Context: an optimization exercise on an open-source flow, tuned for small area and a short achievable clock period. The choices shown serve that exercise and are no tape-out recipe.
RTL that was checked went through simulation tests only; none was proved equivalent to the original.
The series may have gaps, and a smaller design here may also do less where the tests do not look.
For runs 11 and 12, only the layout was checked, not whether the RTL still works.

==> config.mk <==
export PLATFORM = sky130hd
export DESIGN_NAME = mlt_cplx
export DESIGN_NICKNAME = mlt_cplx
export VERILOG_FILES = /design/flow/design.v
export SDC_FILE = /design/flow/constraint.sdc
export NUM_CORES = 8
export LEC_CHECK = 0
export CAP_MARGIN = 20
export CORE_MARGIN = 2
export CORE_UTILIZATION = 40
export SLEW_MARGIN = 20
export SYNTH_HIERARCHICAL = 1
==> constraint.sdc <==
create_clock -name core_clock -period 35.0 [get_ports {clock}]
set_input_delay 7.0000 -clock core_clock [delete_from_list [all_inputs] [get_ports {clock}]]
set_output_delay 7.0000 -clock core_clock [all_outputs]
set_load 0.01 [all_outputs]
==> design.v <==
module fp_add(a, b, z);
parameter SUB = 0;
input  [23:0] a, b;
output reg [23:0] z;
wire        sa = a[23];
wire        sb = b[23] ^ SUB;
wire [5:0]  ea = a[22:17], eb = b[22:17];
wire [16:0] fa = a[16:0],  fb = b[16:0];
wire ha = |ea, hb = |eb;
wire a_max = &ea, b_max = &eb;
wire a_f0 = ~|fa, b_f0 = ~|fb;
wire a_nan = a_max & ~a_f0, b_nan = b_max & ~b_f0;
wire a_inf = a_max & a_f0,  b_inf = b_max & b_f0;
wire [5:0]  ea1 = {ea[5:1], ea[0] | ~ha};
wire [5:0]  eb1 = {eb[5:1], eb[0] | ~hb};
wire [6:0]  dab  = {1'b0, ea1} - {1'b0, eb1};
wire [5:0]  dba  = eb1 - ea1;
wire        swap = dab[6];
wire [5:0]  d    = swap ? dba : dab[5:0];
wire        sx   = swap ? sb : sa;
wire        sy   = swap ? sa : sb;
wire [5:0]  ex1  = swap ? eb1 : ea1;
wire [17:0] mx   = swap ? {hb, fb} : {ha, fa};
wire [17:0] my   = swap ? {ha, fa} : {hb, fb};
wire        eff_sub = sa ^ sb;
reg [20:0] v;
reg        st;
always @(*) begin
   v  = {my, 3'b000};
   st = 1'b0;
   if (d[5]) begin st = |v;            v = 21'd0;              end
   if (d[4]) begin st = st | |v[15:0]; v = {16'd0, v[20:16]}; end
   if (d[3]) begin st = st | |v[7:0];  v = {8'd0, v[20:8]};   end
   if (d[2]) begin st = st | |v[3:0];  v = {4'd0, v[20:4]};   end
   if (d[1]) begin st = st | |v[1:0];  v = {2'd0, v[20:2]};   end
   if (d[0]) begin st = st | v[0];     v = {1'd0, v[20:1]};   end
end
wire [20:0] ax = {mx, 3'b000};
wire [20:0] ay = {v[20:1], v[0] | st} ^ {21{eff_sub}};
wire [20:0] g0 = ax & ay, p0 = ax ^ ay;
reg  [20:0] gg, pp;    
integer i, k;
always @(*) begin
   gg = g0; pp = p0;
   for (k = 1; k < 21; k = k * 2)
      for (i = 20; i >= 0; i = i - 1)
         if (i & k) begin
            gg[i] = gg[i] | (pp[i] & gg[(i & ~(k - 1)) - 1]);
            pp[i] = pp[i] & pp[(i & ~(k - 1)) - 1];
         end
end
wire [21:0] s0 = {gg[20], p0 ^ {gg[19:0], 1'b0}};
wire [21:0] s1 = {gg[20] | pp[20], p0 ^ {gg[19:0] | pp[19:0], 1'b1}};
wire        neg = eff_sub & ~gg[20];
wire [21:0] sum = ~eff_sub ? s0 : (neg ? {1'b0, ~s0[20:0]} : {1'b0, s1[20:0]});
wire        sr  = neg ? sy : sx;
wire [21:0] mark = (ex1 > 6'd21) ? 22'd0 : (22'h200000 >> ex1);
wire [21:0] sm   = sum | mark;
reg  [4:0]  lz;
always @(*) begin
   lz = 5'd0;
   for (k = 0; k < 22; k = k + 1)
      if (sm[k]) lz = 21 - k;
end
wire [21:0] nrm = sum << lz;
wire [6:0]  en  = {1'b0, ex1} + 7'd1 - {2'b00, lz};
wire [5:0]  ee  = nrm[21] ? en[5:0] : 6'd0;
wire        g   = nrm[3];
wire        s   = |nrm[2:0];
wire        rup = g & (s | nrm[4]);
wire [22:0] mag = {ee, nrm[20:4]} + {22'd0, rup};
always @(*) begin
   if (a_nan || b_nan || (a_inf && b_inf && eff_sub))
      z = 24'h7e0001;
   else if (a_inf)
      z = {sa, 6'h3f, 17'd0};
   else if (b_inf)
      z = {sb, 6'h3f, 17'd0};
   else if (sum == 22'd0)
      z = {sa & sb, 23'd0};
   else if ((nrm[21] && (en[6] || (&en[5:0]))) || (&mag[22:17]))
      z = {sr, 6'h3f, 17'd0};
   else
      z = {sr, mag};
end
endmodule
module fp_opinfo(x, lz, tz, c);
input  [23:0] x;
output reg [4:0] lz, tz;
output [2:0] c;
wire [5:0]  e = x[22:17];
wire [16:0] f = x[16:0];
wire [17:0] m = {|e, f};
integer k;
always @(*) begin
   lz = 5'd18;
   tz = 5'd18;
   for (k = 0; k < 18; k = k + 1) begin
      if (m[k]) lz = 17 - k;
      if (m[17 - k]) tz = 17 - k;
   end
end
assign c = {(&e) & (|f), (&e) & ~(|f), ~(|e) & ~(|f)};
endmodule
module fp_mulr(a, la, ta, ca, b, lb, tb, cb, z);
input  [23:0] a, b;
input  [4:0]  la, ta, lb, tb;
input  [2:0]  ca, cb;
output reg [23:0] z;
wire        sz  = a[23] ^ b[23];
wire [5:0]  ea  = a[22:17], eb = b[22:17];
wire [5:0]  ea1 = {ea[5:1], ea[0] | ~|ea};
wire [5:0]  eb1 = {eb[5:1], eb[0] | ~|eb};
wire [35:0] pn;
wire [35:0] p = ~pn;
mul18 u_mul (.a({|ea, a[16:0]}), .b({|eb, b[16:0]}), .pn(pn));
wire signed [7:0] lm = 8'sd17 - $signed({3'b000, la}) - $signed({3'b000, lb});
wire signed [7:0] q  = 8'sd49 - $signed({2'b00, ea1}) - $signed({2'b00, eb1});
wire              nf = (lm >= q);                        
wire signed [7:0] l0 = nf ? lm : q;
wire [5:0]        sh = l0[7] ? 6'd0 : (l0[6] ? 6'd63 : l0[5:0]);
wire [7:0]        eb0 = {2'b00, ea1} + {2'b00, eb1} - {3'b000, la} - {3'b000, lb} - 8'd31;
wire [7:0]        eb1x = eb0 + 8'd1;
wire              st = ({2'b00, ta} + {2'b00, tb} + 7'd2) <= {1'b0, sh};
wire [36:0] p2 = {p, 1'b0};
wire [19:0] w  = p2 >> sh;
wire        corr = w[19];
wire [17:0] sig  = corr ? w[19:2] : w[18:1];
wire        g    = corr ? w[1] : w[0];
wire        s    = st | (corr & w[0]);
wire        rup  = g & (s | sig[0]);
wire [7:0]  ee   = nf ? (corr ? eb1x : eb0) : {7'd0, sig[17]};
wire [22:0] mag  = {ee[5:0], sig[16:0]} + {22'd0, rup};
wire        ovf  = (nf & ((ee[7:6] != 2'b00) | (&ee[5:0]))) | (&mag[22:17]);
always @(*) begin
   if (ca[2] || cb[2] || (ca[1] && cb[0]) || (cb[1] && ca[0]))
      z = 24'h7e0001;
   else if (ca[1] || cb[1] || ovf)
      z = {sz, 6'h3f, 17'd0};
   else if (ca[0] || cb[0])
      z = {sz, 23'd0};
   else
      z = {sz, mag};
end
endmodule
module mul18(a, b, pn);
input  [17:0] a, b;
output [35:0] pn;
wire pp1;
wire pp2;
wire pp3;
wire pp4;
wire pp5;
wire pp6;
wire pp7;
wire pp8;
wire pp9;
wire pp10;
wire pp11;
wire pp12;
wire pp13;
wire pp14;
wire pp15;
wire pp16;
wire pp17;
wire pp18;
wire pp19;
wire pp20;
wire pp21;
wire pp22;
wire pp23;
wire pp24;
wire pp25;
wire pp26;
wire pp27;
wire pp28;
wire pp29;
wire pp30;
wire pp31;
wire pp32;
wire pp33;
wire pp34;
wire pp35;
wire pp36;
wire pp37;
wire pp38;
wire pp39;
wire pp40;
wire pp41;
wire pp42;
wire pp43;
wire pp44;
wire pp45;
wire pp46;
wire pp47;
wire pp48;
wire pp49;
wire pp50;
wire pp51;
wire pp52;
wire pp53;
wire pp54;
wire pp55;
wire pp56;
wire pp57;
wire pp58;
wire pp59;
wire pp60;
wire pp61;
wire pp62;
wire pp63;
wire pp64;
wire pp65;
wire pp66;
wire pp67;
wire pp68;
wire pp69;
wire pp70;
wire pp71;
wire pp72;
wire pp73;
wire pp74;
wire pp75;
wire pp76;
wire pp77;
wire pp78;
wire pp79;
wire pp80;
wire pp81;
wire pp82;
wire pp83;
wire pp84;
wire pp85;
wire pp86;
wire pp87;
wire pp88;
wire pp89;
wire pp90;
wire pp91;
wire pp92;
wire pp93;
wire pp94;
wire pp95;
wire pp96;
wire pp97;
wire pp98;
wire pp99;
wire pp100;
wire pp101;
wire pp102;
wire pp103;
wire pp104;
wire pp105;
wire pp106;
wire pp107;
wire pp108;
wire pp109;
wire pp110;
wire pp111;
wire pp112;
wire pp113;
wire pp114;
wire pp115;
wire pp116;
wire pp117;
wire pp118;
wire pp119;
wire pp120;
wire pp121;
wire pp122;
wire pp123;
wire pp124;
wire pp125;
wire pp126;
wire pp127;
wire pp128;
wire pp129;
wire pp130;
wire pp131;
wire pp132;
wire pp133;
wire pp134;
wire pp135;
wire pp136;
wire pp137;
wire pp138;
wire pp139;
wire pp140;
wire pp141;
wire pp142;
wire pp143;
wire pp144;
wire pp145;
wire pp146;
wire pp147;
wire pp148;
wire pp149;
wire pp150;
wire pp151;
wire pp152;
wire pp153;
wire pp154;
wire pp155;
wire pp156;
wire pp157;
wire pp158;
wire pp159;
wire pp160;
wire pp161;
wire pp162;
wire pp163;
wire pp164;
wire pp165;
wire pp166;
wire pp167;
wire pp168;
wire pp169;
wire pp170;
wire pp171;
wire pp172;
wire pp173;
wire pp174;
wire pp175;
wire pp176;
wire pp177;
wire pp178;
wire pp179;
wire pp180;
wire pp181;
wire pp182;
wire pp183;
wire pp184;
wire pp185;
wire pp186;
wire pp187;
wire pp188;
wire pp189;
wire pp190;
wire pp191;
wire pp192;
wire pp193;
wire pp194;
wire pp195;
wire pp196;
wire pp197;
wire pp198;
wire pp199;
wire pp200;
wire pp201;
wire pp202;
wire pp203;
wire pp204;
wire pp205;
wire pp206;
wire pp207;
wire pp208;
wire pp209;
wire pp210;
wire pp211;
wire pp212;
wire pp213;
wire pp214;
wire pp215;
wire pp216;
wire pp217;
wire pp218;
wire pp219;
wire pp220;
wire pp221;
wire pp222;
wire pp223;
wire pp224;
wire pp225;
wire pp226;
wire pp227;
wire pp228;
wire pp229;
wire pp230;
wire pp231;
wire pp232;
wire pp233;
wire pp234;
wire pp235;
wire pp236;
wire pp237;
wire pp238;
wire pp239;
wire pp240;
wire pp241;
wire pp242;
wire pp243;
wire pp244;
wire pp245;
wire pp246;
wire pp247;
wire pp248;
wire pp249;
wire pp250;
wire pp251;
wire pp252;
wire pp253;
wire pp254;
wire pp255;
wire pp256;
wire pp257;
wire pp258;
wire pp259;
wire pp260;
wire pp261;
wire pp262;
wire pp263;
wire pp264;
wire pp265;
wire pp266;
wire pp267;
wire pp268;
wire pp269;
wire pp270;
wire pp271;
wire pp272;
wire pp273;
wire pp274;
wire pp275;
wire pp276;
wire pp277;
wire pp278;
wire pp279;
wire pp280;
wire pp281;
wire pp282;
wire pp283;
wire pp284;
wire pp285;
wire pp286;
wire pp287;
wire pp288;
wire pp289;
wire pp290;
wire pp291;
wire pp292;
wire pp293;
wire pp294;
wire pp295;
wire pp296;
wire pp297;
wire pp298;
wire pp299;
wire pp300;
wire pp301;
wire pp302;
wire pp303;
wire pp304;
wire pp305;
wire pp306;
wire pp307;
wire pp308;
wire pp309;
wire pp310;
wire pp311;
wire pp312;
wire pp313;
wire pp314;
wire pp315;
wire pp316;
wire pp317;
wire pp318;
wire pp319;
wire pp320;
wire pp321;
wire pp322;
wire pp323;
wire pp324;
wire s325;
wire c326;
wire s327;
wire c328;
wire s329;
wire c330;
wire s331;
wire c332;
wire s333;
wire c334;
wire s335;
wire c336;
wire s337;
wire c338;
wire s339;
wire c340;
wire s341;
wire c342;
wire s343;
wire c344;
wire s345;
wire c346;
wire s347;
wire c348;
wire s349;
wire c350;
wire s351;
wire c352;
wire s353;
wire c354;
wire s355;
wire c356;
wire s357;
wire c358;
wire s359;
wire c360;
wire s361;
wire c362;
wire s363;
wire c364;
wire s365;
wire c366;
wire s367;
wire c368;
wire s369;
wire c370;
wire s371;
wire c372;
wire s373;
wire c374;
wire s375;
wire c376;
wire s377;
wire c378;
wire s379;
wire c380;
wire s381;
wire c382;
wire s383;
wire c384;
wire s385;
wire c386;
wire s387;
wire c388;
wire s389;
wire c390;
wire s391;
wire c392;
wire s393;
wire c394;
wire s395;
wire c396;
wire s397;
wire c398;
wire s399;
wire c400;
wire s401;
wire c402;
wire s403;
wire c404;
wire s405;
wire c406;
wire s407;
wire c408;
wire s409;
wire c410;
wire s411;
wire c412;
wire s413;
wire c414;
wire s415;
wire c416;
wire s417;
wire c418;
wire s419;
wire c420;
wire s421;
wire c422;
wire s423;
wire c424;
wire s425;
wire c426;
wire s427;
wire c428;
wire s429;
wire c430;
wire s431;
wire c432;
wire s433;
wire c434;
wire s435;
wire c436;
wire s437;
wire c438;
wire s439;
wire c440;
wire s441;
wire c442;
wire s443;
wire c444;
wire s445;
wire c446;
wire s447;
wire c448;
wire s449;
wire c450;
wire s451;
wire c452;
wire s453;
wire c454;
wire s455;
wire c456;
wire s457;
wire c458;
wire s459;
wire c460;
wire s461;
wire c462;
wire s463;
wire c464;
wire s465;
wire c466;
wire s467;
wire c468;
wire s469;
wire c470;
wire s471;
wire c472;
wire s473;
wire c474;
wire s475;
wire c476;
wire s477;
wire c478;
wire s479;
wire c480;
wire s481;
wire c482;
wire s483;
wire c484;
wire s485;
wire c486;
wire s487;
wire c488;
wire s489;
wire c490;
wire s491;
wire c492;
wire s493;
wire c494;
wire s495;
wire c496;
wire s497;
wire c498;
wire s499;
wire c500;
wire s501;
wire c502;
wire s503;
wire c504;
wire s505;
wire c506;
wire s507;
wire c508;
wire s509;
wire c510;
wire s511;
wire c512;
wire s513;
wire c514;
wire s515;
wire c516;
wire s517;
wire c518;
wire s519;
wire c520;
wire s521;
wire c522;
wire s523;
wire c524;
wire s525;
wire c526;
wire s527;
wire c528;
wire s529;
wire c530;
wire s531;
wire c532;
wire s533;
wire c534;
wire s535;
wire c536;
wire s537;
wire c538;
wire s539;
wire c540;
wire s541;
wire c542;
wire s543;
wire c544;
wire s545;
wire c546;
wire s547;
wire c548;
wire s549;
wire c550;
wire s551;
wire c552;
wire s553;
wire c554;
wire s555;
wire c556;
wire s557;
wire c558;
wire s559;
wire c560;
wire s561;
wire c562;
wire s563;
wire c564;
wire s565;
wire c566;
wire s567;
wire c568;
wire s569;
wire c570;
wire s571;
wire c572;
wire s573;
wire c574;
wire s575;
wire c576;
wire s577;
wire c578;
wire s579;
wire c580;
wire s581;
wire c582;
wire s583;
wire c584;
wire s585;
wire c586;
wire s587;
wire c588;
wire s589;
wire c590;
wire s591;
wire c592;
wire s593;
wire c594;
wire s595;
wire c596;
wire s597;
wire c598;
wire s599;
wire c600;
wire s601;
wire c602;
wire s603;
wire c604;
wire s605;
wire c606;
wire s607;
wire c608;
wire s609;
wire c610;
wire s611;
wire c612;
wire s613;
wire c614;
wire s615;
wire c616;
wire s617;
wire c618;
wire s619;
wire c620;
wire s621;
wire c622;
wire s623;
wire c624;
wire s625;
wire c626;
wire s627;
wire c628;
wire s629;
wire c630;
wire s631;
wire c632;
wire s633;
wire c634;
wire s635;
wire c636;
wire s637;
wire c638;
wire s639;
wire c640;
wire s641;
wire c642;
wire s643;
wire c644;
wire s645;
wire c646;
wire s647;
wire c648;
wire s649;
wire c650;
wire s651;
wire c652;
wire s653;
wire c654;
wire s655;
wire c656;
wire s657;
wire c658;
wire s659;
wire c660;
wire s661;
wire c662;
wire s663;
wire c664;
wire s665;
wire c666;
wire s667;
wire c668;
wire s669;
wire c670;
wire s671;
wire c672;
wire s673;
wire c674;
wire s675;
wire c676;
wire s677;
wire c678;
wire s679;
wire c680;
wire s681;
wire c682;
wire s683;
wire c684;
wire s685;
wire c686;
wire s687;
wire c688;
wire s689;
wire c690;
wire s691;
wire c692;
wire s693;
wire c694;
wire s695;
wire c696;
wire s697;
wire c698;
wire s699;
wire c700;
wire s701;
wire c702;
wire s703;
wire c704;
wire s705;
wire c706;
wire s707;
wire c708;
wire s709;
wire c710;
wire s711;
wire c712;
wire s713;
wire c714;
wire s715;
wire c716;
wire s717;
wire c718;
wire s719;
wire c720;
wire s721;
wire c722;
wire s723;
wire c724;
wire s725;
wire c726;
wire s727;
wire c728;
wire s729;
wire c730;
wire s731;
wire c732;
wire s733;
wire c734;
wire s735;
wire c736;
wire s737;
wire c738;
wire s739;
wire c740;
wire s741;
wire c742;
wire s743;
wire c744;
wire s745;
wire c746;
wire s747;
wire c748;
wire s749;
wire c750;
wire s751;
wire c752;
wire s753;
wire c754;
wire s755;
wire c756;
wire s757;
wire c758;
wire s759;
wire c760;
wire s761;
wire c762;
wire s763;
wire c764;
wire s765;
wire c766;
wire s767;
wire c768;
wire s769;
wire c770;
wire s771;
wire c772;
wire s773;
wire c774;
wire s775;
wire c776;
wire s777;
wire c778;
wire s779;
wire c780;
wire s781;
wire c782;
wire s783;
wire c784;
wire s785;
wire c786;
wire s787;
wire c788;
wire s789;
wire c790;
wire s791;
wire c792;
wire s793;
wire c794;
wire s795;
wire c796;
wire s797;
wire c798;
wire s799;
wire c800;
wire s801;
wire c802;
wire s803;
wire c804;
wire s805;
wire c806;
wire s807;
wire c808;
wire s809;
wire c810;
wire s811;
wire c812;
wire s813;
wire c814;
wire s815;
wire c816;
wire s817;
wire c818;
wire s819;
wire c820;
wire s821;
wire c822;
wire s823;
wire c824;
wire s825;
wire c826;
wire s827;
wire c828;
wire s829;
wire c830;
wire s831;
wire c832;
wire s833;
wire c834;
wire s835;
wire c836;
wire s837;
wire c838;
wire s839;
wire c840;
wire s841;
wire c842;
wire s843;
wire c844;
wire s845;
wire c846;
wire s847;
wire c848;
wire s849;
wire c850;
wire s851;
wire c852;
wire s853;
wire c854;
wire s855;
wire c856;
wire s857;
wire c858;
wire s859;
wire c860;
wire s861;
wire c862;
wire s863;
wire c864;
wire s865;
wire c866;
wire s867;
wire c868;
assign pp1 = ~(a[0] & b[0]);
assign pp2 = ~(a[0] & b[1]);
assign pp3 = ~(a[0] & b[2]);
assign pp4 = ~(a[0] & b[3]);
assign pp5 = ~(a[0] & b[4]);
assign pp6 = ~(a[0] & b[5]);
assign pp7 = ~(a[0] & b[6]);
assign pp8 = ~(a[0] & b[7]);
assign pp9 = ~(a[0] & b[8]);
assign pp10 = ~(a[0] & b[9]);
assign pp11 = ~(a[0] & b[10]);
assign pp12 = ~(a[0] & b[11]);
assign pp13 = ~(a[0] & b[12]);
assign pp14 = ~(a[0] & b[13]);
assign pp15 = ~(a[0] & b[14]);
assign pp16 = ~(a[0] & b[15]);
assign pp17 = ~(a[0] & b[16]);
assign pp18 = ~(a[0] & b[17]);
assign pp19 = ~(a[1] & b[0]);
assign pp20 = ~(a[1] & b[1]);
assign pp21 = ~(a[1] & b[2]);
assign pp22 = ~(a[1] & b[3]);
assign pp23 = ~(a[1] & b[4]);
assign pp24 = ~(a[1] & b[5]);
assign pp25 = ~(a[1] & b[6]);
assign pp26 = ~(a[1] & b[7]);
assign pp27 = ~(a[1] & b[8]);
assign pp28 = ~(a[1] & b[9]);
assign pp29 = ~(a[1] & b[10]);
assign pp30 = ~(a[1] & b[11]);
assign pp31 = ~(a[1] & b[12]);
assign pp32 = ~(a[1] & b[13]);
assign pp33 = ~(a[1] & b[14]);
assign pp34 = ~(a[1] & b[15]);
assign pp35 = ~(a[1] & b[16]);
assign pp36 = ~(a[1] & b[17]);
assign pp37 = ~(a[2] & b[0]);
assign pp38 = ~(a[2] & b[1]);
assign pp39 = ~(a[2] & b[2]);
assign pp40 = ~(a[2] & b[3]);
assign pp41 = ~(a[2] & b[4]);
assign pp42 = ~(a[2] & b[5]);
assign pp43 = ~(a[2] & b[6]);
assign pp44 = ~(a[2] & b[7]);
assign pp45 = ~(a[2] & b[8]);
assign pp46 = ~(a[2] & b[9]);
assign pp47 = ~(a[2] & b[10]);
assign pp48 = ~(a[2] & b[11]);
assign pp49 = ~(a[2] & b[12]);
assign pp50 = ~(a[2] & b[13]);
assign pp51 = ~(a[2] & b[14]);
assign pp52 = ~(a[2] & b[15]);
assign pp53 = ~(a[2] & b[16]);
assign pp54 = ~(a[2] & b[17]);
assign pp55 = ~(a[3] & b[0]);
assign pp56 = ~(a[3] & b[1]);
assign pp57 = ~(a[3] & b[2]);
assign pp58 = ~(a[3] & b[3]);
assign pp59 = ~(a[3] & b[4]);
assign pp60 = ~(a[3] & b[5]);
assign pp61 = ~(a[3] & b[6]);
assign pp62 = ~(a[3] & b[7]);
assign pp63 = ~(a[3] & b[8]);
assign pp64 = ~(a[3] & b[9]);
assign pp65 = ~(a[3] & b[10]);
assign pp66 = ~(a[3] & b[11]);
assign pp67 = ~(a[3] & b[12]);
assign pp68 = ~(a[3] & b[13]);
assign pp69 = ~(a[3] & b[14]);
assign pp70 = ~(a[3] & b[15]);
assign pp71 = ~(a[3] & b[16]);
assign pp72 = ~(a[3] & b[17]);
assign pp73 = ~(a[4] & b[0]);
assign pp74 = ~(a[4] & b[1]);
assign pp75 = ~(a[4] & b[2]);
assign pp76 = ~(a[4] & b[3]);
assign pp77 = ~(a[4] & b[4]);
assign pp78 = ~(a[4] & b[5]);
assign pp79 = ~(a[4] & b[6]);
assign pp80 = ~(a[4] & b[7]);
assign pp81 = ~(a[4] & b[8]);
assign pp82 = ~(a[4] & b[9]);
assign pp83 = ~(a[4] & b[10]);
assign pp84 = ~(a[4] & b[11]);
assign pp85 = ~(a[4] & b[12]);
assign pp86 = ~(a[4] & b[13]);
assign pp87 = ~(a[4] & b[14]);
assign pp88 = ~(a[4] & b[15]);
assign pp89 = ~(a[4] & b[16]);
assign pp90 = ~(a[4] & b[17]);
assign pp91 = ~(a[5] & b[0]);
assign pp92 = ~(a[5] & b[1]);
assign pp93 = ~(a[5] & b[2]);
assign pp94 = ~(a[5] & b[3]);
assign pp95 = ~(a[5] & b[4]);
assign pp96 = ~(a[5] & b[5]);
assign pp97 = ~(a[5] & b[6]);
assign pp98 = ~(a[5] & b[7]);
assign pp99 = ~(a[5] & b[8]);
assign pp100 = ~(a[5] & b[9]);
assign pp101 = ~(a[5] & b[10]);
assign pp102 = ~(a[5] & b[11]);
assign pp103 = ~(a[5] & b[12]);
assign pp104 = ~(a[5] & b[13]);
assign pp105 = ~(a[5] & b[14]);
assign pp106 = ~(a[5] & b[15]);
assign pp107 = ~(a[5] & b[16]);
assign pp108 = ~(a[5] & b[17]);
assign pp109 = ~(a[6] & b[0]);
assign pp110 = ~(a[6] & b[1]);
assign pp111 = ~(a[6] & b[2]);
assign pp112 = ~(a[6] & b[3]);
assign pp113 = ~(a[6] & b[4]);
assign pp114 = ~(a[6] & b[5]);
assign pp115 = ~(a[6] & b[6]);
assign pp116 = ~(a[6] & b[7]);
assign pp117 = ~(a[6] & b[8]);
assign pp118 = ~(a[6] & b[9]);
assign pp119 = ~(a[6] & b[10]);
assign pp120 = ~(a[6] & b[11]);
assign pp121 = ~(a[6] & b[12]);
assign pp122 = ~(a[6] & b[13]);
assign pp123 = ~(a[6] & b[14]);
assign pp124 = ~(a[6] & b[15]);
assign pp125 = ~(a[6] & b[16]);
assign pp126 = ~(a[6] & b[17]);
assign pp127 = ~(a[7] & b[0]);
assign pp128 = ~(a[7] & b[1]);
assign pp129 = ~(a[7] & b[2]);
assign pp130 = ~(a[7] & b[3]);
assign pp131 = ~(a[7] & b[4]);
assign pp132 = ~(a[7] & b[5]);
assign pp133 = ~(a[7] & b[6]);
assign pp134 = ~(a[7] & b[7]);
assign pp135 = ~(a[7] & b[8]);
assign pp136 = ~(a[7] & b[9]);
assign pp137 = ~(a[7] & b[10]);
assign pp138 = ~(a[7] & b[11]);
assign pp139 = ~(a[7] & b[12]);
assign pp140 = ~(a[7] & b[13]);
assign pp141 = ~(a[7] & b[14]);
assign pp142 = ~(a[7] & b[15]);
assign pp143 = ~(a[7] & b[16]);
assign pp144 = ~(a[7] & b[17]);
assign pp145 = ~(a[8] & b[0]);
assign pp146 = ~(a[8] & b[1]);
assign pp147 = ~(a[8] & b[2]);
assign pp148 = ~(a[8] & b[3]);
assign pp149 = ~(a[8] & b[4]);
assign pp150 = ~(a[8] & b[5]);
assign pp151 = ~(a[8] & b[6]);
assign pp152 = ~(a[8] & b[7]);
assign pp153 = ~(a[8] & b[8]);
assign pp154 = ~(a[8] & b[9]);
assign pp155 = ~(a[8] & b[10]);
assign pp156 = ~(a[8] & b[11]);
assign pp157 = ~(a[8] & b[12]);
assign pp158 = ~(a[8] & b[13]);
assign pp159 = ~(a[8] & b[14]);
assign pp160 = ~(a[8] & b[15]);
assign pp161 = ~(a[8] & b[16]);
assign pp162 = ~(a[8] & b[17]);
assign pp163 = ~(a[9] & b[0]);
assign pp164 = ~(a[9] & b[1]);
assign pp165 = ~(a[9] & b[2]);
assign pp166 = ~(a[9] & b[3]);
assign pp167 = ~(a[9] & b[4]);
assign pp168 = ~(a[9] & b[5]);
assign pp169 = ~(a[9] & b[6]);
assign pp170 = ~(a[9] & b[7]);
assign pp171 = ~(a[9] & b[8]);
assign pp172 = ~(a[9] & b[9]);
assign pp173 = ~(a[9] & b[10]);
assign pp174 = ~(a[9] & b[11]);
assign pp175 = ~(a[9] & b[12]);
assign pp176 = ~(a[9] & b[13]);
assign pp177 = ~(a[9] & b[14]);
assign pp178 = ~(a[9] & b[15]);
assign pp179 = ~(a[9] & b[16]);
assign pp180 = ~(a[9] & b[17]);
assign pp181 = ~(a[10] & b[0]);
assign pp182 = ~(a[10] & b[1]);
assign pp183 = ~(a[10] & b[2]);
assign pp184 = ~(a[10] & b[3]);
assign pp185 = ~(a[10] & b[4]);
assign pp186 = ~(a[10] & b[5]);
assign pp187 = ~(a[10] & b[6]);
assign pp188 = ~(a[10] & b[7]);
assign pp189 = ~(a[10] & b[8]);
assign pp190 = ~(a[10] & b[9]);
assign pp191 = ~(a[10] & b[10]);
assign pp192 = ~(a[10] & b[11]);
assign pp193 = ~(a[10] & b[12]);
assign pp194 = ~(a[10] & b[13]);
assign pp195 = ~(a[10] & b[14]);
assign pp196 = ~(a[10] & b[15]);
assign pp197 = ~(a[10] & b[16]);
assign pp198 = ~(a[10] & b[17]);
assign pp199 = ~(a[11] & b[0]);
assign pp200 = ~(a[11] & b[1]);
assign pp201 = ~(a[11] & b[2]);
assign pp202 = ~(a[11] & b[3]);
assign pp203 = ~(a[11] & b[4]);
assign pp204 = ~(a[11] & b[5]);
assign pp205 = ~(a[11] & b[6]);
assign pp206 = ~(a[11] & b[7]);
assign pp207 = ~(a[11] & b[8]);
assign pp208 = ~(a[11] & b[9]);
assign pp209 = ~(a[11] & b[10]);
assign pp210 = ~(a[11] & b[11]);
assign pp211 = ~(a[11] & b[12]);
assign pp212 = ~(a[11] & b[13]);
assign pp213 = ~(a[11] & b[14]);
assign pp214 = ~(a[11] & b[15]);
assign pp215 = ~(a[11] & b[16]);
assign pp216 = ~(a[11] & b[17]);
assign pp217 = ~(a[12] & b[0]);
assign pp218 = ~(a[12] & b[1]);
assign pp219 = ~(a[12] & b[2]);
assign pp220 = ~(a[12] & b[3]);
assign pp221 = ~(a[12] & b[4]);
assign pp222 = ~(a[12] & b[5]);
assign pp223 = ~(a[12] & b[6]);
assign pp224 = ~(a[12] & b[7]);
assign pp225 = ~(a[12] & b[8]);
assign pp226 = ~(a[12] & b[9]);
assign pp227 = ~(a[12] & b[10]);
assign pp228 = ~(a[12] & b[11]);
assign pp229 = ~(a[12] & b[12]);
assign pp230 = ~(a[12] & b[13]);
assign pp231 = ~(a[12] & b[14]);
assign pp232 = ~(a[12] & b[15]);
assign pp233 = ~(a[12] & b[16]);
assign pp234 = ~(a[12] & b[17]);
assign pp235 = ~(a[13] & b[0]);
assign pp236 = ~(a[13] & b[1]);
assign pp237 = ~(a[13] & b[2]);
assign pp238 = ~(a[13] & b[3]);
assign pp239 = ~(a[13] & b[4]);
assign pp240 = ~(a[13] & b[5]);
assign pp241 = ~(a[13] & b[6]);
assign pp242 = ~(a[13] & b[7]);
assign pp243 = ~(a[13] & b[8]);
assign pp244 = ~(a[13] & b[9]);
assign pp245 = ~(a[13] & b[10]);
assign pp246 = ~(a[13] & b[11]);
assign pp247 = ~(a[13] & b[12]);
assign pp248 = ~(a[13] & b[13]);
assign pp249 = ~(a[13] & b[14]);
assign pp250 = ~(a[13] & b[15]);
assign pp251 = ~(a[13] & b[16]);
assign pp252 = ~(a[13] & b[17]);
assign pp253 = ~(a[14] & b[0]);
assign pp254 = ~(a[14] & b[1]);
assign pp255 = ~(a[14] & b[2]);
assign pp256 = ~(a[14] & b[3]);
assign pp257 = ~(a[14] & b[4]);
assign pp258 = ~(a[14] & b[5]);
assign pp259 = ~(a[14] & b[6]);
assign pp260 = ~(a[14] & b[7]);
assign pp261 = ~(a[14] & b[8]);
assign pp262 = ~(a[14] & b[9]);
assign pp263 = ~(a[14] & b[10]);
assign pp264 = ~(a[14] & b[11]);
assign pp265 = ~(a[14] & b[12]);
assign pp266 = ~(a[14] & b[13]);
assign pp267 = ~(a[14] & b[14]);
assign pp268 = ~(a[14] & b[15]);
assign pp269 = ~(a[14] & b[16]);
assign pp270 = ~(a[14] & b[17]);
assign pp271 = ~(a[15] & b[0]);
assign pp272 = ~(a[15] & b[1]);
assign pp273 = ~(a[15] & b[2]);
assign pp274 = ~(a[15] & b[3]);
assign pp275 = ~(a[15] & b[4]);
assign pp276 = ~(a[15] & b[5]);
assign pp277 = ~(a[15] & b[6]);
assign pp278 = ~(a[15] & b[7]);
assign pp279 = ~(a[15] & b[8]);
assign pp280 = ~(a[15] & b[9]);
assign pp281 = ~(a[15] & b[10]);
assign pp282 = ~(a[15] & b[11]);
assign pp283 = ~(a[15] & b[12]);
assign pp284 = ~(a[15] & b[13]);
assign pp285 = ~(a[15] & b[14]);
assign pp286 = ~(a[15] & b[15]);
assign pp287 = ~(a[15] & b[16]);
assign pp288 = ~(a[15] & b[17]);
assign pp289 = ~(a[16] & b[0]);
assign pp290 = ~(a[16] & b[1]);
assign pp291 = ~(a[16] & b[2]);
assign pp292 = ~(a[16] & b[3]);
assign pp293 = ~(a[16] & b[4]);
assign pp294 = ~(a[16] & b[5]);
assign pp295 = ~(a[16] & b[6]);
assign pp296 = ~(a[16] & b[7]);
assign pp297 = ~(a[16] & b[8]);
assign pp298 = ~(a[16] & b[9]);
assign pp299 = ~(a[16] & b[10]);
assign pp300 = ~(a[16] & b[11]);
assign pp301 = ~(a[16] & b[12]);
assign pp302 = ~(a[16] & b[13]);
assign pp303 = ~(a[16] & b[14]);
assign pp304 = ~(a[16] & b[15]);
assign pp305 = ~(a[16] & b[16]);
assign pp306 = ~(a[16] & b[17]);
assign pp307 = ~(a[17] & b[0]);
assign pp308 = ~(a[17] & b[1]);
assign pp309 = ~(a[17] & b[2]);
assign pp310 = ~(a[17] & b[3]);
assign pp311 = ~(a[17] & b[4]);
assign pp312 = ~(a[17] & b[5]);
assign pp313 = ~(a[17] & b[6]);
assign pp314 = ~(a[17] & b[7]);
assign pp315 = ~(a[17] & b[8]);
assign pp316 = ~(a[17] & b[9]);
assign pp317 = ~(a[17] & b[10]);
assign pp318 = ~(a[17] & b[11]);
assign pp319 = ~(a[17] & b[12]);
assign pp320 = ~(a[17] & b[13]);
assign pp321 = ~(a[17] & b[14]);
assign pp322 = ~(a[17] & b[15]);
assign pp323 = ~(a[17] & b[16]);
assign pp324 = ~(a[17] & b[17]);
fa_cell u_s325 (.a(pp14), .b(pp31), .c(1'b1), .s(s325), .co(c326));
fa_cell u_s327 (.a(pp15), .b(pp32), .c(pp49), .s(s327), .co(c328));
fa_cell u_s329 (.a(pp66), .b(pp83), .c(1'b1), .s(s329), .co(c330));
fa_cell u_s331 (.a(pp16), .b(pp33), .c(pp50), .s(s331), .co(c332));
fa_cell u_s333 (.a(pp67), .b(pp84), .c(pp101), .s(s333), .co(c334));
fa_cell u_s335 (.a(pp118), .b(pp135), .c(1'b1), .s(s335), .co(c336));
fa_cell u_s337 (.a(pp17), .b(pp34), .c(pp51), .s(s337), .co(c338));
fa_cell u_s339 (.a(pp68), .b(pp85), .c(pp102), .s(s339), .co(c340));
fa_cell u_s341 (.a(pp119), .b(pp136), .c(pp153), .s(s341), .co(c342));
fa_cell u_s343 (.a(pp170), .b(pp187), .c(1'b1), .s(s343), .co(c344));
fa_cell u_s345 (.a(pp18), .b(pp35), .c(pp52), .s(s345), .co(c346));
fa_cell u_s347 (.a(pp69), .b(pp86), .c(pp103), .s(s347), .co(c348));
fa_cell u_s349 (.a(pp120), .b(pp137), .c(pp154), .s(s349), .co(c350));
fa_cell u_s351 (.a(pp171), .b(pp188), .c(pp205), .s(s351), .co(c352));
fa_cell u_s353 (.a(pp222), .b(pp239), .c(1'b1), .s(s353), .co(c354));
fa_cell u_s355 (.a(pp36), .b(pp53), .c(pp70), .s(s355), .co(c356));
fa_cell u_s357 (.a(pp87), .b(pp104), .c(pp121), .s(s357), .co(c358));
fa_cell u_s359 (.a(pp138), .b(pp155), .c(pp172), .s(s359), .co(c360));
fa_cell u_s361 (.a(pp189), .b(pp206), .c(pp223), .s(s361), .co(c362));
fa_cell u_s363 (.a(pp240), .b(pp257), .c(1'b1), .s(s363), .co(c364));
fa_cell u_s365 (.a(pp54), .b(pp71), .c(pp88), .s(s365), .co(c366));
fa_cell u_s367 (.a(pp105), .b(pp122), .c(pp139), .s(s367), .co(c368));
fa_cell u_s369 (.a(pp156), .b(pp173), .c(pp190), .s(s369), .co(c370));
fa_cell u_s371 (.a(pp207), .b(pp224), .c(pp241), .s(s371), .co(c372));
fa_cell u_s373 (.a(pp72), .b(pp89), .c(pp106), .s(s373), .co(c374));
fa_cell u_s375 (.a(pp123), .b(pp140), .c(pp157), .s(s375), .co(c376));
fa_cell u_s377 (.a(pp174), .b(pp191), .c(pp208), .s(s377), .co(c378));
fa_cell u_s379 (.a(pp90), .b(pp107), .c(pp124), .s(s379), .co(c380));
fa_cell u_s381 (.a(pp141), .b(pp158), .c(pp175), .s(s381), .co(c382));
fa_cell u_s383 (.a(pp108), .b(pp125), .c(pp142), .s(s383), .co(c384));
fa_cell u_s385 (.a(pp10), .b(pp27), .c(1'b1), .s(s385), .co(c386));
fa_cell u_s387 (.a(pp11), .b(pp28), .c(pp45), .s(s387), .co(c388));
fa_cell u_s389 (.a(pp62), .b(pp79), .c(1'b1), .s(s389), .co(c390));
fa_cell u_s391 (.a(pp12), .b(pp29), .c(pp46), .s(s391), .co(c392));
fa_cell u_s393 (.a(pp63), .b(pp80), .c(pp97), .s(s393), .co(c394));
fa_cell u_s395 (.a(pp114), .b(pp131), .c(1'b1), .s(s395), .co(c396));
fa_cell u_s397 (.a(pp13), .b(pp30), .c(pp47), .s(s397), .co(c398));
fa_cell u_s399 (.a(pp64), .b(pp81), .c(pp98), .s(s399), .co(c400));
fa_cell u_s401 (.a(pp115), .b(pp132), .c(pp149), .s(s401), .co(c402));
fa_cell u_s403 (.a(pp166), .b(pp183), .c(1'b1), .s(s403), .co(c404));
fa_cell u_s405 (.a(s325), .b(pp48), .c(pp65), .s(s405), .co(c406));
fa_cell u_s407 (.a(pp82), .b(pp99), .c(pp116), .s(s407), .co(c408));
fa_cell u_s409 (.a(pp133), .b(pp150), .c(pp167), .s(s409), .co(c410));
fa_cell u_s411 (.a(pp184), .b(pp201), .c(pp218), .s(s411), .co(c412));
fa_cell u_s413 (.a(c326), .b(s327), .c(s329), .s(s413), .co(c414));
fa_cell u_s415 (.a(pp100), .b(pp117), .c(pp134), .s(s415), .co(c416));
fa_cell u_s417 (.a(pp151), .b(pp168), .c(pp185), .s(s417), .co(c418));
fa_cell u_s419 (.a(pp202), .b(pp219), .c(pp236), .s(s419), .co(c420));
fa_cell u_s421 (.a(c328), .b(c330), .c(s331), .s(s421), .co(c422));
fa_cell u_s423 (.a(s333), .b(s335), .c(pp152), .s(s423), .co(c424));
fa_cell u_s425 (.a(pp169), .b(pp186), .c(pp203), .s(s425), .co(c426));
fa_cell u_s427 (.a(pp220), .b(pp237), .c(pp254), .s(s427), .co(c428));
fa_cell u_s429 (.a(c332), .b(c334), .c(c336), .s(s429), .co(c430));
fa_cell u_s431 (.a(s337), .b(s339), .c(s341), .s(s431), .co(c432));
fa_cell u_s433 (.a(s343), .b(pp204), .c(pp221), .s(s433), .co(c434));
fa_cell u_s435 (.a(pp238), .b(pp255), .c(pp272), .s(s435), .co(c436));
fa_cell u_s437 (.a(c338), .b(c340), .c(c342), .s(s437), .co(c438));
fa_cell u_s439 (.a(c344), .b(s345), .c(s347), .s(s439), .co(c440));
fa_cell u_s441 (.a(s349), .b(s351), .c(s353), .s(s441), .co(c442));
fa_cell u_s443 (.a(pp256), .b(pp273), .c(pp290), .s(s443), .co(c444));
fa_cell u_s445 (.a(c346), .b(c348), .c(c350), .s(s445), .co(c446));
fa_cell u_s447 (.a(c352), .b(c354), .c(s355), .s(s447), .co(c448));
fa_cell u_s449 (.a(s357), .b(s359), .c(s361), .s(s449), .co(c450));
fa_cell u_s451 (.a(s363), .b(pp274), .c(pp291), .s(s451), .co(c452));
fa_cell u_s453 (.a(c356), .b(c358), .c(c360), .s(s453), .co(c454));
fa_cell u_s455 (.a(c362), .b(c364), .c(s365), .s(s455), .co(c456));
fa_cell u_s457 (.a(s367), .b(s369), .c(s371), .s(s457), .co(c458));
fa_cell u_s459 (.a(pp258), .b(pp275), .c(pp292), .s(s459), .co(c460));
fa_cell u_s461 (.a(c366), .b(c368), .c(c370), .s(s461), .co(c462));
fa_cell u_s463 (.a(c372), .b(s373), .c(s375), .s(s463), .co(c464));
fa_cell u_s465 (.a(s377), .b(pp225), .c(pp242), .s(s465), .co(c466));
fa_cell u_s467 (.a(pp259), .b(pp276), .c(pp293), .s(s467), .co(c468));
fa_cell u_s469 (.a(c374), .b(c376), .c(c378), .s(s469), .co(c470));
fa_cell u_s471 (.a(s379), .b(s381), .c(pp192), .s(s471), .co(c472));
fa_cell u_s473 (.a(pp209), .b(pp226), .c(pp243), .s(s473), .co(c474));
fa_cell u_s475 (.a(pp260), .b(pp277), .c(pp294), .s(s475), .co(c476));
fa_cell u_s477 (.a(c380), .b(c382), .c(s383), .s(s477), .co(c478));
fa_cell u_s479 (.a(pp159), .b(pp176), .c(pp193), .s(s479), .co(c480));
fa_cell u_s481 (.a(pp210), .b(pp227), .c(pp244), .s(s481), .co(c482));
fa_cell u_s483 (.a(pp261), .b(pp278), .c(pp295), .s(s483), .co(c484));
fa_cell u_s485 (.a(c384), .b(pp126), .c(pp143), .s(s485), .co(c486));
fa_cell u_s487 (.a(pp160), .b(pp177), .c(pp194), .s(s487), .co(c488));
fa_cell u_s489 (.a(pp211), .b(pp228), .c(pp245), .s(s489), .co(c490));
fa_cell u_s491 (.a(pp262), .b(pp279), .c(pp296), .s(s491), .co(c492));
fa_cell u_s493 (.a(pp144), .b(pp161), .c(pp178), .s(s493), .co(c494));
fa_cell u_s495 (.a(pp195), .b(pp212), .c(pp229), .s(s495), .co(c496));
fa_cell u_s497 (.a(pp246), .b(pp263), .c(pp280), .s(s497), .co(c498));
fa_cell u_s499 (.a(pp162), .b(pp179), .c(pp196), .s(s499), .co(c500));
fa_cell u_s501 (.a(pp213), .b(pp230), .c(pp247), .s(s501), .co(c502));
fa_cell u_s503 (.a(pp180), .b(pp197), .c(pp214), .s(s503), .co(c504));
fa_cell u_s505 (.a(pp7), .b(pp24), .c(1'b1), .s(s505), .co(c506));
fa_cell u_s507 (.a(pp8), .b(pp25), .c(pp42), .s(s507), .co(c508));
fa_cell u_s509 (.a(pp59), .b(pp76), .c(1'b1), .s(s509), .co(c510));
fa_cell u_s511 (.a(pp9), .b(pp26), .c(pp43), .s(s511), .co(c512));
fa_cell u_s513 (.a(pp60), .b(pp77), .c(pp94), .s(s513), .co(c514));
fa_cell u_s515 (.a(pp111), .b(pp128), .c(1'b1), .s(s515), .co(c516));
fa_cell u_s517 (.a(s385), .b(pp44), .c(pp61), .s(s517), .co(c518));
fa_cell u_s519 (.a(pp78), .b(pp95), .c(pp112), .s(s519), .co(c520));
fa_cell u_s521 (.a(pp129), .b(pp146), .c(pp163), .s(s521), .co(c522));
fa_cell u_s523 (.a(c386), .b(s387), .c(s389), .s(s523), .co(c524));
fa_cell u_s525 (.a(pp96), .b(pp113), .c(pp130), .s(s525), .co(c526));
fa_cell u_s527 (.a(pp147), .b(pp164), .c(pp181), .s(s527), .co(c528));
fa_cell u_s529 (.a(c388), .b(c390), .c(s391), .s(s529), .co(c530));
fa_cell u_s531 (.a(s393), .b(s395), .c(pp148), .s(s531), .co(c532));
fa_cell u_s533 (.a(pp165), .b(pp182), .c(pp199), .s(s533), .co(c534));
fa_cell u_s535 (.a(c392), .b(c394), .c(c396), .s(s535), .co(c536));
fa_cell u_s537 (.a(s397), .b(s399), .c(s401), .s(s537), .co(c538));
fa_cell u_s539 (.a(s403), .b(pp200), .c(pp217), .s(s539), .co(c540));
fa_cell u_s541 (.a(c398), .b(c400), .c(c402), .s(s541), .co(c542));
fa_cell u_s543 (.a(c404), .b(s405), .c(s407), .s(s543), .co(c544));
fa_cell u_s545 (.a(s409), .b(s411), .c(pp235), .s(s545), .co(c546));
fa_cell u_s547 (.a(c406), .b(c408), .c(c410), .s(s547), .co(c548));
fa_cell u_s549 (.a(c412), .b(s413), .c(s415), .s(s549), .co(c550));
fa_cell u_s551 (.a(s417), .b(s419), .c(pp253), .s(s551), .co(c552));
fa_cell u_s553 (.a(c414), .b(c416), .c(c418), .s(s553), .co(c554));
fa_cell u_s555 (.a(c420), .b(s421), .c(s423), .s(s555), .co(c556));
fa_cell u_s557 (.a(s425), .b(s427), .c(pp271), .s(s557), .co(c558));
fa_cell u_s559 (.a(c422), .b(c424), .c(c426), .s(s559), .co(c560));
fa_cell u_s561 (.a(c428), .b(s429), .c(s431), .s(s561), .co(c562));
fa_cell u_s563 (.a(s433), .b(s435), .c(pp289), .s(s563), .co(c564));
fa_cell u_s565 (.a(c430), .b(c432), .c(c434), .s(s565), .co(c566));
fa_cell u_s567 (.a(c436), .b(s437), .c(s439), .s(s567), .co(c568));
fa_cell u_s569 (.a(s441), .b(s443), .c(pp307), .s(s569), .co(c570));
fa_cell u_s571 (.a(c438), .b(c440), .c(c442), .s(s571), .co(c572));
fa_cell u_s573 (.a(c444), .b(s445), .c(s447), .s(s573), .co(c574));
fa_cell u_s575 (.a(s449), .b(s451), .c(pp308), .s(s575), .co(c576));
fa_cell u_s577 (.a(c446), .b(c448), .c(c450), .s(s577), .co(c578));
fa_cell u_s579 (.a(c452), .b(s453), .c(s455), .s(s579), .co(c580));
fa_cell u_s581 (.a(s457), .b(s459), .c(pp309), .s(s581), .co(c582));
fa_cell u_s583 (.a(c454), .b(c456), .c(c458), .s(s583), .co(c584));
fa_cell u_s585 (.a(c460), .b(s461), .c(s463), .s(s585), .co(c586));
fa_cell u_s587 (.a(s465), .b(s467), .c(pp310), .s(s587), .co(c588));
fa_cell u_s589 (.a(c462), .b(c464), .c(c466), .s(s589), .co(c590));
fa_cell u_s591 (.a(c468), .b(s469), .c(s471), .s(s591), .co(c592));
fa_cell u_s593 (.a(s473), .b(s475), .c(pp311), .s(s593), .co(c594));
fa_cell u_s595 (.a(c470), .b(c472), .c(c474), .s(s595), .co(c596));
fa_cell u_s597 (.a(c476), .b(s477), .c(s479), .s(s597), .co(c598));
fa_cell u_s599 (.a(s481), .b(s483), .c(pp312), .s(s599), .co(c600));
fa_cell u_s601 (.a(c478), .b(c480), .c(c482), .s(s601), .co(c602));
fa_cell u_s603 (.a(c484), .b(s485), .c(s487), .s(s603), .co(c604));
fa_cell u_s605 (.a(s489), .b(s491), .c(pp313), .s(s605), .co(c606));
fa_cell u_s607 (.a(c486), .b(c488), .c(c490), .s(s607), .co(c608));
fa_cell u_s609 (.a(c492), .b(s493), .c(s495), .s(s609), .co(c610));
fa_cell u_s611 (.a(s497), .b(pp297), .c(pp314), .s(s611), .co(c612));
fa_cell u_s613 (.a(c494), .b(c496), .c(c498), .s(s613), .co(c614));
fa_cell u_s615 (.a(s499), .b(s501), .c(pp264), .s(s615), .co(c616));
fa_cell u_s617 (.a(pp281), .b(pp298), .c(pp315), .s(s617), .co(c618));
fa_cell u_s619 (.a(c500), .b(c502), .c(s503), .s(s619), .co(c620));
fa_cell u_s621 (.a(pp231), .b(pp248), .c(pp265), .s(s621), .co(c622));
fa_cell u_s623 (.a(pp282), .b(pp299), .c(pp316), .s(s623), .co(c624));
fa_cell u_s625 (.a(c504), .b(pp198), .c(pp215), .s(s625), .co(c626));
fa_cell u_s627 (.a(pp232), .b(pp249), .c(pp266), .s(s627), .co(c628));
fa_cell u_s629 (.a(pp283), .b(pp300), .c(pp317), .s(s629), .co(c630));
fa_cell u_s631 (.a(pp216), .b(pp233), .c(pp250), .s(s631), .co(c632));
fa_cell u_s633 (.a(pp267), .b(pp284), .c(pp301), .s(s633), .co(c634));
fa_cell u_s635 (.a(pp234), .b(pp251), .c(pp268), .s(s635), .co(c636));
fa_cell u_s637 (.a(pp5), .b(pp22), .c(1'b1), .s(s637), .co(c638));
fa_cell u_s639 (.a(pp6), .b(pp23), .c(pp40), .s(s639), .co(c640));
fa_cell u_s641 (.a(pp57), .b(pp74), .c(1'b1), .s(s641), .co(c642));
fa_cell u_s643 (.a(s505), .b(pp41), .c(pp58), .s(s643), .co(c644));
fa_cell u_s645 (.a(pp75), .b(pp92), .c(pp109), .s(s645), .co(c646));
fa_cell u_s647 (.a(c506), .b(s507), .c(s509), .s(s647), .co(c648));
fa_cell u_s649 (.a(pp93), .b(pp110), .c(pp127), .s(s649), .co(c650));
fa_cell u_s651 (.a(c508), .b(c510), .c(s511), .s(s651), .co(c652));
fa_cell u_s653 (.a(s513), .b(s515), .c(pp145), .s(s653), .co(c654));
fa_cell u_s655 (.a(c512), .b(c514), .c(c516), .s(s655), .co(c656));
fa_cell u_s657 (.a(s517), .b(s519), .c(s521), .s(s657), .co(c658));
fa_cell u_s659 (.a(c518), .b(c520), .c(c522), .s(s659), .co(c660));
fa_cell u_s661 (.a(s523), .b(s525), .c(s527), .s(s661), .co(c662));
fa_cell u_s663 (.a(c524), .b(c526), .c(c528), .s(s663), .co(c664));
fa_cell u_s665 (.a(s529), .b(s531), .c(s533), .s(s665), .co(c666));
fa_cell u_s667 (.a(c530), .b(c532), .c(c534), .s(s667), .co(c668));
fa_cell u_s669 (.a(s535), .b(s537), .c(s539), .s(s669), .co(c670));
fa_cell u_s671 (.a(c536), .b(c538), .c(c540), .s(s671), .co(c672));
fa_cell u_s673 (.a(s541), .b(s543), .c(s545), .s(s673), .co(c674));
fa_cell u_s675 (.a(c542), .b(c544), .c(c546), .s(s675), .co(c676));
fa_cell u_s677 (.a(s547), .b(s549), .c(s551), .s(s677), .co(c678));
fa_cell u_s679 (.a(c548), .b(c550), .c(c552), .s(s679), .co(c680));
fa_cell u_s681 (.a(s553), .b(s555), .c(s557), .s(s681), .co(c682));
fa_cell u_s683 (.a(c554), .b(c556), .c(c558), .s(s683), .co(c684));
fa_cell u_s685 (.a(s559), .b(s561), .c(s563), .s(s685), .co(c686));
fa_cell u_s687 (.a(c560), .b(c562), .c(c564), .s(s687), .co(c688));
fa_cell u_s689 (.a(s565), .b(s567), .c(s569), .s(s689), .co(c690));
fa_cell u_s691 (.a(c566), .b(c568), .c(c570), .s(s691), .co(c692));
fa_cell u_s693 (.a(s571), .b(s573), .c(s575), .s(s693), .co(c694));
fa_cell u_s695 (.a(c572), .b(c574), .c(c576), .s(s695), .co(c696));
fa_cell u_s697 (.a(s577), .b(s579), .c(s581), .s(s697), .co(c698));
fa_cell u_s699 (.a(c578), .b(c580), .c(c582), .s(s699), .co(c700));
fa_cell u_s701 (.a(s583), .b(s585), .c(s587), .s(s701), .co(c702));
fa_cell u_s703 (.a(c584), .b(c586), .c(c588), .s(s703), .co(c704));
fa_cell u_s705 (.a(s589), .b(s591), .c(s593), .s(s705), .co(c706));
fa_cell u_s707 (.a(c590), .b(c592), .c(c594), .s(s707), .co(c708));
fa_cell u_s709 (.a(s595), .b(s597), .c(s599), .s(s709), .co(c710));
fa_cell u_s711 (.a(c596), .b(c598), .c(c600), .s(s711), .co(c712));
fa_cell u_s713 (.a(s601), .b(s603), .c(s605), .s(s713), .co(c714));
fa_cell u_s715 (.a(c602), .b(c604), .c(c606), .s(s715), .co(c716));
fa_cell u_s717 (.a(s607), .b(s609), .c(s611), .s(s717), .co(c718));
fa_cell u_s719 (.a(c608), .b(c610), .c(c612), .s(s719), .co(c720));
fa_cell u_s721 (.a(s613), .b(s615), .c(s617), .s(s721), .co(c722));
fa_cell u_s723 (.a(c614), .b(c616), .c(c618), .s(s723), .co(c724));
fa_cell u_s725 (.a(s619), .b(s621), .c(s623), .s(s725), .co(c726));
fa_cell u_s727 (.a(c620), .b(c622), .c(c624), .s(s727), .co(c728));
fa_cell u_s729 (.a(s625), .b(s627), .c(s629), .s(s729), .co(c730));
fa_cell u_s731 (.a(c626), .b(c628), .c(c630), .s(s731), .co(c732));
fa_cell u_s733 (.a(s631), .b(s633), .c(pp318), .s(s733), .co(c734));
fa_cell u_s735 (.a(c632), .b(c634), .c(s635), .s(s735), .co(c736));
fa_cell u_s737 (.a(pp285), .b(pp302), .c(pp319), .s(s737), .co(c738));
fa_cell u_s739 (.a(c636), .b(pp252), .c(pp269), .s(s739), .co(c740));
fa_cell u_s741 (.a(pp286), .b(pp303), .c(pp320), .s(s741), .co(c742));
fa_cell u_s743 (.a(pp270), .b(pp287), .c(pp304), .s(s743), .co(c744));
fa_cell u_s745 (.a(pp4), .b(pp21), .c(1'b1), .s(s745), .co(c746));
fa_cell u_s747 (.a(s637), .b(pp39), .c(pp56), .s(s747), .co(c748));
fa_cell u_s749 (.a(c638), .b(s639), .c(s641), .s(s749), .co(c750));
fa_cell u_s751 (.a(c640), .b(c642), .c(s643), .s(s751), .co(c752));
fa_cell u_s753 (.a(c644), .b(c646), .c(s647), .s(s753), .co(c754));
fa_cell u_s755 (.a(c648), .b(c650), .c(s651), .s(s755), .co(c756));
fa_cell u_s757 (.a(c652), .b(c654), .c(s655), .s(s757), .co(c758));
fa_cell u_s759 (.a(c656), .b(c658), .c(s659), .s(s759), .co(c760));
fa_cell u_s761 (.a(c660), .b(c662), .c(s663), .s(s761), .co(c762));
fa_cell u_s763 (.a(c664), .b(c666), .c(s667), .s(s763), .co(c764));
fa_cell u_s765 (.a(c668), .b(c670), .c(s671), .s(s765), .co(c766));
fa_cell u_s767 (.a(c672), .b(c674), .c(s675), .s(s767), .co(c768));
fa_cell u_s769 (.a(c676), .b(c678), .c(s679), .s(s769), .co(c770));
fa_cell u_s771 (.a(c680), .b(c682), .c(s683), .s(s771), .co(c772));
fa_cell u_s773 (.a(c684), .b(c686), .c(s687), .s(s773), .co(c774));
fa_cell u_s775 (.a(c688), .b(c690), .c(s691), .s(s775), .co(c776));
fa_cell u_s777 (.a(c692), .b(c694), .c(s695), .s(s777), .co(c778));
fa_cell u_s779 (.a(c696), .b(c698), .c(s699), .s(s779), .co(c780));
fa_cell u_s781 (.a(c700), .b(c702), .c(s703), .s(s781), .co(c782));
fa_cell u_s783 (.a(c704), .b(c706), .c(s707), .s(s783), .co(c784));
fa_cell u_s785 (.a(c708), .b(c710), .c(s711), .s(s785), .co(c786));
fa_cell u_s787 (.a(c712), .b(c714), .c(s715), .s(s787), .co(c788));
fa_cell u_s789 (.a(c716), .b(c718), .c(s719), .s(s789), .co(c790));
fa_cell u_s791 (.a(c720), .b(c722), .c(s723), .s(s791), .co(c792));
fa_cell u_s793 (.a(c724), .b(c726), .c(s727), .s(s793), .co(c794));
fa_cell u_s795 (.a(c728), .b(c730), .c(s731), .s(s795), .co(c796));
fa_cell u_s797 (.a(c732), .b(c734), .c(s735), .s(s797), .co(c798));
fa_cell u_s799 (.a(c736), .b(c738), .c(s739), .s(s799), .co(c800));
fa_cell u_s801 (.a(c740), .b(c742), .c(s743), .s(s801), .co(c802));
fa_cell u_s803 (.a(c744), .b(pp288), .c(pp305), .s(s803), .co(c804));
fa_cell u_s805 (.a(pp3), .b(pp20), .c(1'b1), .s(s805), .co(c806));
fa_cell u_s807 (.a(s745), .b(pp38), .c(pp55), .s(s807), .co(c808));
fa_cell u_s809 (.a(c746), .b(s747), .c(pp73), .s(s809), .co(c810));
fa_cell u_s811 (.a(c748), .b(s749), .c(pp91), .s(s811), .co(c812));
fa_cell u_s813 (.a(c750), .b(s751), .c(s645), .s(s813), .co(c814));
fa_cell u_s815 (.a(c752), .b(s753), .c(s649), .s(s815), .co(c816));
fa_cell u_s817 (.a(c754), .b(s755), .c(s653), .s(s817), .co(c818));
fa_cell u_s819 (.a(c756), .b(s757), .c(s657), .s(s819), .co(c820));
fa_cell u_s821 (.a(c758), .b(s759), .c(s661), .s(s821), .co(c822));
fa_cell u_s823 (.a(c760), .b(s761), .c(s665), .s(s823), .co(c824));
fa_cell u_s825 (.a(c762), .b(s763), .c(s669), .s(s825), .co(c826));
fa_cell u_s827 (.a(c764), .b(s765), .c(s673), .s(s827), .co(c828));
fa_cell u_s829 (.a(c766), .b(s767), .c(s677), .s(s829), .co(c830));
fa_cell u_s831 (.a(c768), .b(s769), .c(s681), .s(s831), .co(c832));
fa_cell u_s833 (.a(c770), .b(s771), .c(s685), .s(s833), .co(c834));
fa_cell u_s835 (.a(c772), .b(s773), .c(s689), .s(s835), .co(c836));
fa_cell u_s837 (.a(c774), .b(s775), .c(s693), .s(s837), .co(c838));
fa_cell u_s839 (.a(c776), .b(s777), .c(s697), .s(s839), .co(c840));
fa_cell u_s841 (.a(c778), .b(s779), .c(s701), .s(s841), .co(c842));
fa_cell u_s843 (.a(c780), .b(s781), .c(s705), .s(s843), .co(c844));
fa_cell u_s845 (.a(c782), .b(s783), .c(s709), .s(s845), .co(c846));
fa_cell u_s847 (.a(c784), .b(s785), .c(s713), .s(s847), .co(c848));
fa_cell u_s849 (.a(c786), .b(s787), .c(s717), .s(s849), .co(c850));
fa_cell u_s851 (.a(c788), .b(s789), .c(s721), .s(s851), .co(c852));
fa_cell u_s853 (.a(c790), .b(s791), .c(s725), .s(s853), .co(c854));
fa_cell u_s855 (.a(c792), .b(s793), .c(s729), .s(s855), .co(c856));
fa_cell u_s857 (.a(c794), .b(s795), .c(s733), .s(s857), .co(c858));
fa_cell u_s859 (.a(c796), .b(s797), .c(s737), .s(s859), .co(c860));
fa_cell u_s861 (.a(c798), .b(s799), .c(s741), .s(s861), .co(c862));
fa_cell u_s863 (.a(c800), .b(s801), .c(pp321), .s(s863), .co(c864));
fa_cell u_s865 (.a(c802), .b(s803), .c(pp322), .s(s865), .co(c866));
fa_cell u_s867 (.a(c804), .b(pp306), .c(pp323), .s(s867), .co(c868));
wire [35:0] x = {1'b1, c868, c866, c864, c862, c860, c858, c856, c854, c852, c850, c848, c846, c844, c842, c840, c838, c836, c834, c832, c830, c828, c826, c824, c822, c820, c818, c816, c814, c812, c810, c808, c806, s805, pp2, pp1};
wire [35:0] y = {1'b1, pp324, s867, s865, s863, s861, s859, s857, s855, s853, s851, s849, s847, s845, s843, s841, s839, s837, s835, s833, s831, s829, s827, s825, s823, s821, s819, s817, s815, s813, s811, s809, s807, pp37, pp19, 1'b1};
wire [35:0] g0 = x & y;
wire [35:0] p0 = x ^ y;
wire g0c = x[0] | y[0];
wire G1 = g0[1] | (p0[1] & g0c);
wire P1 = p0[1] & p0[0];
wire G2 = g0[3] | (p0[3] & g0[2]);
wire P2 = p0[3] & p0[2];
wire G3 = g0[5] | (p0[5] & g0[4]);
wire P3 = p0[5] & p0[4];
wire G4 = g0[7] | (p0[7] & g0[6]);
wire P4 = p0[7] & p0[6];
wire G5 = g0[9] | (p0[9] & g0[8]);
wire P5 = p0[9] & p0[8];
wire G6 = g0[11] | (p0[11] & g0[10]);
wire P6 = p0[11] & p0[10];
wire G7 = g0[13] | (p0[13] & g0[12]);
wire P7 = p0[13] & p0[12];
wire G8 = g0[15] | (p0[15] & g0[14]);
wire P8 = p0[15] & p0[14];
wire G9 = g0[17] | (p0[17] & g0[16]);
wire P9 = p0[17] & p0[16];
wire G10 = g0[19] | (p0[19] & g0[18]);
wire P10 = p0[19] & p0[18];
wire G11 = g0[21] | (p0[21] & g0[20]);
wire P11 = p0[21] & p0[20];
wire G12 = g0[23] | (p0[23] & g0[22]);
wire P12 = p0[23] & p0[22];
wire G13 = g0[25] | (p0[25] & g0[24]);
wire P13 = p0[25] & p0[24];
wire G14 = g0[27] | (p0[27] & g0[26]);
wire P14 = p0[27] & p0[26];
wire G15 = g0[29] | (p0[29] & g0[28]);
wire P15 = p0[29] & p0[28];
wire G16 = g0[31] | (p0[31] & g0[30]);
wire P16 = p0[31] & p0[30];
wire G17 = g0[33] | (p0[33] & g0[32]);
wire P17 = p0[33] & p0[32];
wire G18 = g0[35] | (p0[35] & g0[34]);
wire P18 = p0[35] & p0[34];
wire G19 = g0[2] | (p0[2] & G1);
wire P19 = p0[2] & P1;
wire G20 = G2 | (P2 & G1);
wire P20 = P2 & P1;
wire G21 = g0[6] | (p0[6] & G3);
wire P21 = p0[6] & P3;
wire G22 = G4 | (P4 & G3);
wire P22 = P4 & P3;
wire G23 = g0[10] | (p0[10] & G5);
wire P23 = p0[10] & P5;
wire G24 = G6 | (P6 & G5);
wire P24 = P6 & P5;
wire G25 = g0[14] | (p0[14] & G7);
wire P25 = p0[14] & P7;
wire G26 = G8 | (P8 & G7);
wire P26 = P8 & P7;
wire G27 = g0[18] | (p0[18] & G9);
wire P27 = p0[18] & P9;
wire G28 = G10 | (P10 & G9);
wire P28 = P10 & P9;
wire G29 = g0[22] | (p0[22] & G11);
wire P29 = p0[22] & P11;
wire G30 = G12 | (P12 & G11);
wire P30 = P12 & P11;
wire G31 = g0[26] | (p0[26] & G13);
wire P31 = p0[26] & P13;
wire G32 = G14 | (P14 & G13);
wire P32 = P14 & P13;
wire G33 = g0[30] | (p0[30] & G15);
wire P33 = p0[30] & P15;
wire G34 = G16 | (P16 & G15);
wire P34 = P16 & P15;
wire G35 = g0[34] | (p0[34] & G17);
wire P35 = p0[34] & P17;
wire G36 = G18 | (P18 & G17);
wire P36 = P18 & P17;
wire G37 = g0[4] | (p0[4] & G20);
wire P37 = p0[4] & P20;
wire G38 = G3 | (P3 & G20);
wire P38 = P3 & P20;
wire G39 = G21 | (P21 & G20);
wire P39 = P21 & P20;
wire G40 = G22 | (P22 & G20);
wire P40 = P22 & P20;
wire G41 = g0[12] | (p0[12] & G24);
wire P41 = p0[12] & P24;
wire G42 = G7 | (P7 & G24);
wire P42 = P7 & P24;
wire G43 = G25 | (P25 & G24);
wire P43 = P25 & P24;
wire G44 = G26 | (P26 & G24);
wire P44 = P26 & P24;
wire G45 = g0[20] | (p0[20] & G28);
wire P45 = p0[20] & P28;
wire G46 = G11 | (P11 & G28);
wire P46 = P11 & P28;
wire G47 = G29 | (P29 & G28);
wire P47 = P29 & P28;
wire G48 = G30 | (P30 & G28);
wire P48 = P30 & P28;
wire G49 = g0[28] | (p0[28] & G32);
wire P49 = p0[28] & P32;
wire G50 = G15 | (P15 & G32);
wire P50 = P15 & P32;
wire G51 = G33 | (P33 & G32);
wire P51 = P33 & P32;
wire G52 = G34 | (P34 & G32);
wire P52 = P34 & P32;
wire G53 = g0[8] | (p0[8] & G40);
wire P53 = p0[8] & P40;
wire G54 = G5 | (P5 & G40);
wire P54 = P5 & P40;
wire G55 = G23 | (P23 & G40);
wire P55 = P23 & P40;
wire G56 = G24 | (P24 & G40);
wire P56 = P24 & P40;
wire G57 = G41 | (P41 & G40);
wire P57 = P41 & P40;
wire G58 = G42 | (P42 & G40);
wire P58 = P42 & P40;
wire G59 = G43 | (P43 & G40);
wire P59 = P43 & P40;
wire G60 = G44 | (P44 & G40);
wire P60 = P44 & P40;
wire G61 = g0[24] | (p0[24] & G48);
wire P61 = p0[24] & P48;
wire G62 = G13 | (P13 & G48);
wire P62 = P13 & P48;
wire G63 = G31 | (P31 & G48);
wire P63 = P31 & P48;
wire G64 = G32 | (P32 & G48);
wire P64 = P32 & P48;
wire G65 = G49 | (P49 & G48);
wire P65 = P49 & P48;
wire G66 = G50 | (P50 & G48);
wire P66 = P50 & P48;
wire G67 = G51 | (P51 & G48);
wire P67 = P51 & P48;
wire G68 = G52 | (P52 & G48);
wire P68 = P52 & P48;
wire G69 = g0[16] | (p0[16] & G60);
wire P69 = p0[16] & P60;
wire G70 = G9 | (P9 & G60);
wire P70 = P9 & P60;
wire G71 = G27 | (P27 & G60);
wire P71 = P27 & P60;
wire G72 = G28 | (P28 & G60);
wire P72 = P28 & P60;
wire G73 = G45 | (P45 & G60);
wire P73 = P45 & P60;
wire G74 = G46 | (P46 & G60);
wire P74 = P46 & P60;
wire G75 = G47 | (P47 & G60);
wire P75 = P47 & P60;
wire G76 = G48 | (P48 & G60);
wire P76 = P48 & P60;
wire G77 = G61 | (P61 & G60);
wire P77 = P61 & P60;
wire G78 = G62 | (P62 & G60);
wire P78 = P62 & P60;
wire G79 = G63 | (P63 & G60);
wire P79 = P63 & P60;
wire G80 = G64 | (P64 & G60);
wire P80 = P64 & P60;
wire G81 = G65 | (P65 & G60);
wire P81 = P65 & P60;
wire G82 = G66 | (P66 & G60);
wire P82 = P66 & P60;
wire G83 = G67 | (P67 & G60);
wire P83 = P67 & P60;
wire G84 = G68 | (P68 & G60);
wire P84 = P68 & P60;
wire G85 = g0[32] | (p0[32] & G84);
wire P85 = p0[32] & P84;
wire G86 = G17 | (P17 & G84);
wire P86 = P17 & P84;
wire G87 = G35 | (P35 & G84);
wire P87 = P35 & P84;
wire G88 = G36 | (P36 & G84);
wire P88 = P36 & P84;
assign pn = {(p0[35] ^ G87), (p0[34] ^ G86), (p0[33] ^ G85), (p0[32] ^ G84), (p0[31] ^ G83), (p0[30] ^ G82), (p0[29] ^ G81), (p0[28] ^ G80), (p0[27] ^ G79), (p0[26] ^ G78), (p0[25] ^ G77), (p0[24] ^ G76), (p0[23] ^ G75), (p0[22] ^ G74), (p0[21] ^ G73), (p0[20] ^ G72), (p0[19] ^ G71), (p0[18] ^ G70), (p0[17] ^ G69), (p0[16] ^ G60), (p0[15] ^ G59), (p0[14] ^ G58), (p0[13] ^ G57), (p0[12] ^ G56), (p0[11] ^ G55), (p0[10] ^ G54), (p0[9] ^ G53), (p0[8] ^ G40), (p0[7] ^ G39), (p0[6] ^ G38), (p0[5] ^ G37), (p0[4] ^ G20), (p0[3] ^ G19), (p0[2] ^ G1), (p0[1] ^ g0c), (p0[0] ^ 1'b1)};
endmodule
module fa_cell(a, b, c, s, co);
input a, b, c;
output s, co;
assign s = a ^ b ^ c;
assign co = (a & b) | (a & c) | (b & c);
endmodule
module mlt_cplx(in1, in2, op, clock);
input  [47:0] in1, in2;
input         clock;
output [47:0] op;
wire [23:0] ar = in1[47:24], ai = in1[23:0];
wire [23:0] br = in2[47:24], bi = in2[23:0];
wire [4:0] lz_ar, lz_ai, lz_br, lz_bi, tz_ar, tz_ai, tz_br, tz_bi;
wire [2:0] c_ar, c_ai, c_br, c_bi;
fp_opinfo o_ar (.x(ar), .lz(lz_ar), .tz(tz_ar), .c(c_ar));
fp_opinfo o_ai (.x(ai), .lz(lz_ai), .tz(tz_ai), .c(c_ai));
fp_opinfo o_br (.x(br), .lz(lz_br), .tz(tz_br), .c(c_br));
fp_opinfo o_bi (.x(bi), .lz(lz_bi), .tz(tz_bi), .c(c_bi));
wire [23:0] rr, ii, ri, ir;
fp_mulr m1 (.a(ar), .la(lz_ar), .ta(tz_ar), .ca(c_ar), .b(br), .lb(lz_br), .tb(tz_br), .cb(c_br), .z(rr));
fp_mulr m2 (.a(ai), .la(lz_ai), .ta(tz_ai), .ca(c_ai), .b(bi), .lb(lz_bi), .tb(tz_bi), .cb(c_bi), .z(ii));
fp_mulr m3 (.a(ar), .la(lz_ar), .ta(tz_ar), .ca(c_ar), .b(bi), .lb(lz_bi), .tb(tz_bi), .cb(c_bi), .z(ri));
fp_mulr m4 (.a(ai), .la(lz_ai), .ta(tz_ai), .ca(c_ai), .b(br), .lb(lz_br), .tb(tz_br), .cb(c_br), .z(ir));
reg [23:0] p_rr, p_ii, p_ri, p_ir;
always @(posedge clock) begin
   p_rr <= rr;
   p_ii <= ii;
   p_ri <= ri;
   p_ir <= ir;
end
fp_add #(1) a_re (.a(p_rr), .b(p_ii), .z(op[47:24]));
fp_add #(0) a_im (.a(p_ri), .b(p_ir), .z(op[23:0]));
endmodule
==> flow/run.sh <==
#!/bin/bash
# Layout flow for this design.
#  1. Synthesis: the standard flow's own synthesis script (ORFS synth.tcl, hierarchical
#     as set in config.mk), changed so that only the full adders of the
#     multiplier arrays (module fa_cell) are mapped to adder cells; the rest
#     of the logic, except the multiplier arrays (module mul18), is
#     flattened just before ABC, which maps it with flow/abc.script.
#     Yosys's early "abc -fast" pass is skipped so that the adders stay as
#     written.  Registers are untouched, so they keep
#     the names and cell types of the standard synthesis.
#  2. Floorplan to finish: the standard steps (standard.sh).
# Each tool's output goes to a log file of its own in this folder.
set -o pipefail
W=$(pwd)
S=$FLOW_HOME/scripts

# synthesis script
sed -e "s|^source \$::env(SCRIPTS_DIR)/synth_preamble.tcl\$|&\nset abc_args [list -script $W/flow/abc.script {*}\$lib_args {*}\$lib_dont_use_args -constr \$::env(OBJECTS_DIR)/abc.constr]|" \
    -e "s|^\(  *\)extract_fa {\*}\[dont_use_extract_fa_args\]\$|\1extract_fa {*}[dont_use_extract_fa_args] fa_cell|" \
    -e "s|^\(  *\)log_cmd abc {\*}\$abc_args\$|\1setattr -mod -unset keep_hierarchy\n\1setattr -mod -set keep_hierarchy 1 mul18\n\1flatten\n\1hierarchy -top \$::env(DESIGN_NAME)\n\1opt_clean -purge\n&|" \
    $S/synth.tcl > my_synth.tcl
sed -e "s|yosys synth -nofsm -noshare|yosys synth -nofsm -noshare -noabc|" \
    -e "s|^source \$::env(SCRIPTS_DIR)/synth.tcl\$|source $W/my_synth.tcl|" \
    synth_recipe.tcl > my_synth_recipe.tcl
diff $S/synth.tcl my_synth.tcl > my_synth.diff
diff synth_recipe.tcl my_synth_recipe.tcl > my_synth_recipe.diff

# the standard make command, for the synthesis target with the script above
MK=$(grep '^make ' standard.sh | sed -e "s|SYNTH_SCRIPT=[^ ]*|SYNTH_SCRIPT=$W/my_synth_recipe.tcl|" -e 's|"\${@:-finish}"|synth|')
eval "$MK" > synth.log 2>&1 || exit 1

# floorplan to finish: port buffers of plain buffers, and the timing repair
# aiming for extra setup slack (the clock and constraints are unchanged)
export BUFFER_PORTS_ARGS="-buffer_cell sky130_fd_sc_hd__buf_4"
export SETUP_SLACK_MARGIN=$(cat flow/margin.txt)
bash standard.sh > standard.log 2>&1
==> flow/abc.script <==
strash
dch
map -B 0.9
topo
stime -c
buffer -c
upsize -c
dnsize -c
==> flow/margin.txt <==
18.5
==> standard.sh <==
#!/bin/bash
# synth_recipe.tcl (not shown) runs the flow's synth.tcl, then flattens the netlist and writes it again
# the make line also repeats each setting of config.mk as NAME=value (left out here)
make -C /OpenROAD-flow-scripts/flow DESIGN_CONFIG=/design/flow/config.mk WORK_HOME=/design/flow/orfs CLKGATE_MAP_FILE= SYNTH_SCRIPT=/design/flow/synth_recipe.tcl "${@:-finish}"
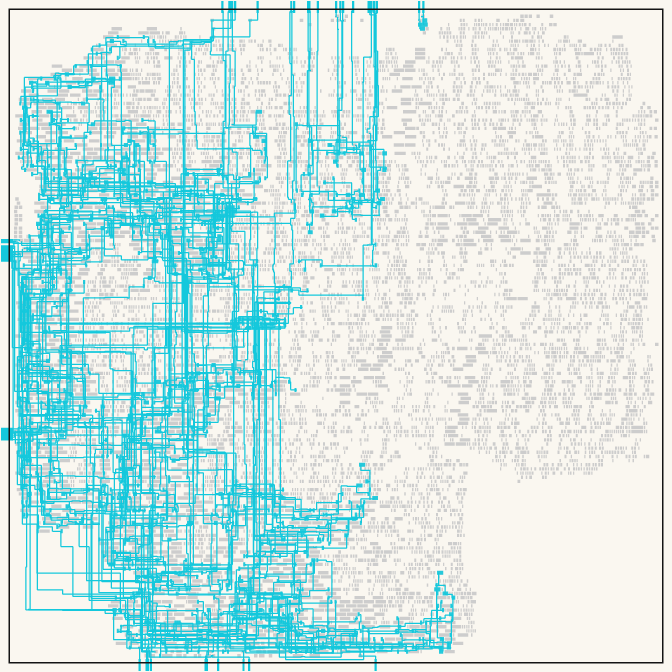
Figure 1: run 1, port wiring.
Key: in2 = cyan [bits 48, direction input, end cells 1358, wire 39.3 mm]
I/O pins: 145
Port Buffer Count: 144

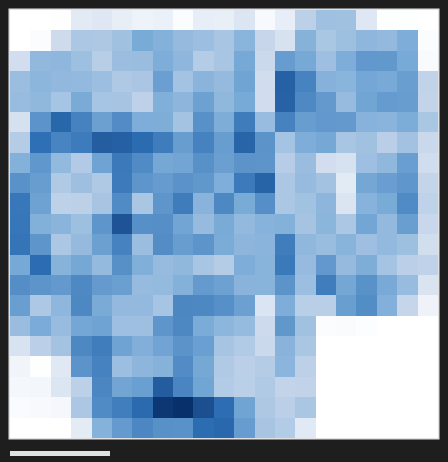
Figure 2: run 1, signal metal coverage by tile.
Scale bar: 100 um. 21 x 21 tiles, from white (low) to dark blue (high), scaled to the fullest tile. Values are wire area over tile area, all layers added.
The emptiest ninth of the die: bottom right. 11% of the tiles are nearly empty. The mean over all tiles is 0.23.
final wirelength: 258000 um
routed via count: 74300
DR WL/cell: 18.9 um
GRT Resource Usage Total: 0.281

==> results.yml, run 1 <==
synth:
  syn_area_per_cell_sq_um: 6.19
  ys_seq_area_frac: 0.0268
  synth_compound_area_frac: 0.0920
  synthTopCellsByArea: "fa_1, nand2_1, nand3_1"
  syn_area_sq_um: 71600
  synth_fa_ha_area_frac: 0.308
  synthArstFlopShare: 0
  synth_top_family_by_area: "simple AND/OR/NAND/NOR gates"
  ys_types: 81
  synth_warnings: 11
  ys_seq_elements: 96
  synth.mux.area_fraction: 0.00224
  yosys.area.top_type: "fa_1"
  synth_edf_count: 0
  synth_simple_gate_area_share: 0.418
  synth_top_area_share: 0.304
  synth-xor-area-share: 0.0520
  synthCells: 11600
  synthFlopType: "dfxtp_1"
timing:
  slew_headroom: 0.264
  hold_ws_ns: 7.15
  post-route-period-util: 0.452
  setup_tns_ns: 0
  finalHoldViolCount: 0
  timing.fmax_mhz: 63.2
  layout_setup_ws_ns: 19.18
  setup_violations: 0
  finalCriticalPeriod_ns: 15.82
  rsz0062_at_grt: "false"
  maxSlewViolCount: 0
  worstMarginPinSlew_ns: 1.09
drt:
  met2_length_um: 122000
  wl_met1_um: 109000
  first_pass_iters: 6
  remaining_drc_errors: 0
  drt_iter0_markers: 5846
  viasPerCell: 5.44
  dr_wl_met3_um: 17000
  ant_nets: 0
  routed.top_layer: "met5"
placed_design:
  dp_hpwl_um: 203000
  dp.cells: 13600
  place_area_sq_um: 73600
  dp_slack_ns: 18.21
  gp_congestion: 0.985
critical_path:
  path_max_fanout: 25
  cpPeakStageDelay_ns: 0.74
  critPathKind: "input port to register"
  critical_path_depth: 42
  worst_setup_path_end_kind: "register"
  startpoint_type: "input port"
  cp_top_family: "adder cells"
  crit_required_ns: 35.25
  cp_common_cell: "nand2_1"
  cp_data_arrival_time_ns: 16.06
final_layout:
  comb.multi_input.count: 9789
  n_all_inverters: 1184
  fin_nets: 12500
  buf_share: 0.0219
  area.sequential_sq_um: 1930
  diodes: 5
  final_common_cell: "nand2_1"
  multiInputGateArea_sq_um: 62900
  clk_share: 0.00369
  nClkBuffers: 10
  final_cell_mix: "nand2_1, fa_1, inv_1"
  final_cell_area_sq_um: 74200
  layout.cells.non_filler: 13700
  seq_share: 0.0260
  final_layout_size_suffix_gt1_frac: 0.0743
  nFillCells: 19200
  nFlopsAndLatches: 96
  dominant_cells: "multi-input gates"
  nNonClkBuffers: 207
  multi_input_area_share: 0.848
  synthToLayoutAreaGrowth_pct: 3.65
cts:
  numCtsBuffers: 9
  cts_setup_buffers: 0
  path_clk_slew_ns: 0.08
  clock-sinks: 96
  ctsResizeCount: 1
  hold_buffers: 0
  clock_path_buffers: 2
  cts_root_buffer: "clkbuf_16"
  cts_tree: "done"
  htreeDepth: 3
die:
  die-area_sq_um: 182000
  rows: 155
  tap_cells: 2355
  initial_core_util: 0.402
  core_area_sq_um: 178000
global_route:
  antenna_found_initial: 5
  met3_usage: 0.0354
  grt-ovfl-total: 0
  busiest_layer: "met2"
  grt_max_degree: 70
  grt_pass1_wl_um: 408000
  met1_usage: 0.360
  grt_use_met2: 0.482
  grt_pass1_vias: 73700
run_status:
  status: "no timing/DRC/antenna violations"
hold_path:
  min_path_type: "input port to register"
  hold_depth: 3
job:
  max_cap_violations: 0
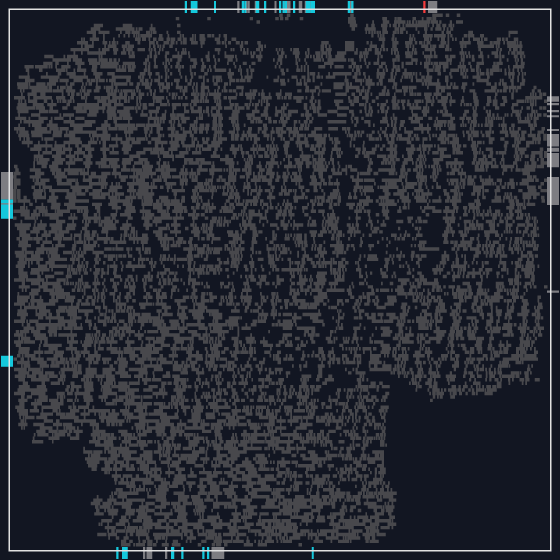
Figure 3: run 1, pin placement.
Pins as bars across the die edge, other pins in gray.
Key: clock = red [pins 1, direction input, edge top]; in2 = cyan [pins 48, direction input, edge 22 top, 16 left, 10 bottom]
All pins by edge: 45 top, 41 right, 33 left, 26 bottom.
Die Wd: 427 um
Die Span Y: 427 um

-- run 1: modules after synthesis (local to each module, per instance) --
module    times used  area (sq um)  cells  flip-flops and latches
mul18              4          8840   1034                       0
mlt_cplx           1         36200   7430                      96
-- run 1: cells in the mapped netlist (45+ instances only) --
| cell type | instances |
|---|---|
| nand4_1 | 118 |
| inv_2 | 99 |
| o211ai_1 | 68 |
| buf_2 | 86 |
| buf_1 | 58 |
| nor2_2 | 105 |
| inv_1 | 1061 |
| o21ai_0 | 598 |
| o21ai_1 | 103 |
| dfxtp_1 | 96 |
| nand3_2 | 55 |
| clkbuf_1 | 343 |
| fa_1 | 1088 |
| nand2_2 | 129 |
| nand3_1 | 952 |
| xor2_1 | 264 |
| xnor2_1 | 106 |
| a21oi_1 | 244 |
| nor2_4 | 45 |
| nor2_1 | 957 |
| nand2_1 | 4402 |
| nor3_1 | 54 |
-- run 1: path summary, 6_finish.rpt --
path | start | to | slack, ns
min | in2[47] | p_ir[23] | 7.15
max | in2[16] | p_ri[4] | 19.18
Figure 4. Full-chip view from the flow's report step (run 1).
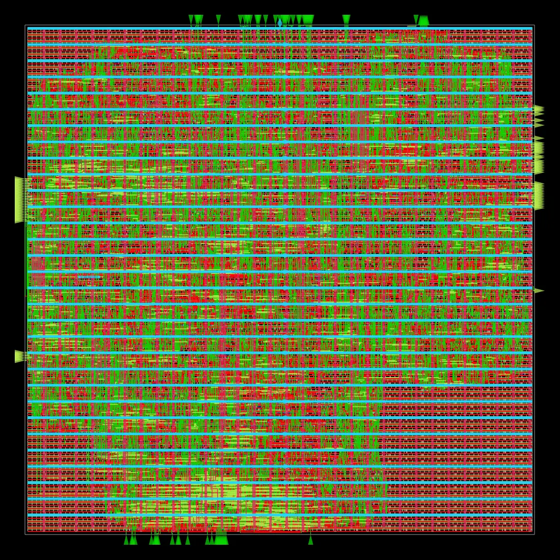

==> run 1 -> run 2 <==
==> flow/margin.txt (replaced) <==
20.5
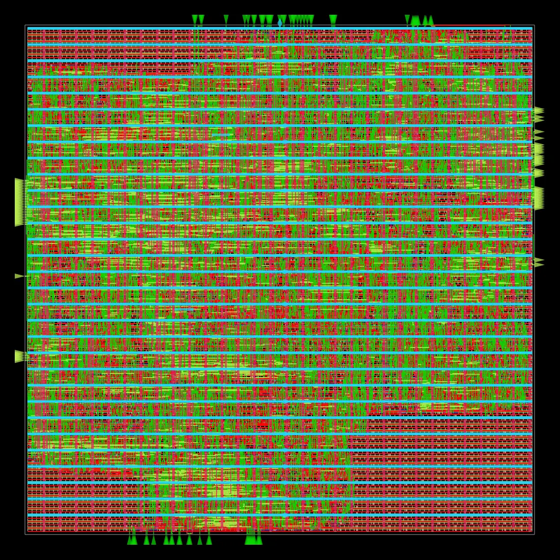
Figure 5: run 2, full-chip view from the flow's report step.
Design Area, Final: 88600 sq um
Total Die Area: 182000 sq um
post-layout util: 0.497

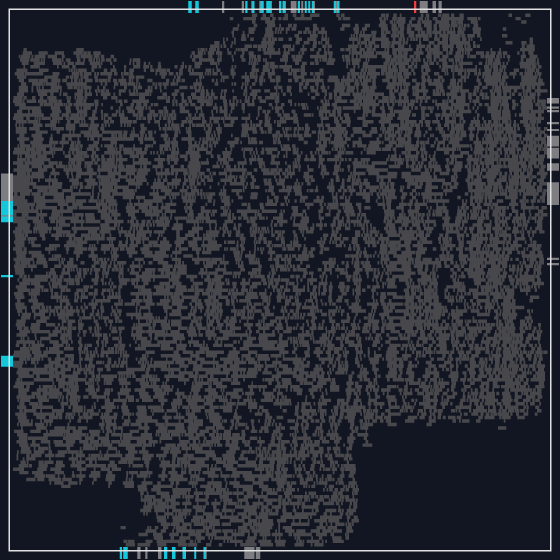
Figure 6: run 2, pin placement.
Pins as bars across the die edge, other pins in gray.
Key: in2 = cyan [pins 48, direction input, edge 18 left, 18 top, 12 bottom]; clock = red [pins 1, direction input, edge top]

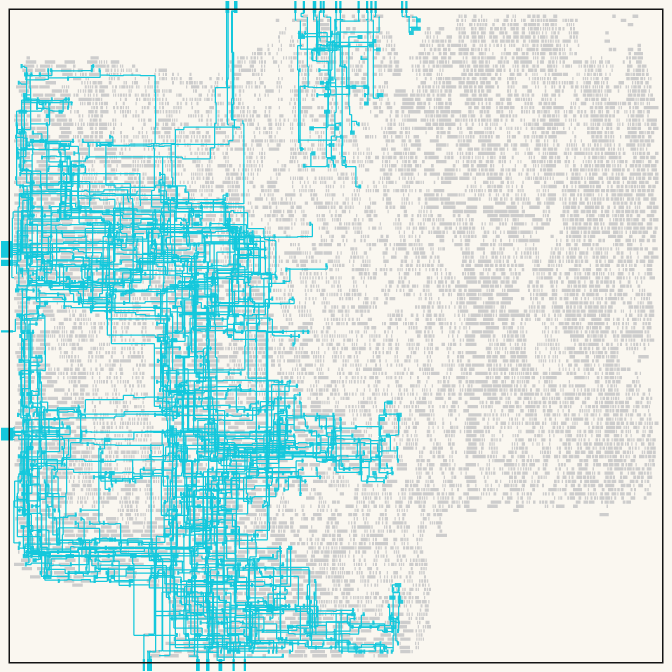
Figure 7: run 2, port wiring.
Key: in2 = cyan [bits 48, direction input, end cells 1358, wire 34.9 mm]

==> results.yml, run 2 <==
timing:
  rsz0062_at_grt: "true"
  finalHoldViolCount: 0
  setup_tns_ns: 0
  timing.fmax_mhz: 68.6
  slew_headroom: 0.212
  post-route-period-util: 0.416
  setup_violations: 0
  maxSlewViolCount: 0
  finalCriticalPeriod_ns: 14.57
critical_path:
  cp_data_arrival_time_ns: 7.57
  cpPeakStageDelay_ns: 0.40
  worst_setup_path_end_kind: "primary output"
  crit_required_ns: 28.00
  startpoint_type: "register"
  cp_top_family: "simple AND/OR/NAND/NOR gates"
  critPathKind: "register to primary output"
  slowest_stage: "dfxtp_4"
final_layout:
  nFillCells: 17800
  final_layout_size_suffix_gt1_frac: 0.246
  comb.multi_input.count: 9828
  final_common_cell: "nand2_1"
  synthToLayoutAreaGrowth_pct: 23.7
  nNonClkBuffers: 688
  multiInputGateArea_sq_um: 71200
  dominant_cells: "multi-input gates"
  multi_input_area_share: 0.804
  layout.cells.non_filler: 14200
  final_cell_mix: "nand2_1, inv_1, fa_1"
  buf_share: 0.0809
  area.sequential_sq_um: 1990
  fin_nets: 13000
  diodes: 0
  n_all_inverters: 1198
synth:
  ys_seq_elements: 96
  yosysMostFrequentCell: "nand2_1"
  synth_common_cells: "nand2_1, fa_1, inv_1"
  synth_top_area_share: 0.304
  syn_area_sq_um: 71600
  syn_area_per_cell_sq_um: 6.19
  synth_warnings: 11
  yosys.area.top_type: "fa_1"
  synthArstFlopShare: 0
  ys_seq_area_frac: 0.0268
  ys_types: 81
drt:
  met2_length_um: 140000
  wl_per_cell_um: 20.4
  wl_met1_um: 113000
  drt_wl_total_um: 289000
  routed.top_layer: "met5"
  drt_iter0_markers: 6099
  remaining_drc_errors: 0
  viasPerCell: 5.57
  dr_wl_met3_um: 20900
  ant_nets: 0
die:
  initial_core_util: 0.402
  io_pins: 145
  tap_cells: 2355
  core_area_sq_um: 178000
  die_h_um: 427
  die_w_um: 427
global_route:
  grt_use_met2: 0.526
  track_usage: 0.297
  met3_usage: 0.0315
  antenna_found_initial: 5
  grt_pass1_vias: 76100
  grt_max_degree: 60
  met1_usage: 0.370
  grt-ovfl-total: 0
  grt_pass1_wl_um: 428000
job:
  max_cap_violations: 0
cts:
  cts_tree: "done"
  htreeDepth: 3
  path_clk_slew_ns: 0.07
  cts_setup_buffers: 149
  numCtsBuffers: 9
  clock_path_buffers: 2
  cts_root_buffer: "clkbuf_16"
  hold_buffers: 0
  ctsResizeCount: 836
placed_design:
  gp_congestion: 1.01
  port_buffers: 144
  dp_slack_ns: 18.44
  dp.cells: 13600
hold_path:
  min_path_type: "input port to register"
run_status:
  status: "no timing/DRC/antenna violations"
[run 2: cell counts after synthesis]
No cell type changed its count.
[run 2: kinds of logic (layout without fill, tap and decap cells)]
logic type	Yosys count	count (layout)	synth area share
other	4	68	0.000210
AND/OR/NAND/NOR	7010	7050	0.418
multiplexers	16	16	0.00224
flip-flops	96	96	0.0268
XOR/XNOR	399	399	0.0520
adder cells (fa/ha/maj)	1113	1113	0.308
AO/OA/AOI/OAI	1181	1182	0.0920
buffers and inverters	1747	1902	0.100
[run 2: through the flow]
step                instance area (sq um)   util  hold slack, ns
finish                              88600  0.497            7.17
global route                        88600  0.497            7.15
CTS                                 78700  0.442            7.18
floorplan                           71900      -            7.15
detailed placement                  73600  0.413            7.57
global placement                    73600  0.413            7.56
[run 2: final timing paths]
kind | startpoint | endpoint | slack (ns) | cells after the start
setup / recovery | p_ir[21] | op[11] | 20.43 | 57
hold / removal | in2[23] | p_ii[23] | 7.17 | 3
Figure 8. Signal metal coverage by tile (run 2).
Scale bar: 100 um. 21 x 21 tiles, from white (low) to dark blue (high), scaled to the fullest tile. Values are wire area over tile area, all layers added.
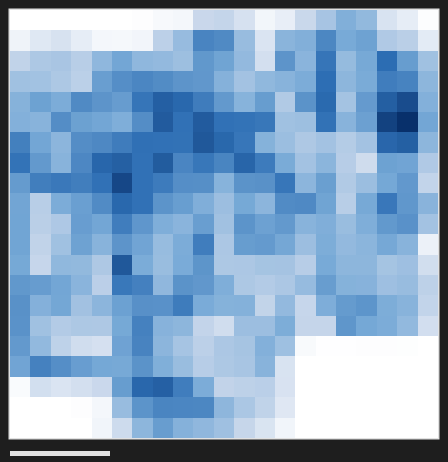

==> run 2 -> run 3 <==
==> flow/abc.script (replaced) <==
strash
dch
map -B 0.9
topo
stime -c
==> flow/margin.txt (replaced) <==
19.5
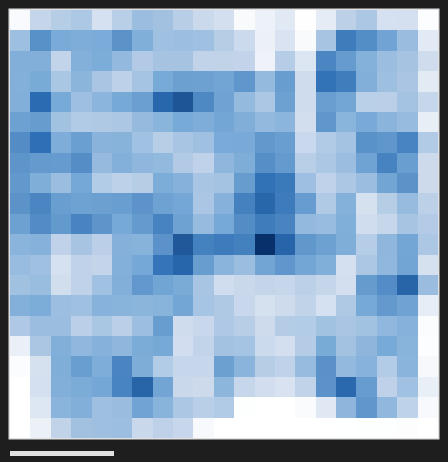
Figure 9: run 3, signal metal coverage by tile.
Scale bar: 100 um. 21 x 21 tiles, from white (low) to dark blue (high), scaled to the fullest tile. Values are wire area over tile area, all layers added.
28% of the tiles are over half the peak. The fullest tile reaches 0.66. The mean over all tiles is 0.26. The emptiest ninth of the die: bottom middle.
GRT Resource Usage Total: 0.309
final wirelength: 270000 um

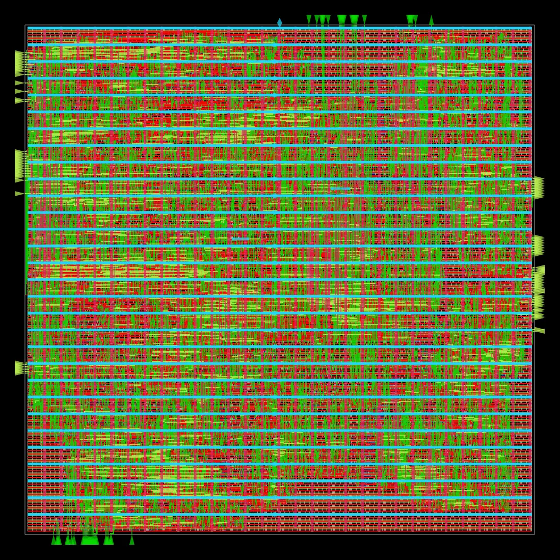
Figure 10: run 3, full-chip view from the flow's report step.
Die Span Y: 413 um
Final Non-Filler Cells: 13700
post-layout util: 0.459
Design Area, Final: 76500 sq um

==> results.yml, run 3 <==
global_route:
  met1_usage: 0.415
  met3_usage: 0.0378
  grt_max_degree: 55
  grt_use_met2: 0.514
  grt_pass1_vias: 73400
  antenna_found_initial: 9
  grt-ovfl-total: 0
timing:
  setup_tns_ns: 0
  timing.fmax_mhz: 66.4
  finalCriticalPeriod_ns: 15.05
  rsz0062_at_grt: "false"
  finalHoldViolCount: 0
  hold_ws_ns: 7.05
  post-route-period-util: 0.430
  slew_headroom: 0.154
synth:
  synth_compound_area_frac: 0.0963
  synthArstFlopShare: 0
  ys_seq_area_frac: 0.0287
  ys_seq_elements: 96
  synth_top_area_share: 0.325
  syn_area_sq_um: 67000
  synth.mux.area_fraction: 0.00239
  synth_common_cells: "nand2_1, clkinv_1, nor2_1"
  synth_fa_ha_area_frac: 0.329
  ys_types: 47
  syn_area_per_cell_sq_um: 6.08
final_layout:
  fin_nets: 12600
  synthToLayoutAreaGrowth_pct: 14.3
  final_cell_mix: "nand2_1, clkinv_1, fa_1"
  final_common_cell: "nand2_1"
  final_layout_size_suffix_gt1_frac: 0.0948
  nFillCells: 17800
die:
  initial_core_util: 0.402
  die-area_sq_um: 171000
  die_w_um: 413
  io_pins: 145
drt:
  wl_met1_um: 114000
  dr_wl_met3_um: 20800
  ant_nets: 0
  viasPerCell: 5.59
  remaining_drc_errors: 0
  met2_length_um: 125000
cts:
  hold_buffers: 0
  cts_setup_buffers: 31
  cts_tree: "done"
  clock_path_buffers: 2
  numCtsBuffers: 9
  path_clk_slew_ns: 0.07
critical_path:
  cpPeakStageDelay_ns: 0.70
  critPathKind: "input port to register"
  slowest_stage: "fa_1"
  cp-startpoint: "in1[32]"
  crit_end: "p_rr[0]"
  cp_data_arrival_time_ns: 15.25
  crit_required_ns: 35.20
hold_path:
  holdCritStartpoint: "in1[23]"
  hold_depth: 3
  min_path_type: "input port to register"
  min_to: "p_ir[23]"
placed_design:
  place_area_sq_um: 71500
  dp_slack_ns: 15.72
  gp_congestion: 1.00
  port_buffers: 144
run_status:
  status: "no timing/DRC/antenna violations"
job:
  max_cap_violations: 0
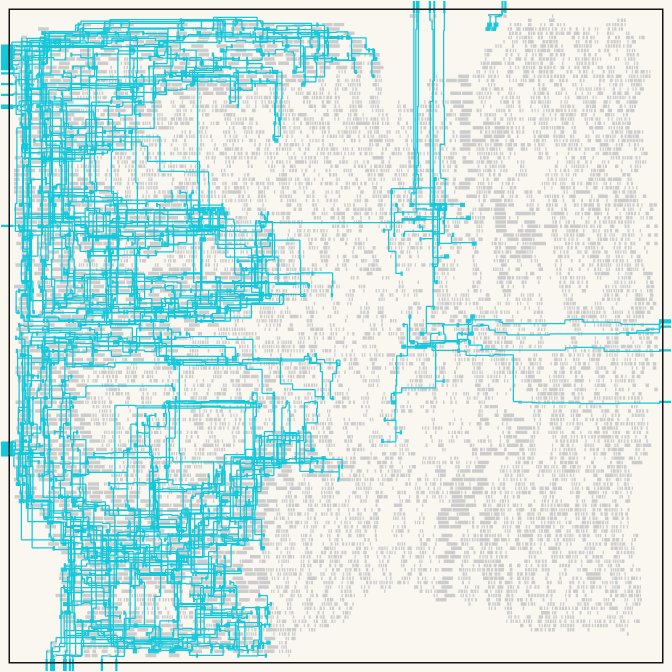
Figure 11: run 3, port wiring.
Key: in2 = cyan [bits 48, direction input, end cells 1358, wire 33.3 mm]

## run 3: cell types whose count changed after synthesis, moves of 55 or more
| cell | delta |
|---|---|
| buf_1 | -58 |
| buf_2 | -86 |
| clkbuf_1 | -343 |
| clkinv_1 | +1166 |
| inv_1 | -1061 |
| inv_2 | -99 |
| nand2_1 | +170 |
| nand2_2 | -129 |
| nand3_1 | +58 |
| nand3_2 | -55 |
| nor2_1 | +150 |
| nor2_2 | -105 |
| o21ai_0 | +114 |
| o21ai_1 | -103 |
## run 3: worst max-delay path: cells and delay by family
kind,cells,cell delay (ns)
buffers and inverters,5,1.19
XOR/XNOR,3,0.57
AND/OR/NAND/NOR,21,2.53
adder cells (fa/ha/maj),6,3.14
AO/OA/AOI/OAI,4,0.77
## run 3: final cells by class
type | instances | area (sq um) | share of cell area
diodes | 6 | 15.0 | 0.000196
clock buffers | 10 | 229 | 0.00299
clock inverters | 6 | 67.6 | 0.000883
inverters | 1183 | 4660 | 0.0609
multi-input cells | 9825 | 63900 | 0.835
flip-flops and latches | 96 | 1940 | 0.0253
well taps | 2204 | 2760 | 0.0360
repair buffers | 336 | 2950 | 0.0385
repair inverters | 3 | 22.5 | 0.000294
Figure 12. Pin placement (run 3).
Pins as bars across the die edge, other pins in gray.
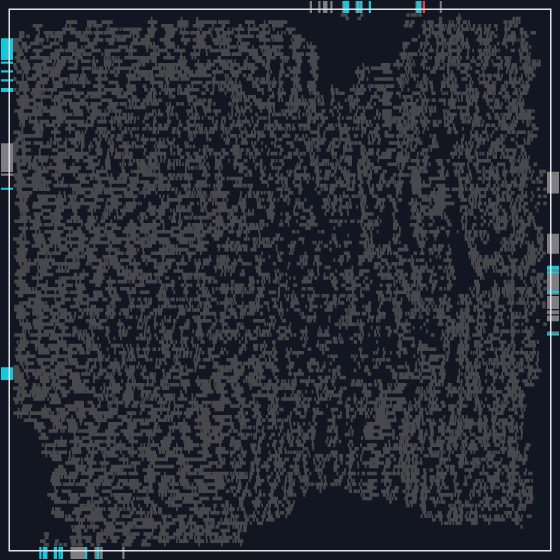

==> run 3 -> run 4 <==
==> flow/abc.script (replaced) <==
strash
dch
map -B 0.9
topo
stime -c
buffer -c
upsize -c
dnsize -c
==> flow/margin.txt (replaced) <==
19.0
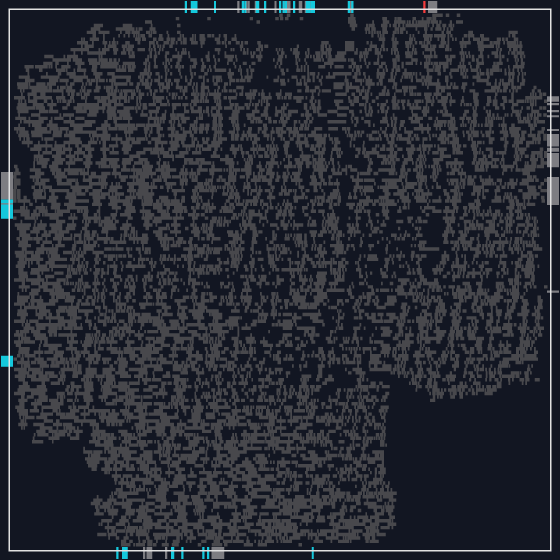
Figure 13: run 4, pin placement.
Pins as bars across the die edge, other pins in gray.
Key: clock = red [pins 1, direction input, edge top]; in2 = cyan [pins 48, direction input, edge 22 top, 16 left, 10 bottom]
Die Span Y: 427 um

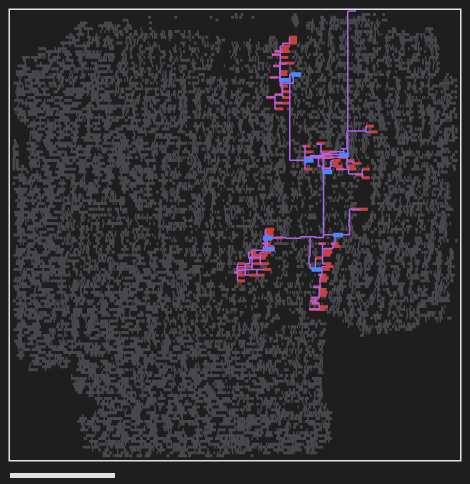
Figure 14: run 4, clock distribution.
Scale bar: 100 um.
Key: clock drivers = blue [count 9]; clock wires = purple [length 1410 um]; flip-flops = red [count 96]
There are 10 routed clock nets.

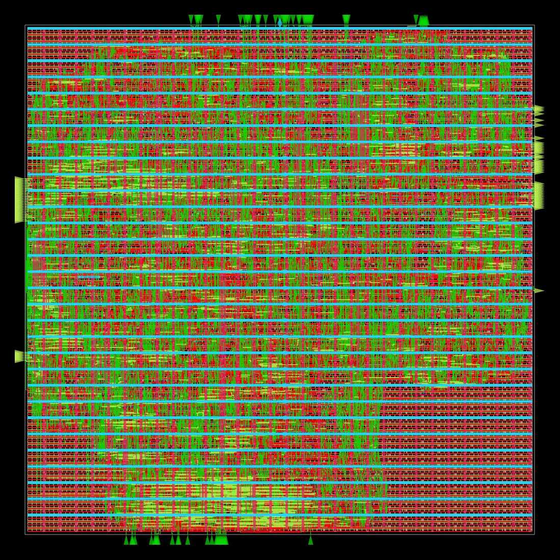
Figure 15: run 4, full-chip view from the flow's report step.
Cell Rows: 155
final wirelength: 260000 um
Final Non-Filler Cells: 13700
Design Area, Final: 74800 sq um
post-layout util: 0.420

==> results.yml, run 4 <==
drt:
  remaining_drc_errors: 0
  wl_met1_um: 109000
  viasPerCell: 5.44
  met2_length_um: 123000
  ant_nets: 0
  dr_wl_met3_um: 17200
synth:
  syn_area_sq_um: 71600
  ys_seq_elements: 96
  ys_types: 81
  ys_seq_area_frac: 0.0268
  syn_area_per_cell_sq_um: 6.19
placed_design:
  port_buffers: 144
  place_area_sq_um: 73600
  gp_congestion: 0.985
  dp_slack_ns: 18.21
global_route:
  met3_usage: 0.0354
  grt_pass1_vias: 73700
  met1_usage: 0.360
  grt_use_met2: 0.482
  grt-ovfl-total: 0
  grt_max_degree: 70
timing:
  timing.fmax_mhz: 65.1
  hold_ws_ns: 7.11
  rsz0062_at_grt: "false"
  finalHoldViolCount: 0
  setup_tns_ns: 0
  post-route-period-util: 0.439
job:
  max_cap_violations: 0
final_layout:
  buf_share: 0.0241
  n_all_inverters: 1185
  fin_nets: 12500
  area.sequential_sq_um: 1930
  seq_share: 0.0258
  multi_input_area_share: 0.846
  final_common_cell: "nand2_1"
  multiInputGateArea_sq_um: 63300
  nFillCells: 19200
  dominant_cells: "multi-input gates"
  nFlopsAndLatches: 96
  synthToLayoutAreaGrowth_pct: 4.46
  clk_share: 0.00366
  nNonClkBuffers: 223
  final_layout_size_suffix_gt1_frac: 0.0794
critical_path:
  worst_setup_path_end_kind: "register"
  cpPeakStageDelay_ns: 0.65
  critPathKind: "input port to register"
  cp_data_arrival_time_ns: 15.62
  cp_top_family: "adder cells"
cts:
  path_clk_slew_ns: 0.08
  cts_setup_buffers: 0
  hold_buffers: 0
  cts_tree: "done"
  numCtsBuffers: 9
die:
  tap_cells: 2355
  die-area_sq_um: 182000
  die_w_um: 427
run_status:
  status: "no timing/DRC/antenna violations"
hold_path:
  min_path_type: "input port to register"
[run 4: cell count changes in the layout (fill, tap and decap cells not counted), sizes merged]
cell      before   now
nor2b          0     1
buf          332   222
inv           40  1161
clkinvlp       8     4
and2b          1     0
clkbuf        14    11
nand3       1020  1011
nand2       4599  4578
clkinv      1143    26
bufinv         1     0
[run 4: cells by family (layout without fill, tap and decap cells)]
family	Yosys count	after routing	share of synthesized area
AO/OA/AOI/OAI	1181	1182	0.0920
XOR/XNOR	399	399	0.0520
adder cells (fa/ha/maj)	1113	1113	0.308
buffers and inverters	1747	1424	0.100
flip-flops	96	96	0.0268
multiplexers	16	16	0.00224
other	4	74	0.000210
AND/OR/NAND/NOR	7010	7017	0.418
[run 4: path summary, 6_finish.rpt]
| kind | endpoint | slack [ns] | cells past startpoint | from |
|---|---|---|---|---|
| setup / recovery | p_ii[16] | 19.64 | 42 | in2[22] |
| hold / removal | p_ir[23] | 7.11 | 3 | in2[47] |
Figure 16. Port wiring (run 4).
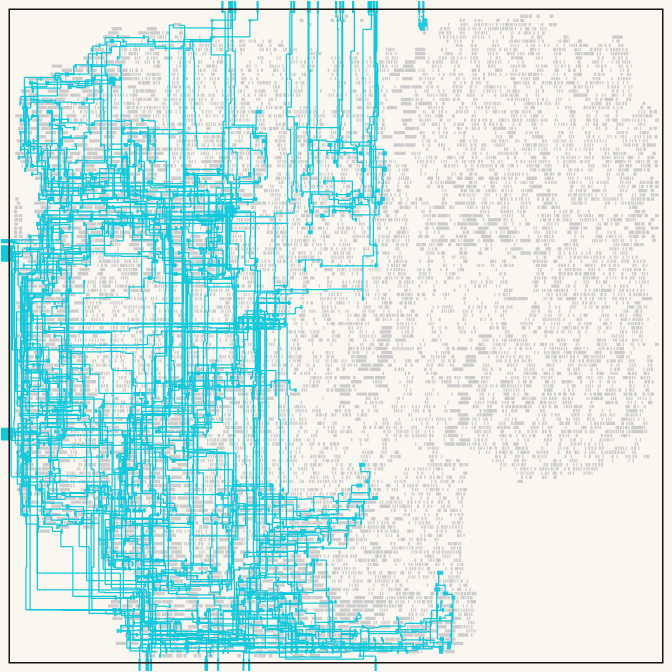

==> run 4 -> run 5 <==
==> flow/margin.txt (replaced) <==
19.5
--- a/config.mk
+++ b/config.mk
@@ -10,2 +10,3 @@
 export CORE_UTILIZATION = 40
+export PLACE_DENSITY = 0.75
 export SLEW_MARGIN = 20
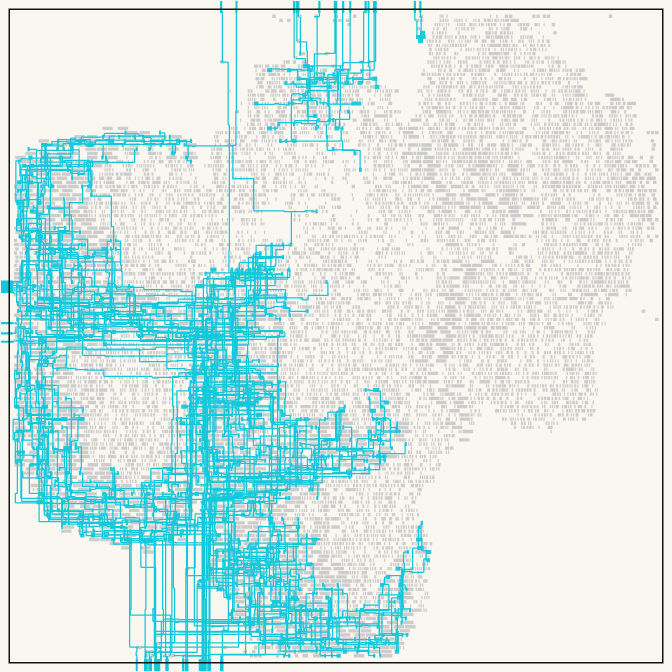
Figure 17: run 5, port wiring.
Key: in2 = cyan [bits 48, direction input, end cells 1358, wire 32.5 mm]

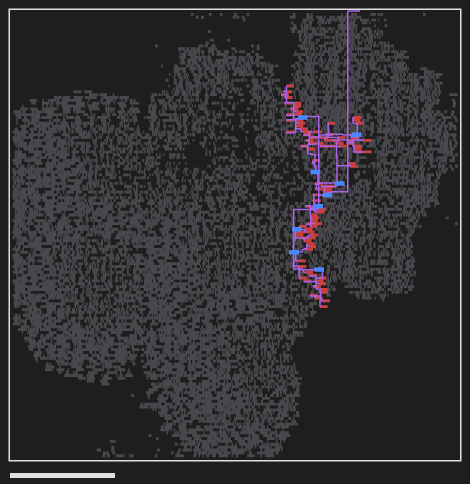
Figure 18: run 5, clock distribution.
Scale bar: 100 um.
Key: clock wires = purple [length 1230 um]; clock drivers = blue [count 9]; flip-flops = red [count 96]
There are 10 routed clock nets.

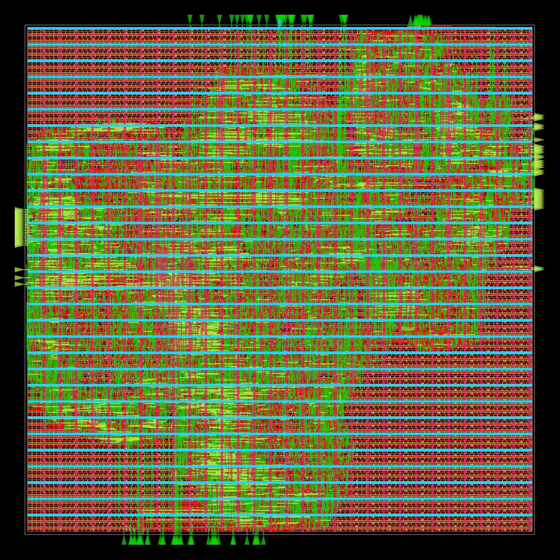
Figure 19: run 5, full-chip view from the flow's report step.
final wirelength: 245000 um
Final Non-Filler Cells: 13700
Design Area, Final: 75900 sq um
post-layout util: 0.426

==> results.yml, run 5 <==
critical_path:
  critPathKind: "input port to register"
  cp-startpoint: "in2[18]"
  slowest_stage: "fa_1"
  path_buf_inv: 7
  crit_end: "p_ii[22]"
  path_max_fanout: 23
  crit_required_ns: 35.23
  critical_path_depth: 41
  worst_setup_path_end_kind: "register"
  cp_data_arrival_time_ns: 15.29
  cp_common_cell: "nand2_1"
  cp_top_family: "adder cells"
  cpPeakStageDelay_ns: 0.58
  startpoint_type: "input port"
synth:
  synth_warnings: 11
  synthCells: 11600
  syn_area_per_cell_sq_um: 6.19
  synthArstFlopShare: 0
  synthFlopType: "dfxtp_1"
  synth_top_area_share: 0.304
  yosysMostFrequentCell: "nand2_1"
  ys_types: 81
  yosys.area.top_type: "fa_1"
  ys_seq_elements: 96
  syn_area_sq_um: 71600
  synthTopCellsByArea: "fa_1, nand2_1, nand3_1"
  ys_seq_area_frac: 0.0268
  synth_edf_count: 0
  synth_common_cells: "nand2_1, fa_1, inv_1"
cts:
  numCtsBuffers: 9
  clock_path_buffers: 2
  cts_setup_buffers: 4
  hold_buffers: 0
  cts_root_buffer: "clkbuf_16"
  clock-sinks: 96
  path_clk_slew_ns: 0.07
  htreeDepth: 3
  ctsResizeCount: 42
  cts_tree: "done"
final_layout:
  multiInputGateArea_sq_um: 63900
  final_cell_mix: "nand2_1, fa_1, inv_1"
  fin_nets: 12500
  final_layout_size_suffix_gt1_frac: 0.0919
  final_common_cell: "nand2_1"
  nFillCells: 18700
  area.sequential_sq_um: 1930
  synthToLayoutAreaGrowth_pct: 6.01
drt:
  vias: 74800
  routed.top_layer: "met4"
  wl_met1_um: 98000
  met2_length_um: 114000
  first_pass_iters: 8
  wl_per_cell_um: 17.8
  viasPerCell: 5.45
  drt_iter0_markers: 6832
  remaining_drc_errors: 0
  ant_nets: 0
  dr_wl_met3_um: 20800
die:
  die_w_um: 427
  rows: 155
  initial_core_util: 0.402
  die-area_sq_um: 182000
  core_area_sq_um: 178000
  io_pins: 145
  die_h_um: 427
global_route:
  grt_use_met2: 0.446
  grt_max_degree: 60
  track_usage: 0.263
  met1_usage: 0.335
  antenna_found_initial: 2
  grt_pass1_vias: 71500
  met3_usage: 0.0365
  grt_pass1_wl_um: 385000
  grt-ovfl-total: 0
  busiest_layer: "met2"
job:
  max_cap_violations: 0
placed_design:
  dp.cells: 13600
  place_area_sq_um: 73500
  dp_slack_ns: 18.83
  gp_congestion: 1.04
  dp_hpwl_um: 189000
  port_buffers: 144
run_status:
  status: "no timing/DRC/antenna violations"
timing:
  rsz0062_at_grt: "false"
  hold_ws_ns: 7.15
  finalCriticalPeriod_ns: 15.06
  layout_setup_ws_ns: 19.94
  finalHoldViolCount: 0
  setup_tns_ns: 0
  post-route-period-util: 0.430
  setup_violations: 0
  slew_headroom: 0.261
  worstMarginPinSlew_ns: 1.08
  maxSlewViolCount: 0
  timing.fmax_mhz: 66.4
hold_path:
  min_path_type: "input port to register"
run 5: worst min-delay path by stage:
stage,endpoint,cells past startpoint,slack (ns),startpoint
finish,p_ri[23],3,7.15,in1[47]
global placement,p_ii[23],3,7.56,in2[23]
global route,p_ii[23],3,7.16,in1[23]
CTS,p_ii[23],3,7.16,in1[23]
floorplan,p_ii[23],2,7.15,in2[23]
detailed placement,p_ii[23],3,7.56,in1[23]
run 5: final cells by class:
cell class,count,area share
Tap cell,2355,0.0388
Timing Repair inverter,2,0.000231
Timing Repair Buffer,261,0.0290
Clock buffer,9,0.00297
Inverter,1183,0.0601
Clock inverter,7,0.000890
Sequential cell,96,0.0254
Antenna cell,2,0.0000659
Multi-Input combinational cell,9807,0.842
run 5: cells by family after synthesis:
group           share of synthesized area
mux                               0.00224
fa+ha+maj                           0.308
xor+xnor                           0.0520
buf+inv                             0.100
other cells                      0.000210
simple gates                        0.418
flops                              0.0268
compound gates                     0.0920
Figure 20. Pin placement (run 5).
Pins as bars across the die edge, other pins in gray.
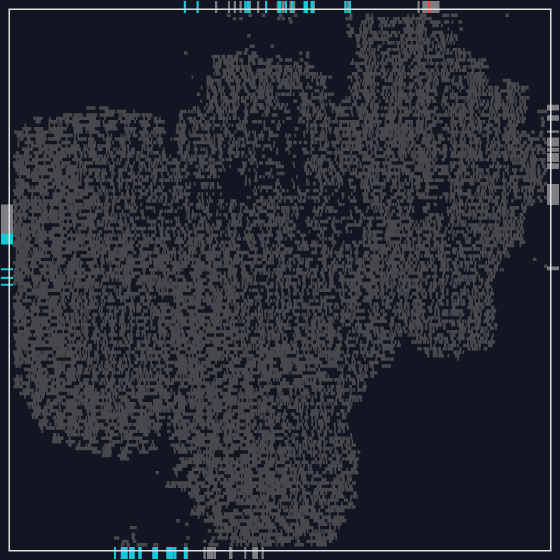

==> run 5 -> run 6 <==
==> flow/margin.txt (replaced) <==
19.0
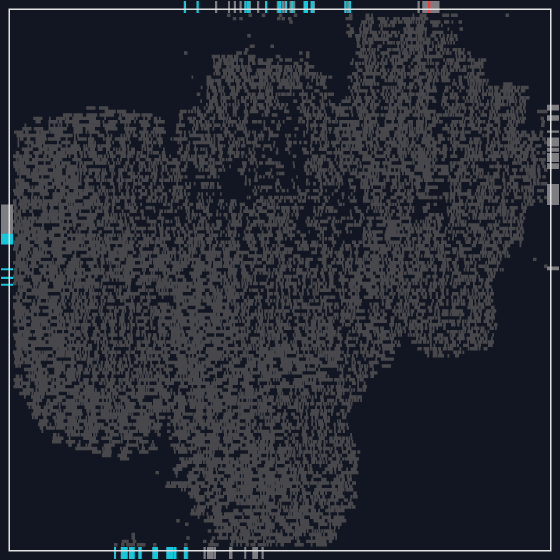
Figure 21: run 6, pin placement.
Pins as bars across the die edge, other pins in gray.
Key: clock = red [pins 1, direction input, edge top]; in2 = cyan [pins 48, direction input, edge 23 bottom, 16 top, 9 left]
All pins by edge: 44 top, 39 bottom, 36 right, 26 left.

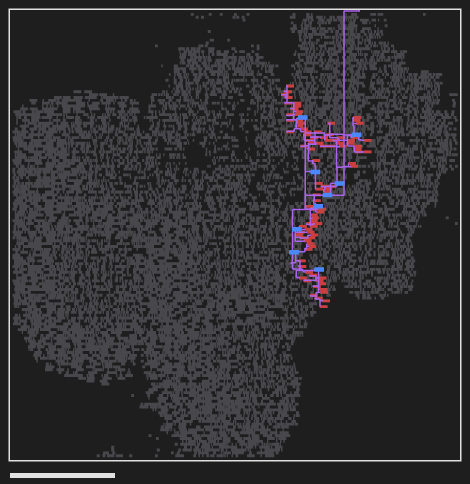
Figure 22: run 6, clock distribution.
Scale bar: 100 um.
Key: clock drivers = blue [count 9]; clock wires = purple [length 1260 um]; flip-flops = red [count 96]
There are 10 routed clock nets.

==> results.yml, run 6 <==
run_status:
  status: "no timing/DRC/antenna violations"
synth:
  synthTopCellsByArea: "fa_1, nand2_1, nand3_1"
  yosysMostFrequentCell: "nand2_1"
  syn_area_per_cell_sq_um: 6.19
  synthFlopType: "dfxtp_1"
  ys_seq_area_frac: 0.0268
  synth_edf_count: 0
  yosys.area.top_type: "fa_1"
  ys_seq_elements: 96
  synth_warnings: 11
cts:
  hold_buffers: 0
  cts_tree: "done"
  clock-sinks: 96
  numCtsBuffers: 9
  htreeDepth: 3
  cts_root_buffer: "clkbuf_16"
  clock_path_buffers: 2
  path_clk_slew_ns: 0.07
timing:
  post-route-period-util: 0.443
  finalHoldViolCount: 0
  worstMarginPinSlew_ns: 1.12
  hold_ws_ns: 7.15
  maxSlewViolCount: 0
  setup_violations: 0
  layout_setup_ws_ns: 19.49
  slew_headroom: 0.253
global_route:
  antenna_found_initial: 2
  busiest_layer: "met2"
  track_usage: 0.263
  grt_max_degree: 70
  grt_pass1_vias: 71300
final_layout:
  multi_input_area_share: 0.848
  buf_share: 0.0225
  nFillCells: 18900
  nClkBuffers: 9
  nNonClkBuffers: 211
  dominant_cells: "multi-input gates"
  comb.multi_input.count: 9792
  final_layout_size_suffix_gt1_frac: 0.0767
  area.sequential_sq_um: 1920
  fin_nets: 12500
  synthToLayoutAreaGrowth_pct: 4.07
  n_all_inverters: 1184
  final_cell_area_sq_um: 74500
  seq_share: 0.0258
  diodes: 2
placed_design:
  place_area_sq_um: 73500
  dp.cells: 13600
  port_buffers: 144
critical_path:
  path_buf_inv: 4
  path_max_fanout: 23
  cpPeakStageDelay_ns: 0.58
  slowest_stage: "fa_1"
  critPathKind: "input port to register"
  crit_required_ns: 35.23
  cp_data_arrival_time_ns: 15.73
  worst_setup_path_end_kind: "register"
die:
  io_pins: 145
  tap_cells: 2355
  die_h_um: 427
  rows: 155
  core_area_sq_um: 178000
  die-area_sq_um: 182000
drt:
  drt_wl_total_um: 242000
  first_pass_iters: 8
  ant_nets: 0
  viasPerCell: 5.42
  met2_length_um: 113000
  drt_iter0_markers: 6967
  remaining_drc_errors: 0
  dr_wl_met3_um: 20300
  wl_per_cell_um: 17.7
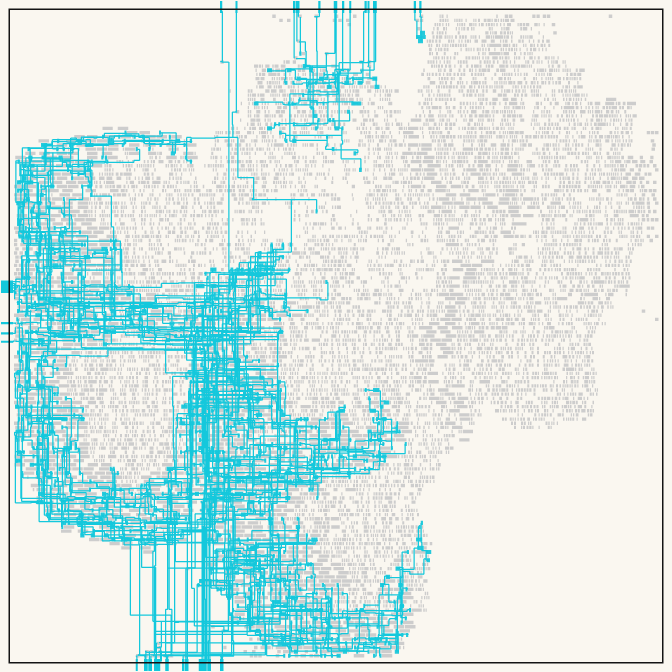
Figure 23: run 6, port wiring.
Key: in2 = cyan [bits 48, direction input, end cells 1358, wire 32.4 mm]

==> run 6: timing repair <==
item	CTS	global route
pin swaps	0	7
resized for setup	4	131
setup endpoints to repair	36	137
cloned	0	6
buffers inserted	0	24
==> run 6: path summary, 6_finish.rpt <==
check	cells past startpoint	startpoint	slack, ns	to
min	3	in1[23]	7.15	p_ir[23]
max	37	in2[18]	19.49	p_ii[18]
==> run 6: cells by family after synthesis <==
| family | Yosys count | synth area share |
|---|---|---|
| simple gates | 7010 | 0.418 |
| mux | 16 | 0.00224 |
| fa+ha+maj | 1113 | 0.308 |
| flops | 96 | 0.0268 |
| compound gates | 1181 | 0.0920 |
| xor+xnor | 399 | 0.0520 |
| buf+inv | 1747 | 0.100 |
| other cells | 4 | 0.000210 |
==> run 6: modules after synthesis (local to each module, per instance) <==
module | cell area (sq um) | times used | flip-flops and latches | cells inside
mlt_cplx | 36200 | 1 | 96 | 7430
mul18 | 8840 | 4 | 0 | 1034
Figure 24. Signal metal coverage by tile (run 6).
Scale bar: 100 um. 21 x 21 tiles, from white (low) to dark blue (high), scaled to the fullest tile. Values are wire area over tile area, all layers added.
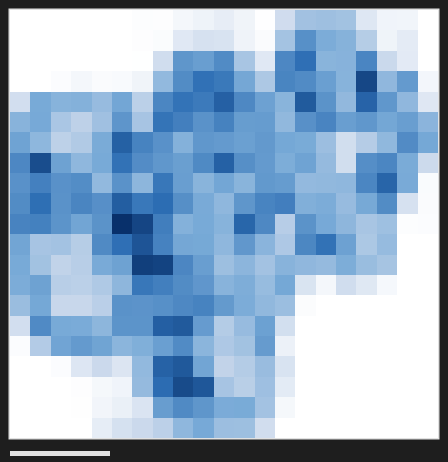

==> run 6 -> run 7 <==
==> flow/margin.txt (replaced) <==
19.5
--- a/config.mk
+++ b/config.mk
@@ -10,3 +10,2 @@
 export CORE_UTILIZATION = 40
-export PLACE_DENSITY = 0.75
 export SLEW_MARGIN = 20
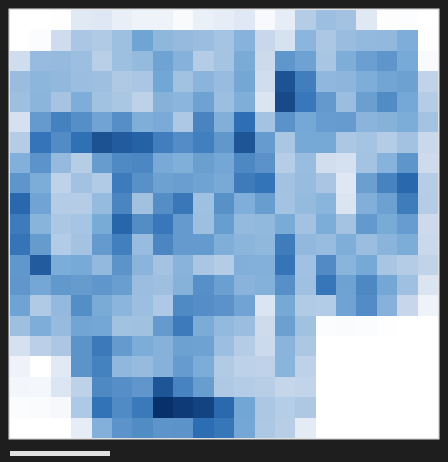
Figure 25: run 7, signal metal coverage by tile.
Scale bar: 100 um. 21 x 21 tiles, from white (low) to dark blue (high), scaled to the fullest tile. Values are wire area over tile area, all layers added.
routed via count: 75000
DR WL/cell: 19.1 um
GRT Resource Usage Total: 0.282

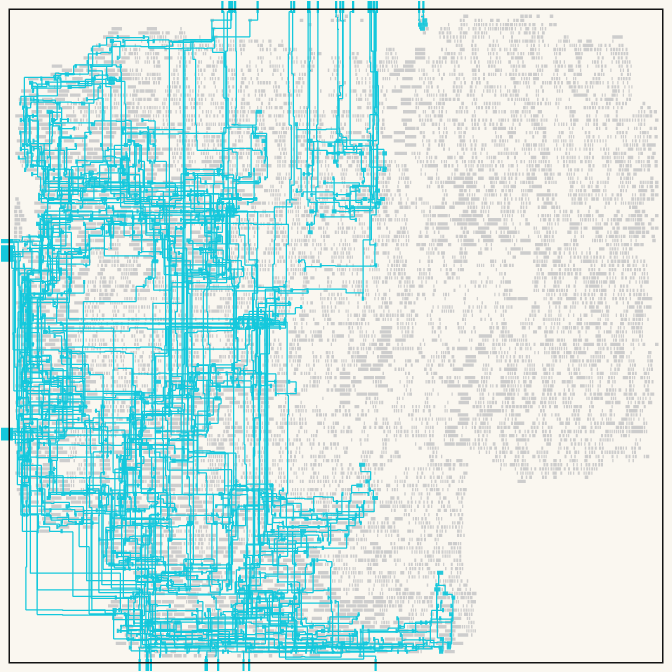
Figure 26: run 7, port wiring.
Key: in2 = cyan [bits 48, direction input, end cells 1358, wire 39.2 mm]

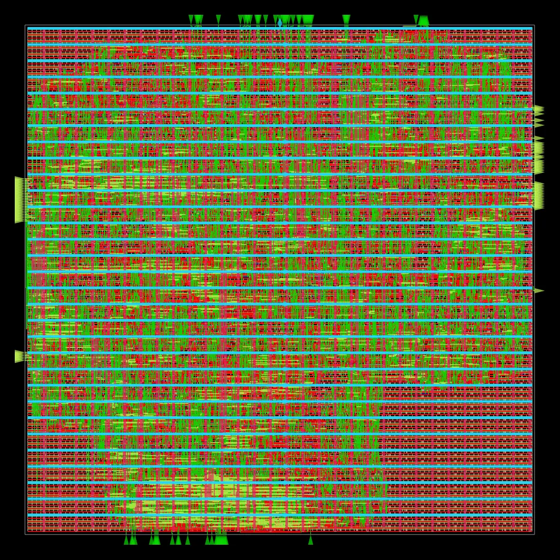
Figure 27: run 7, full-chip view from the flow's report step.
Final Non-Filler Cells: 13800
Design Area, Final: 76600 sq um
post-layout util: 0.430

==> results.yml, run 7 <==
hold_path:
  min_to: "p_ir[23]"
  min_path_type: "input port to register"
  holdCritStartpoint: "in2[47]"
  hold_depth: 3
critical_path:
  startpoint_type: "input port"
  cpPeakStageDelay_ns: 0.56
  critPathKind: "input port to register"
  path_buf_inv: 7
  crit_required_ns: 35.30
  crit_end: "p_ii[16]"
  cp_top_family: "adder cells"
  cp-startpoint: "in2[18]"
  path_max_fanout: 12
  slowest_stage: "fa_1"
  cp_common_cell: "nand2_1"
  cp_data_arrival_time_ns: 15.36
  worst_setup_path_end_kind: "register"
  critical_path_depth: 44
synth:
  synth.mux.area_fraction: 0.00224
  synth_top_family_by_area: "simple AND/OR/NAND/NOR gates"
  yosys.area.top_type: "fa_1"
  yosysMostFrequentCell: "nand2_1"
  synth_top_area_share: 0.304
  synth_fa_ha_area_frac: 0.308
  synthCells: 11600
  synth_compound_area_frac: 0.0920
  ys_seq_elements: 96
  synthArstFlopShare: 0
  synth_simple_gate_area_share: 0.418
  syn_area_per_cell_sq_um: 6.19
  synthFlopType: "dfxtp_1"
  synthTopCellsByArea: "fa_1, nand2_1, nand3_1"
  syn_area_sq_um: 71600
  ys_seq_area_frac: 0.0268
  synth_warnings: 11
  synth_common_cells: "nand2_1, fa_1, inv_1"
  ys_types: 81
  synth-xor-area-share: 0.0520
  synth_edf_count: 0
die:
  core_area_sq_um: 178000
  die_h_um: 427
  rows: 155
  initial_core_util: 0.402
  die-area_sq_um: 182000
  io_pins: 145
  die_w_um: 427
timing:
  maxSlewViolCount: 0
  worstMarginPinSlew_ns: 1.09
  post-route-period-util: 0.430
  timing.fmax_mhz: 66.4
  layout_setup_ws_ns: 19.94
  finalHoldViolCount: 0
  setup_tns_ns: 0
  slew_headroom: 0.267
  finalCriticalPeriod_ns: 15.06
  rsz0062_at_grt: "true"
  setup_violations: 0
final_layout:
  final_layout_size_suffix_gt1_frac: 0.0972
  multiInputGateArea_sq_um: 64100
  nFillCells: 19000
  area.sequential_sq_um: 1940
  synthToLayoutAreaGrowth_pct: 6.95
  final_common_cell: "nand2_1"
  final_cell_mix: "nand2_1, fa_1, inv_1"
  fin_nets: 12600
cts:
  numCtsBuffers: 9
  ctsResizeCount: 77
  cts_root_buffer: "clkbuf_16"
  cts_setup_buffers: 6
  path_clk_slew_ns: 0.08
  clock_path_buffers: 2
  htreeDepth: 3
  clock-sinks: 96
  hold_buffers: 0
  cts_tree: "done"
global_route:
  grt-ovfl-total: 0
  grt_max_degree: 60
  grt_pass1_vias: 73900
  grt_pass1_wl_um: 409000
  antenna_found_initial: 4
job:
  max_cap_violations: 0
placed_design:
  dp_hpwl_um: 203000
  dp_slack_ns: 18.21
  gp_congestion: 0.985
  port_buffers: 144
drt:
  drt_iter0_markers: 5867
  remaining_drc_errors: 0
  drt_wl_total_um: 263000
  first_pass_iters: 8
  viasPerCell: 5.45
  ant_nets: 0
run_status:
  status: "no timing/DRC/antenna violations"
-- run 7: changes by cell type in the layout (fill, tap and decap cells not counted), sizes merged, moves of 3 or more --
| cell | change |
|---|---|
| buf | +77 |
| nand2 | +12 |
| inv | -8 |
| clkbuf | +5 |
| clkinv | +5 |
| clkinvlp | +5 |
| diode | +3 |
-- run 7: cell type report --
class	count	area share
clock buffers	10	0.00299
well taps	2355	0.0385
repair buffers	292	0.0345
inverters	1183	0.0599
multi-input cells	9808	0.838
repair inverters	4	0.000392
flip-flops and latches	96	0.0254
diodes	5	0.000163
clock inverters	6	0.000588
-- run 7: stage by stage --
stage          instance area, sq um  instances   util  hold slack [ns]
6_report                      76600      13800  0.430             7.21
5_1_grt                       76600      13800  0.430             7.21
4_1_cts                       74300      13600  0.417             7.15
3_5_place_dp                  73600      13600  0.413             7.55
3_3_place_gp                  73600      13600  0.413             7.56
2_1_floorplan                 71800      11600      -             7.15
-- run 7: per-layer routing --
metal  share of wire  track usage
met2            0.47        0.483
met4           0.042        0.108
met3           0.068       0.0348
met5               0            0
met1            0.42        0.362
Figure 28. Clock distribution (run 7).
Scale bar: 100 um.
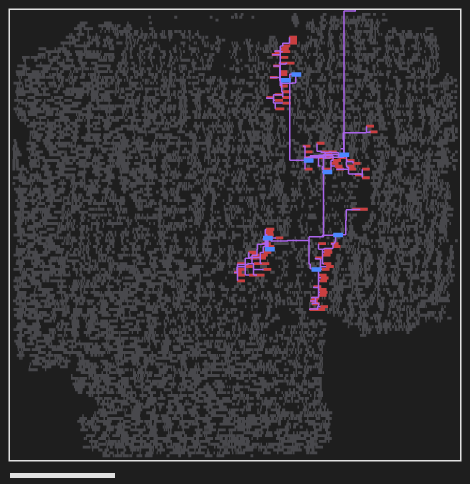

==> run 7 -> run 8 <==
--- a/config.mk
+++ b/config.mk
@@ -9,3 +9,3 @@
 export CORE_MARGIN = 2
-export CORE_UTILIZATION = 40
+export CORE_UTILIZATION = 55
 export SLEW_MARGIN = 20
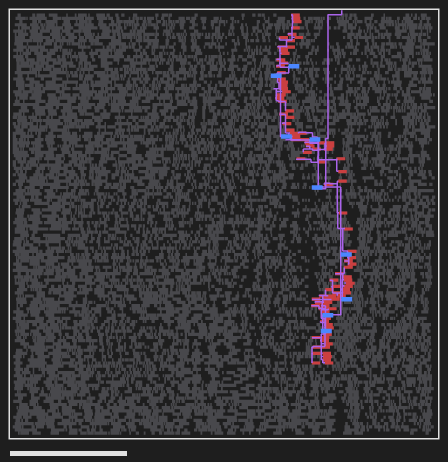
Figure 29: run 8, clock distribution.
Scale bar: 100 um.
Key: clock wires = purple [length 1230 um]; clock drivers = blue [count 9]; flip-flops = red [count 96]
Position of the flops: a vertical strip on the right.

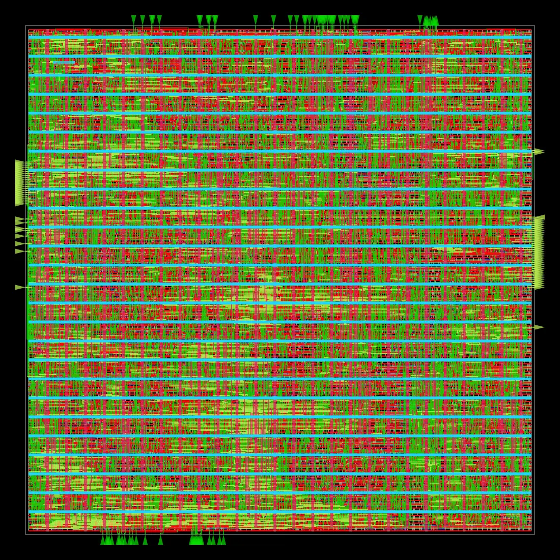
Figure 30: run 8, full-chip view from the flow's report step.
Cell Rows: 132
Design Area, Final: 75300 sq um

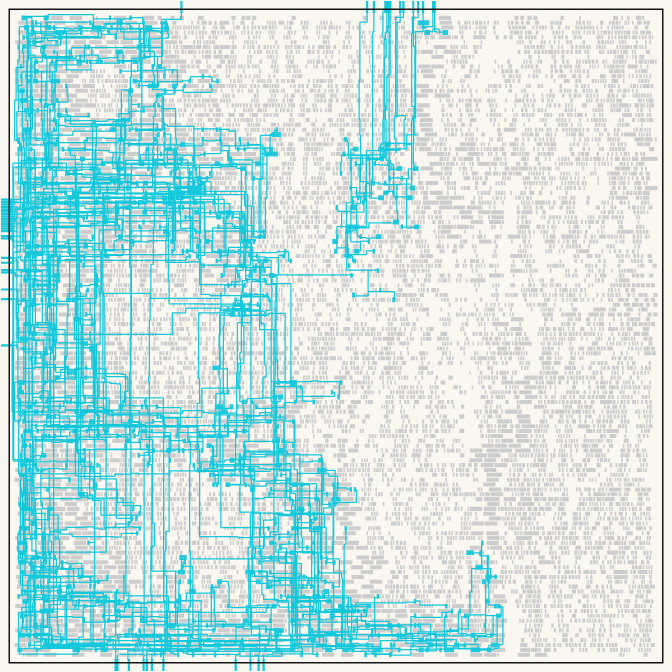
Figure 31: run 8, port wiring.
Key: in2 = cyan [bits 48, direction input, end cells 1358, wire 34.2 mm]

==> results.yml, run 8 <==
final_layout:
  synthToLayoutAreaGrowth_pct: 5.15
  final_cell_mix: "nand2_1, fa_1, inv_1"
  final_layout_size_suffix_gt1_frac: 0.0937
  final_common_cell: "nand2_1"
  fin_nets: 12500
  postLayoutCoreUtil: 0.582
  layout.cells.non_filler: 13100
synth:
  synth-xor-area-share: 0.0520
  synth_simple_gate_area_share: 0.418
  synth_compound_area_frac: 0.0920
  synth_warnings: 11
  yosysMostFrequentCell: "nand2_1"
  syn_area_per_cell_sq_um: 6.19
  ys_types: 81
  yosys.area.top_type: "fa_1"
  synthFlopType: "dfxtp_1"
  ys_seq_elements: 96
  synth_top_family_by_area: "simple AND/OR/NAND/NOR gates"
  ys_seq_area_frac: 0.0268
  synth_top_area_share: 0.304
  synth.mux.area_fraction: 0.00224
  syn_area_sq_um: 71600
  synthTopCellsByArea: "fa_1, nand2_1, nand3_1"
  synth_fa_ha_area_frac: 0.308
  synth_edf_count: 0
  synthCells: 11600
  synthArstFlopShare: 0
  synth_common_cells: "nand2_1, fa_1, inv_1"
placed_design:
  place_area_sq_um: 72700
  dp_slack_ns: 18.67
  port_buffers: 144
  gp_congestion: 1.03
  dp_hpwl_um: 191000
  dp.cells: 13000
global_route:
  grt_max_degree: 75
  track_usage: 0.367
  grt_pass1_vias: 72400
  antenna_found_initial: 6
  met1_usage: 0.473
  grt-ovfl-total: 0
  busiest_layer: "met2"
  met3_usage: 0.0555
  grt_use_met2: 0.608
  grt_pass1_wl_um: 388000
hold_path:
  holdCritStartpoint: "in1[23]"
  min_path_type: "input port to register"
  hold_depth: 3
  min_to: "p_ir[23]"
critical_path:
  cp_data_arrival_time_ns: 8.06
  startpoint_type: "register"
  slowest_stage: "a21oi_1"
  cp_common_cell: "nand2_1"
  critPathKind: "register to primary output"
  crit_required_ns: 28.00
  cpPeakStageDelay_ns: 0.37
  path_max_fanout: 16
  worst_setup_path_end_kind: "primary output"
  path_buf_inv: 5
  cp_top_family: "simple AND/OR/NAND/NOR gates"
drt:
  wl_per_cell_um: 19.1
  drt_iter0_markers: 6952
  drt_wl_total_um: 250000
  viasPerCell: 5.76
  dr_wl_met3_um: 22900
  vias: 75500
  ant_nets: 0
  wl_met1_um: 99000
  routed.top_layer: "met5"
  remaining_drc_errors: 0
  met2_length_um: 115000
  first_pass_iters: 8
timing:
  finalCriticalPeriod_ns: 15.06
  worstMarginPinSlew_ns: 1.11
  timing.fmax_mhz: 66.4
  post-route-period-util: 0.430
  finalHoldViolCount: 0
  rsz0062_at_grt: "true"
  setup_violations: 0
  hold_ws_ns: 7.01
  maxSlewViolCount: 0
  layout_setup_ws_ns: 19.94
  setup_tns_ns: 0
  slew_headroom: 0.255
cts:
  cts_root_buffer: "clkbuf_16"
  clock_path_buffers: 2
  numCtsBuffers: 9
  path_clk_slew_ns: 0.06
  clock-sinks: 96
  htreeDepth: 3
  cts_tree: "done"
  hold_buffers: 0
die:
  die-area_sq_um: 133000
  die_w_um: 365
  io_pins: 145
  initial_core_util: 0.554
  core_area_sq_um: 129000
  die_h_um: 365
job:
  max_cap_violations: 0
run_status:
  status: "no timing/DRC/antenna violations"
## run 8: how the worst max path moves through the flow
| stage | endpoint | cells past startpoint | startpoint | slack (ns) |
|---|---|---|---|---|
| 6_report | op[18] | 55 | p_ri[21] | 19.94 |
| 2_1_floorplan | p_ii[3] | 42 | in2[20] | 20.35 |
| 3_5_place_dp | p_rr[13] | 42 | in2[45] | 18.67 |
| 4_1_cts | p_ii[14] | 42 | in2[18] | 19.53 |
| 3_3_place_gp | p_rr[13] | 48 | in2[45] | 18.68 |
| 5_1_grt | op[15] | 60 | p_ir[20] | 19.41 |
## run 8: final cells by class
type                            instances  area [sq um]
Fill cell                           13100         54000
Antenna cell                            5          12.5
Multi-Input combinational cell       9802         64000
Sequential cell                        96          1940
Clock buffer                            9           225
Clock inverter                          7          61.3
Inverter                             1183          4570
Timing Repair inverter                  2          17.5
Tap cell                             1742          2180
Timing Repair Buffer                  258          2260
## run 8: per-module statistics from Yosys, one instance, submodules excluded
module	cells inside	cell area [sq um]
mul18	1034	8840
mlt_cplx	7430	36200
## run 8: repair_timing
action                                  in CTS  in global routing
pin swaps                                    5                 33
endpoints found under the setup margin     131                138
gates cloned                                 2                 18
buffers inserted                             8                 57
resized for setup                           41                373
Figure 32. Signal metal coverage by tile (run 8).
Scale bar: 100 um. 36 x 36 tiles, from white (low) to dark blue (high), scaled to the fullest tile. Values are wire area over tile area, all layers added.
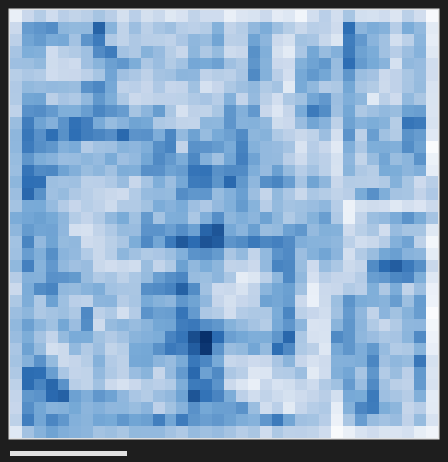

==> run 8 -> run 9 <==
--- a/config.mk
+++ b/config.mk
@@ -10,2 +10,3 @@
 export CORE_UTILIZATION = 55
+export PLACE_DENSITY = 0.75
 export SLEW_MARGIN = 20
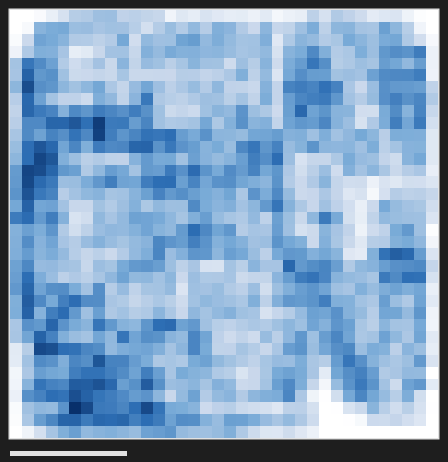
Figure 33: run 9, signal metal coverage by tile.
Scale bar: 100 um. 36 x 36 tiles, from white (low) to dark blue (high), scaled to the fullest tile. Values are wire area over tile area, all layers added.
The fullest tile reaches 0.76. 34% of the tiles are over half the peak. The mean over all tiles is 0.33.

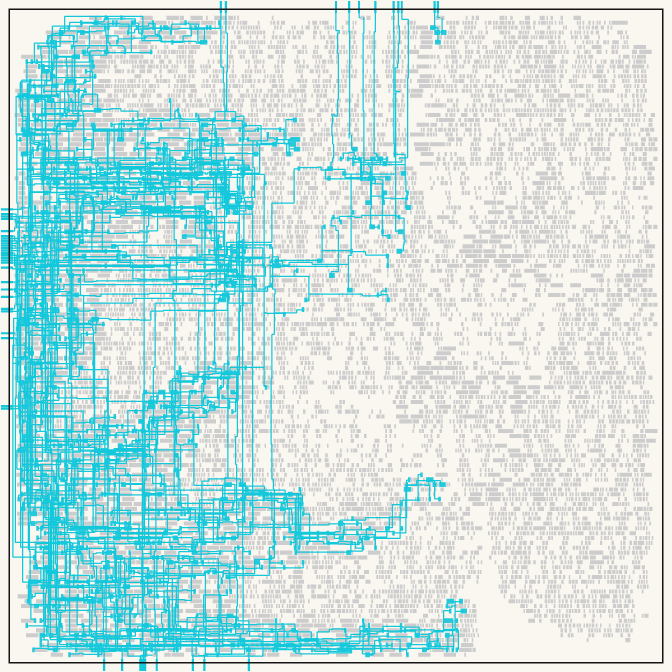
Figure 34: run 9, port wiring.

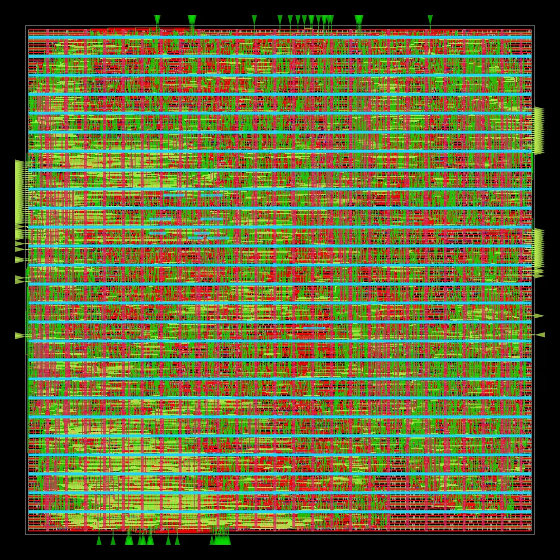
Figure 35: run 9, full-chip view from the flow's report step.
Total Die Area: 133000 sq um
Die Span Y: 365 um
post-layout util: 0.582

==> results.yml, run 9 <==
synth:
  synth_top_family_by_area: "simple AND/OR/NAND/NOR gates"
  yosys.area.top_type: "fa_1"
  ys_types: 81
  yosysMostFrequentCell: "nand2_1"
  synthCells: 11600
  synth_simple_gate_area_share: 0.418
  ys_seq_area_frac: 0.0268
  synth_warnings: 11
  syn_area_per_cell_sq_um: 6.19
  synthArstFlopShare: 0
  synth_compound_area_frac: 0.0920
  synth_top_area_share: 0.304
  synthFlopType: "dfxtp_1"
  syn_area_sq_um: 71600
  synth_common_cells: "nand2_1, fa_1, inv_1"
  synth-xor-area-share: 0.0520
  ys_seq_elements: 96
  synth_fa_ha_area_frac: 0.308
  synth.mux.area_fraction: 0.00224
  synth_edf_count: 0
  synthTopCellsByArea: "fa_1, nand2_1, nand3_1"
critical_path:
  startpoint_type: "input port"
  cp_top_family: "adder cells"
  cp_common_cell: "nand2_1"
  path_max_fanout: 39
  critPathKind: "input port to register"
  crit_required_ns: 35.27
  slowest_stage: "fa_1"
  worst_setup_path_end_kind: "register"
  path_buf_inv: 6
  cpPeakStageDelay_ns: 0.67
  cp_data_arrival_time_ns: 15.30
hold_path:
  holdCritStartpoint: "in1[23]"
  min_path_type: "input port to register"
  min_to: "p_ir[23]"
  hold_depth: 3
placed_design:
  port_buffers: 144
  place_area_sq_um: 72700
  dp.cells: 13000
  gp_congestion: 1.02
  dp_hpwl_um: 194000
  dp_slack_ns: 18.65
final_layout:
  final_layout_size_suffix_gt1_frac: 0.0949
  final_cell_mix: "nand2_1, fa_1, inv_1"
  synthToLayoutAreaGrowth_pct: 5.18
  final_cell_area_sq_um: 75300
  nFillCells: 12900
  final_common_cell: "nand2_1"
  layout.cells.non_filler: 13100
  fin_nets: 12500
die:
  initial_core_util: 0.554
  core_area_sq_um: 129000
  die_w_um: 365
  io_pins: 145
  rows: 132
drt:
  first_pass_iters: 8
  wl_per_cell_um: 19.3
  remaining_drc_errors: 0
  viasPerCell: 5.80
  ant_nets: 0
  drt_wl_total_um: 253000
  vias: 76100
  drt_iter0_markers: 7207
cts:
  numCtsBuffers: 9
  hold_buffers: 0
  path_clk_slew_ns: 0.09
  clock-sinks: 96
  cts_setup_buffers: 8
  htreeDepth: 3
  clock_path_buffers: 2
  cts_tree: "done"
  ctsResizeCount: 56
  cts_root_buffer: "clkbuf_16"
timing:
  worstMarginPinSlew_ns: 1.16
  layout_setup_ws_ns: 19.96
  rsz0062_at_grt: "false"
  setup_tns_ns: 0
  timing.fmax_mhz: 66.5
  post-route-period-util: 0.430
  finalHoldViolCount: 0
  hold_ws_ns: 7.13
  finalCriticalPeriod_ns: 15.04
  setup_violations: 0
  slew_headroom: 0.225
  maxSlewViolCount: 0
run_status:
  status: "no timing/DRC/antenna violations"
global_route:
  track_usage: 0.371
  grt_pass1_wl_um: 393000
  grt_max_degree: 60
  antenna_found_initial: 13
  grt-ovfl-total: 0
  grt_pass1_vias: 72700
job:
  max_cap_violations: 0
[run 9: cell counts after synthesis]
No cell type changed its count.
[run 9: worst max-delay path by stage]
stage | startpoint | endpoint | slack, ns | cells after the start
6_report | in2[13] | p_ri[1] | 19.96 | 42
5_1_grt | p_ir[19] | op[13] | 19.37 | 51
4_1_cts | in2[18] | p_ii[14] | 19.51 | 43
3_5_place_dp | p_ii[22] | op[40] | 18.65 | 53
3_3_place_gp | p_ii[22] | op[40] | 18.82 | 53
2_1_floorplan | in2[20] | p_ii[3] | 20.35 | 42
[run 9: area by class of cell]
class	count	area [sq um]	share of cell area
Multi-Input combinational cell	9809	64100	0.852
Inverter	1183	4570	0.0607
Tap cell	1742	2180	0.0289
Timing Repair Buffer	258	2140	0.0285
Sequential cell	96	1950	0.0259
Clock buffer	9	225	0.00299
Clock inverter	7	81.3	0.00108
Timing Repair inverter	2	13.8	0.000183
Antenna cell	5	12.5	0.000166
[run 9: metal layers]
metal,share of wire,track usage,wire (um)
met4,0.056,0.174,14100
met2,0.45,0.597,113000
met3,0.10,0.0774,25900
met5,0.00043,0.00145,110
met1,0.40,0.479,100000
Figure 36. Pin placement (run 9).
Pins as bars across the die edge, other pins in gray.
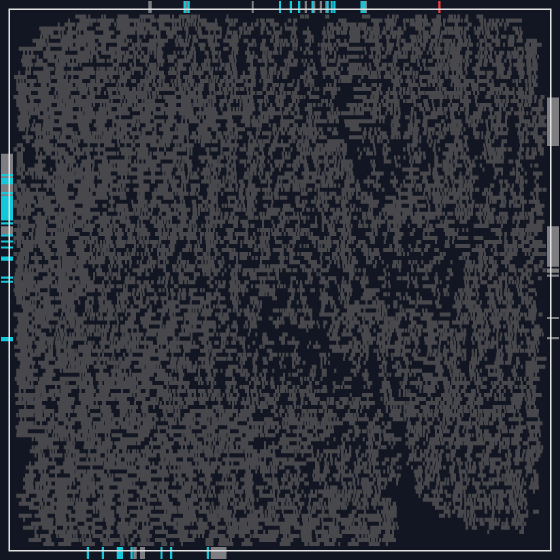

==> run 9 -> run 10 <==
--- a/flow/run.sh
+++ b/flow/run.sh
@@ -33,3 +33,3 @@
 # aiming for extra setup slack (the clock and constraints are unchanged)
-export BUFFER_PORTS_ARGS="-buffer_cell sky130_fd_sc_hd__buf_4"
+export BUFFER_PORTS_ARGS="-buffer_cell sky130_fd_sc_hd__buf_2"
 export SETUP_SLACK_MARGIN=$(cat flow/margin.txt)
--- a/config.mk
+++ b/config.mk
@@ -9,4 +9,3 @@
 export CORE_MARGIN = 2
-export CORE_UTILIZATION = 55
-export PLACE_DENSITY = 0.75
+export CORE_UTILIZATION = 40
 export SLEW_MARGIN = 20
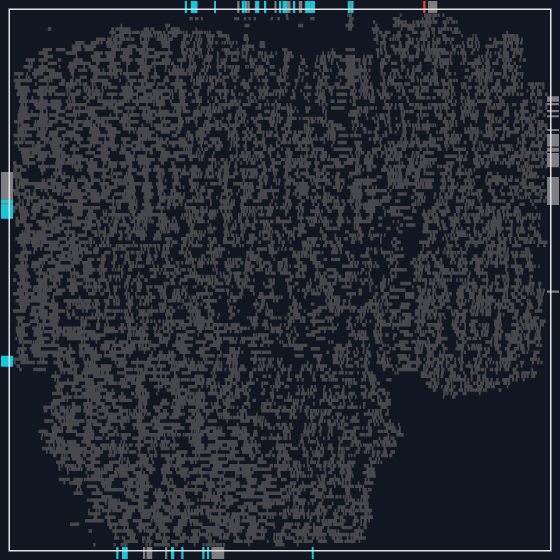
Figure 37: run 10, pin placement.
Pins as bars across the die edge, other pins in gray.
Key: in2 = cyan [pins 48, direction input, edge 22 top, 16 left, 10 bottom]; clock = red [pins 1, direction input, edge top]
Die Span Y: 427 um

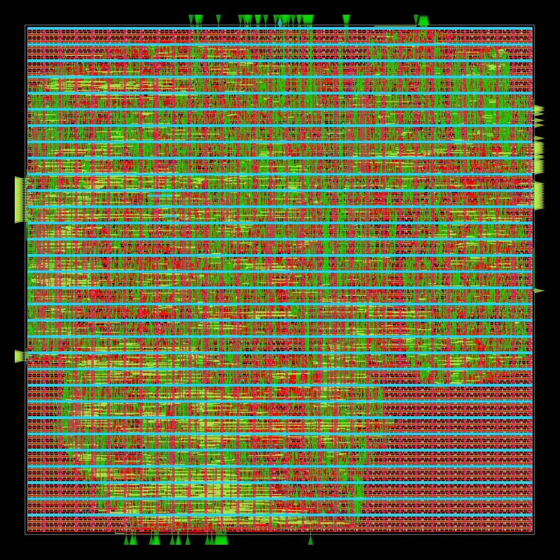
Figure 38: run 10, full-chip view from the flow's report step.
Final Non-Filler Cells: 13800
Total Die Area: 182000 sq um
final wirelength: 267000 um

==> results.yml, run 10 <==
timing:
  finalHoldViolCount: 0
  layout_setup_ws_ns: 19.93
  maxSlewViolCount: 0
  hold_ws_ns: 7.16
  timing.fmax_mhz: 66.4
  post-route-period-util: 0.430
  setup_violations: 0
critical_path:
  cp_top_family: "adder cells"
  cpPeakStageDelay_ns: 0.64
  slowest_stage: "xor2_1"
  cp-startpoint: "in1[24]"
  crit_required_ns: 35.26
  critical_path_depth: 42
  critPathKind: "input port to register"
  cp_data_arrival_time_ns: 15.33
  cp_common_cell: "nand2_1"
  path_buf_inv: 6
  crit_end: "p_rr[9]"
synth:
  synth_common_cells: "nand2_1, fa_1, inv_1"
  ys_types: 81
  yosysMostFrequentCell: "nand2_1"
  synth_warnings: 11
  syn_area_sq_um: 71600
  ys_seq_elements: 96
  synthTopCellsByArea: "fa_1, nand2_1, nand3_1"
  ys_seq_area_frac: 0.0268
  syn_area_per_cell_sq_um: 6.19
  synth_edf_count: 0
  synthCells: 11600
  synthFlopType: "dfxtp_1"
  yosys.area.top_type: "fa_1"
cts:
  cts_tree: "done"
  hold_buffers: 0
  numCtsBuffers: 9
  path_clk_slew_ns: 0.07
  clock-sinks: 96
  ctsResizeCount: 65
  cts_root_buffer: "clkbuf_16"
  htreeDepth: 3
drt:
  ant_nets: 0
  wl_per_cell_um: 19.4
  vias: 75300
  remaining_drc_errors: 0
  drt_iter0_markers: 6725
  viasPerCell: 5.45
  first_pass_iters: 9
global_route:
  grt_pass1_vias: 73000
  grt_max_degree: 75
  grt-ovfl-total: 0
  track_usage: 0.285
final_layout:
  nFillCells: 18900
  final_common_cell: "nand2_1"
  final_layout_size_suffix_gt1_frac: 0.0992
  area.sequential_sq_um: 1940
  fin_nets: 12600
  multiInputGateArea_sq_um: 64000
job:
  max_cap_violations: 0
run_status:
  status: "no timing/DRC/antenna violations"
placed_design:
  dp.cells: 13700
  dp_hpwl_um: 206000
  gp_congestion: 0.981
  port_buffers: 144
  dp_slack_ns: 18.62
die:
  io_pins: 145
  die_w_um: 427
  core_area_sq_um: 178000
hold_path:
  hold_depth: 3
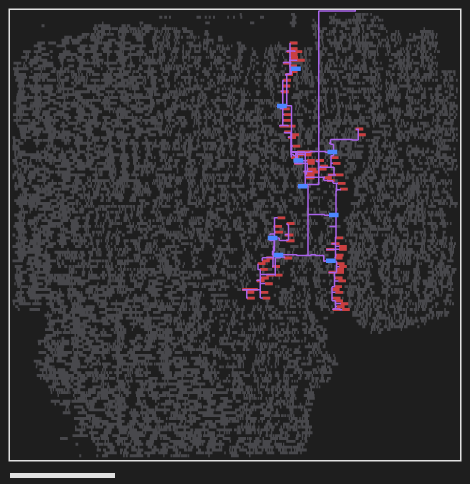
Figure 39: run 10, clock distribution.
Scale bar: 100 um.
Key: flip-flops = red [count 96]; clock wires = purple [length 1380 um]; clock drivers = blue [count 9]
There are 10 routed clock nets.

[run 10: cell counts after synthesis]
Identical to the previous run, type by type.
[run 10: cell type report]
type | instances | area share
repair buffers | 333 | 0.0354
clock inverters | 5 | 0.00113
clock buffers | 10 | 0.00312
inverters | 1183 | 0.0598
well taps | 2355 | 0.0385
diodes | 7 | 0.000229
repair inverters | 3 | 0.000327
flip-flops and latches | 96 | 0.0253
multi-input cells | 9807 | 0.836
[run 10: cells by family after synthesis]
kind of cell    share of synthesized area
flops                              0.0268
compound gates                     0.0920
fa+ha+maj                           0.308
xor+xnor                           0.0520
simple gates                        0.418
mux                               0.00224
other cells                      0.000210
buf+inv                             0.100
[run 10: per-layer routing]
layer / vias up / part of all wire / track usage
met5: - / 0.00010 / 0
met4: 4 / 0.045 / 0.106
met3: 579 / 0.079 / 0.0445
met2: 3102 / 0.46 / 0.476
met1: 35900 / 0.42 / 0.370
li1: 35700 / - / -
Figure 40. Port wiring (run 10).
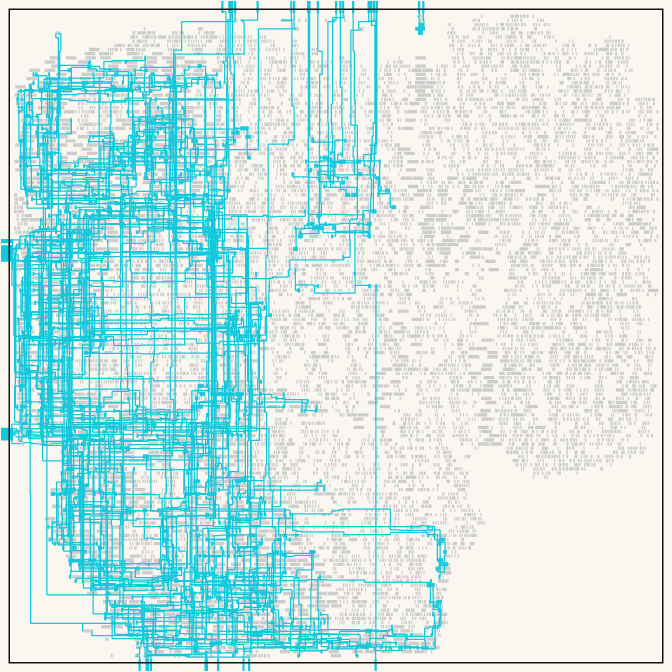

==> run 10 -> run 11 <==
--- a/design.v
+++ b/design.v
@@ -127,9 +127,13 @@
 wire        corr = w[19];
-wire [17:0] sig  = corr ? w[19:2] : w[18:1];
-wire        g    = corr ? w[1] : w[0];
-wire        s    = st | (corr & w[0]);
-wire        rup  = g & (s | sig[0]);
-wire [7:0]  ee   = nf ? (corr ? eb1x : eb0) : {7'd0, sig[17]};
-wire [22:0] mag  = {ee[5:0], sig[16:0]} + {22'd0, rup};
-wire        ovf  = (nf & ((ee[7:6] != 2'b00) | (&ee[5:0]))) | (&mag[22:17]);
+wire [17:0] sig0 = w[18:1],  sig1 = w[19:2];
+wire        rup0 = w[0] & (st | sig0[0]);
+wire        rup1 = w[1] & (st | w[0] | sig1[0]);
+wire [7:0]  ee0  = nf ? eb0 : {7'd0, sig0[17]};
+wire [7:0]  ee1  = nf ? eb1x : {7'd0, sig1[17]};
+wire [22:0] mag0 = {ee0[5:0], sig0[16:0]} + {22'd0, rup0};
+wire [22:0] mag1 = {ee1[5:0], sig1[16:0]} + {22'd0, rup1};
+wire        ovf0 = (nf & ((ee0[7:6] != 2'b00) | (&ee0[5:0]))) | (&mag0[22:17]);
+wire        ovf1 = (nf & ((ee1[7:6] != 2'b00) | (&ee1[5:0]))) | (&mag1[22:17]);
+wire [22:0] mag  = corr ? mag1 : mag0;
+wire        ovf  = corr ? ovf1 : ovf0;
 always @(*) begin
--- a/flow/run.sh
+++ b/flow/run.sh
@@ -33,3 +33,3 @@
 # aiming for extra setup slack (the clock and constraints are unchanged)
-export BUFFER_PORTS_ARGS="-buffer_cell sky130_fd_sc_hd__buf_2"
+export BUFFER_PORTS_ARGS="-buffer_cell sky130_fd_sc_hd__buf_4"
 export SETUP_SLACK_MARGIN=$(cat flow/margin.txt)
--- a/config.mk
+++ b/config.mk
@@ -9,3 +9,4 @@
 export CORE_MARGIN = 2
-export CORE_UTILIZATION = 40
+export CORE_UTILIZATION = 55
+export PLACE_DENSITY = 0.75
 export SLEW_MARGIN = 20
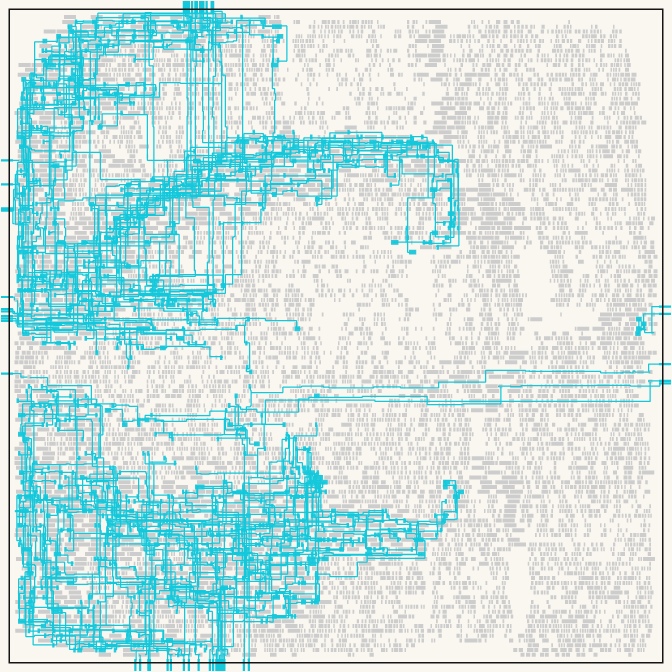
Figure 41: run 11, port wiring.
Key: in2 = cyan [bits 48, direction input, end cells 1364, wire 29.1 mm]

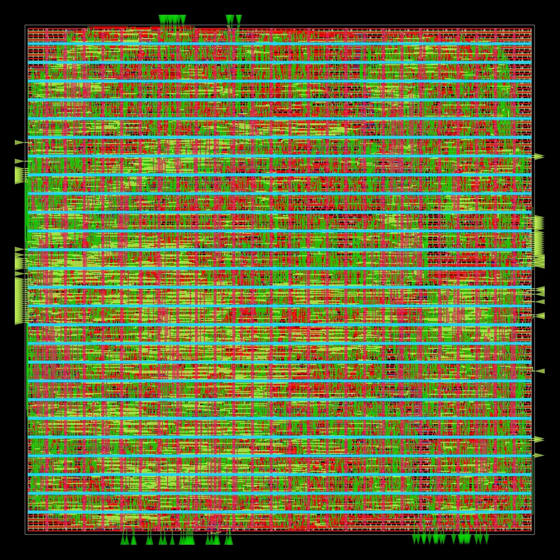
Figure 42: run 11, full-chip view from the flow's report step.
Cell Rows: 134
Die Wd: 370 um

==> results.yml, run 11 <==
die:
  tap_cells: 1768
  io_pins: 145
  die-area_sq_um: 137000
  core_area_sq_um: 133000
synth:
  ys_seq_area_frac: 0.0261
  synthCells: 11900
  synthFlopType: "dfxtp_1"
  synth_edf_count: 0
  synth_fa_ha_area_frac: 0.298
  synth.mux.area_fraction: 0.00330
  yosys.area.top_type: "fa_1"
  syn_area_per_cell_sq_um: 6.18
  ys_seq_elements: 96
  synth_simple_gate_area_share: 0.417
  syn_area_sq_um: 73600
  synth_compound_area_frac: 0.0983
cts:
  numCtsBuffers: 9
  clock-sinks: 96
  cts_tree: "done"
  cts_root_buffer: "clkbuf_16"
run_status:
  status: "no timing/DRC/antenna violations"
timing:
  timing.fmax_mhz: 66.4
  post-route-period-util: 0.430
  setup_violations: 0
  layout_setup_ws_ns: 19.94
  finalHoldViolCount: 0
placed_design:
  dp_hpwl_um: 206000
  dp_slack_ns: 18.53
  port_buffers: 144
drt:
  wl_met1_um: 108000
  drt_iter0_markers: 8469
  ant_nets: 0
  first_pass_iters: 7
  routed.top_layer: "met4"
hold_path:
  hold_depth: 3
final_layout:
  diodes: 3
  fin_nets: 12900
  area.sequential_sq_um: 1950
  nFlopsAndLatches: 96
  multi_input_area_share: 0.846
  dominant_cells: "multi-input gates"
  layout.cells.non_filler: 13500
  final_layout_size_suffix_gt1_frac: 0.0983
  buf_share: 0.0304
  multiInputGateArea_sq_um: 65600
  n_all_inverters: 1324
  nClkBuffers: 12
  nNonClkBuffers: 271
critical_path:
  crit_required_ns: 28.00
  cp_top_family: "simple AND/OR/NAND/NOR gates"
  cp_data_arrival_time_ns: 8.06
  cp-startpoint: "p_rr[21]"
  path_buf_inv: 8
  critPathKind: "register to primary output"
  cpPeakStageDelay_ns: 0.45
job:
  max_cap_violations: 0
global_route:
  met1_usage: 0.522
  met3_usage: 0.0716
  grt_use_met2: 0.594
  track_usage: 0.380
  busiest_layer: "met2"
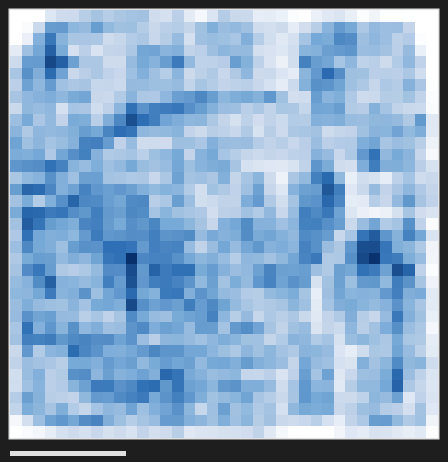
Figure 43: run 11, signal metal coverage by tile.
Scale bar: 100 um. 37 x 37 tiles, from white (low) to dark blue (high), scaled to the fullest tile. Values are wire area over tile area, all layers added.
final wirelength: 269000 um
DR WL/cell: 19.9 um
routed via count: 79800

## run 11: changes by cell type in the layout (fill, tap and decap cells not counted), moves of 16 or more
cell,previous run,this run
buf_4,136,221
o21ai_1,135,101
nor2_1,913,986
nand3_1,933,980
nor3_1,47,78
buf_2,130,0
nand2_1,4374,4268
nand2_2,136,152
a21oi_1,233,294
inv_1,1055,1173
o211ai_1,68,102
## run 11: how the worst max path moves through the flow
stage / to / cells past startpoint
final: op[32] / 49
after global routing: op[32] / 57
after CTS: op[35] / 63
after detailed placement: p_ir[18] / 40
after global placement: p_rr[8] / 44
after floorplan: p_ii[7] / 40
## run 11: repair_timing
item / 4_1_cts / 5_1_grt
setup buffers: 5 / 88
endpoints found under the hold margin: 0 / 0
pin swaps: 2 / 59
resized for setup: 39 / 374
setup endpoints to repair: 126 / 138
hold buffers: 0 / 0
cloned: 3 / 28
## run 11: metrics by stage
step | hold WS, ns | utilization
6_report | 6.94 | 0.583
5_1_grt | 6.96 | 0.583
4_1_cts | 6.94 | 0.564
3_5_place_dp | 7.32 | 0.560
3_3_place_gp | 7.32 | 0.560
2_1_floorplan | 7.15 | -
Figure 44. Clock distribution (run 11).
Scale bar: 100 um.
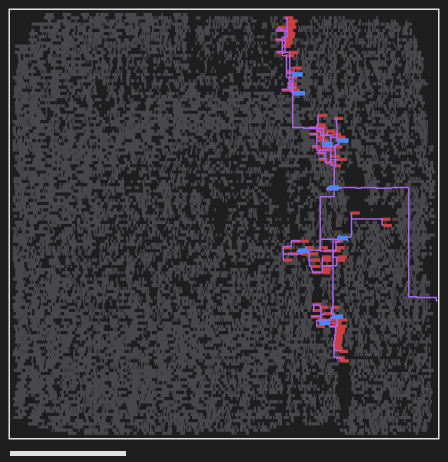

==> run 11 -> run 12 <==
--- a/design.v
+++ b/design.v
@@ -25,2 +25,3 @@
 wire        eff_sub = sa ^ sb;
+wire        near = eff_sub & (d[5:1] == 5'd0);
 reg [20:0] v;
@@ -38,30 +39,30 @@
 wire [20:0] ax = {mx, 3'b000};
-wire [20:0] ay = {v[20:1], v[0] | st} ^ {21{eff_sub}};
-wire [20:0] g0 = ax & ay, p0 = ax ^ ay;
-reg  [20:0] gg, pp;    
-integer i, k;
-always @(*) begin
-   gg = g0; pp = p0;
-   for (k = 1; k < 21; k = k * 2)
-      for (i = 20; i >= 0; i = i - 1)
-         if (i & k) begin
-            gg[i] = gg[i] | (pp[i] & gg[(i & ~(k - 1)) - 1]);
-            pp[i] = pp[i] & pp[(i & ~(k - 1)) - 1];
-         end
-end
-wire [21:0] s0 = {gg[20], p0 ^ {gg[19:0], 1'b0}};
-wire [21:0] s1 = {gg[20] | pp[20], p0 ^ {gg[19:0] | pp[19:0], 1'b1}};
-wire        neg = eff_sub & ~gg[20];
-wire [21:0] sum = ~eff_sub ? s0 : (neg ? {1'b0, ~s0[20:0]} : {1'b0, s1[20:0]});
-wire        sr  = neg ? sy : sx;
+wire [20:0] ay = {v[20:1], v[0] | st};
+wire [21:0] sf = {1'b0, ax} + {eff_sub, ay ^ {21{eff_sub}}} + {21'd0, eff_sub};
+wire        f1 = ~sf[21] & (sf[20] | ~|ex1[5:1]);
+wire        f2 = ~sf[21] & ~sf[20] & |ex1[5:1];
+wire [21:0] nf = f2 ? {sf[19:0], 2'b00} : (f1 ? {sf[20:0], 1'b0} : sf);
+wire [1:0]  shf = {f2, f1};
+wire [18:0] an = {mx, 1'b0};
+wire [18:0] bn = d[0] ? {1'b0, my} : {my, 1'b0};
+wire [19:0] dp = {1'b0, an} - {1'b0, bn};
+wire [18:0] dq = bn - an;
+wire        negn = dp[19];
+wire [18:0] dn = negn ? dq : dp[18:0];
+wire [21:0] sn = {1'b0, dn, 2'b00};
 wire [21:0] mark = (ex1 > 6'd21) ? 22'd0 : (22'h200000 >> ex1);
-wire [21:0] sm   = sum | mark;
-reg  [4:0]  lz;
+wire [21:0] sm   = sn | mark;
+reg  [4:0]  lzn;
+integer k;
 always @(*) begin
-   lz = 5'd0;
+   lzn = 5'd0;
    for (k = 0; k < 22; k = k + 1)
-      if (sm[k]) lz = 21 - k;
+      if (sm[k]) lzn = 21 - k;
 end
-wire [21:0] nrm = sum << lz;
-wire [6:0]  en  = {1'b0, ex1} + 7'd1 - {2'b00, lz};
+wire [21:0] nn = sn << lzn;
+wire [21:0] nrm = near ? nn : nf;
+wire [4:0]  sh  = near ? lzn : {3'd0, shf};
+wire [6:0]  en  = {1'b0, ex1} + 7'd1 - {2'b00, sh};
+wire        sr  = (near & negn) ? sy : sx;
+wire        zr  = near ? (dn == 19'd0) : (sf == 22'd0);
 wire [5:0]  ee  = nrm[21] ? en[5:0] : 6'd0;
@@ -78,3 +79,3 @@
       z = {sb, 6'h3f, 17'd0};
-   else if (sum == 22'd0)
+   else if (zr)
       z = {sa & sb, 23'd0};
@@ -127,13 +128,9 @@
 wire        corr = w[19];
-wire [17:0] sig0 = w[18:1],  sig1 = w[19:2];
-wire        rup0 = w[0] & (st | sig0[0]);
-wire        rup1 = w[1] & (st | w[0] | sig1[0]);
-wire [7:0]  ee0  = nf ? eb0 : {7'd0, sig0[17]};
-wire [7:0]  ee1  = nf ? eb1x : {7'd0, sig1[17]};
-wire [22:0] mag0 = {ee0[5:0], sig0[16:0]} + {22'd0, rup0};
-wire [22:0] mag1 = {ee1[5:0], sig1[16:0]} + {22'd0, rup1};
-wire        ovf0 = (nf & ((ee0[7:6] != 2'b00) | (&ee0[5:0]))) | (&mag0[22:17]);
-wire        ovf1 = (nf & ((ee1[7:6] != 2'b00) | (&ee1[5:0]))) | (&mag1[22:17]);
-wire [22:0] mag  = corr ? mag1 : mag0;
-wire        ovf  = corr ? ovf1 : ovf0;
+wire [17:0] sig  = corr ? w[19:2] : w[18:1];
+wire        g    = corr ? w[1] : w[0];
+wire        s    = st | (corr & w[0]);
+wire        rup  = g & (s | sig[0]);
+wire [7:0]  ee   = nf ? (corr ? eb1x : eb0) : {7'd0, sig[17]};
+wire [22:0] mag  = {ee[5:0], sig[16:0]} + {22'd0, rup};
+wire        ovf  = (nf & ((ee[7:6] != 2'b00) | (&ee[5:0]))) | (&mag[22:17]);
 always @(*) begin
--- a/config.mk
+++ b/config.mk
@@ -9,4 +9,3 @@
 export CORE_MARGIN = 2
-export CORE_UTILIZATION = 55
-export PLACE_DENSITY = 0.75
+export CORE_UTILIZATION = 40
 export SLEW_MARGIN = 20
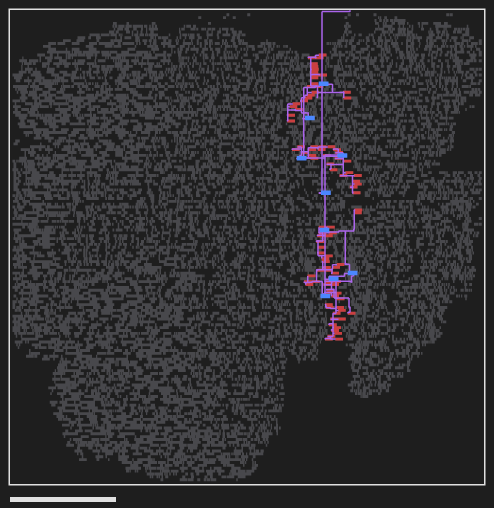
Figure 45: run 12, clock distribution.
Scale bar: 100 um.
Key: clock wires = purple [length 1380 um]; flip-flops = red [count 96]; clock drivers = blue [count 9]
There are 10 routed clock nets.

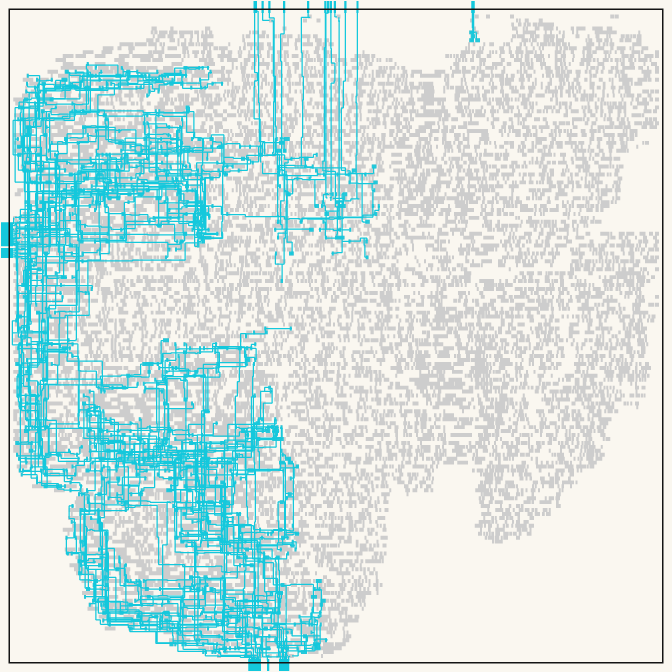
Figure 46: run 12, port wiring.

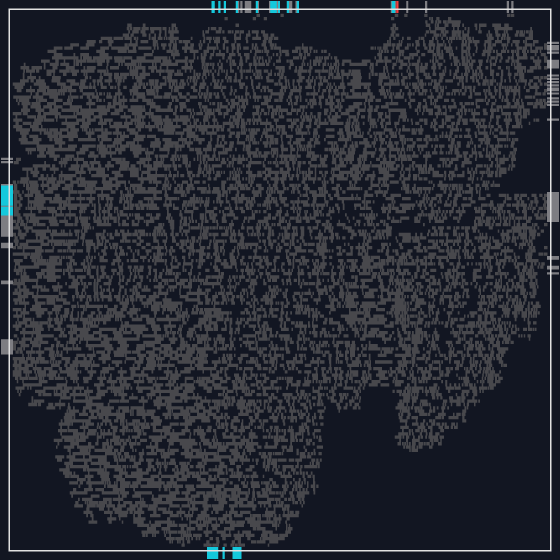
Figure 47: run 12, pin placement.
Pins as bars across the die edge, other pins in gray.
Key: in2 = cyan [pins 48, direction input, edge 17 bottom, 17 left, 14 top]; clock = red [pins 1, direction input, edge top]
All pins by edge: 48 left, 44 right, 36 top, 17 bottom.
Die Wd: 449 um
Die Span Y: 449 um

==> results.yml, run 12 <==
cts:
  cts_tree: "done"
  path_clk_slew_ns: 0.08
  clock_path_buffers: 2
  hold_buffers: 0
  ctsResizeCount: 11
  clock-sinks: 96
  cts_setup_buffers: 0
  numCtsBuffers: 9
  cts_root_buffer: "clkbuf_16"
drt:
  first_pass_iters: 12
  vias: 84400
  wl_per_cell_um: 18.8
  viasPerCell: 5.46
  drt_wl_total_um: 291000
  ant_nets: 0
  remaining_drc_errors: 0
  drt_iter0_markers: 8238
timing:
  setup_tns_ns: 0
  slew_headroom: 0.270
  timing.fmax_mhz: 66.8
  rsz0062_at_grt: "true"
  worstMarginPinSlew_ns: 1.08
  setup_violations: 0
  finalHoldViolCount: 0
  post-route-period-util: 0.428
  finalCriticalPeriod_ns: 14.96
synth:
  synthFlopType: "dfxtp_1"
  synthArstFlopShare: 0
  ys_types: 85
  syn_area_sq_um: 79300
  yosys.area.top_type: "fa_1"
  syn_area_per_cell_sq_um: 6.04
  synth_warnings: 11
  ys_seq_area_frac: 0.0242
  ys_seq_elements: 96
  synth_edf_count: 0
  synthCells: 13100
  synth_common_cells: "nand2_1, nand3_1, inv_1"
  yosysMostFrequentCell: "nand2_1"
final_layout:
  synthToLayoutAreaGrowth_pct: 3.55
  final_layout_size_suffix_gt1_frac: 0.0759
  final_cell_mix: "nand2_1, nand3_1, inv_1"
  buf_share: 0.0211
  fin_nets: 14000
  dominant_cells: "multi-input gates"
  diodes: 8
  n_all_inverters: 1333
  multiInputGateArea_sq_um: 69800
  postLayoutCoreUtil: 0.416
  area.sequential_sq_um: 1920
  layout.cells.non_filler: 15500
  final_common_cell: "nand2_1"
  nFlopsAndLatches: 96
  multi_input_area_share: 0.850
  seq_share: 0.0234
  nClkBuffers: 11
  nFillCells: 21800
  nNonClkBuffers: 217
die:
  die-area_sq_um: 202000
  initial_core_util: 0.402
  core_area_sq_um: 197000
  tap_cells: 2640
  rows: 163
  io_pins: 145
critical_path:
  cp_data_arrival_time_ns: 7.96
  crit_required_ns: 28.00
  cp-startpoint: "p_ii[19]"
  crit_end: "op[24]"
  critical_path_depth: 48
  cpPeakStageDelay_ns: 0.62
  path_buf_inv: 6
  critPathKind: "register to primary output"
  cp_top_family: "simple AND/OR/NAND/NOR gates"
  cp_common_cell: "nand2_1"
global_route:
  track_usage: 0.282
  grt_pass1_wl_um: 459000
  grt_max_degree: 93
  antenna_found_initial: 7
placed_design:
  dp_hpwl_um: 227000
  gp_congestion: 1.04
  port_buffers: 144
  dp.cells: 15400
hold_path:
  hold_depth: 3
  min_to: "p_ir[23]"
  holdCritStartpoint: "in1[23]"
run_status:
  status: "no timing/DRC/antenna violations"
job:
  max_cap_violations: 0
## run 12: per-stage QoR
stage	hold WS, ns	instance area [sq um]	setup slack (ns)
detailed placement	7.35	81100	18.81
global route	7.02	82100	19.46
global placement	7.35	81100	18.89
floorplan	7.15	79500	20.50
CTS	6.97	81500	19.51
finish	6.97	82100	20.04
## run 12: cells by family after synthesis
| logic type | after synthesis | share of synthesized area |
|---|---|---|
| AO/OA/AOI/OAI | 877 | 0.0635 |
| XOR/XNOR | 426 | 0.0498 |
| adder cells (fa/ha/maj) | 1107 | 0.277 |
| buffers and inverters | 1941 | 0.104 |
| flip-flops | 96 | 0.0242 |
| other | 4 | 0.000189 |
| AND/OR/NAND/NOR | 8673 | 0.481 |
## run 12: routing by layer
| layer | part of all wire | routed length, um | track usage | vias up |
|---|---|---|---|---|
| met4 | 0.043 | 12600 | 0.105 | 0 |
| li1 | - | - | - | 40600 |
| met3 | 0.072 | 20900 | 0.0299 | 514 |
| met5 | 0 | 0 | 0 | - |
| met2 | 0.45 | 132000 | 0.461 | 3390 |
| met1 | 0.43 | 126000 | 0.383 | 39900 |

==> layout pictures side by side <==
Signal metal coverage by tile.
(a)
Scale bar: 100 um. 21 x 21 tiles, from white (low) to dark blue (high), scaled to the fullest tile. Values are wire area over tile area, all layers added.
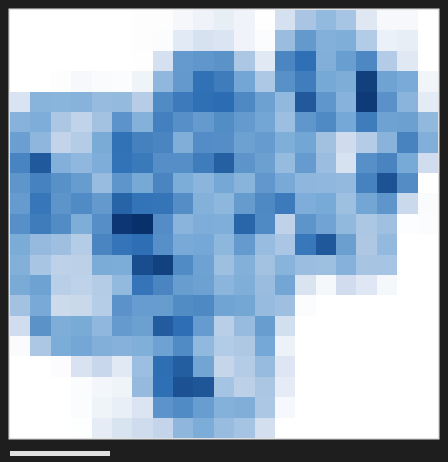
(b)
Scale bar: 100 um. 22 x 22 tiles, from white (low) to dark blue (high), scaled to the fullest tile. Values are wire area over tile area, all layers added.
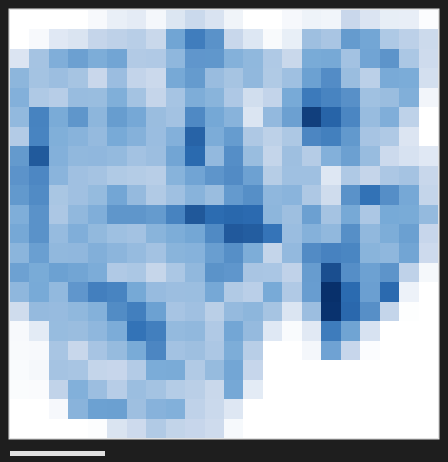
(c)
Scale bar: 100 um. 21 x 21 tiles, from white (low) to dark blue (high), scaled to the fullest tile. Values are wire area over tile area, all layers added.
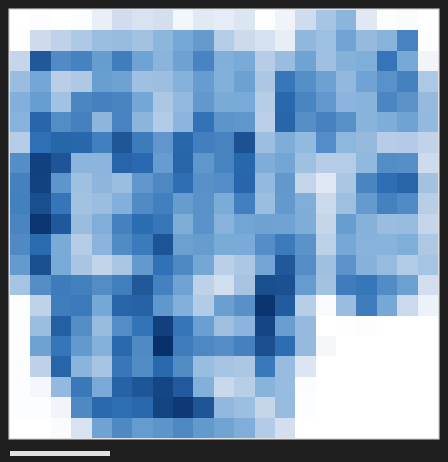
run 12: (b)
run 5: (a)
run 10: (c)

Key to (c):
47% of the tiles are over half the peak. The mean over all tiles is 0.24. 13% of the tiles are nearly empty. The emptiest ninth of the die: bottom right. The fullest tile reaches 0.54.


==> notes/layouts.md <==
Pictures saved along the way, in no particular order.

Pin placement.
Pins as bars across the die edge, other pins in gray.
image #1
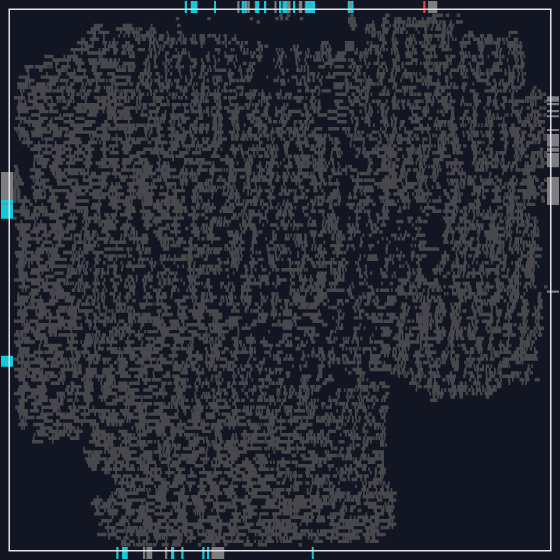
image #2
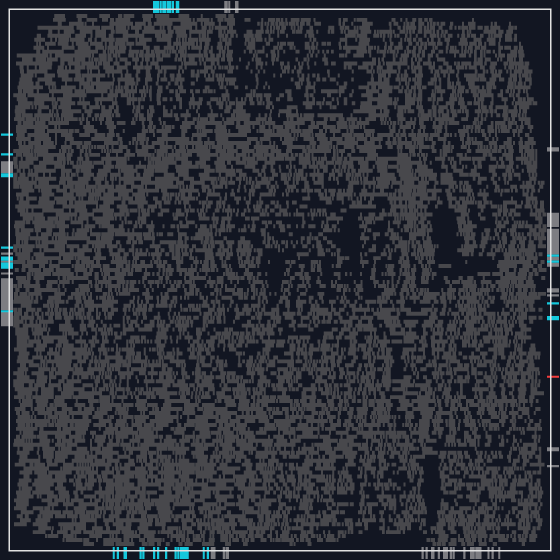
image #3
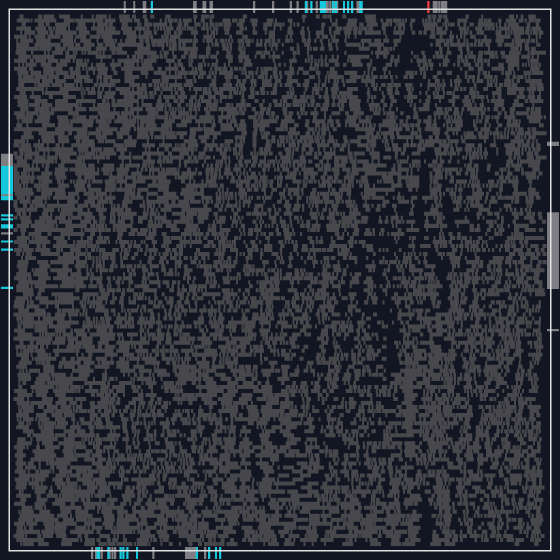
Image #1 is run 7.
Image #3 is run 8.
Image #2 is run 11.

## re-timing with driven ports
The flow's constraints put no driver on any port. The routed layouts listed below were extracted and timed again, unchanged, in two steps. Step 1 sets driving cells, clkbuf_16 on the clock port and buf_2 on the other inputs (assumed; they add their load-dependent delay and slew). Step 2 times the ports against the registers' clock, not the clock port: input delays grow and output delays shrink by t, the midpoint of the rising clock arrivals with the driver on. Three values: ideal ports, drivers, drivers and shift; two values: the first two.
| run | shift t [ns] | setup WS [ns] | clock arrival spread, ns | cell pins on the clock port's net |
|---|---|---|---|---|
| run 1 | 0.423 | 19.183 / 19.145 / 18.722 | 0.012 / 0.012 | 1 |
| run 2 | 0.429 | 20.426 / 20.362 / 20.076 | 0.020 / 0.021 | 1 |
| run 3 | 0.429 | 19.949 / 19.884 / 19.454 | 0.011 / 0.011 | 1 |
| run 4 | 0.425 | 19.635 / 19.595 / 19.170 | 0.013 / 0.014 | 1 |
| run 5 | 0.422 | 19.939 / 19.918 / 19.543 | 0.010 / 0.010 | 1 |
| run 6 | 0.427 | 19.493 / 19.520 / 19.093 | 0.009 / 0.009 | 1 |
| run 7 | 0.427 | 19.939 / 19.907 / 19.480 | 0.012 / 0.012 | 1 |
| run 8 | 0.412 | 19.944 / 19.891 / 19.521 | 0.011 / 0.011 | 1 |
| run 9 | 0.427 | 19.964 / 19.969 / 19.541 | 0.022 / 0.023 | 1 |
| run 10 | 0.428 | 19.934 / 19.902 / 19.545 | 0.010 / 0.010 | 1 |
| run 11 | 0.421 | 19.936 / 19.876 / 19.540 | 0.010 / 0.009 | 1 |
| run 12 | 0.418 | 20.036 / 19.981 / 19.586 | 0.023 / 0.022 | 1 |
After both steps every run listed still meets setup and hold. For run 3, which loses most, drivers alone change the setup slack by -0.065 ns; drivers and shift together by -0.495 ns.
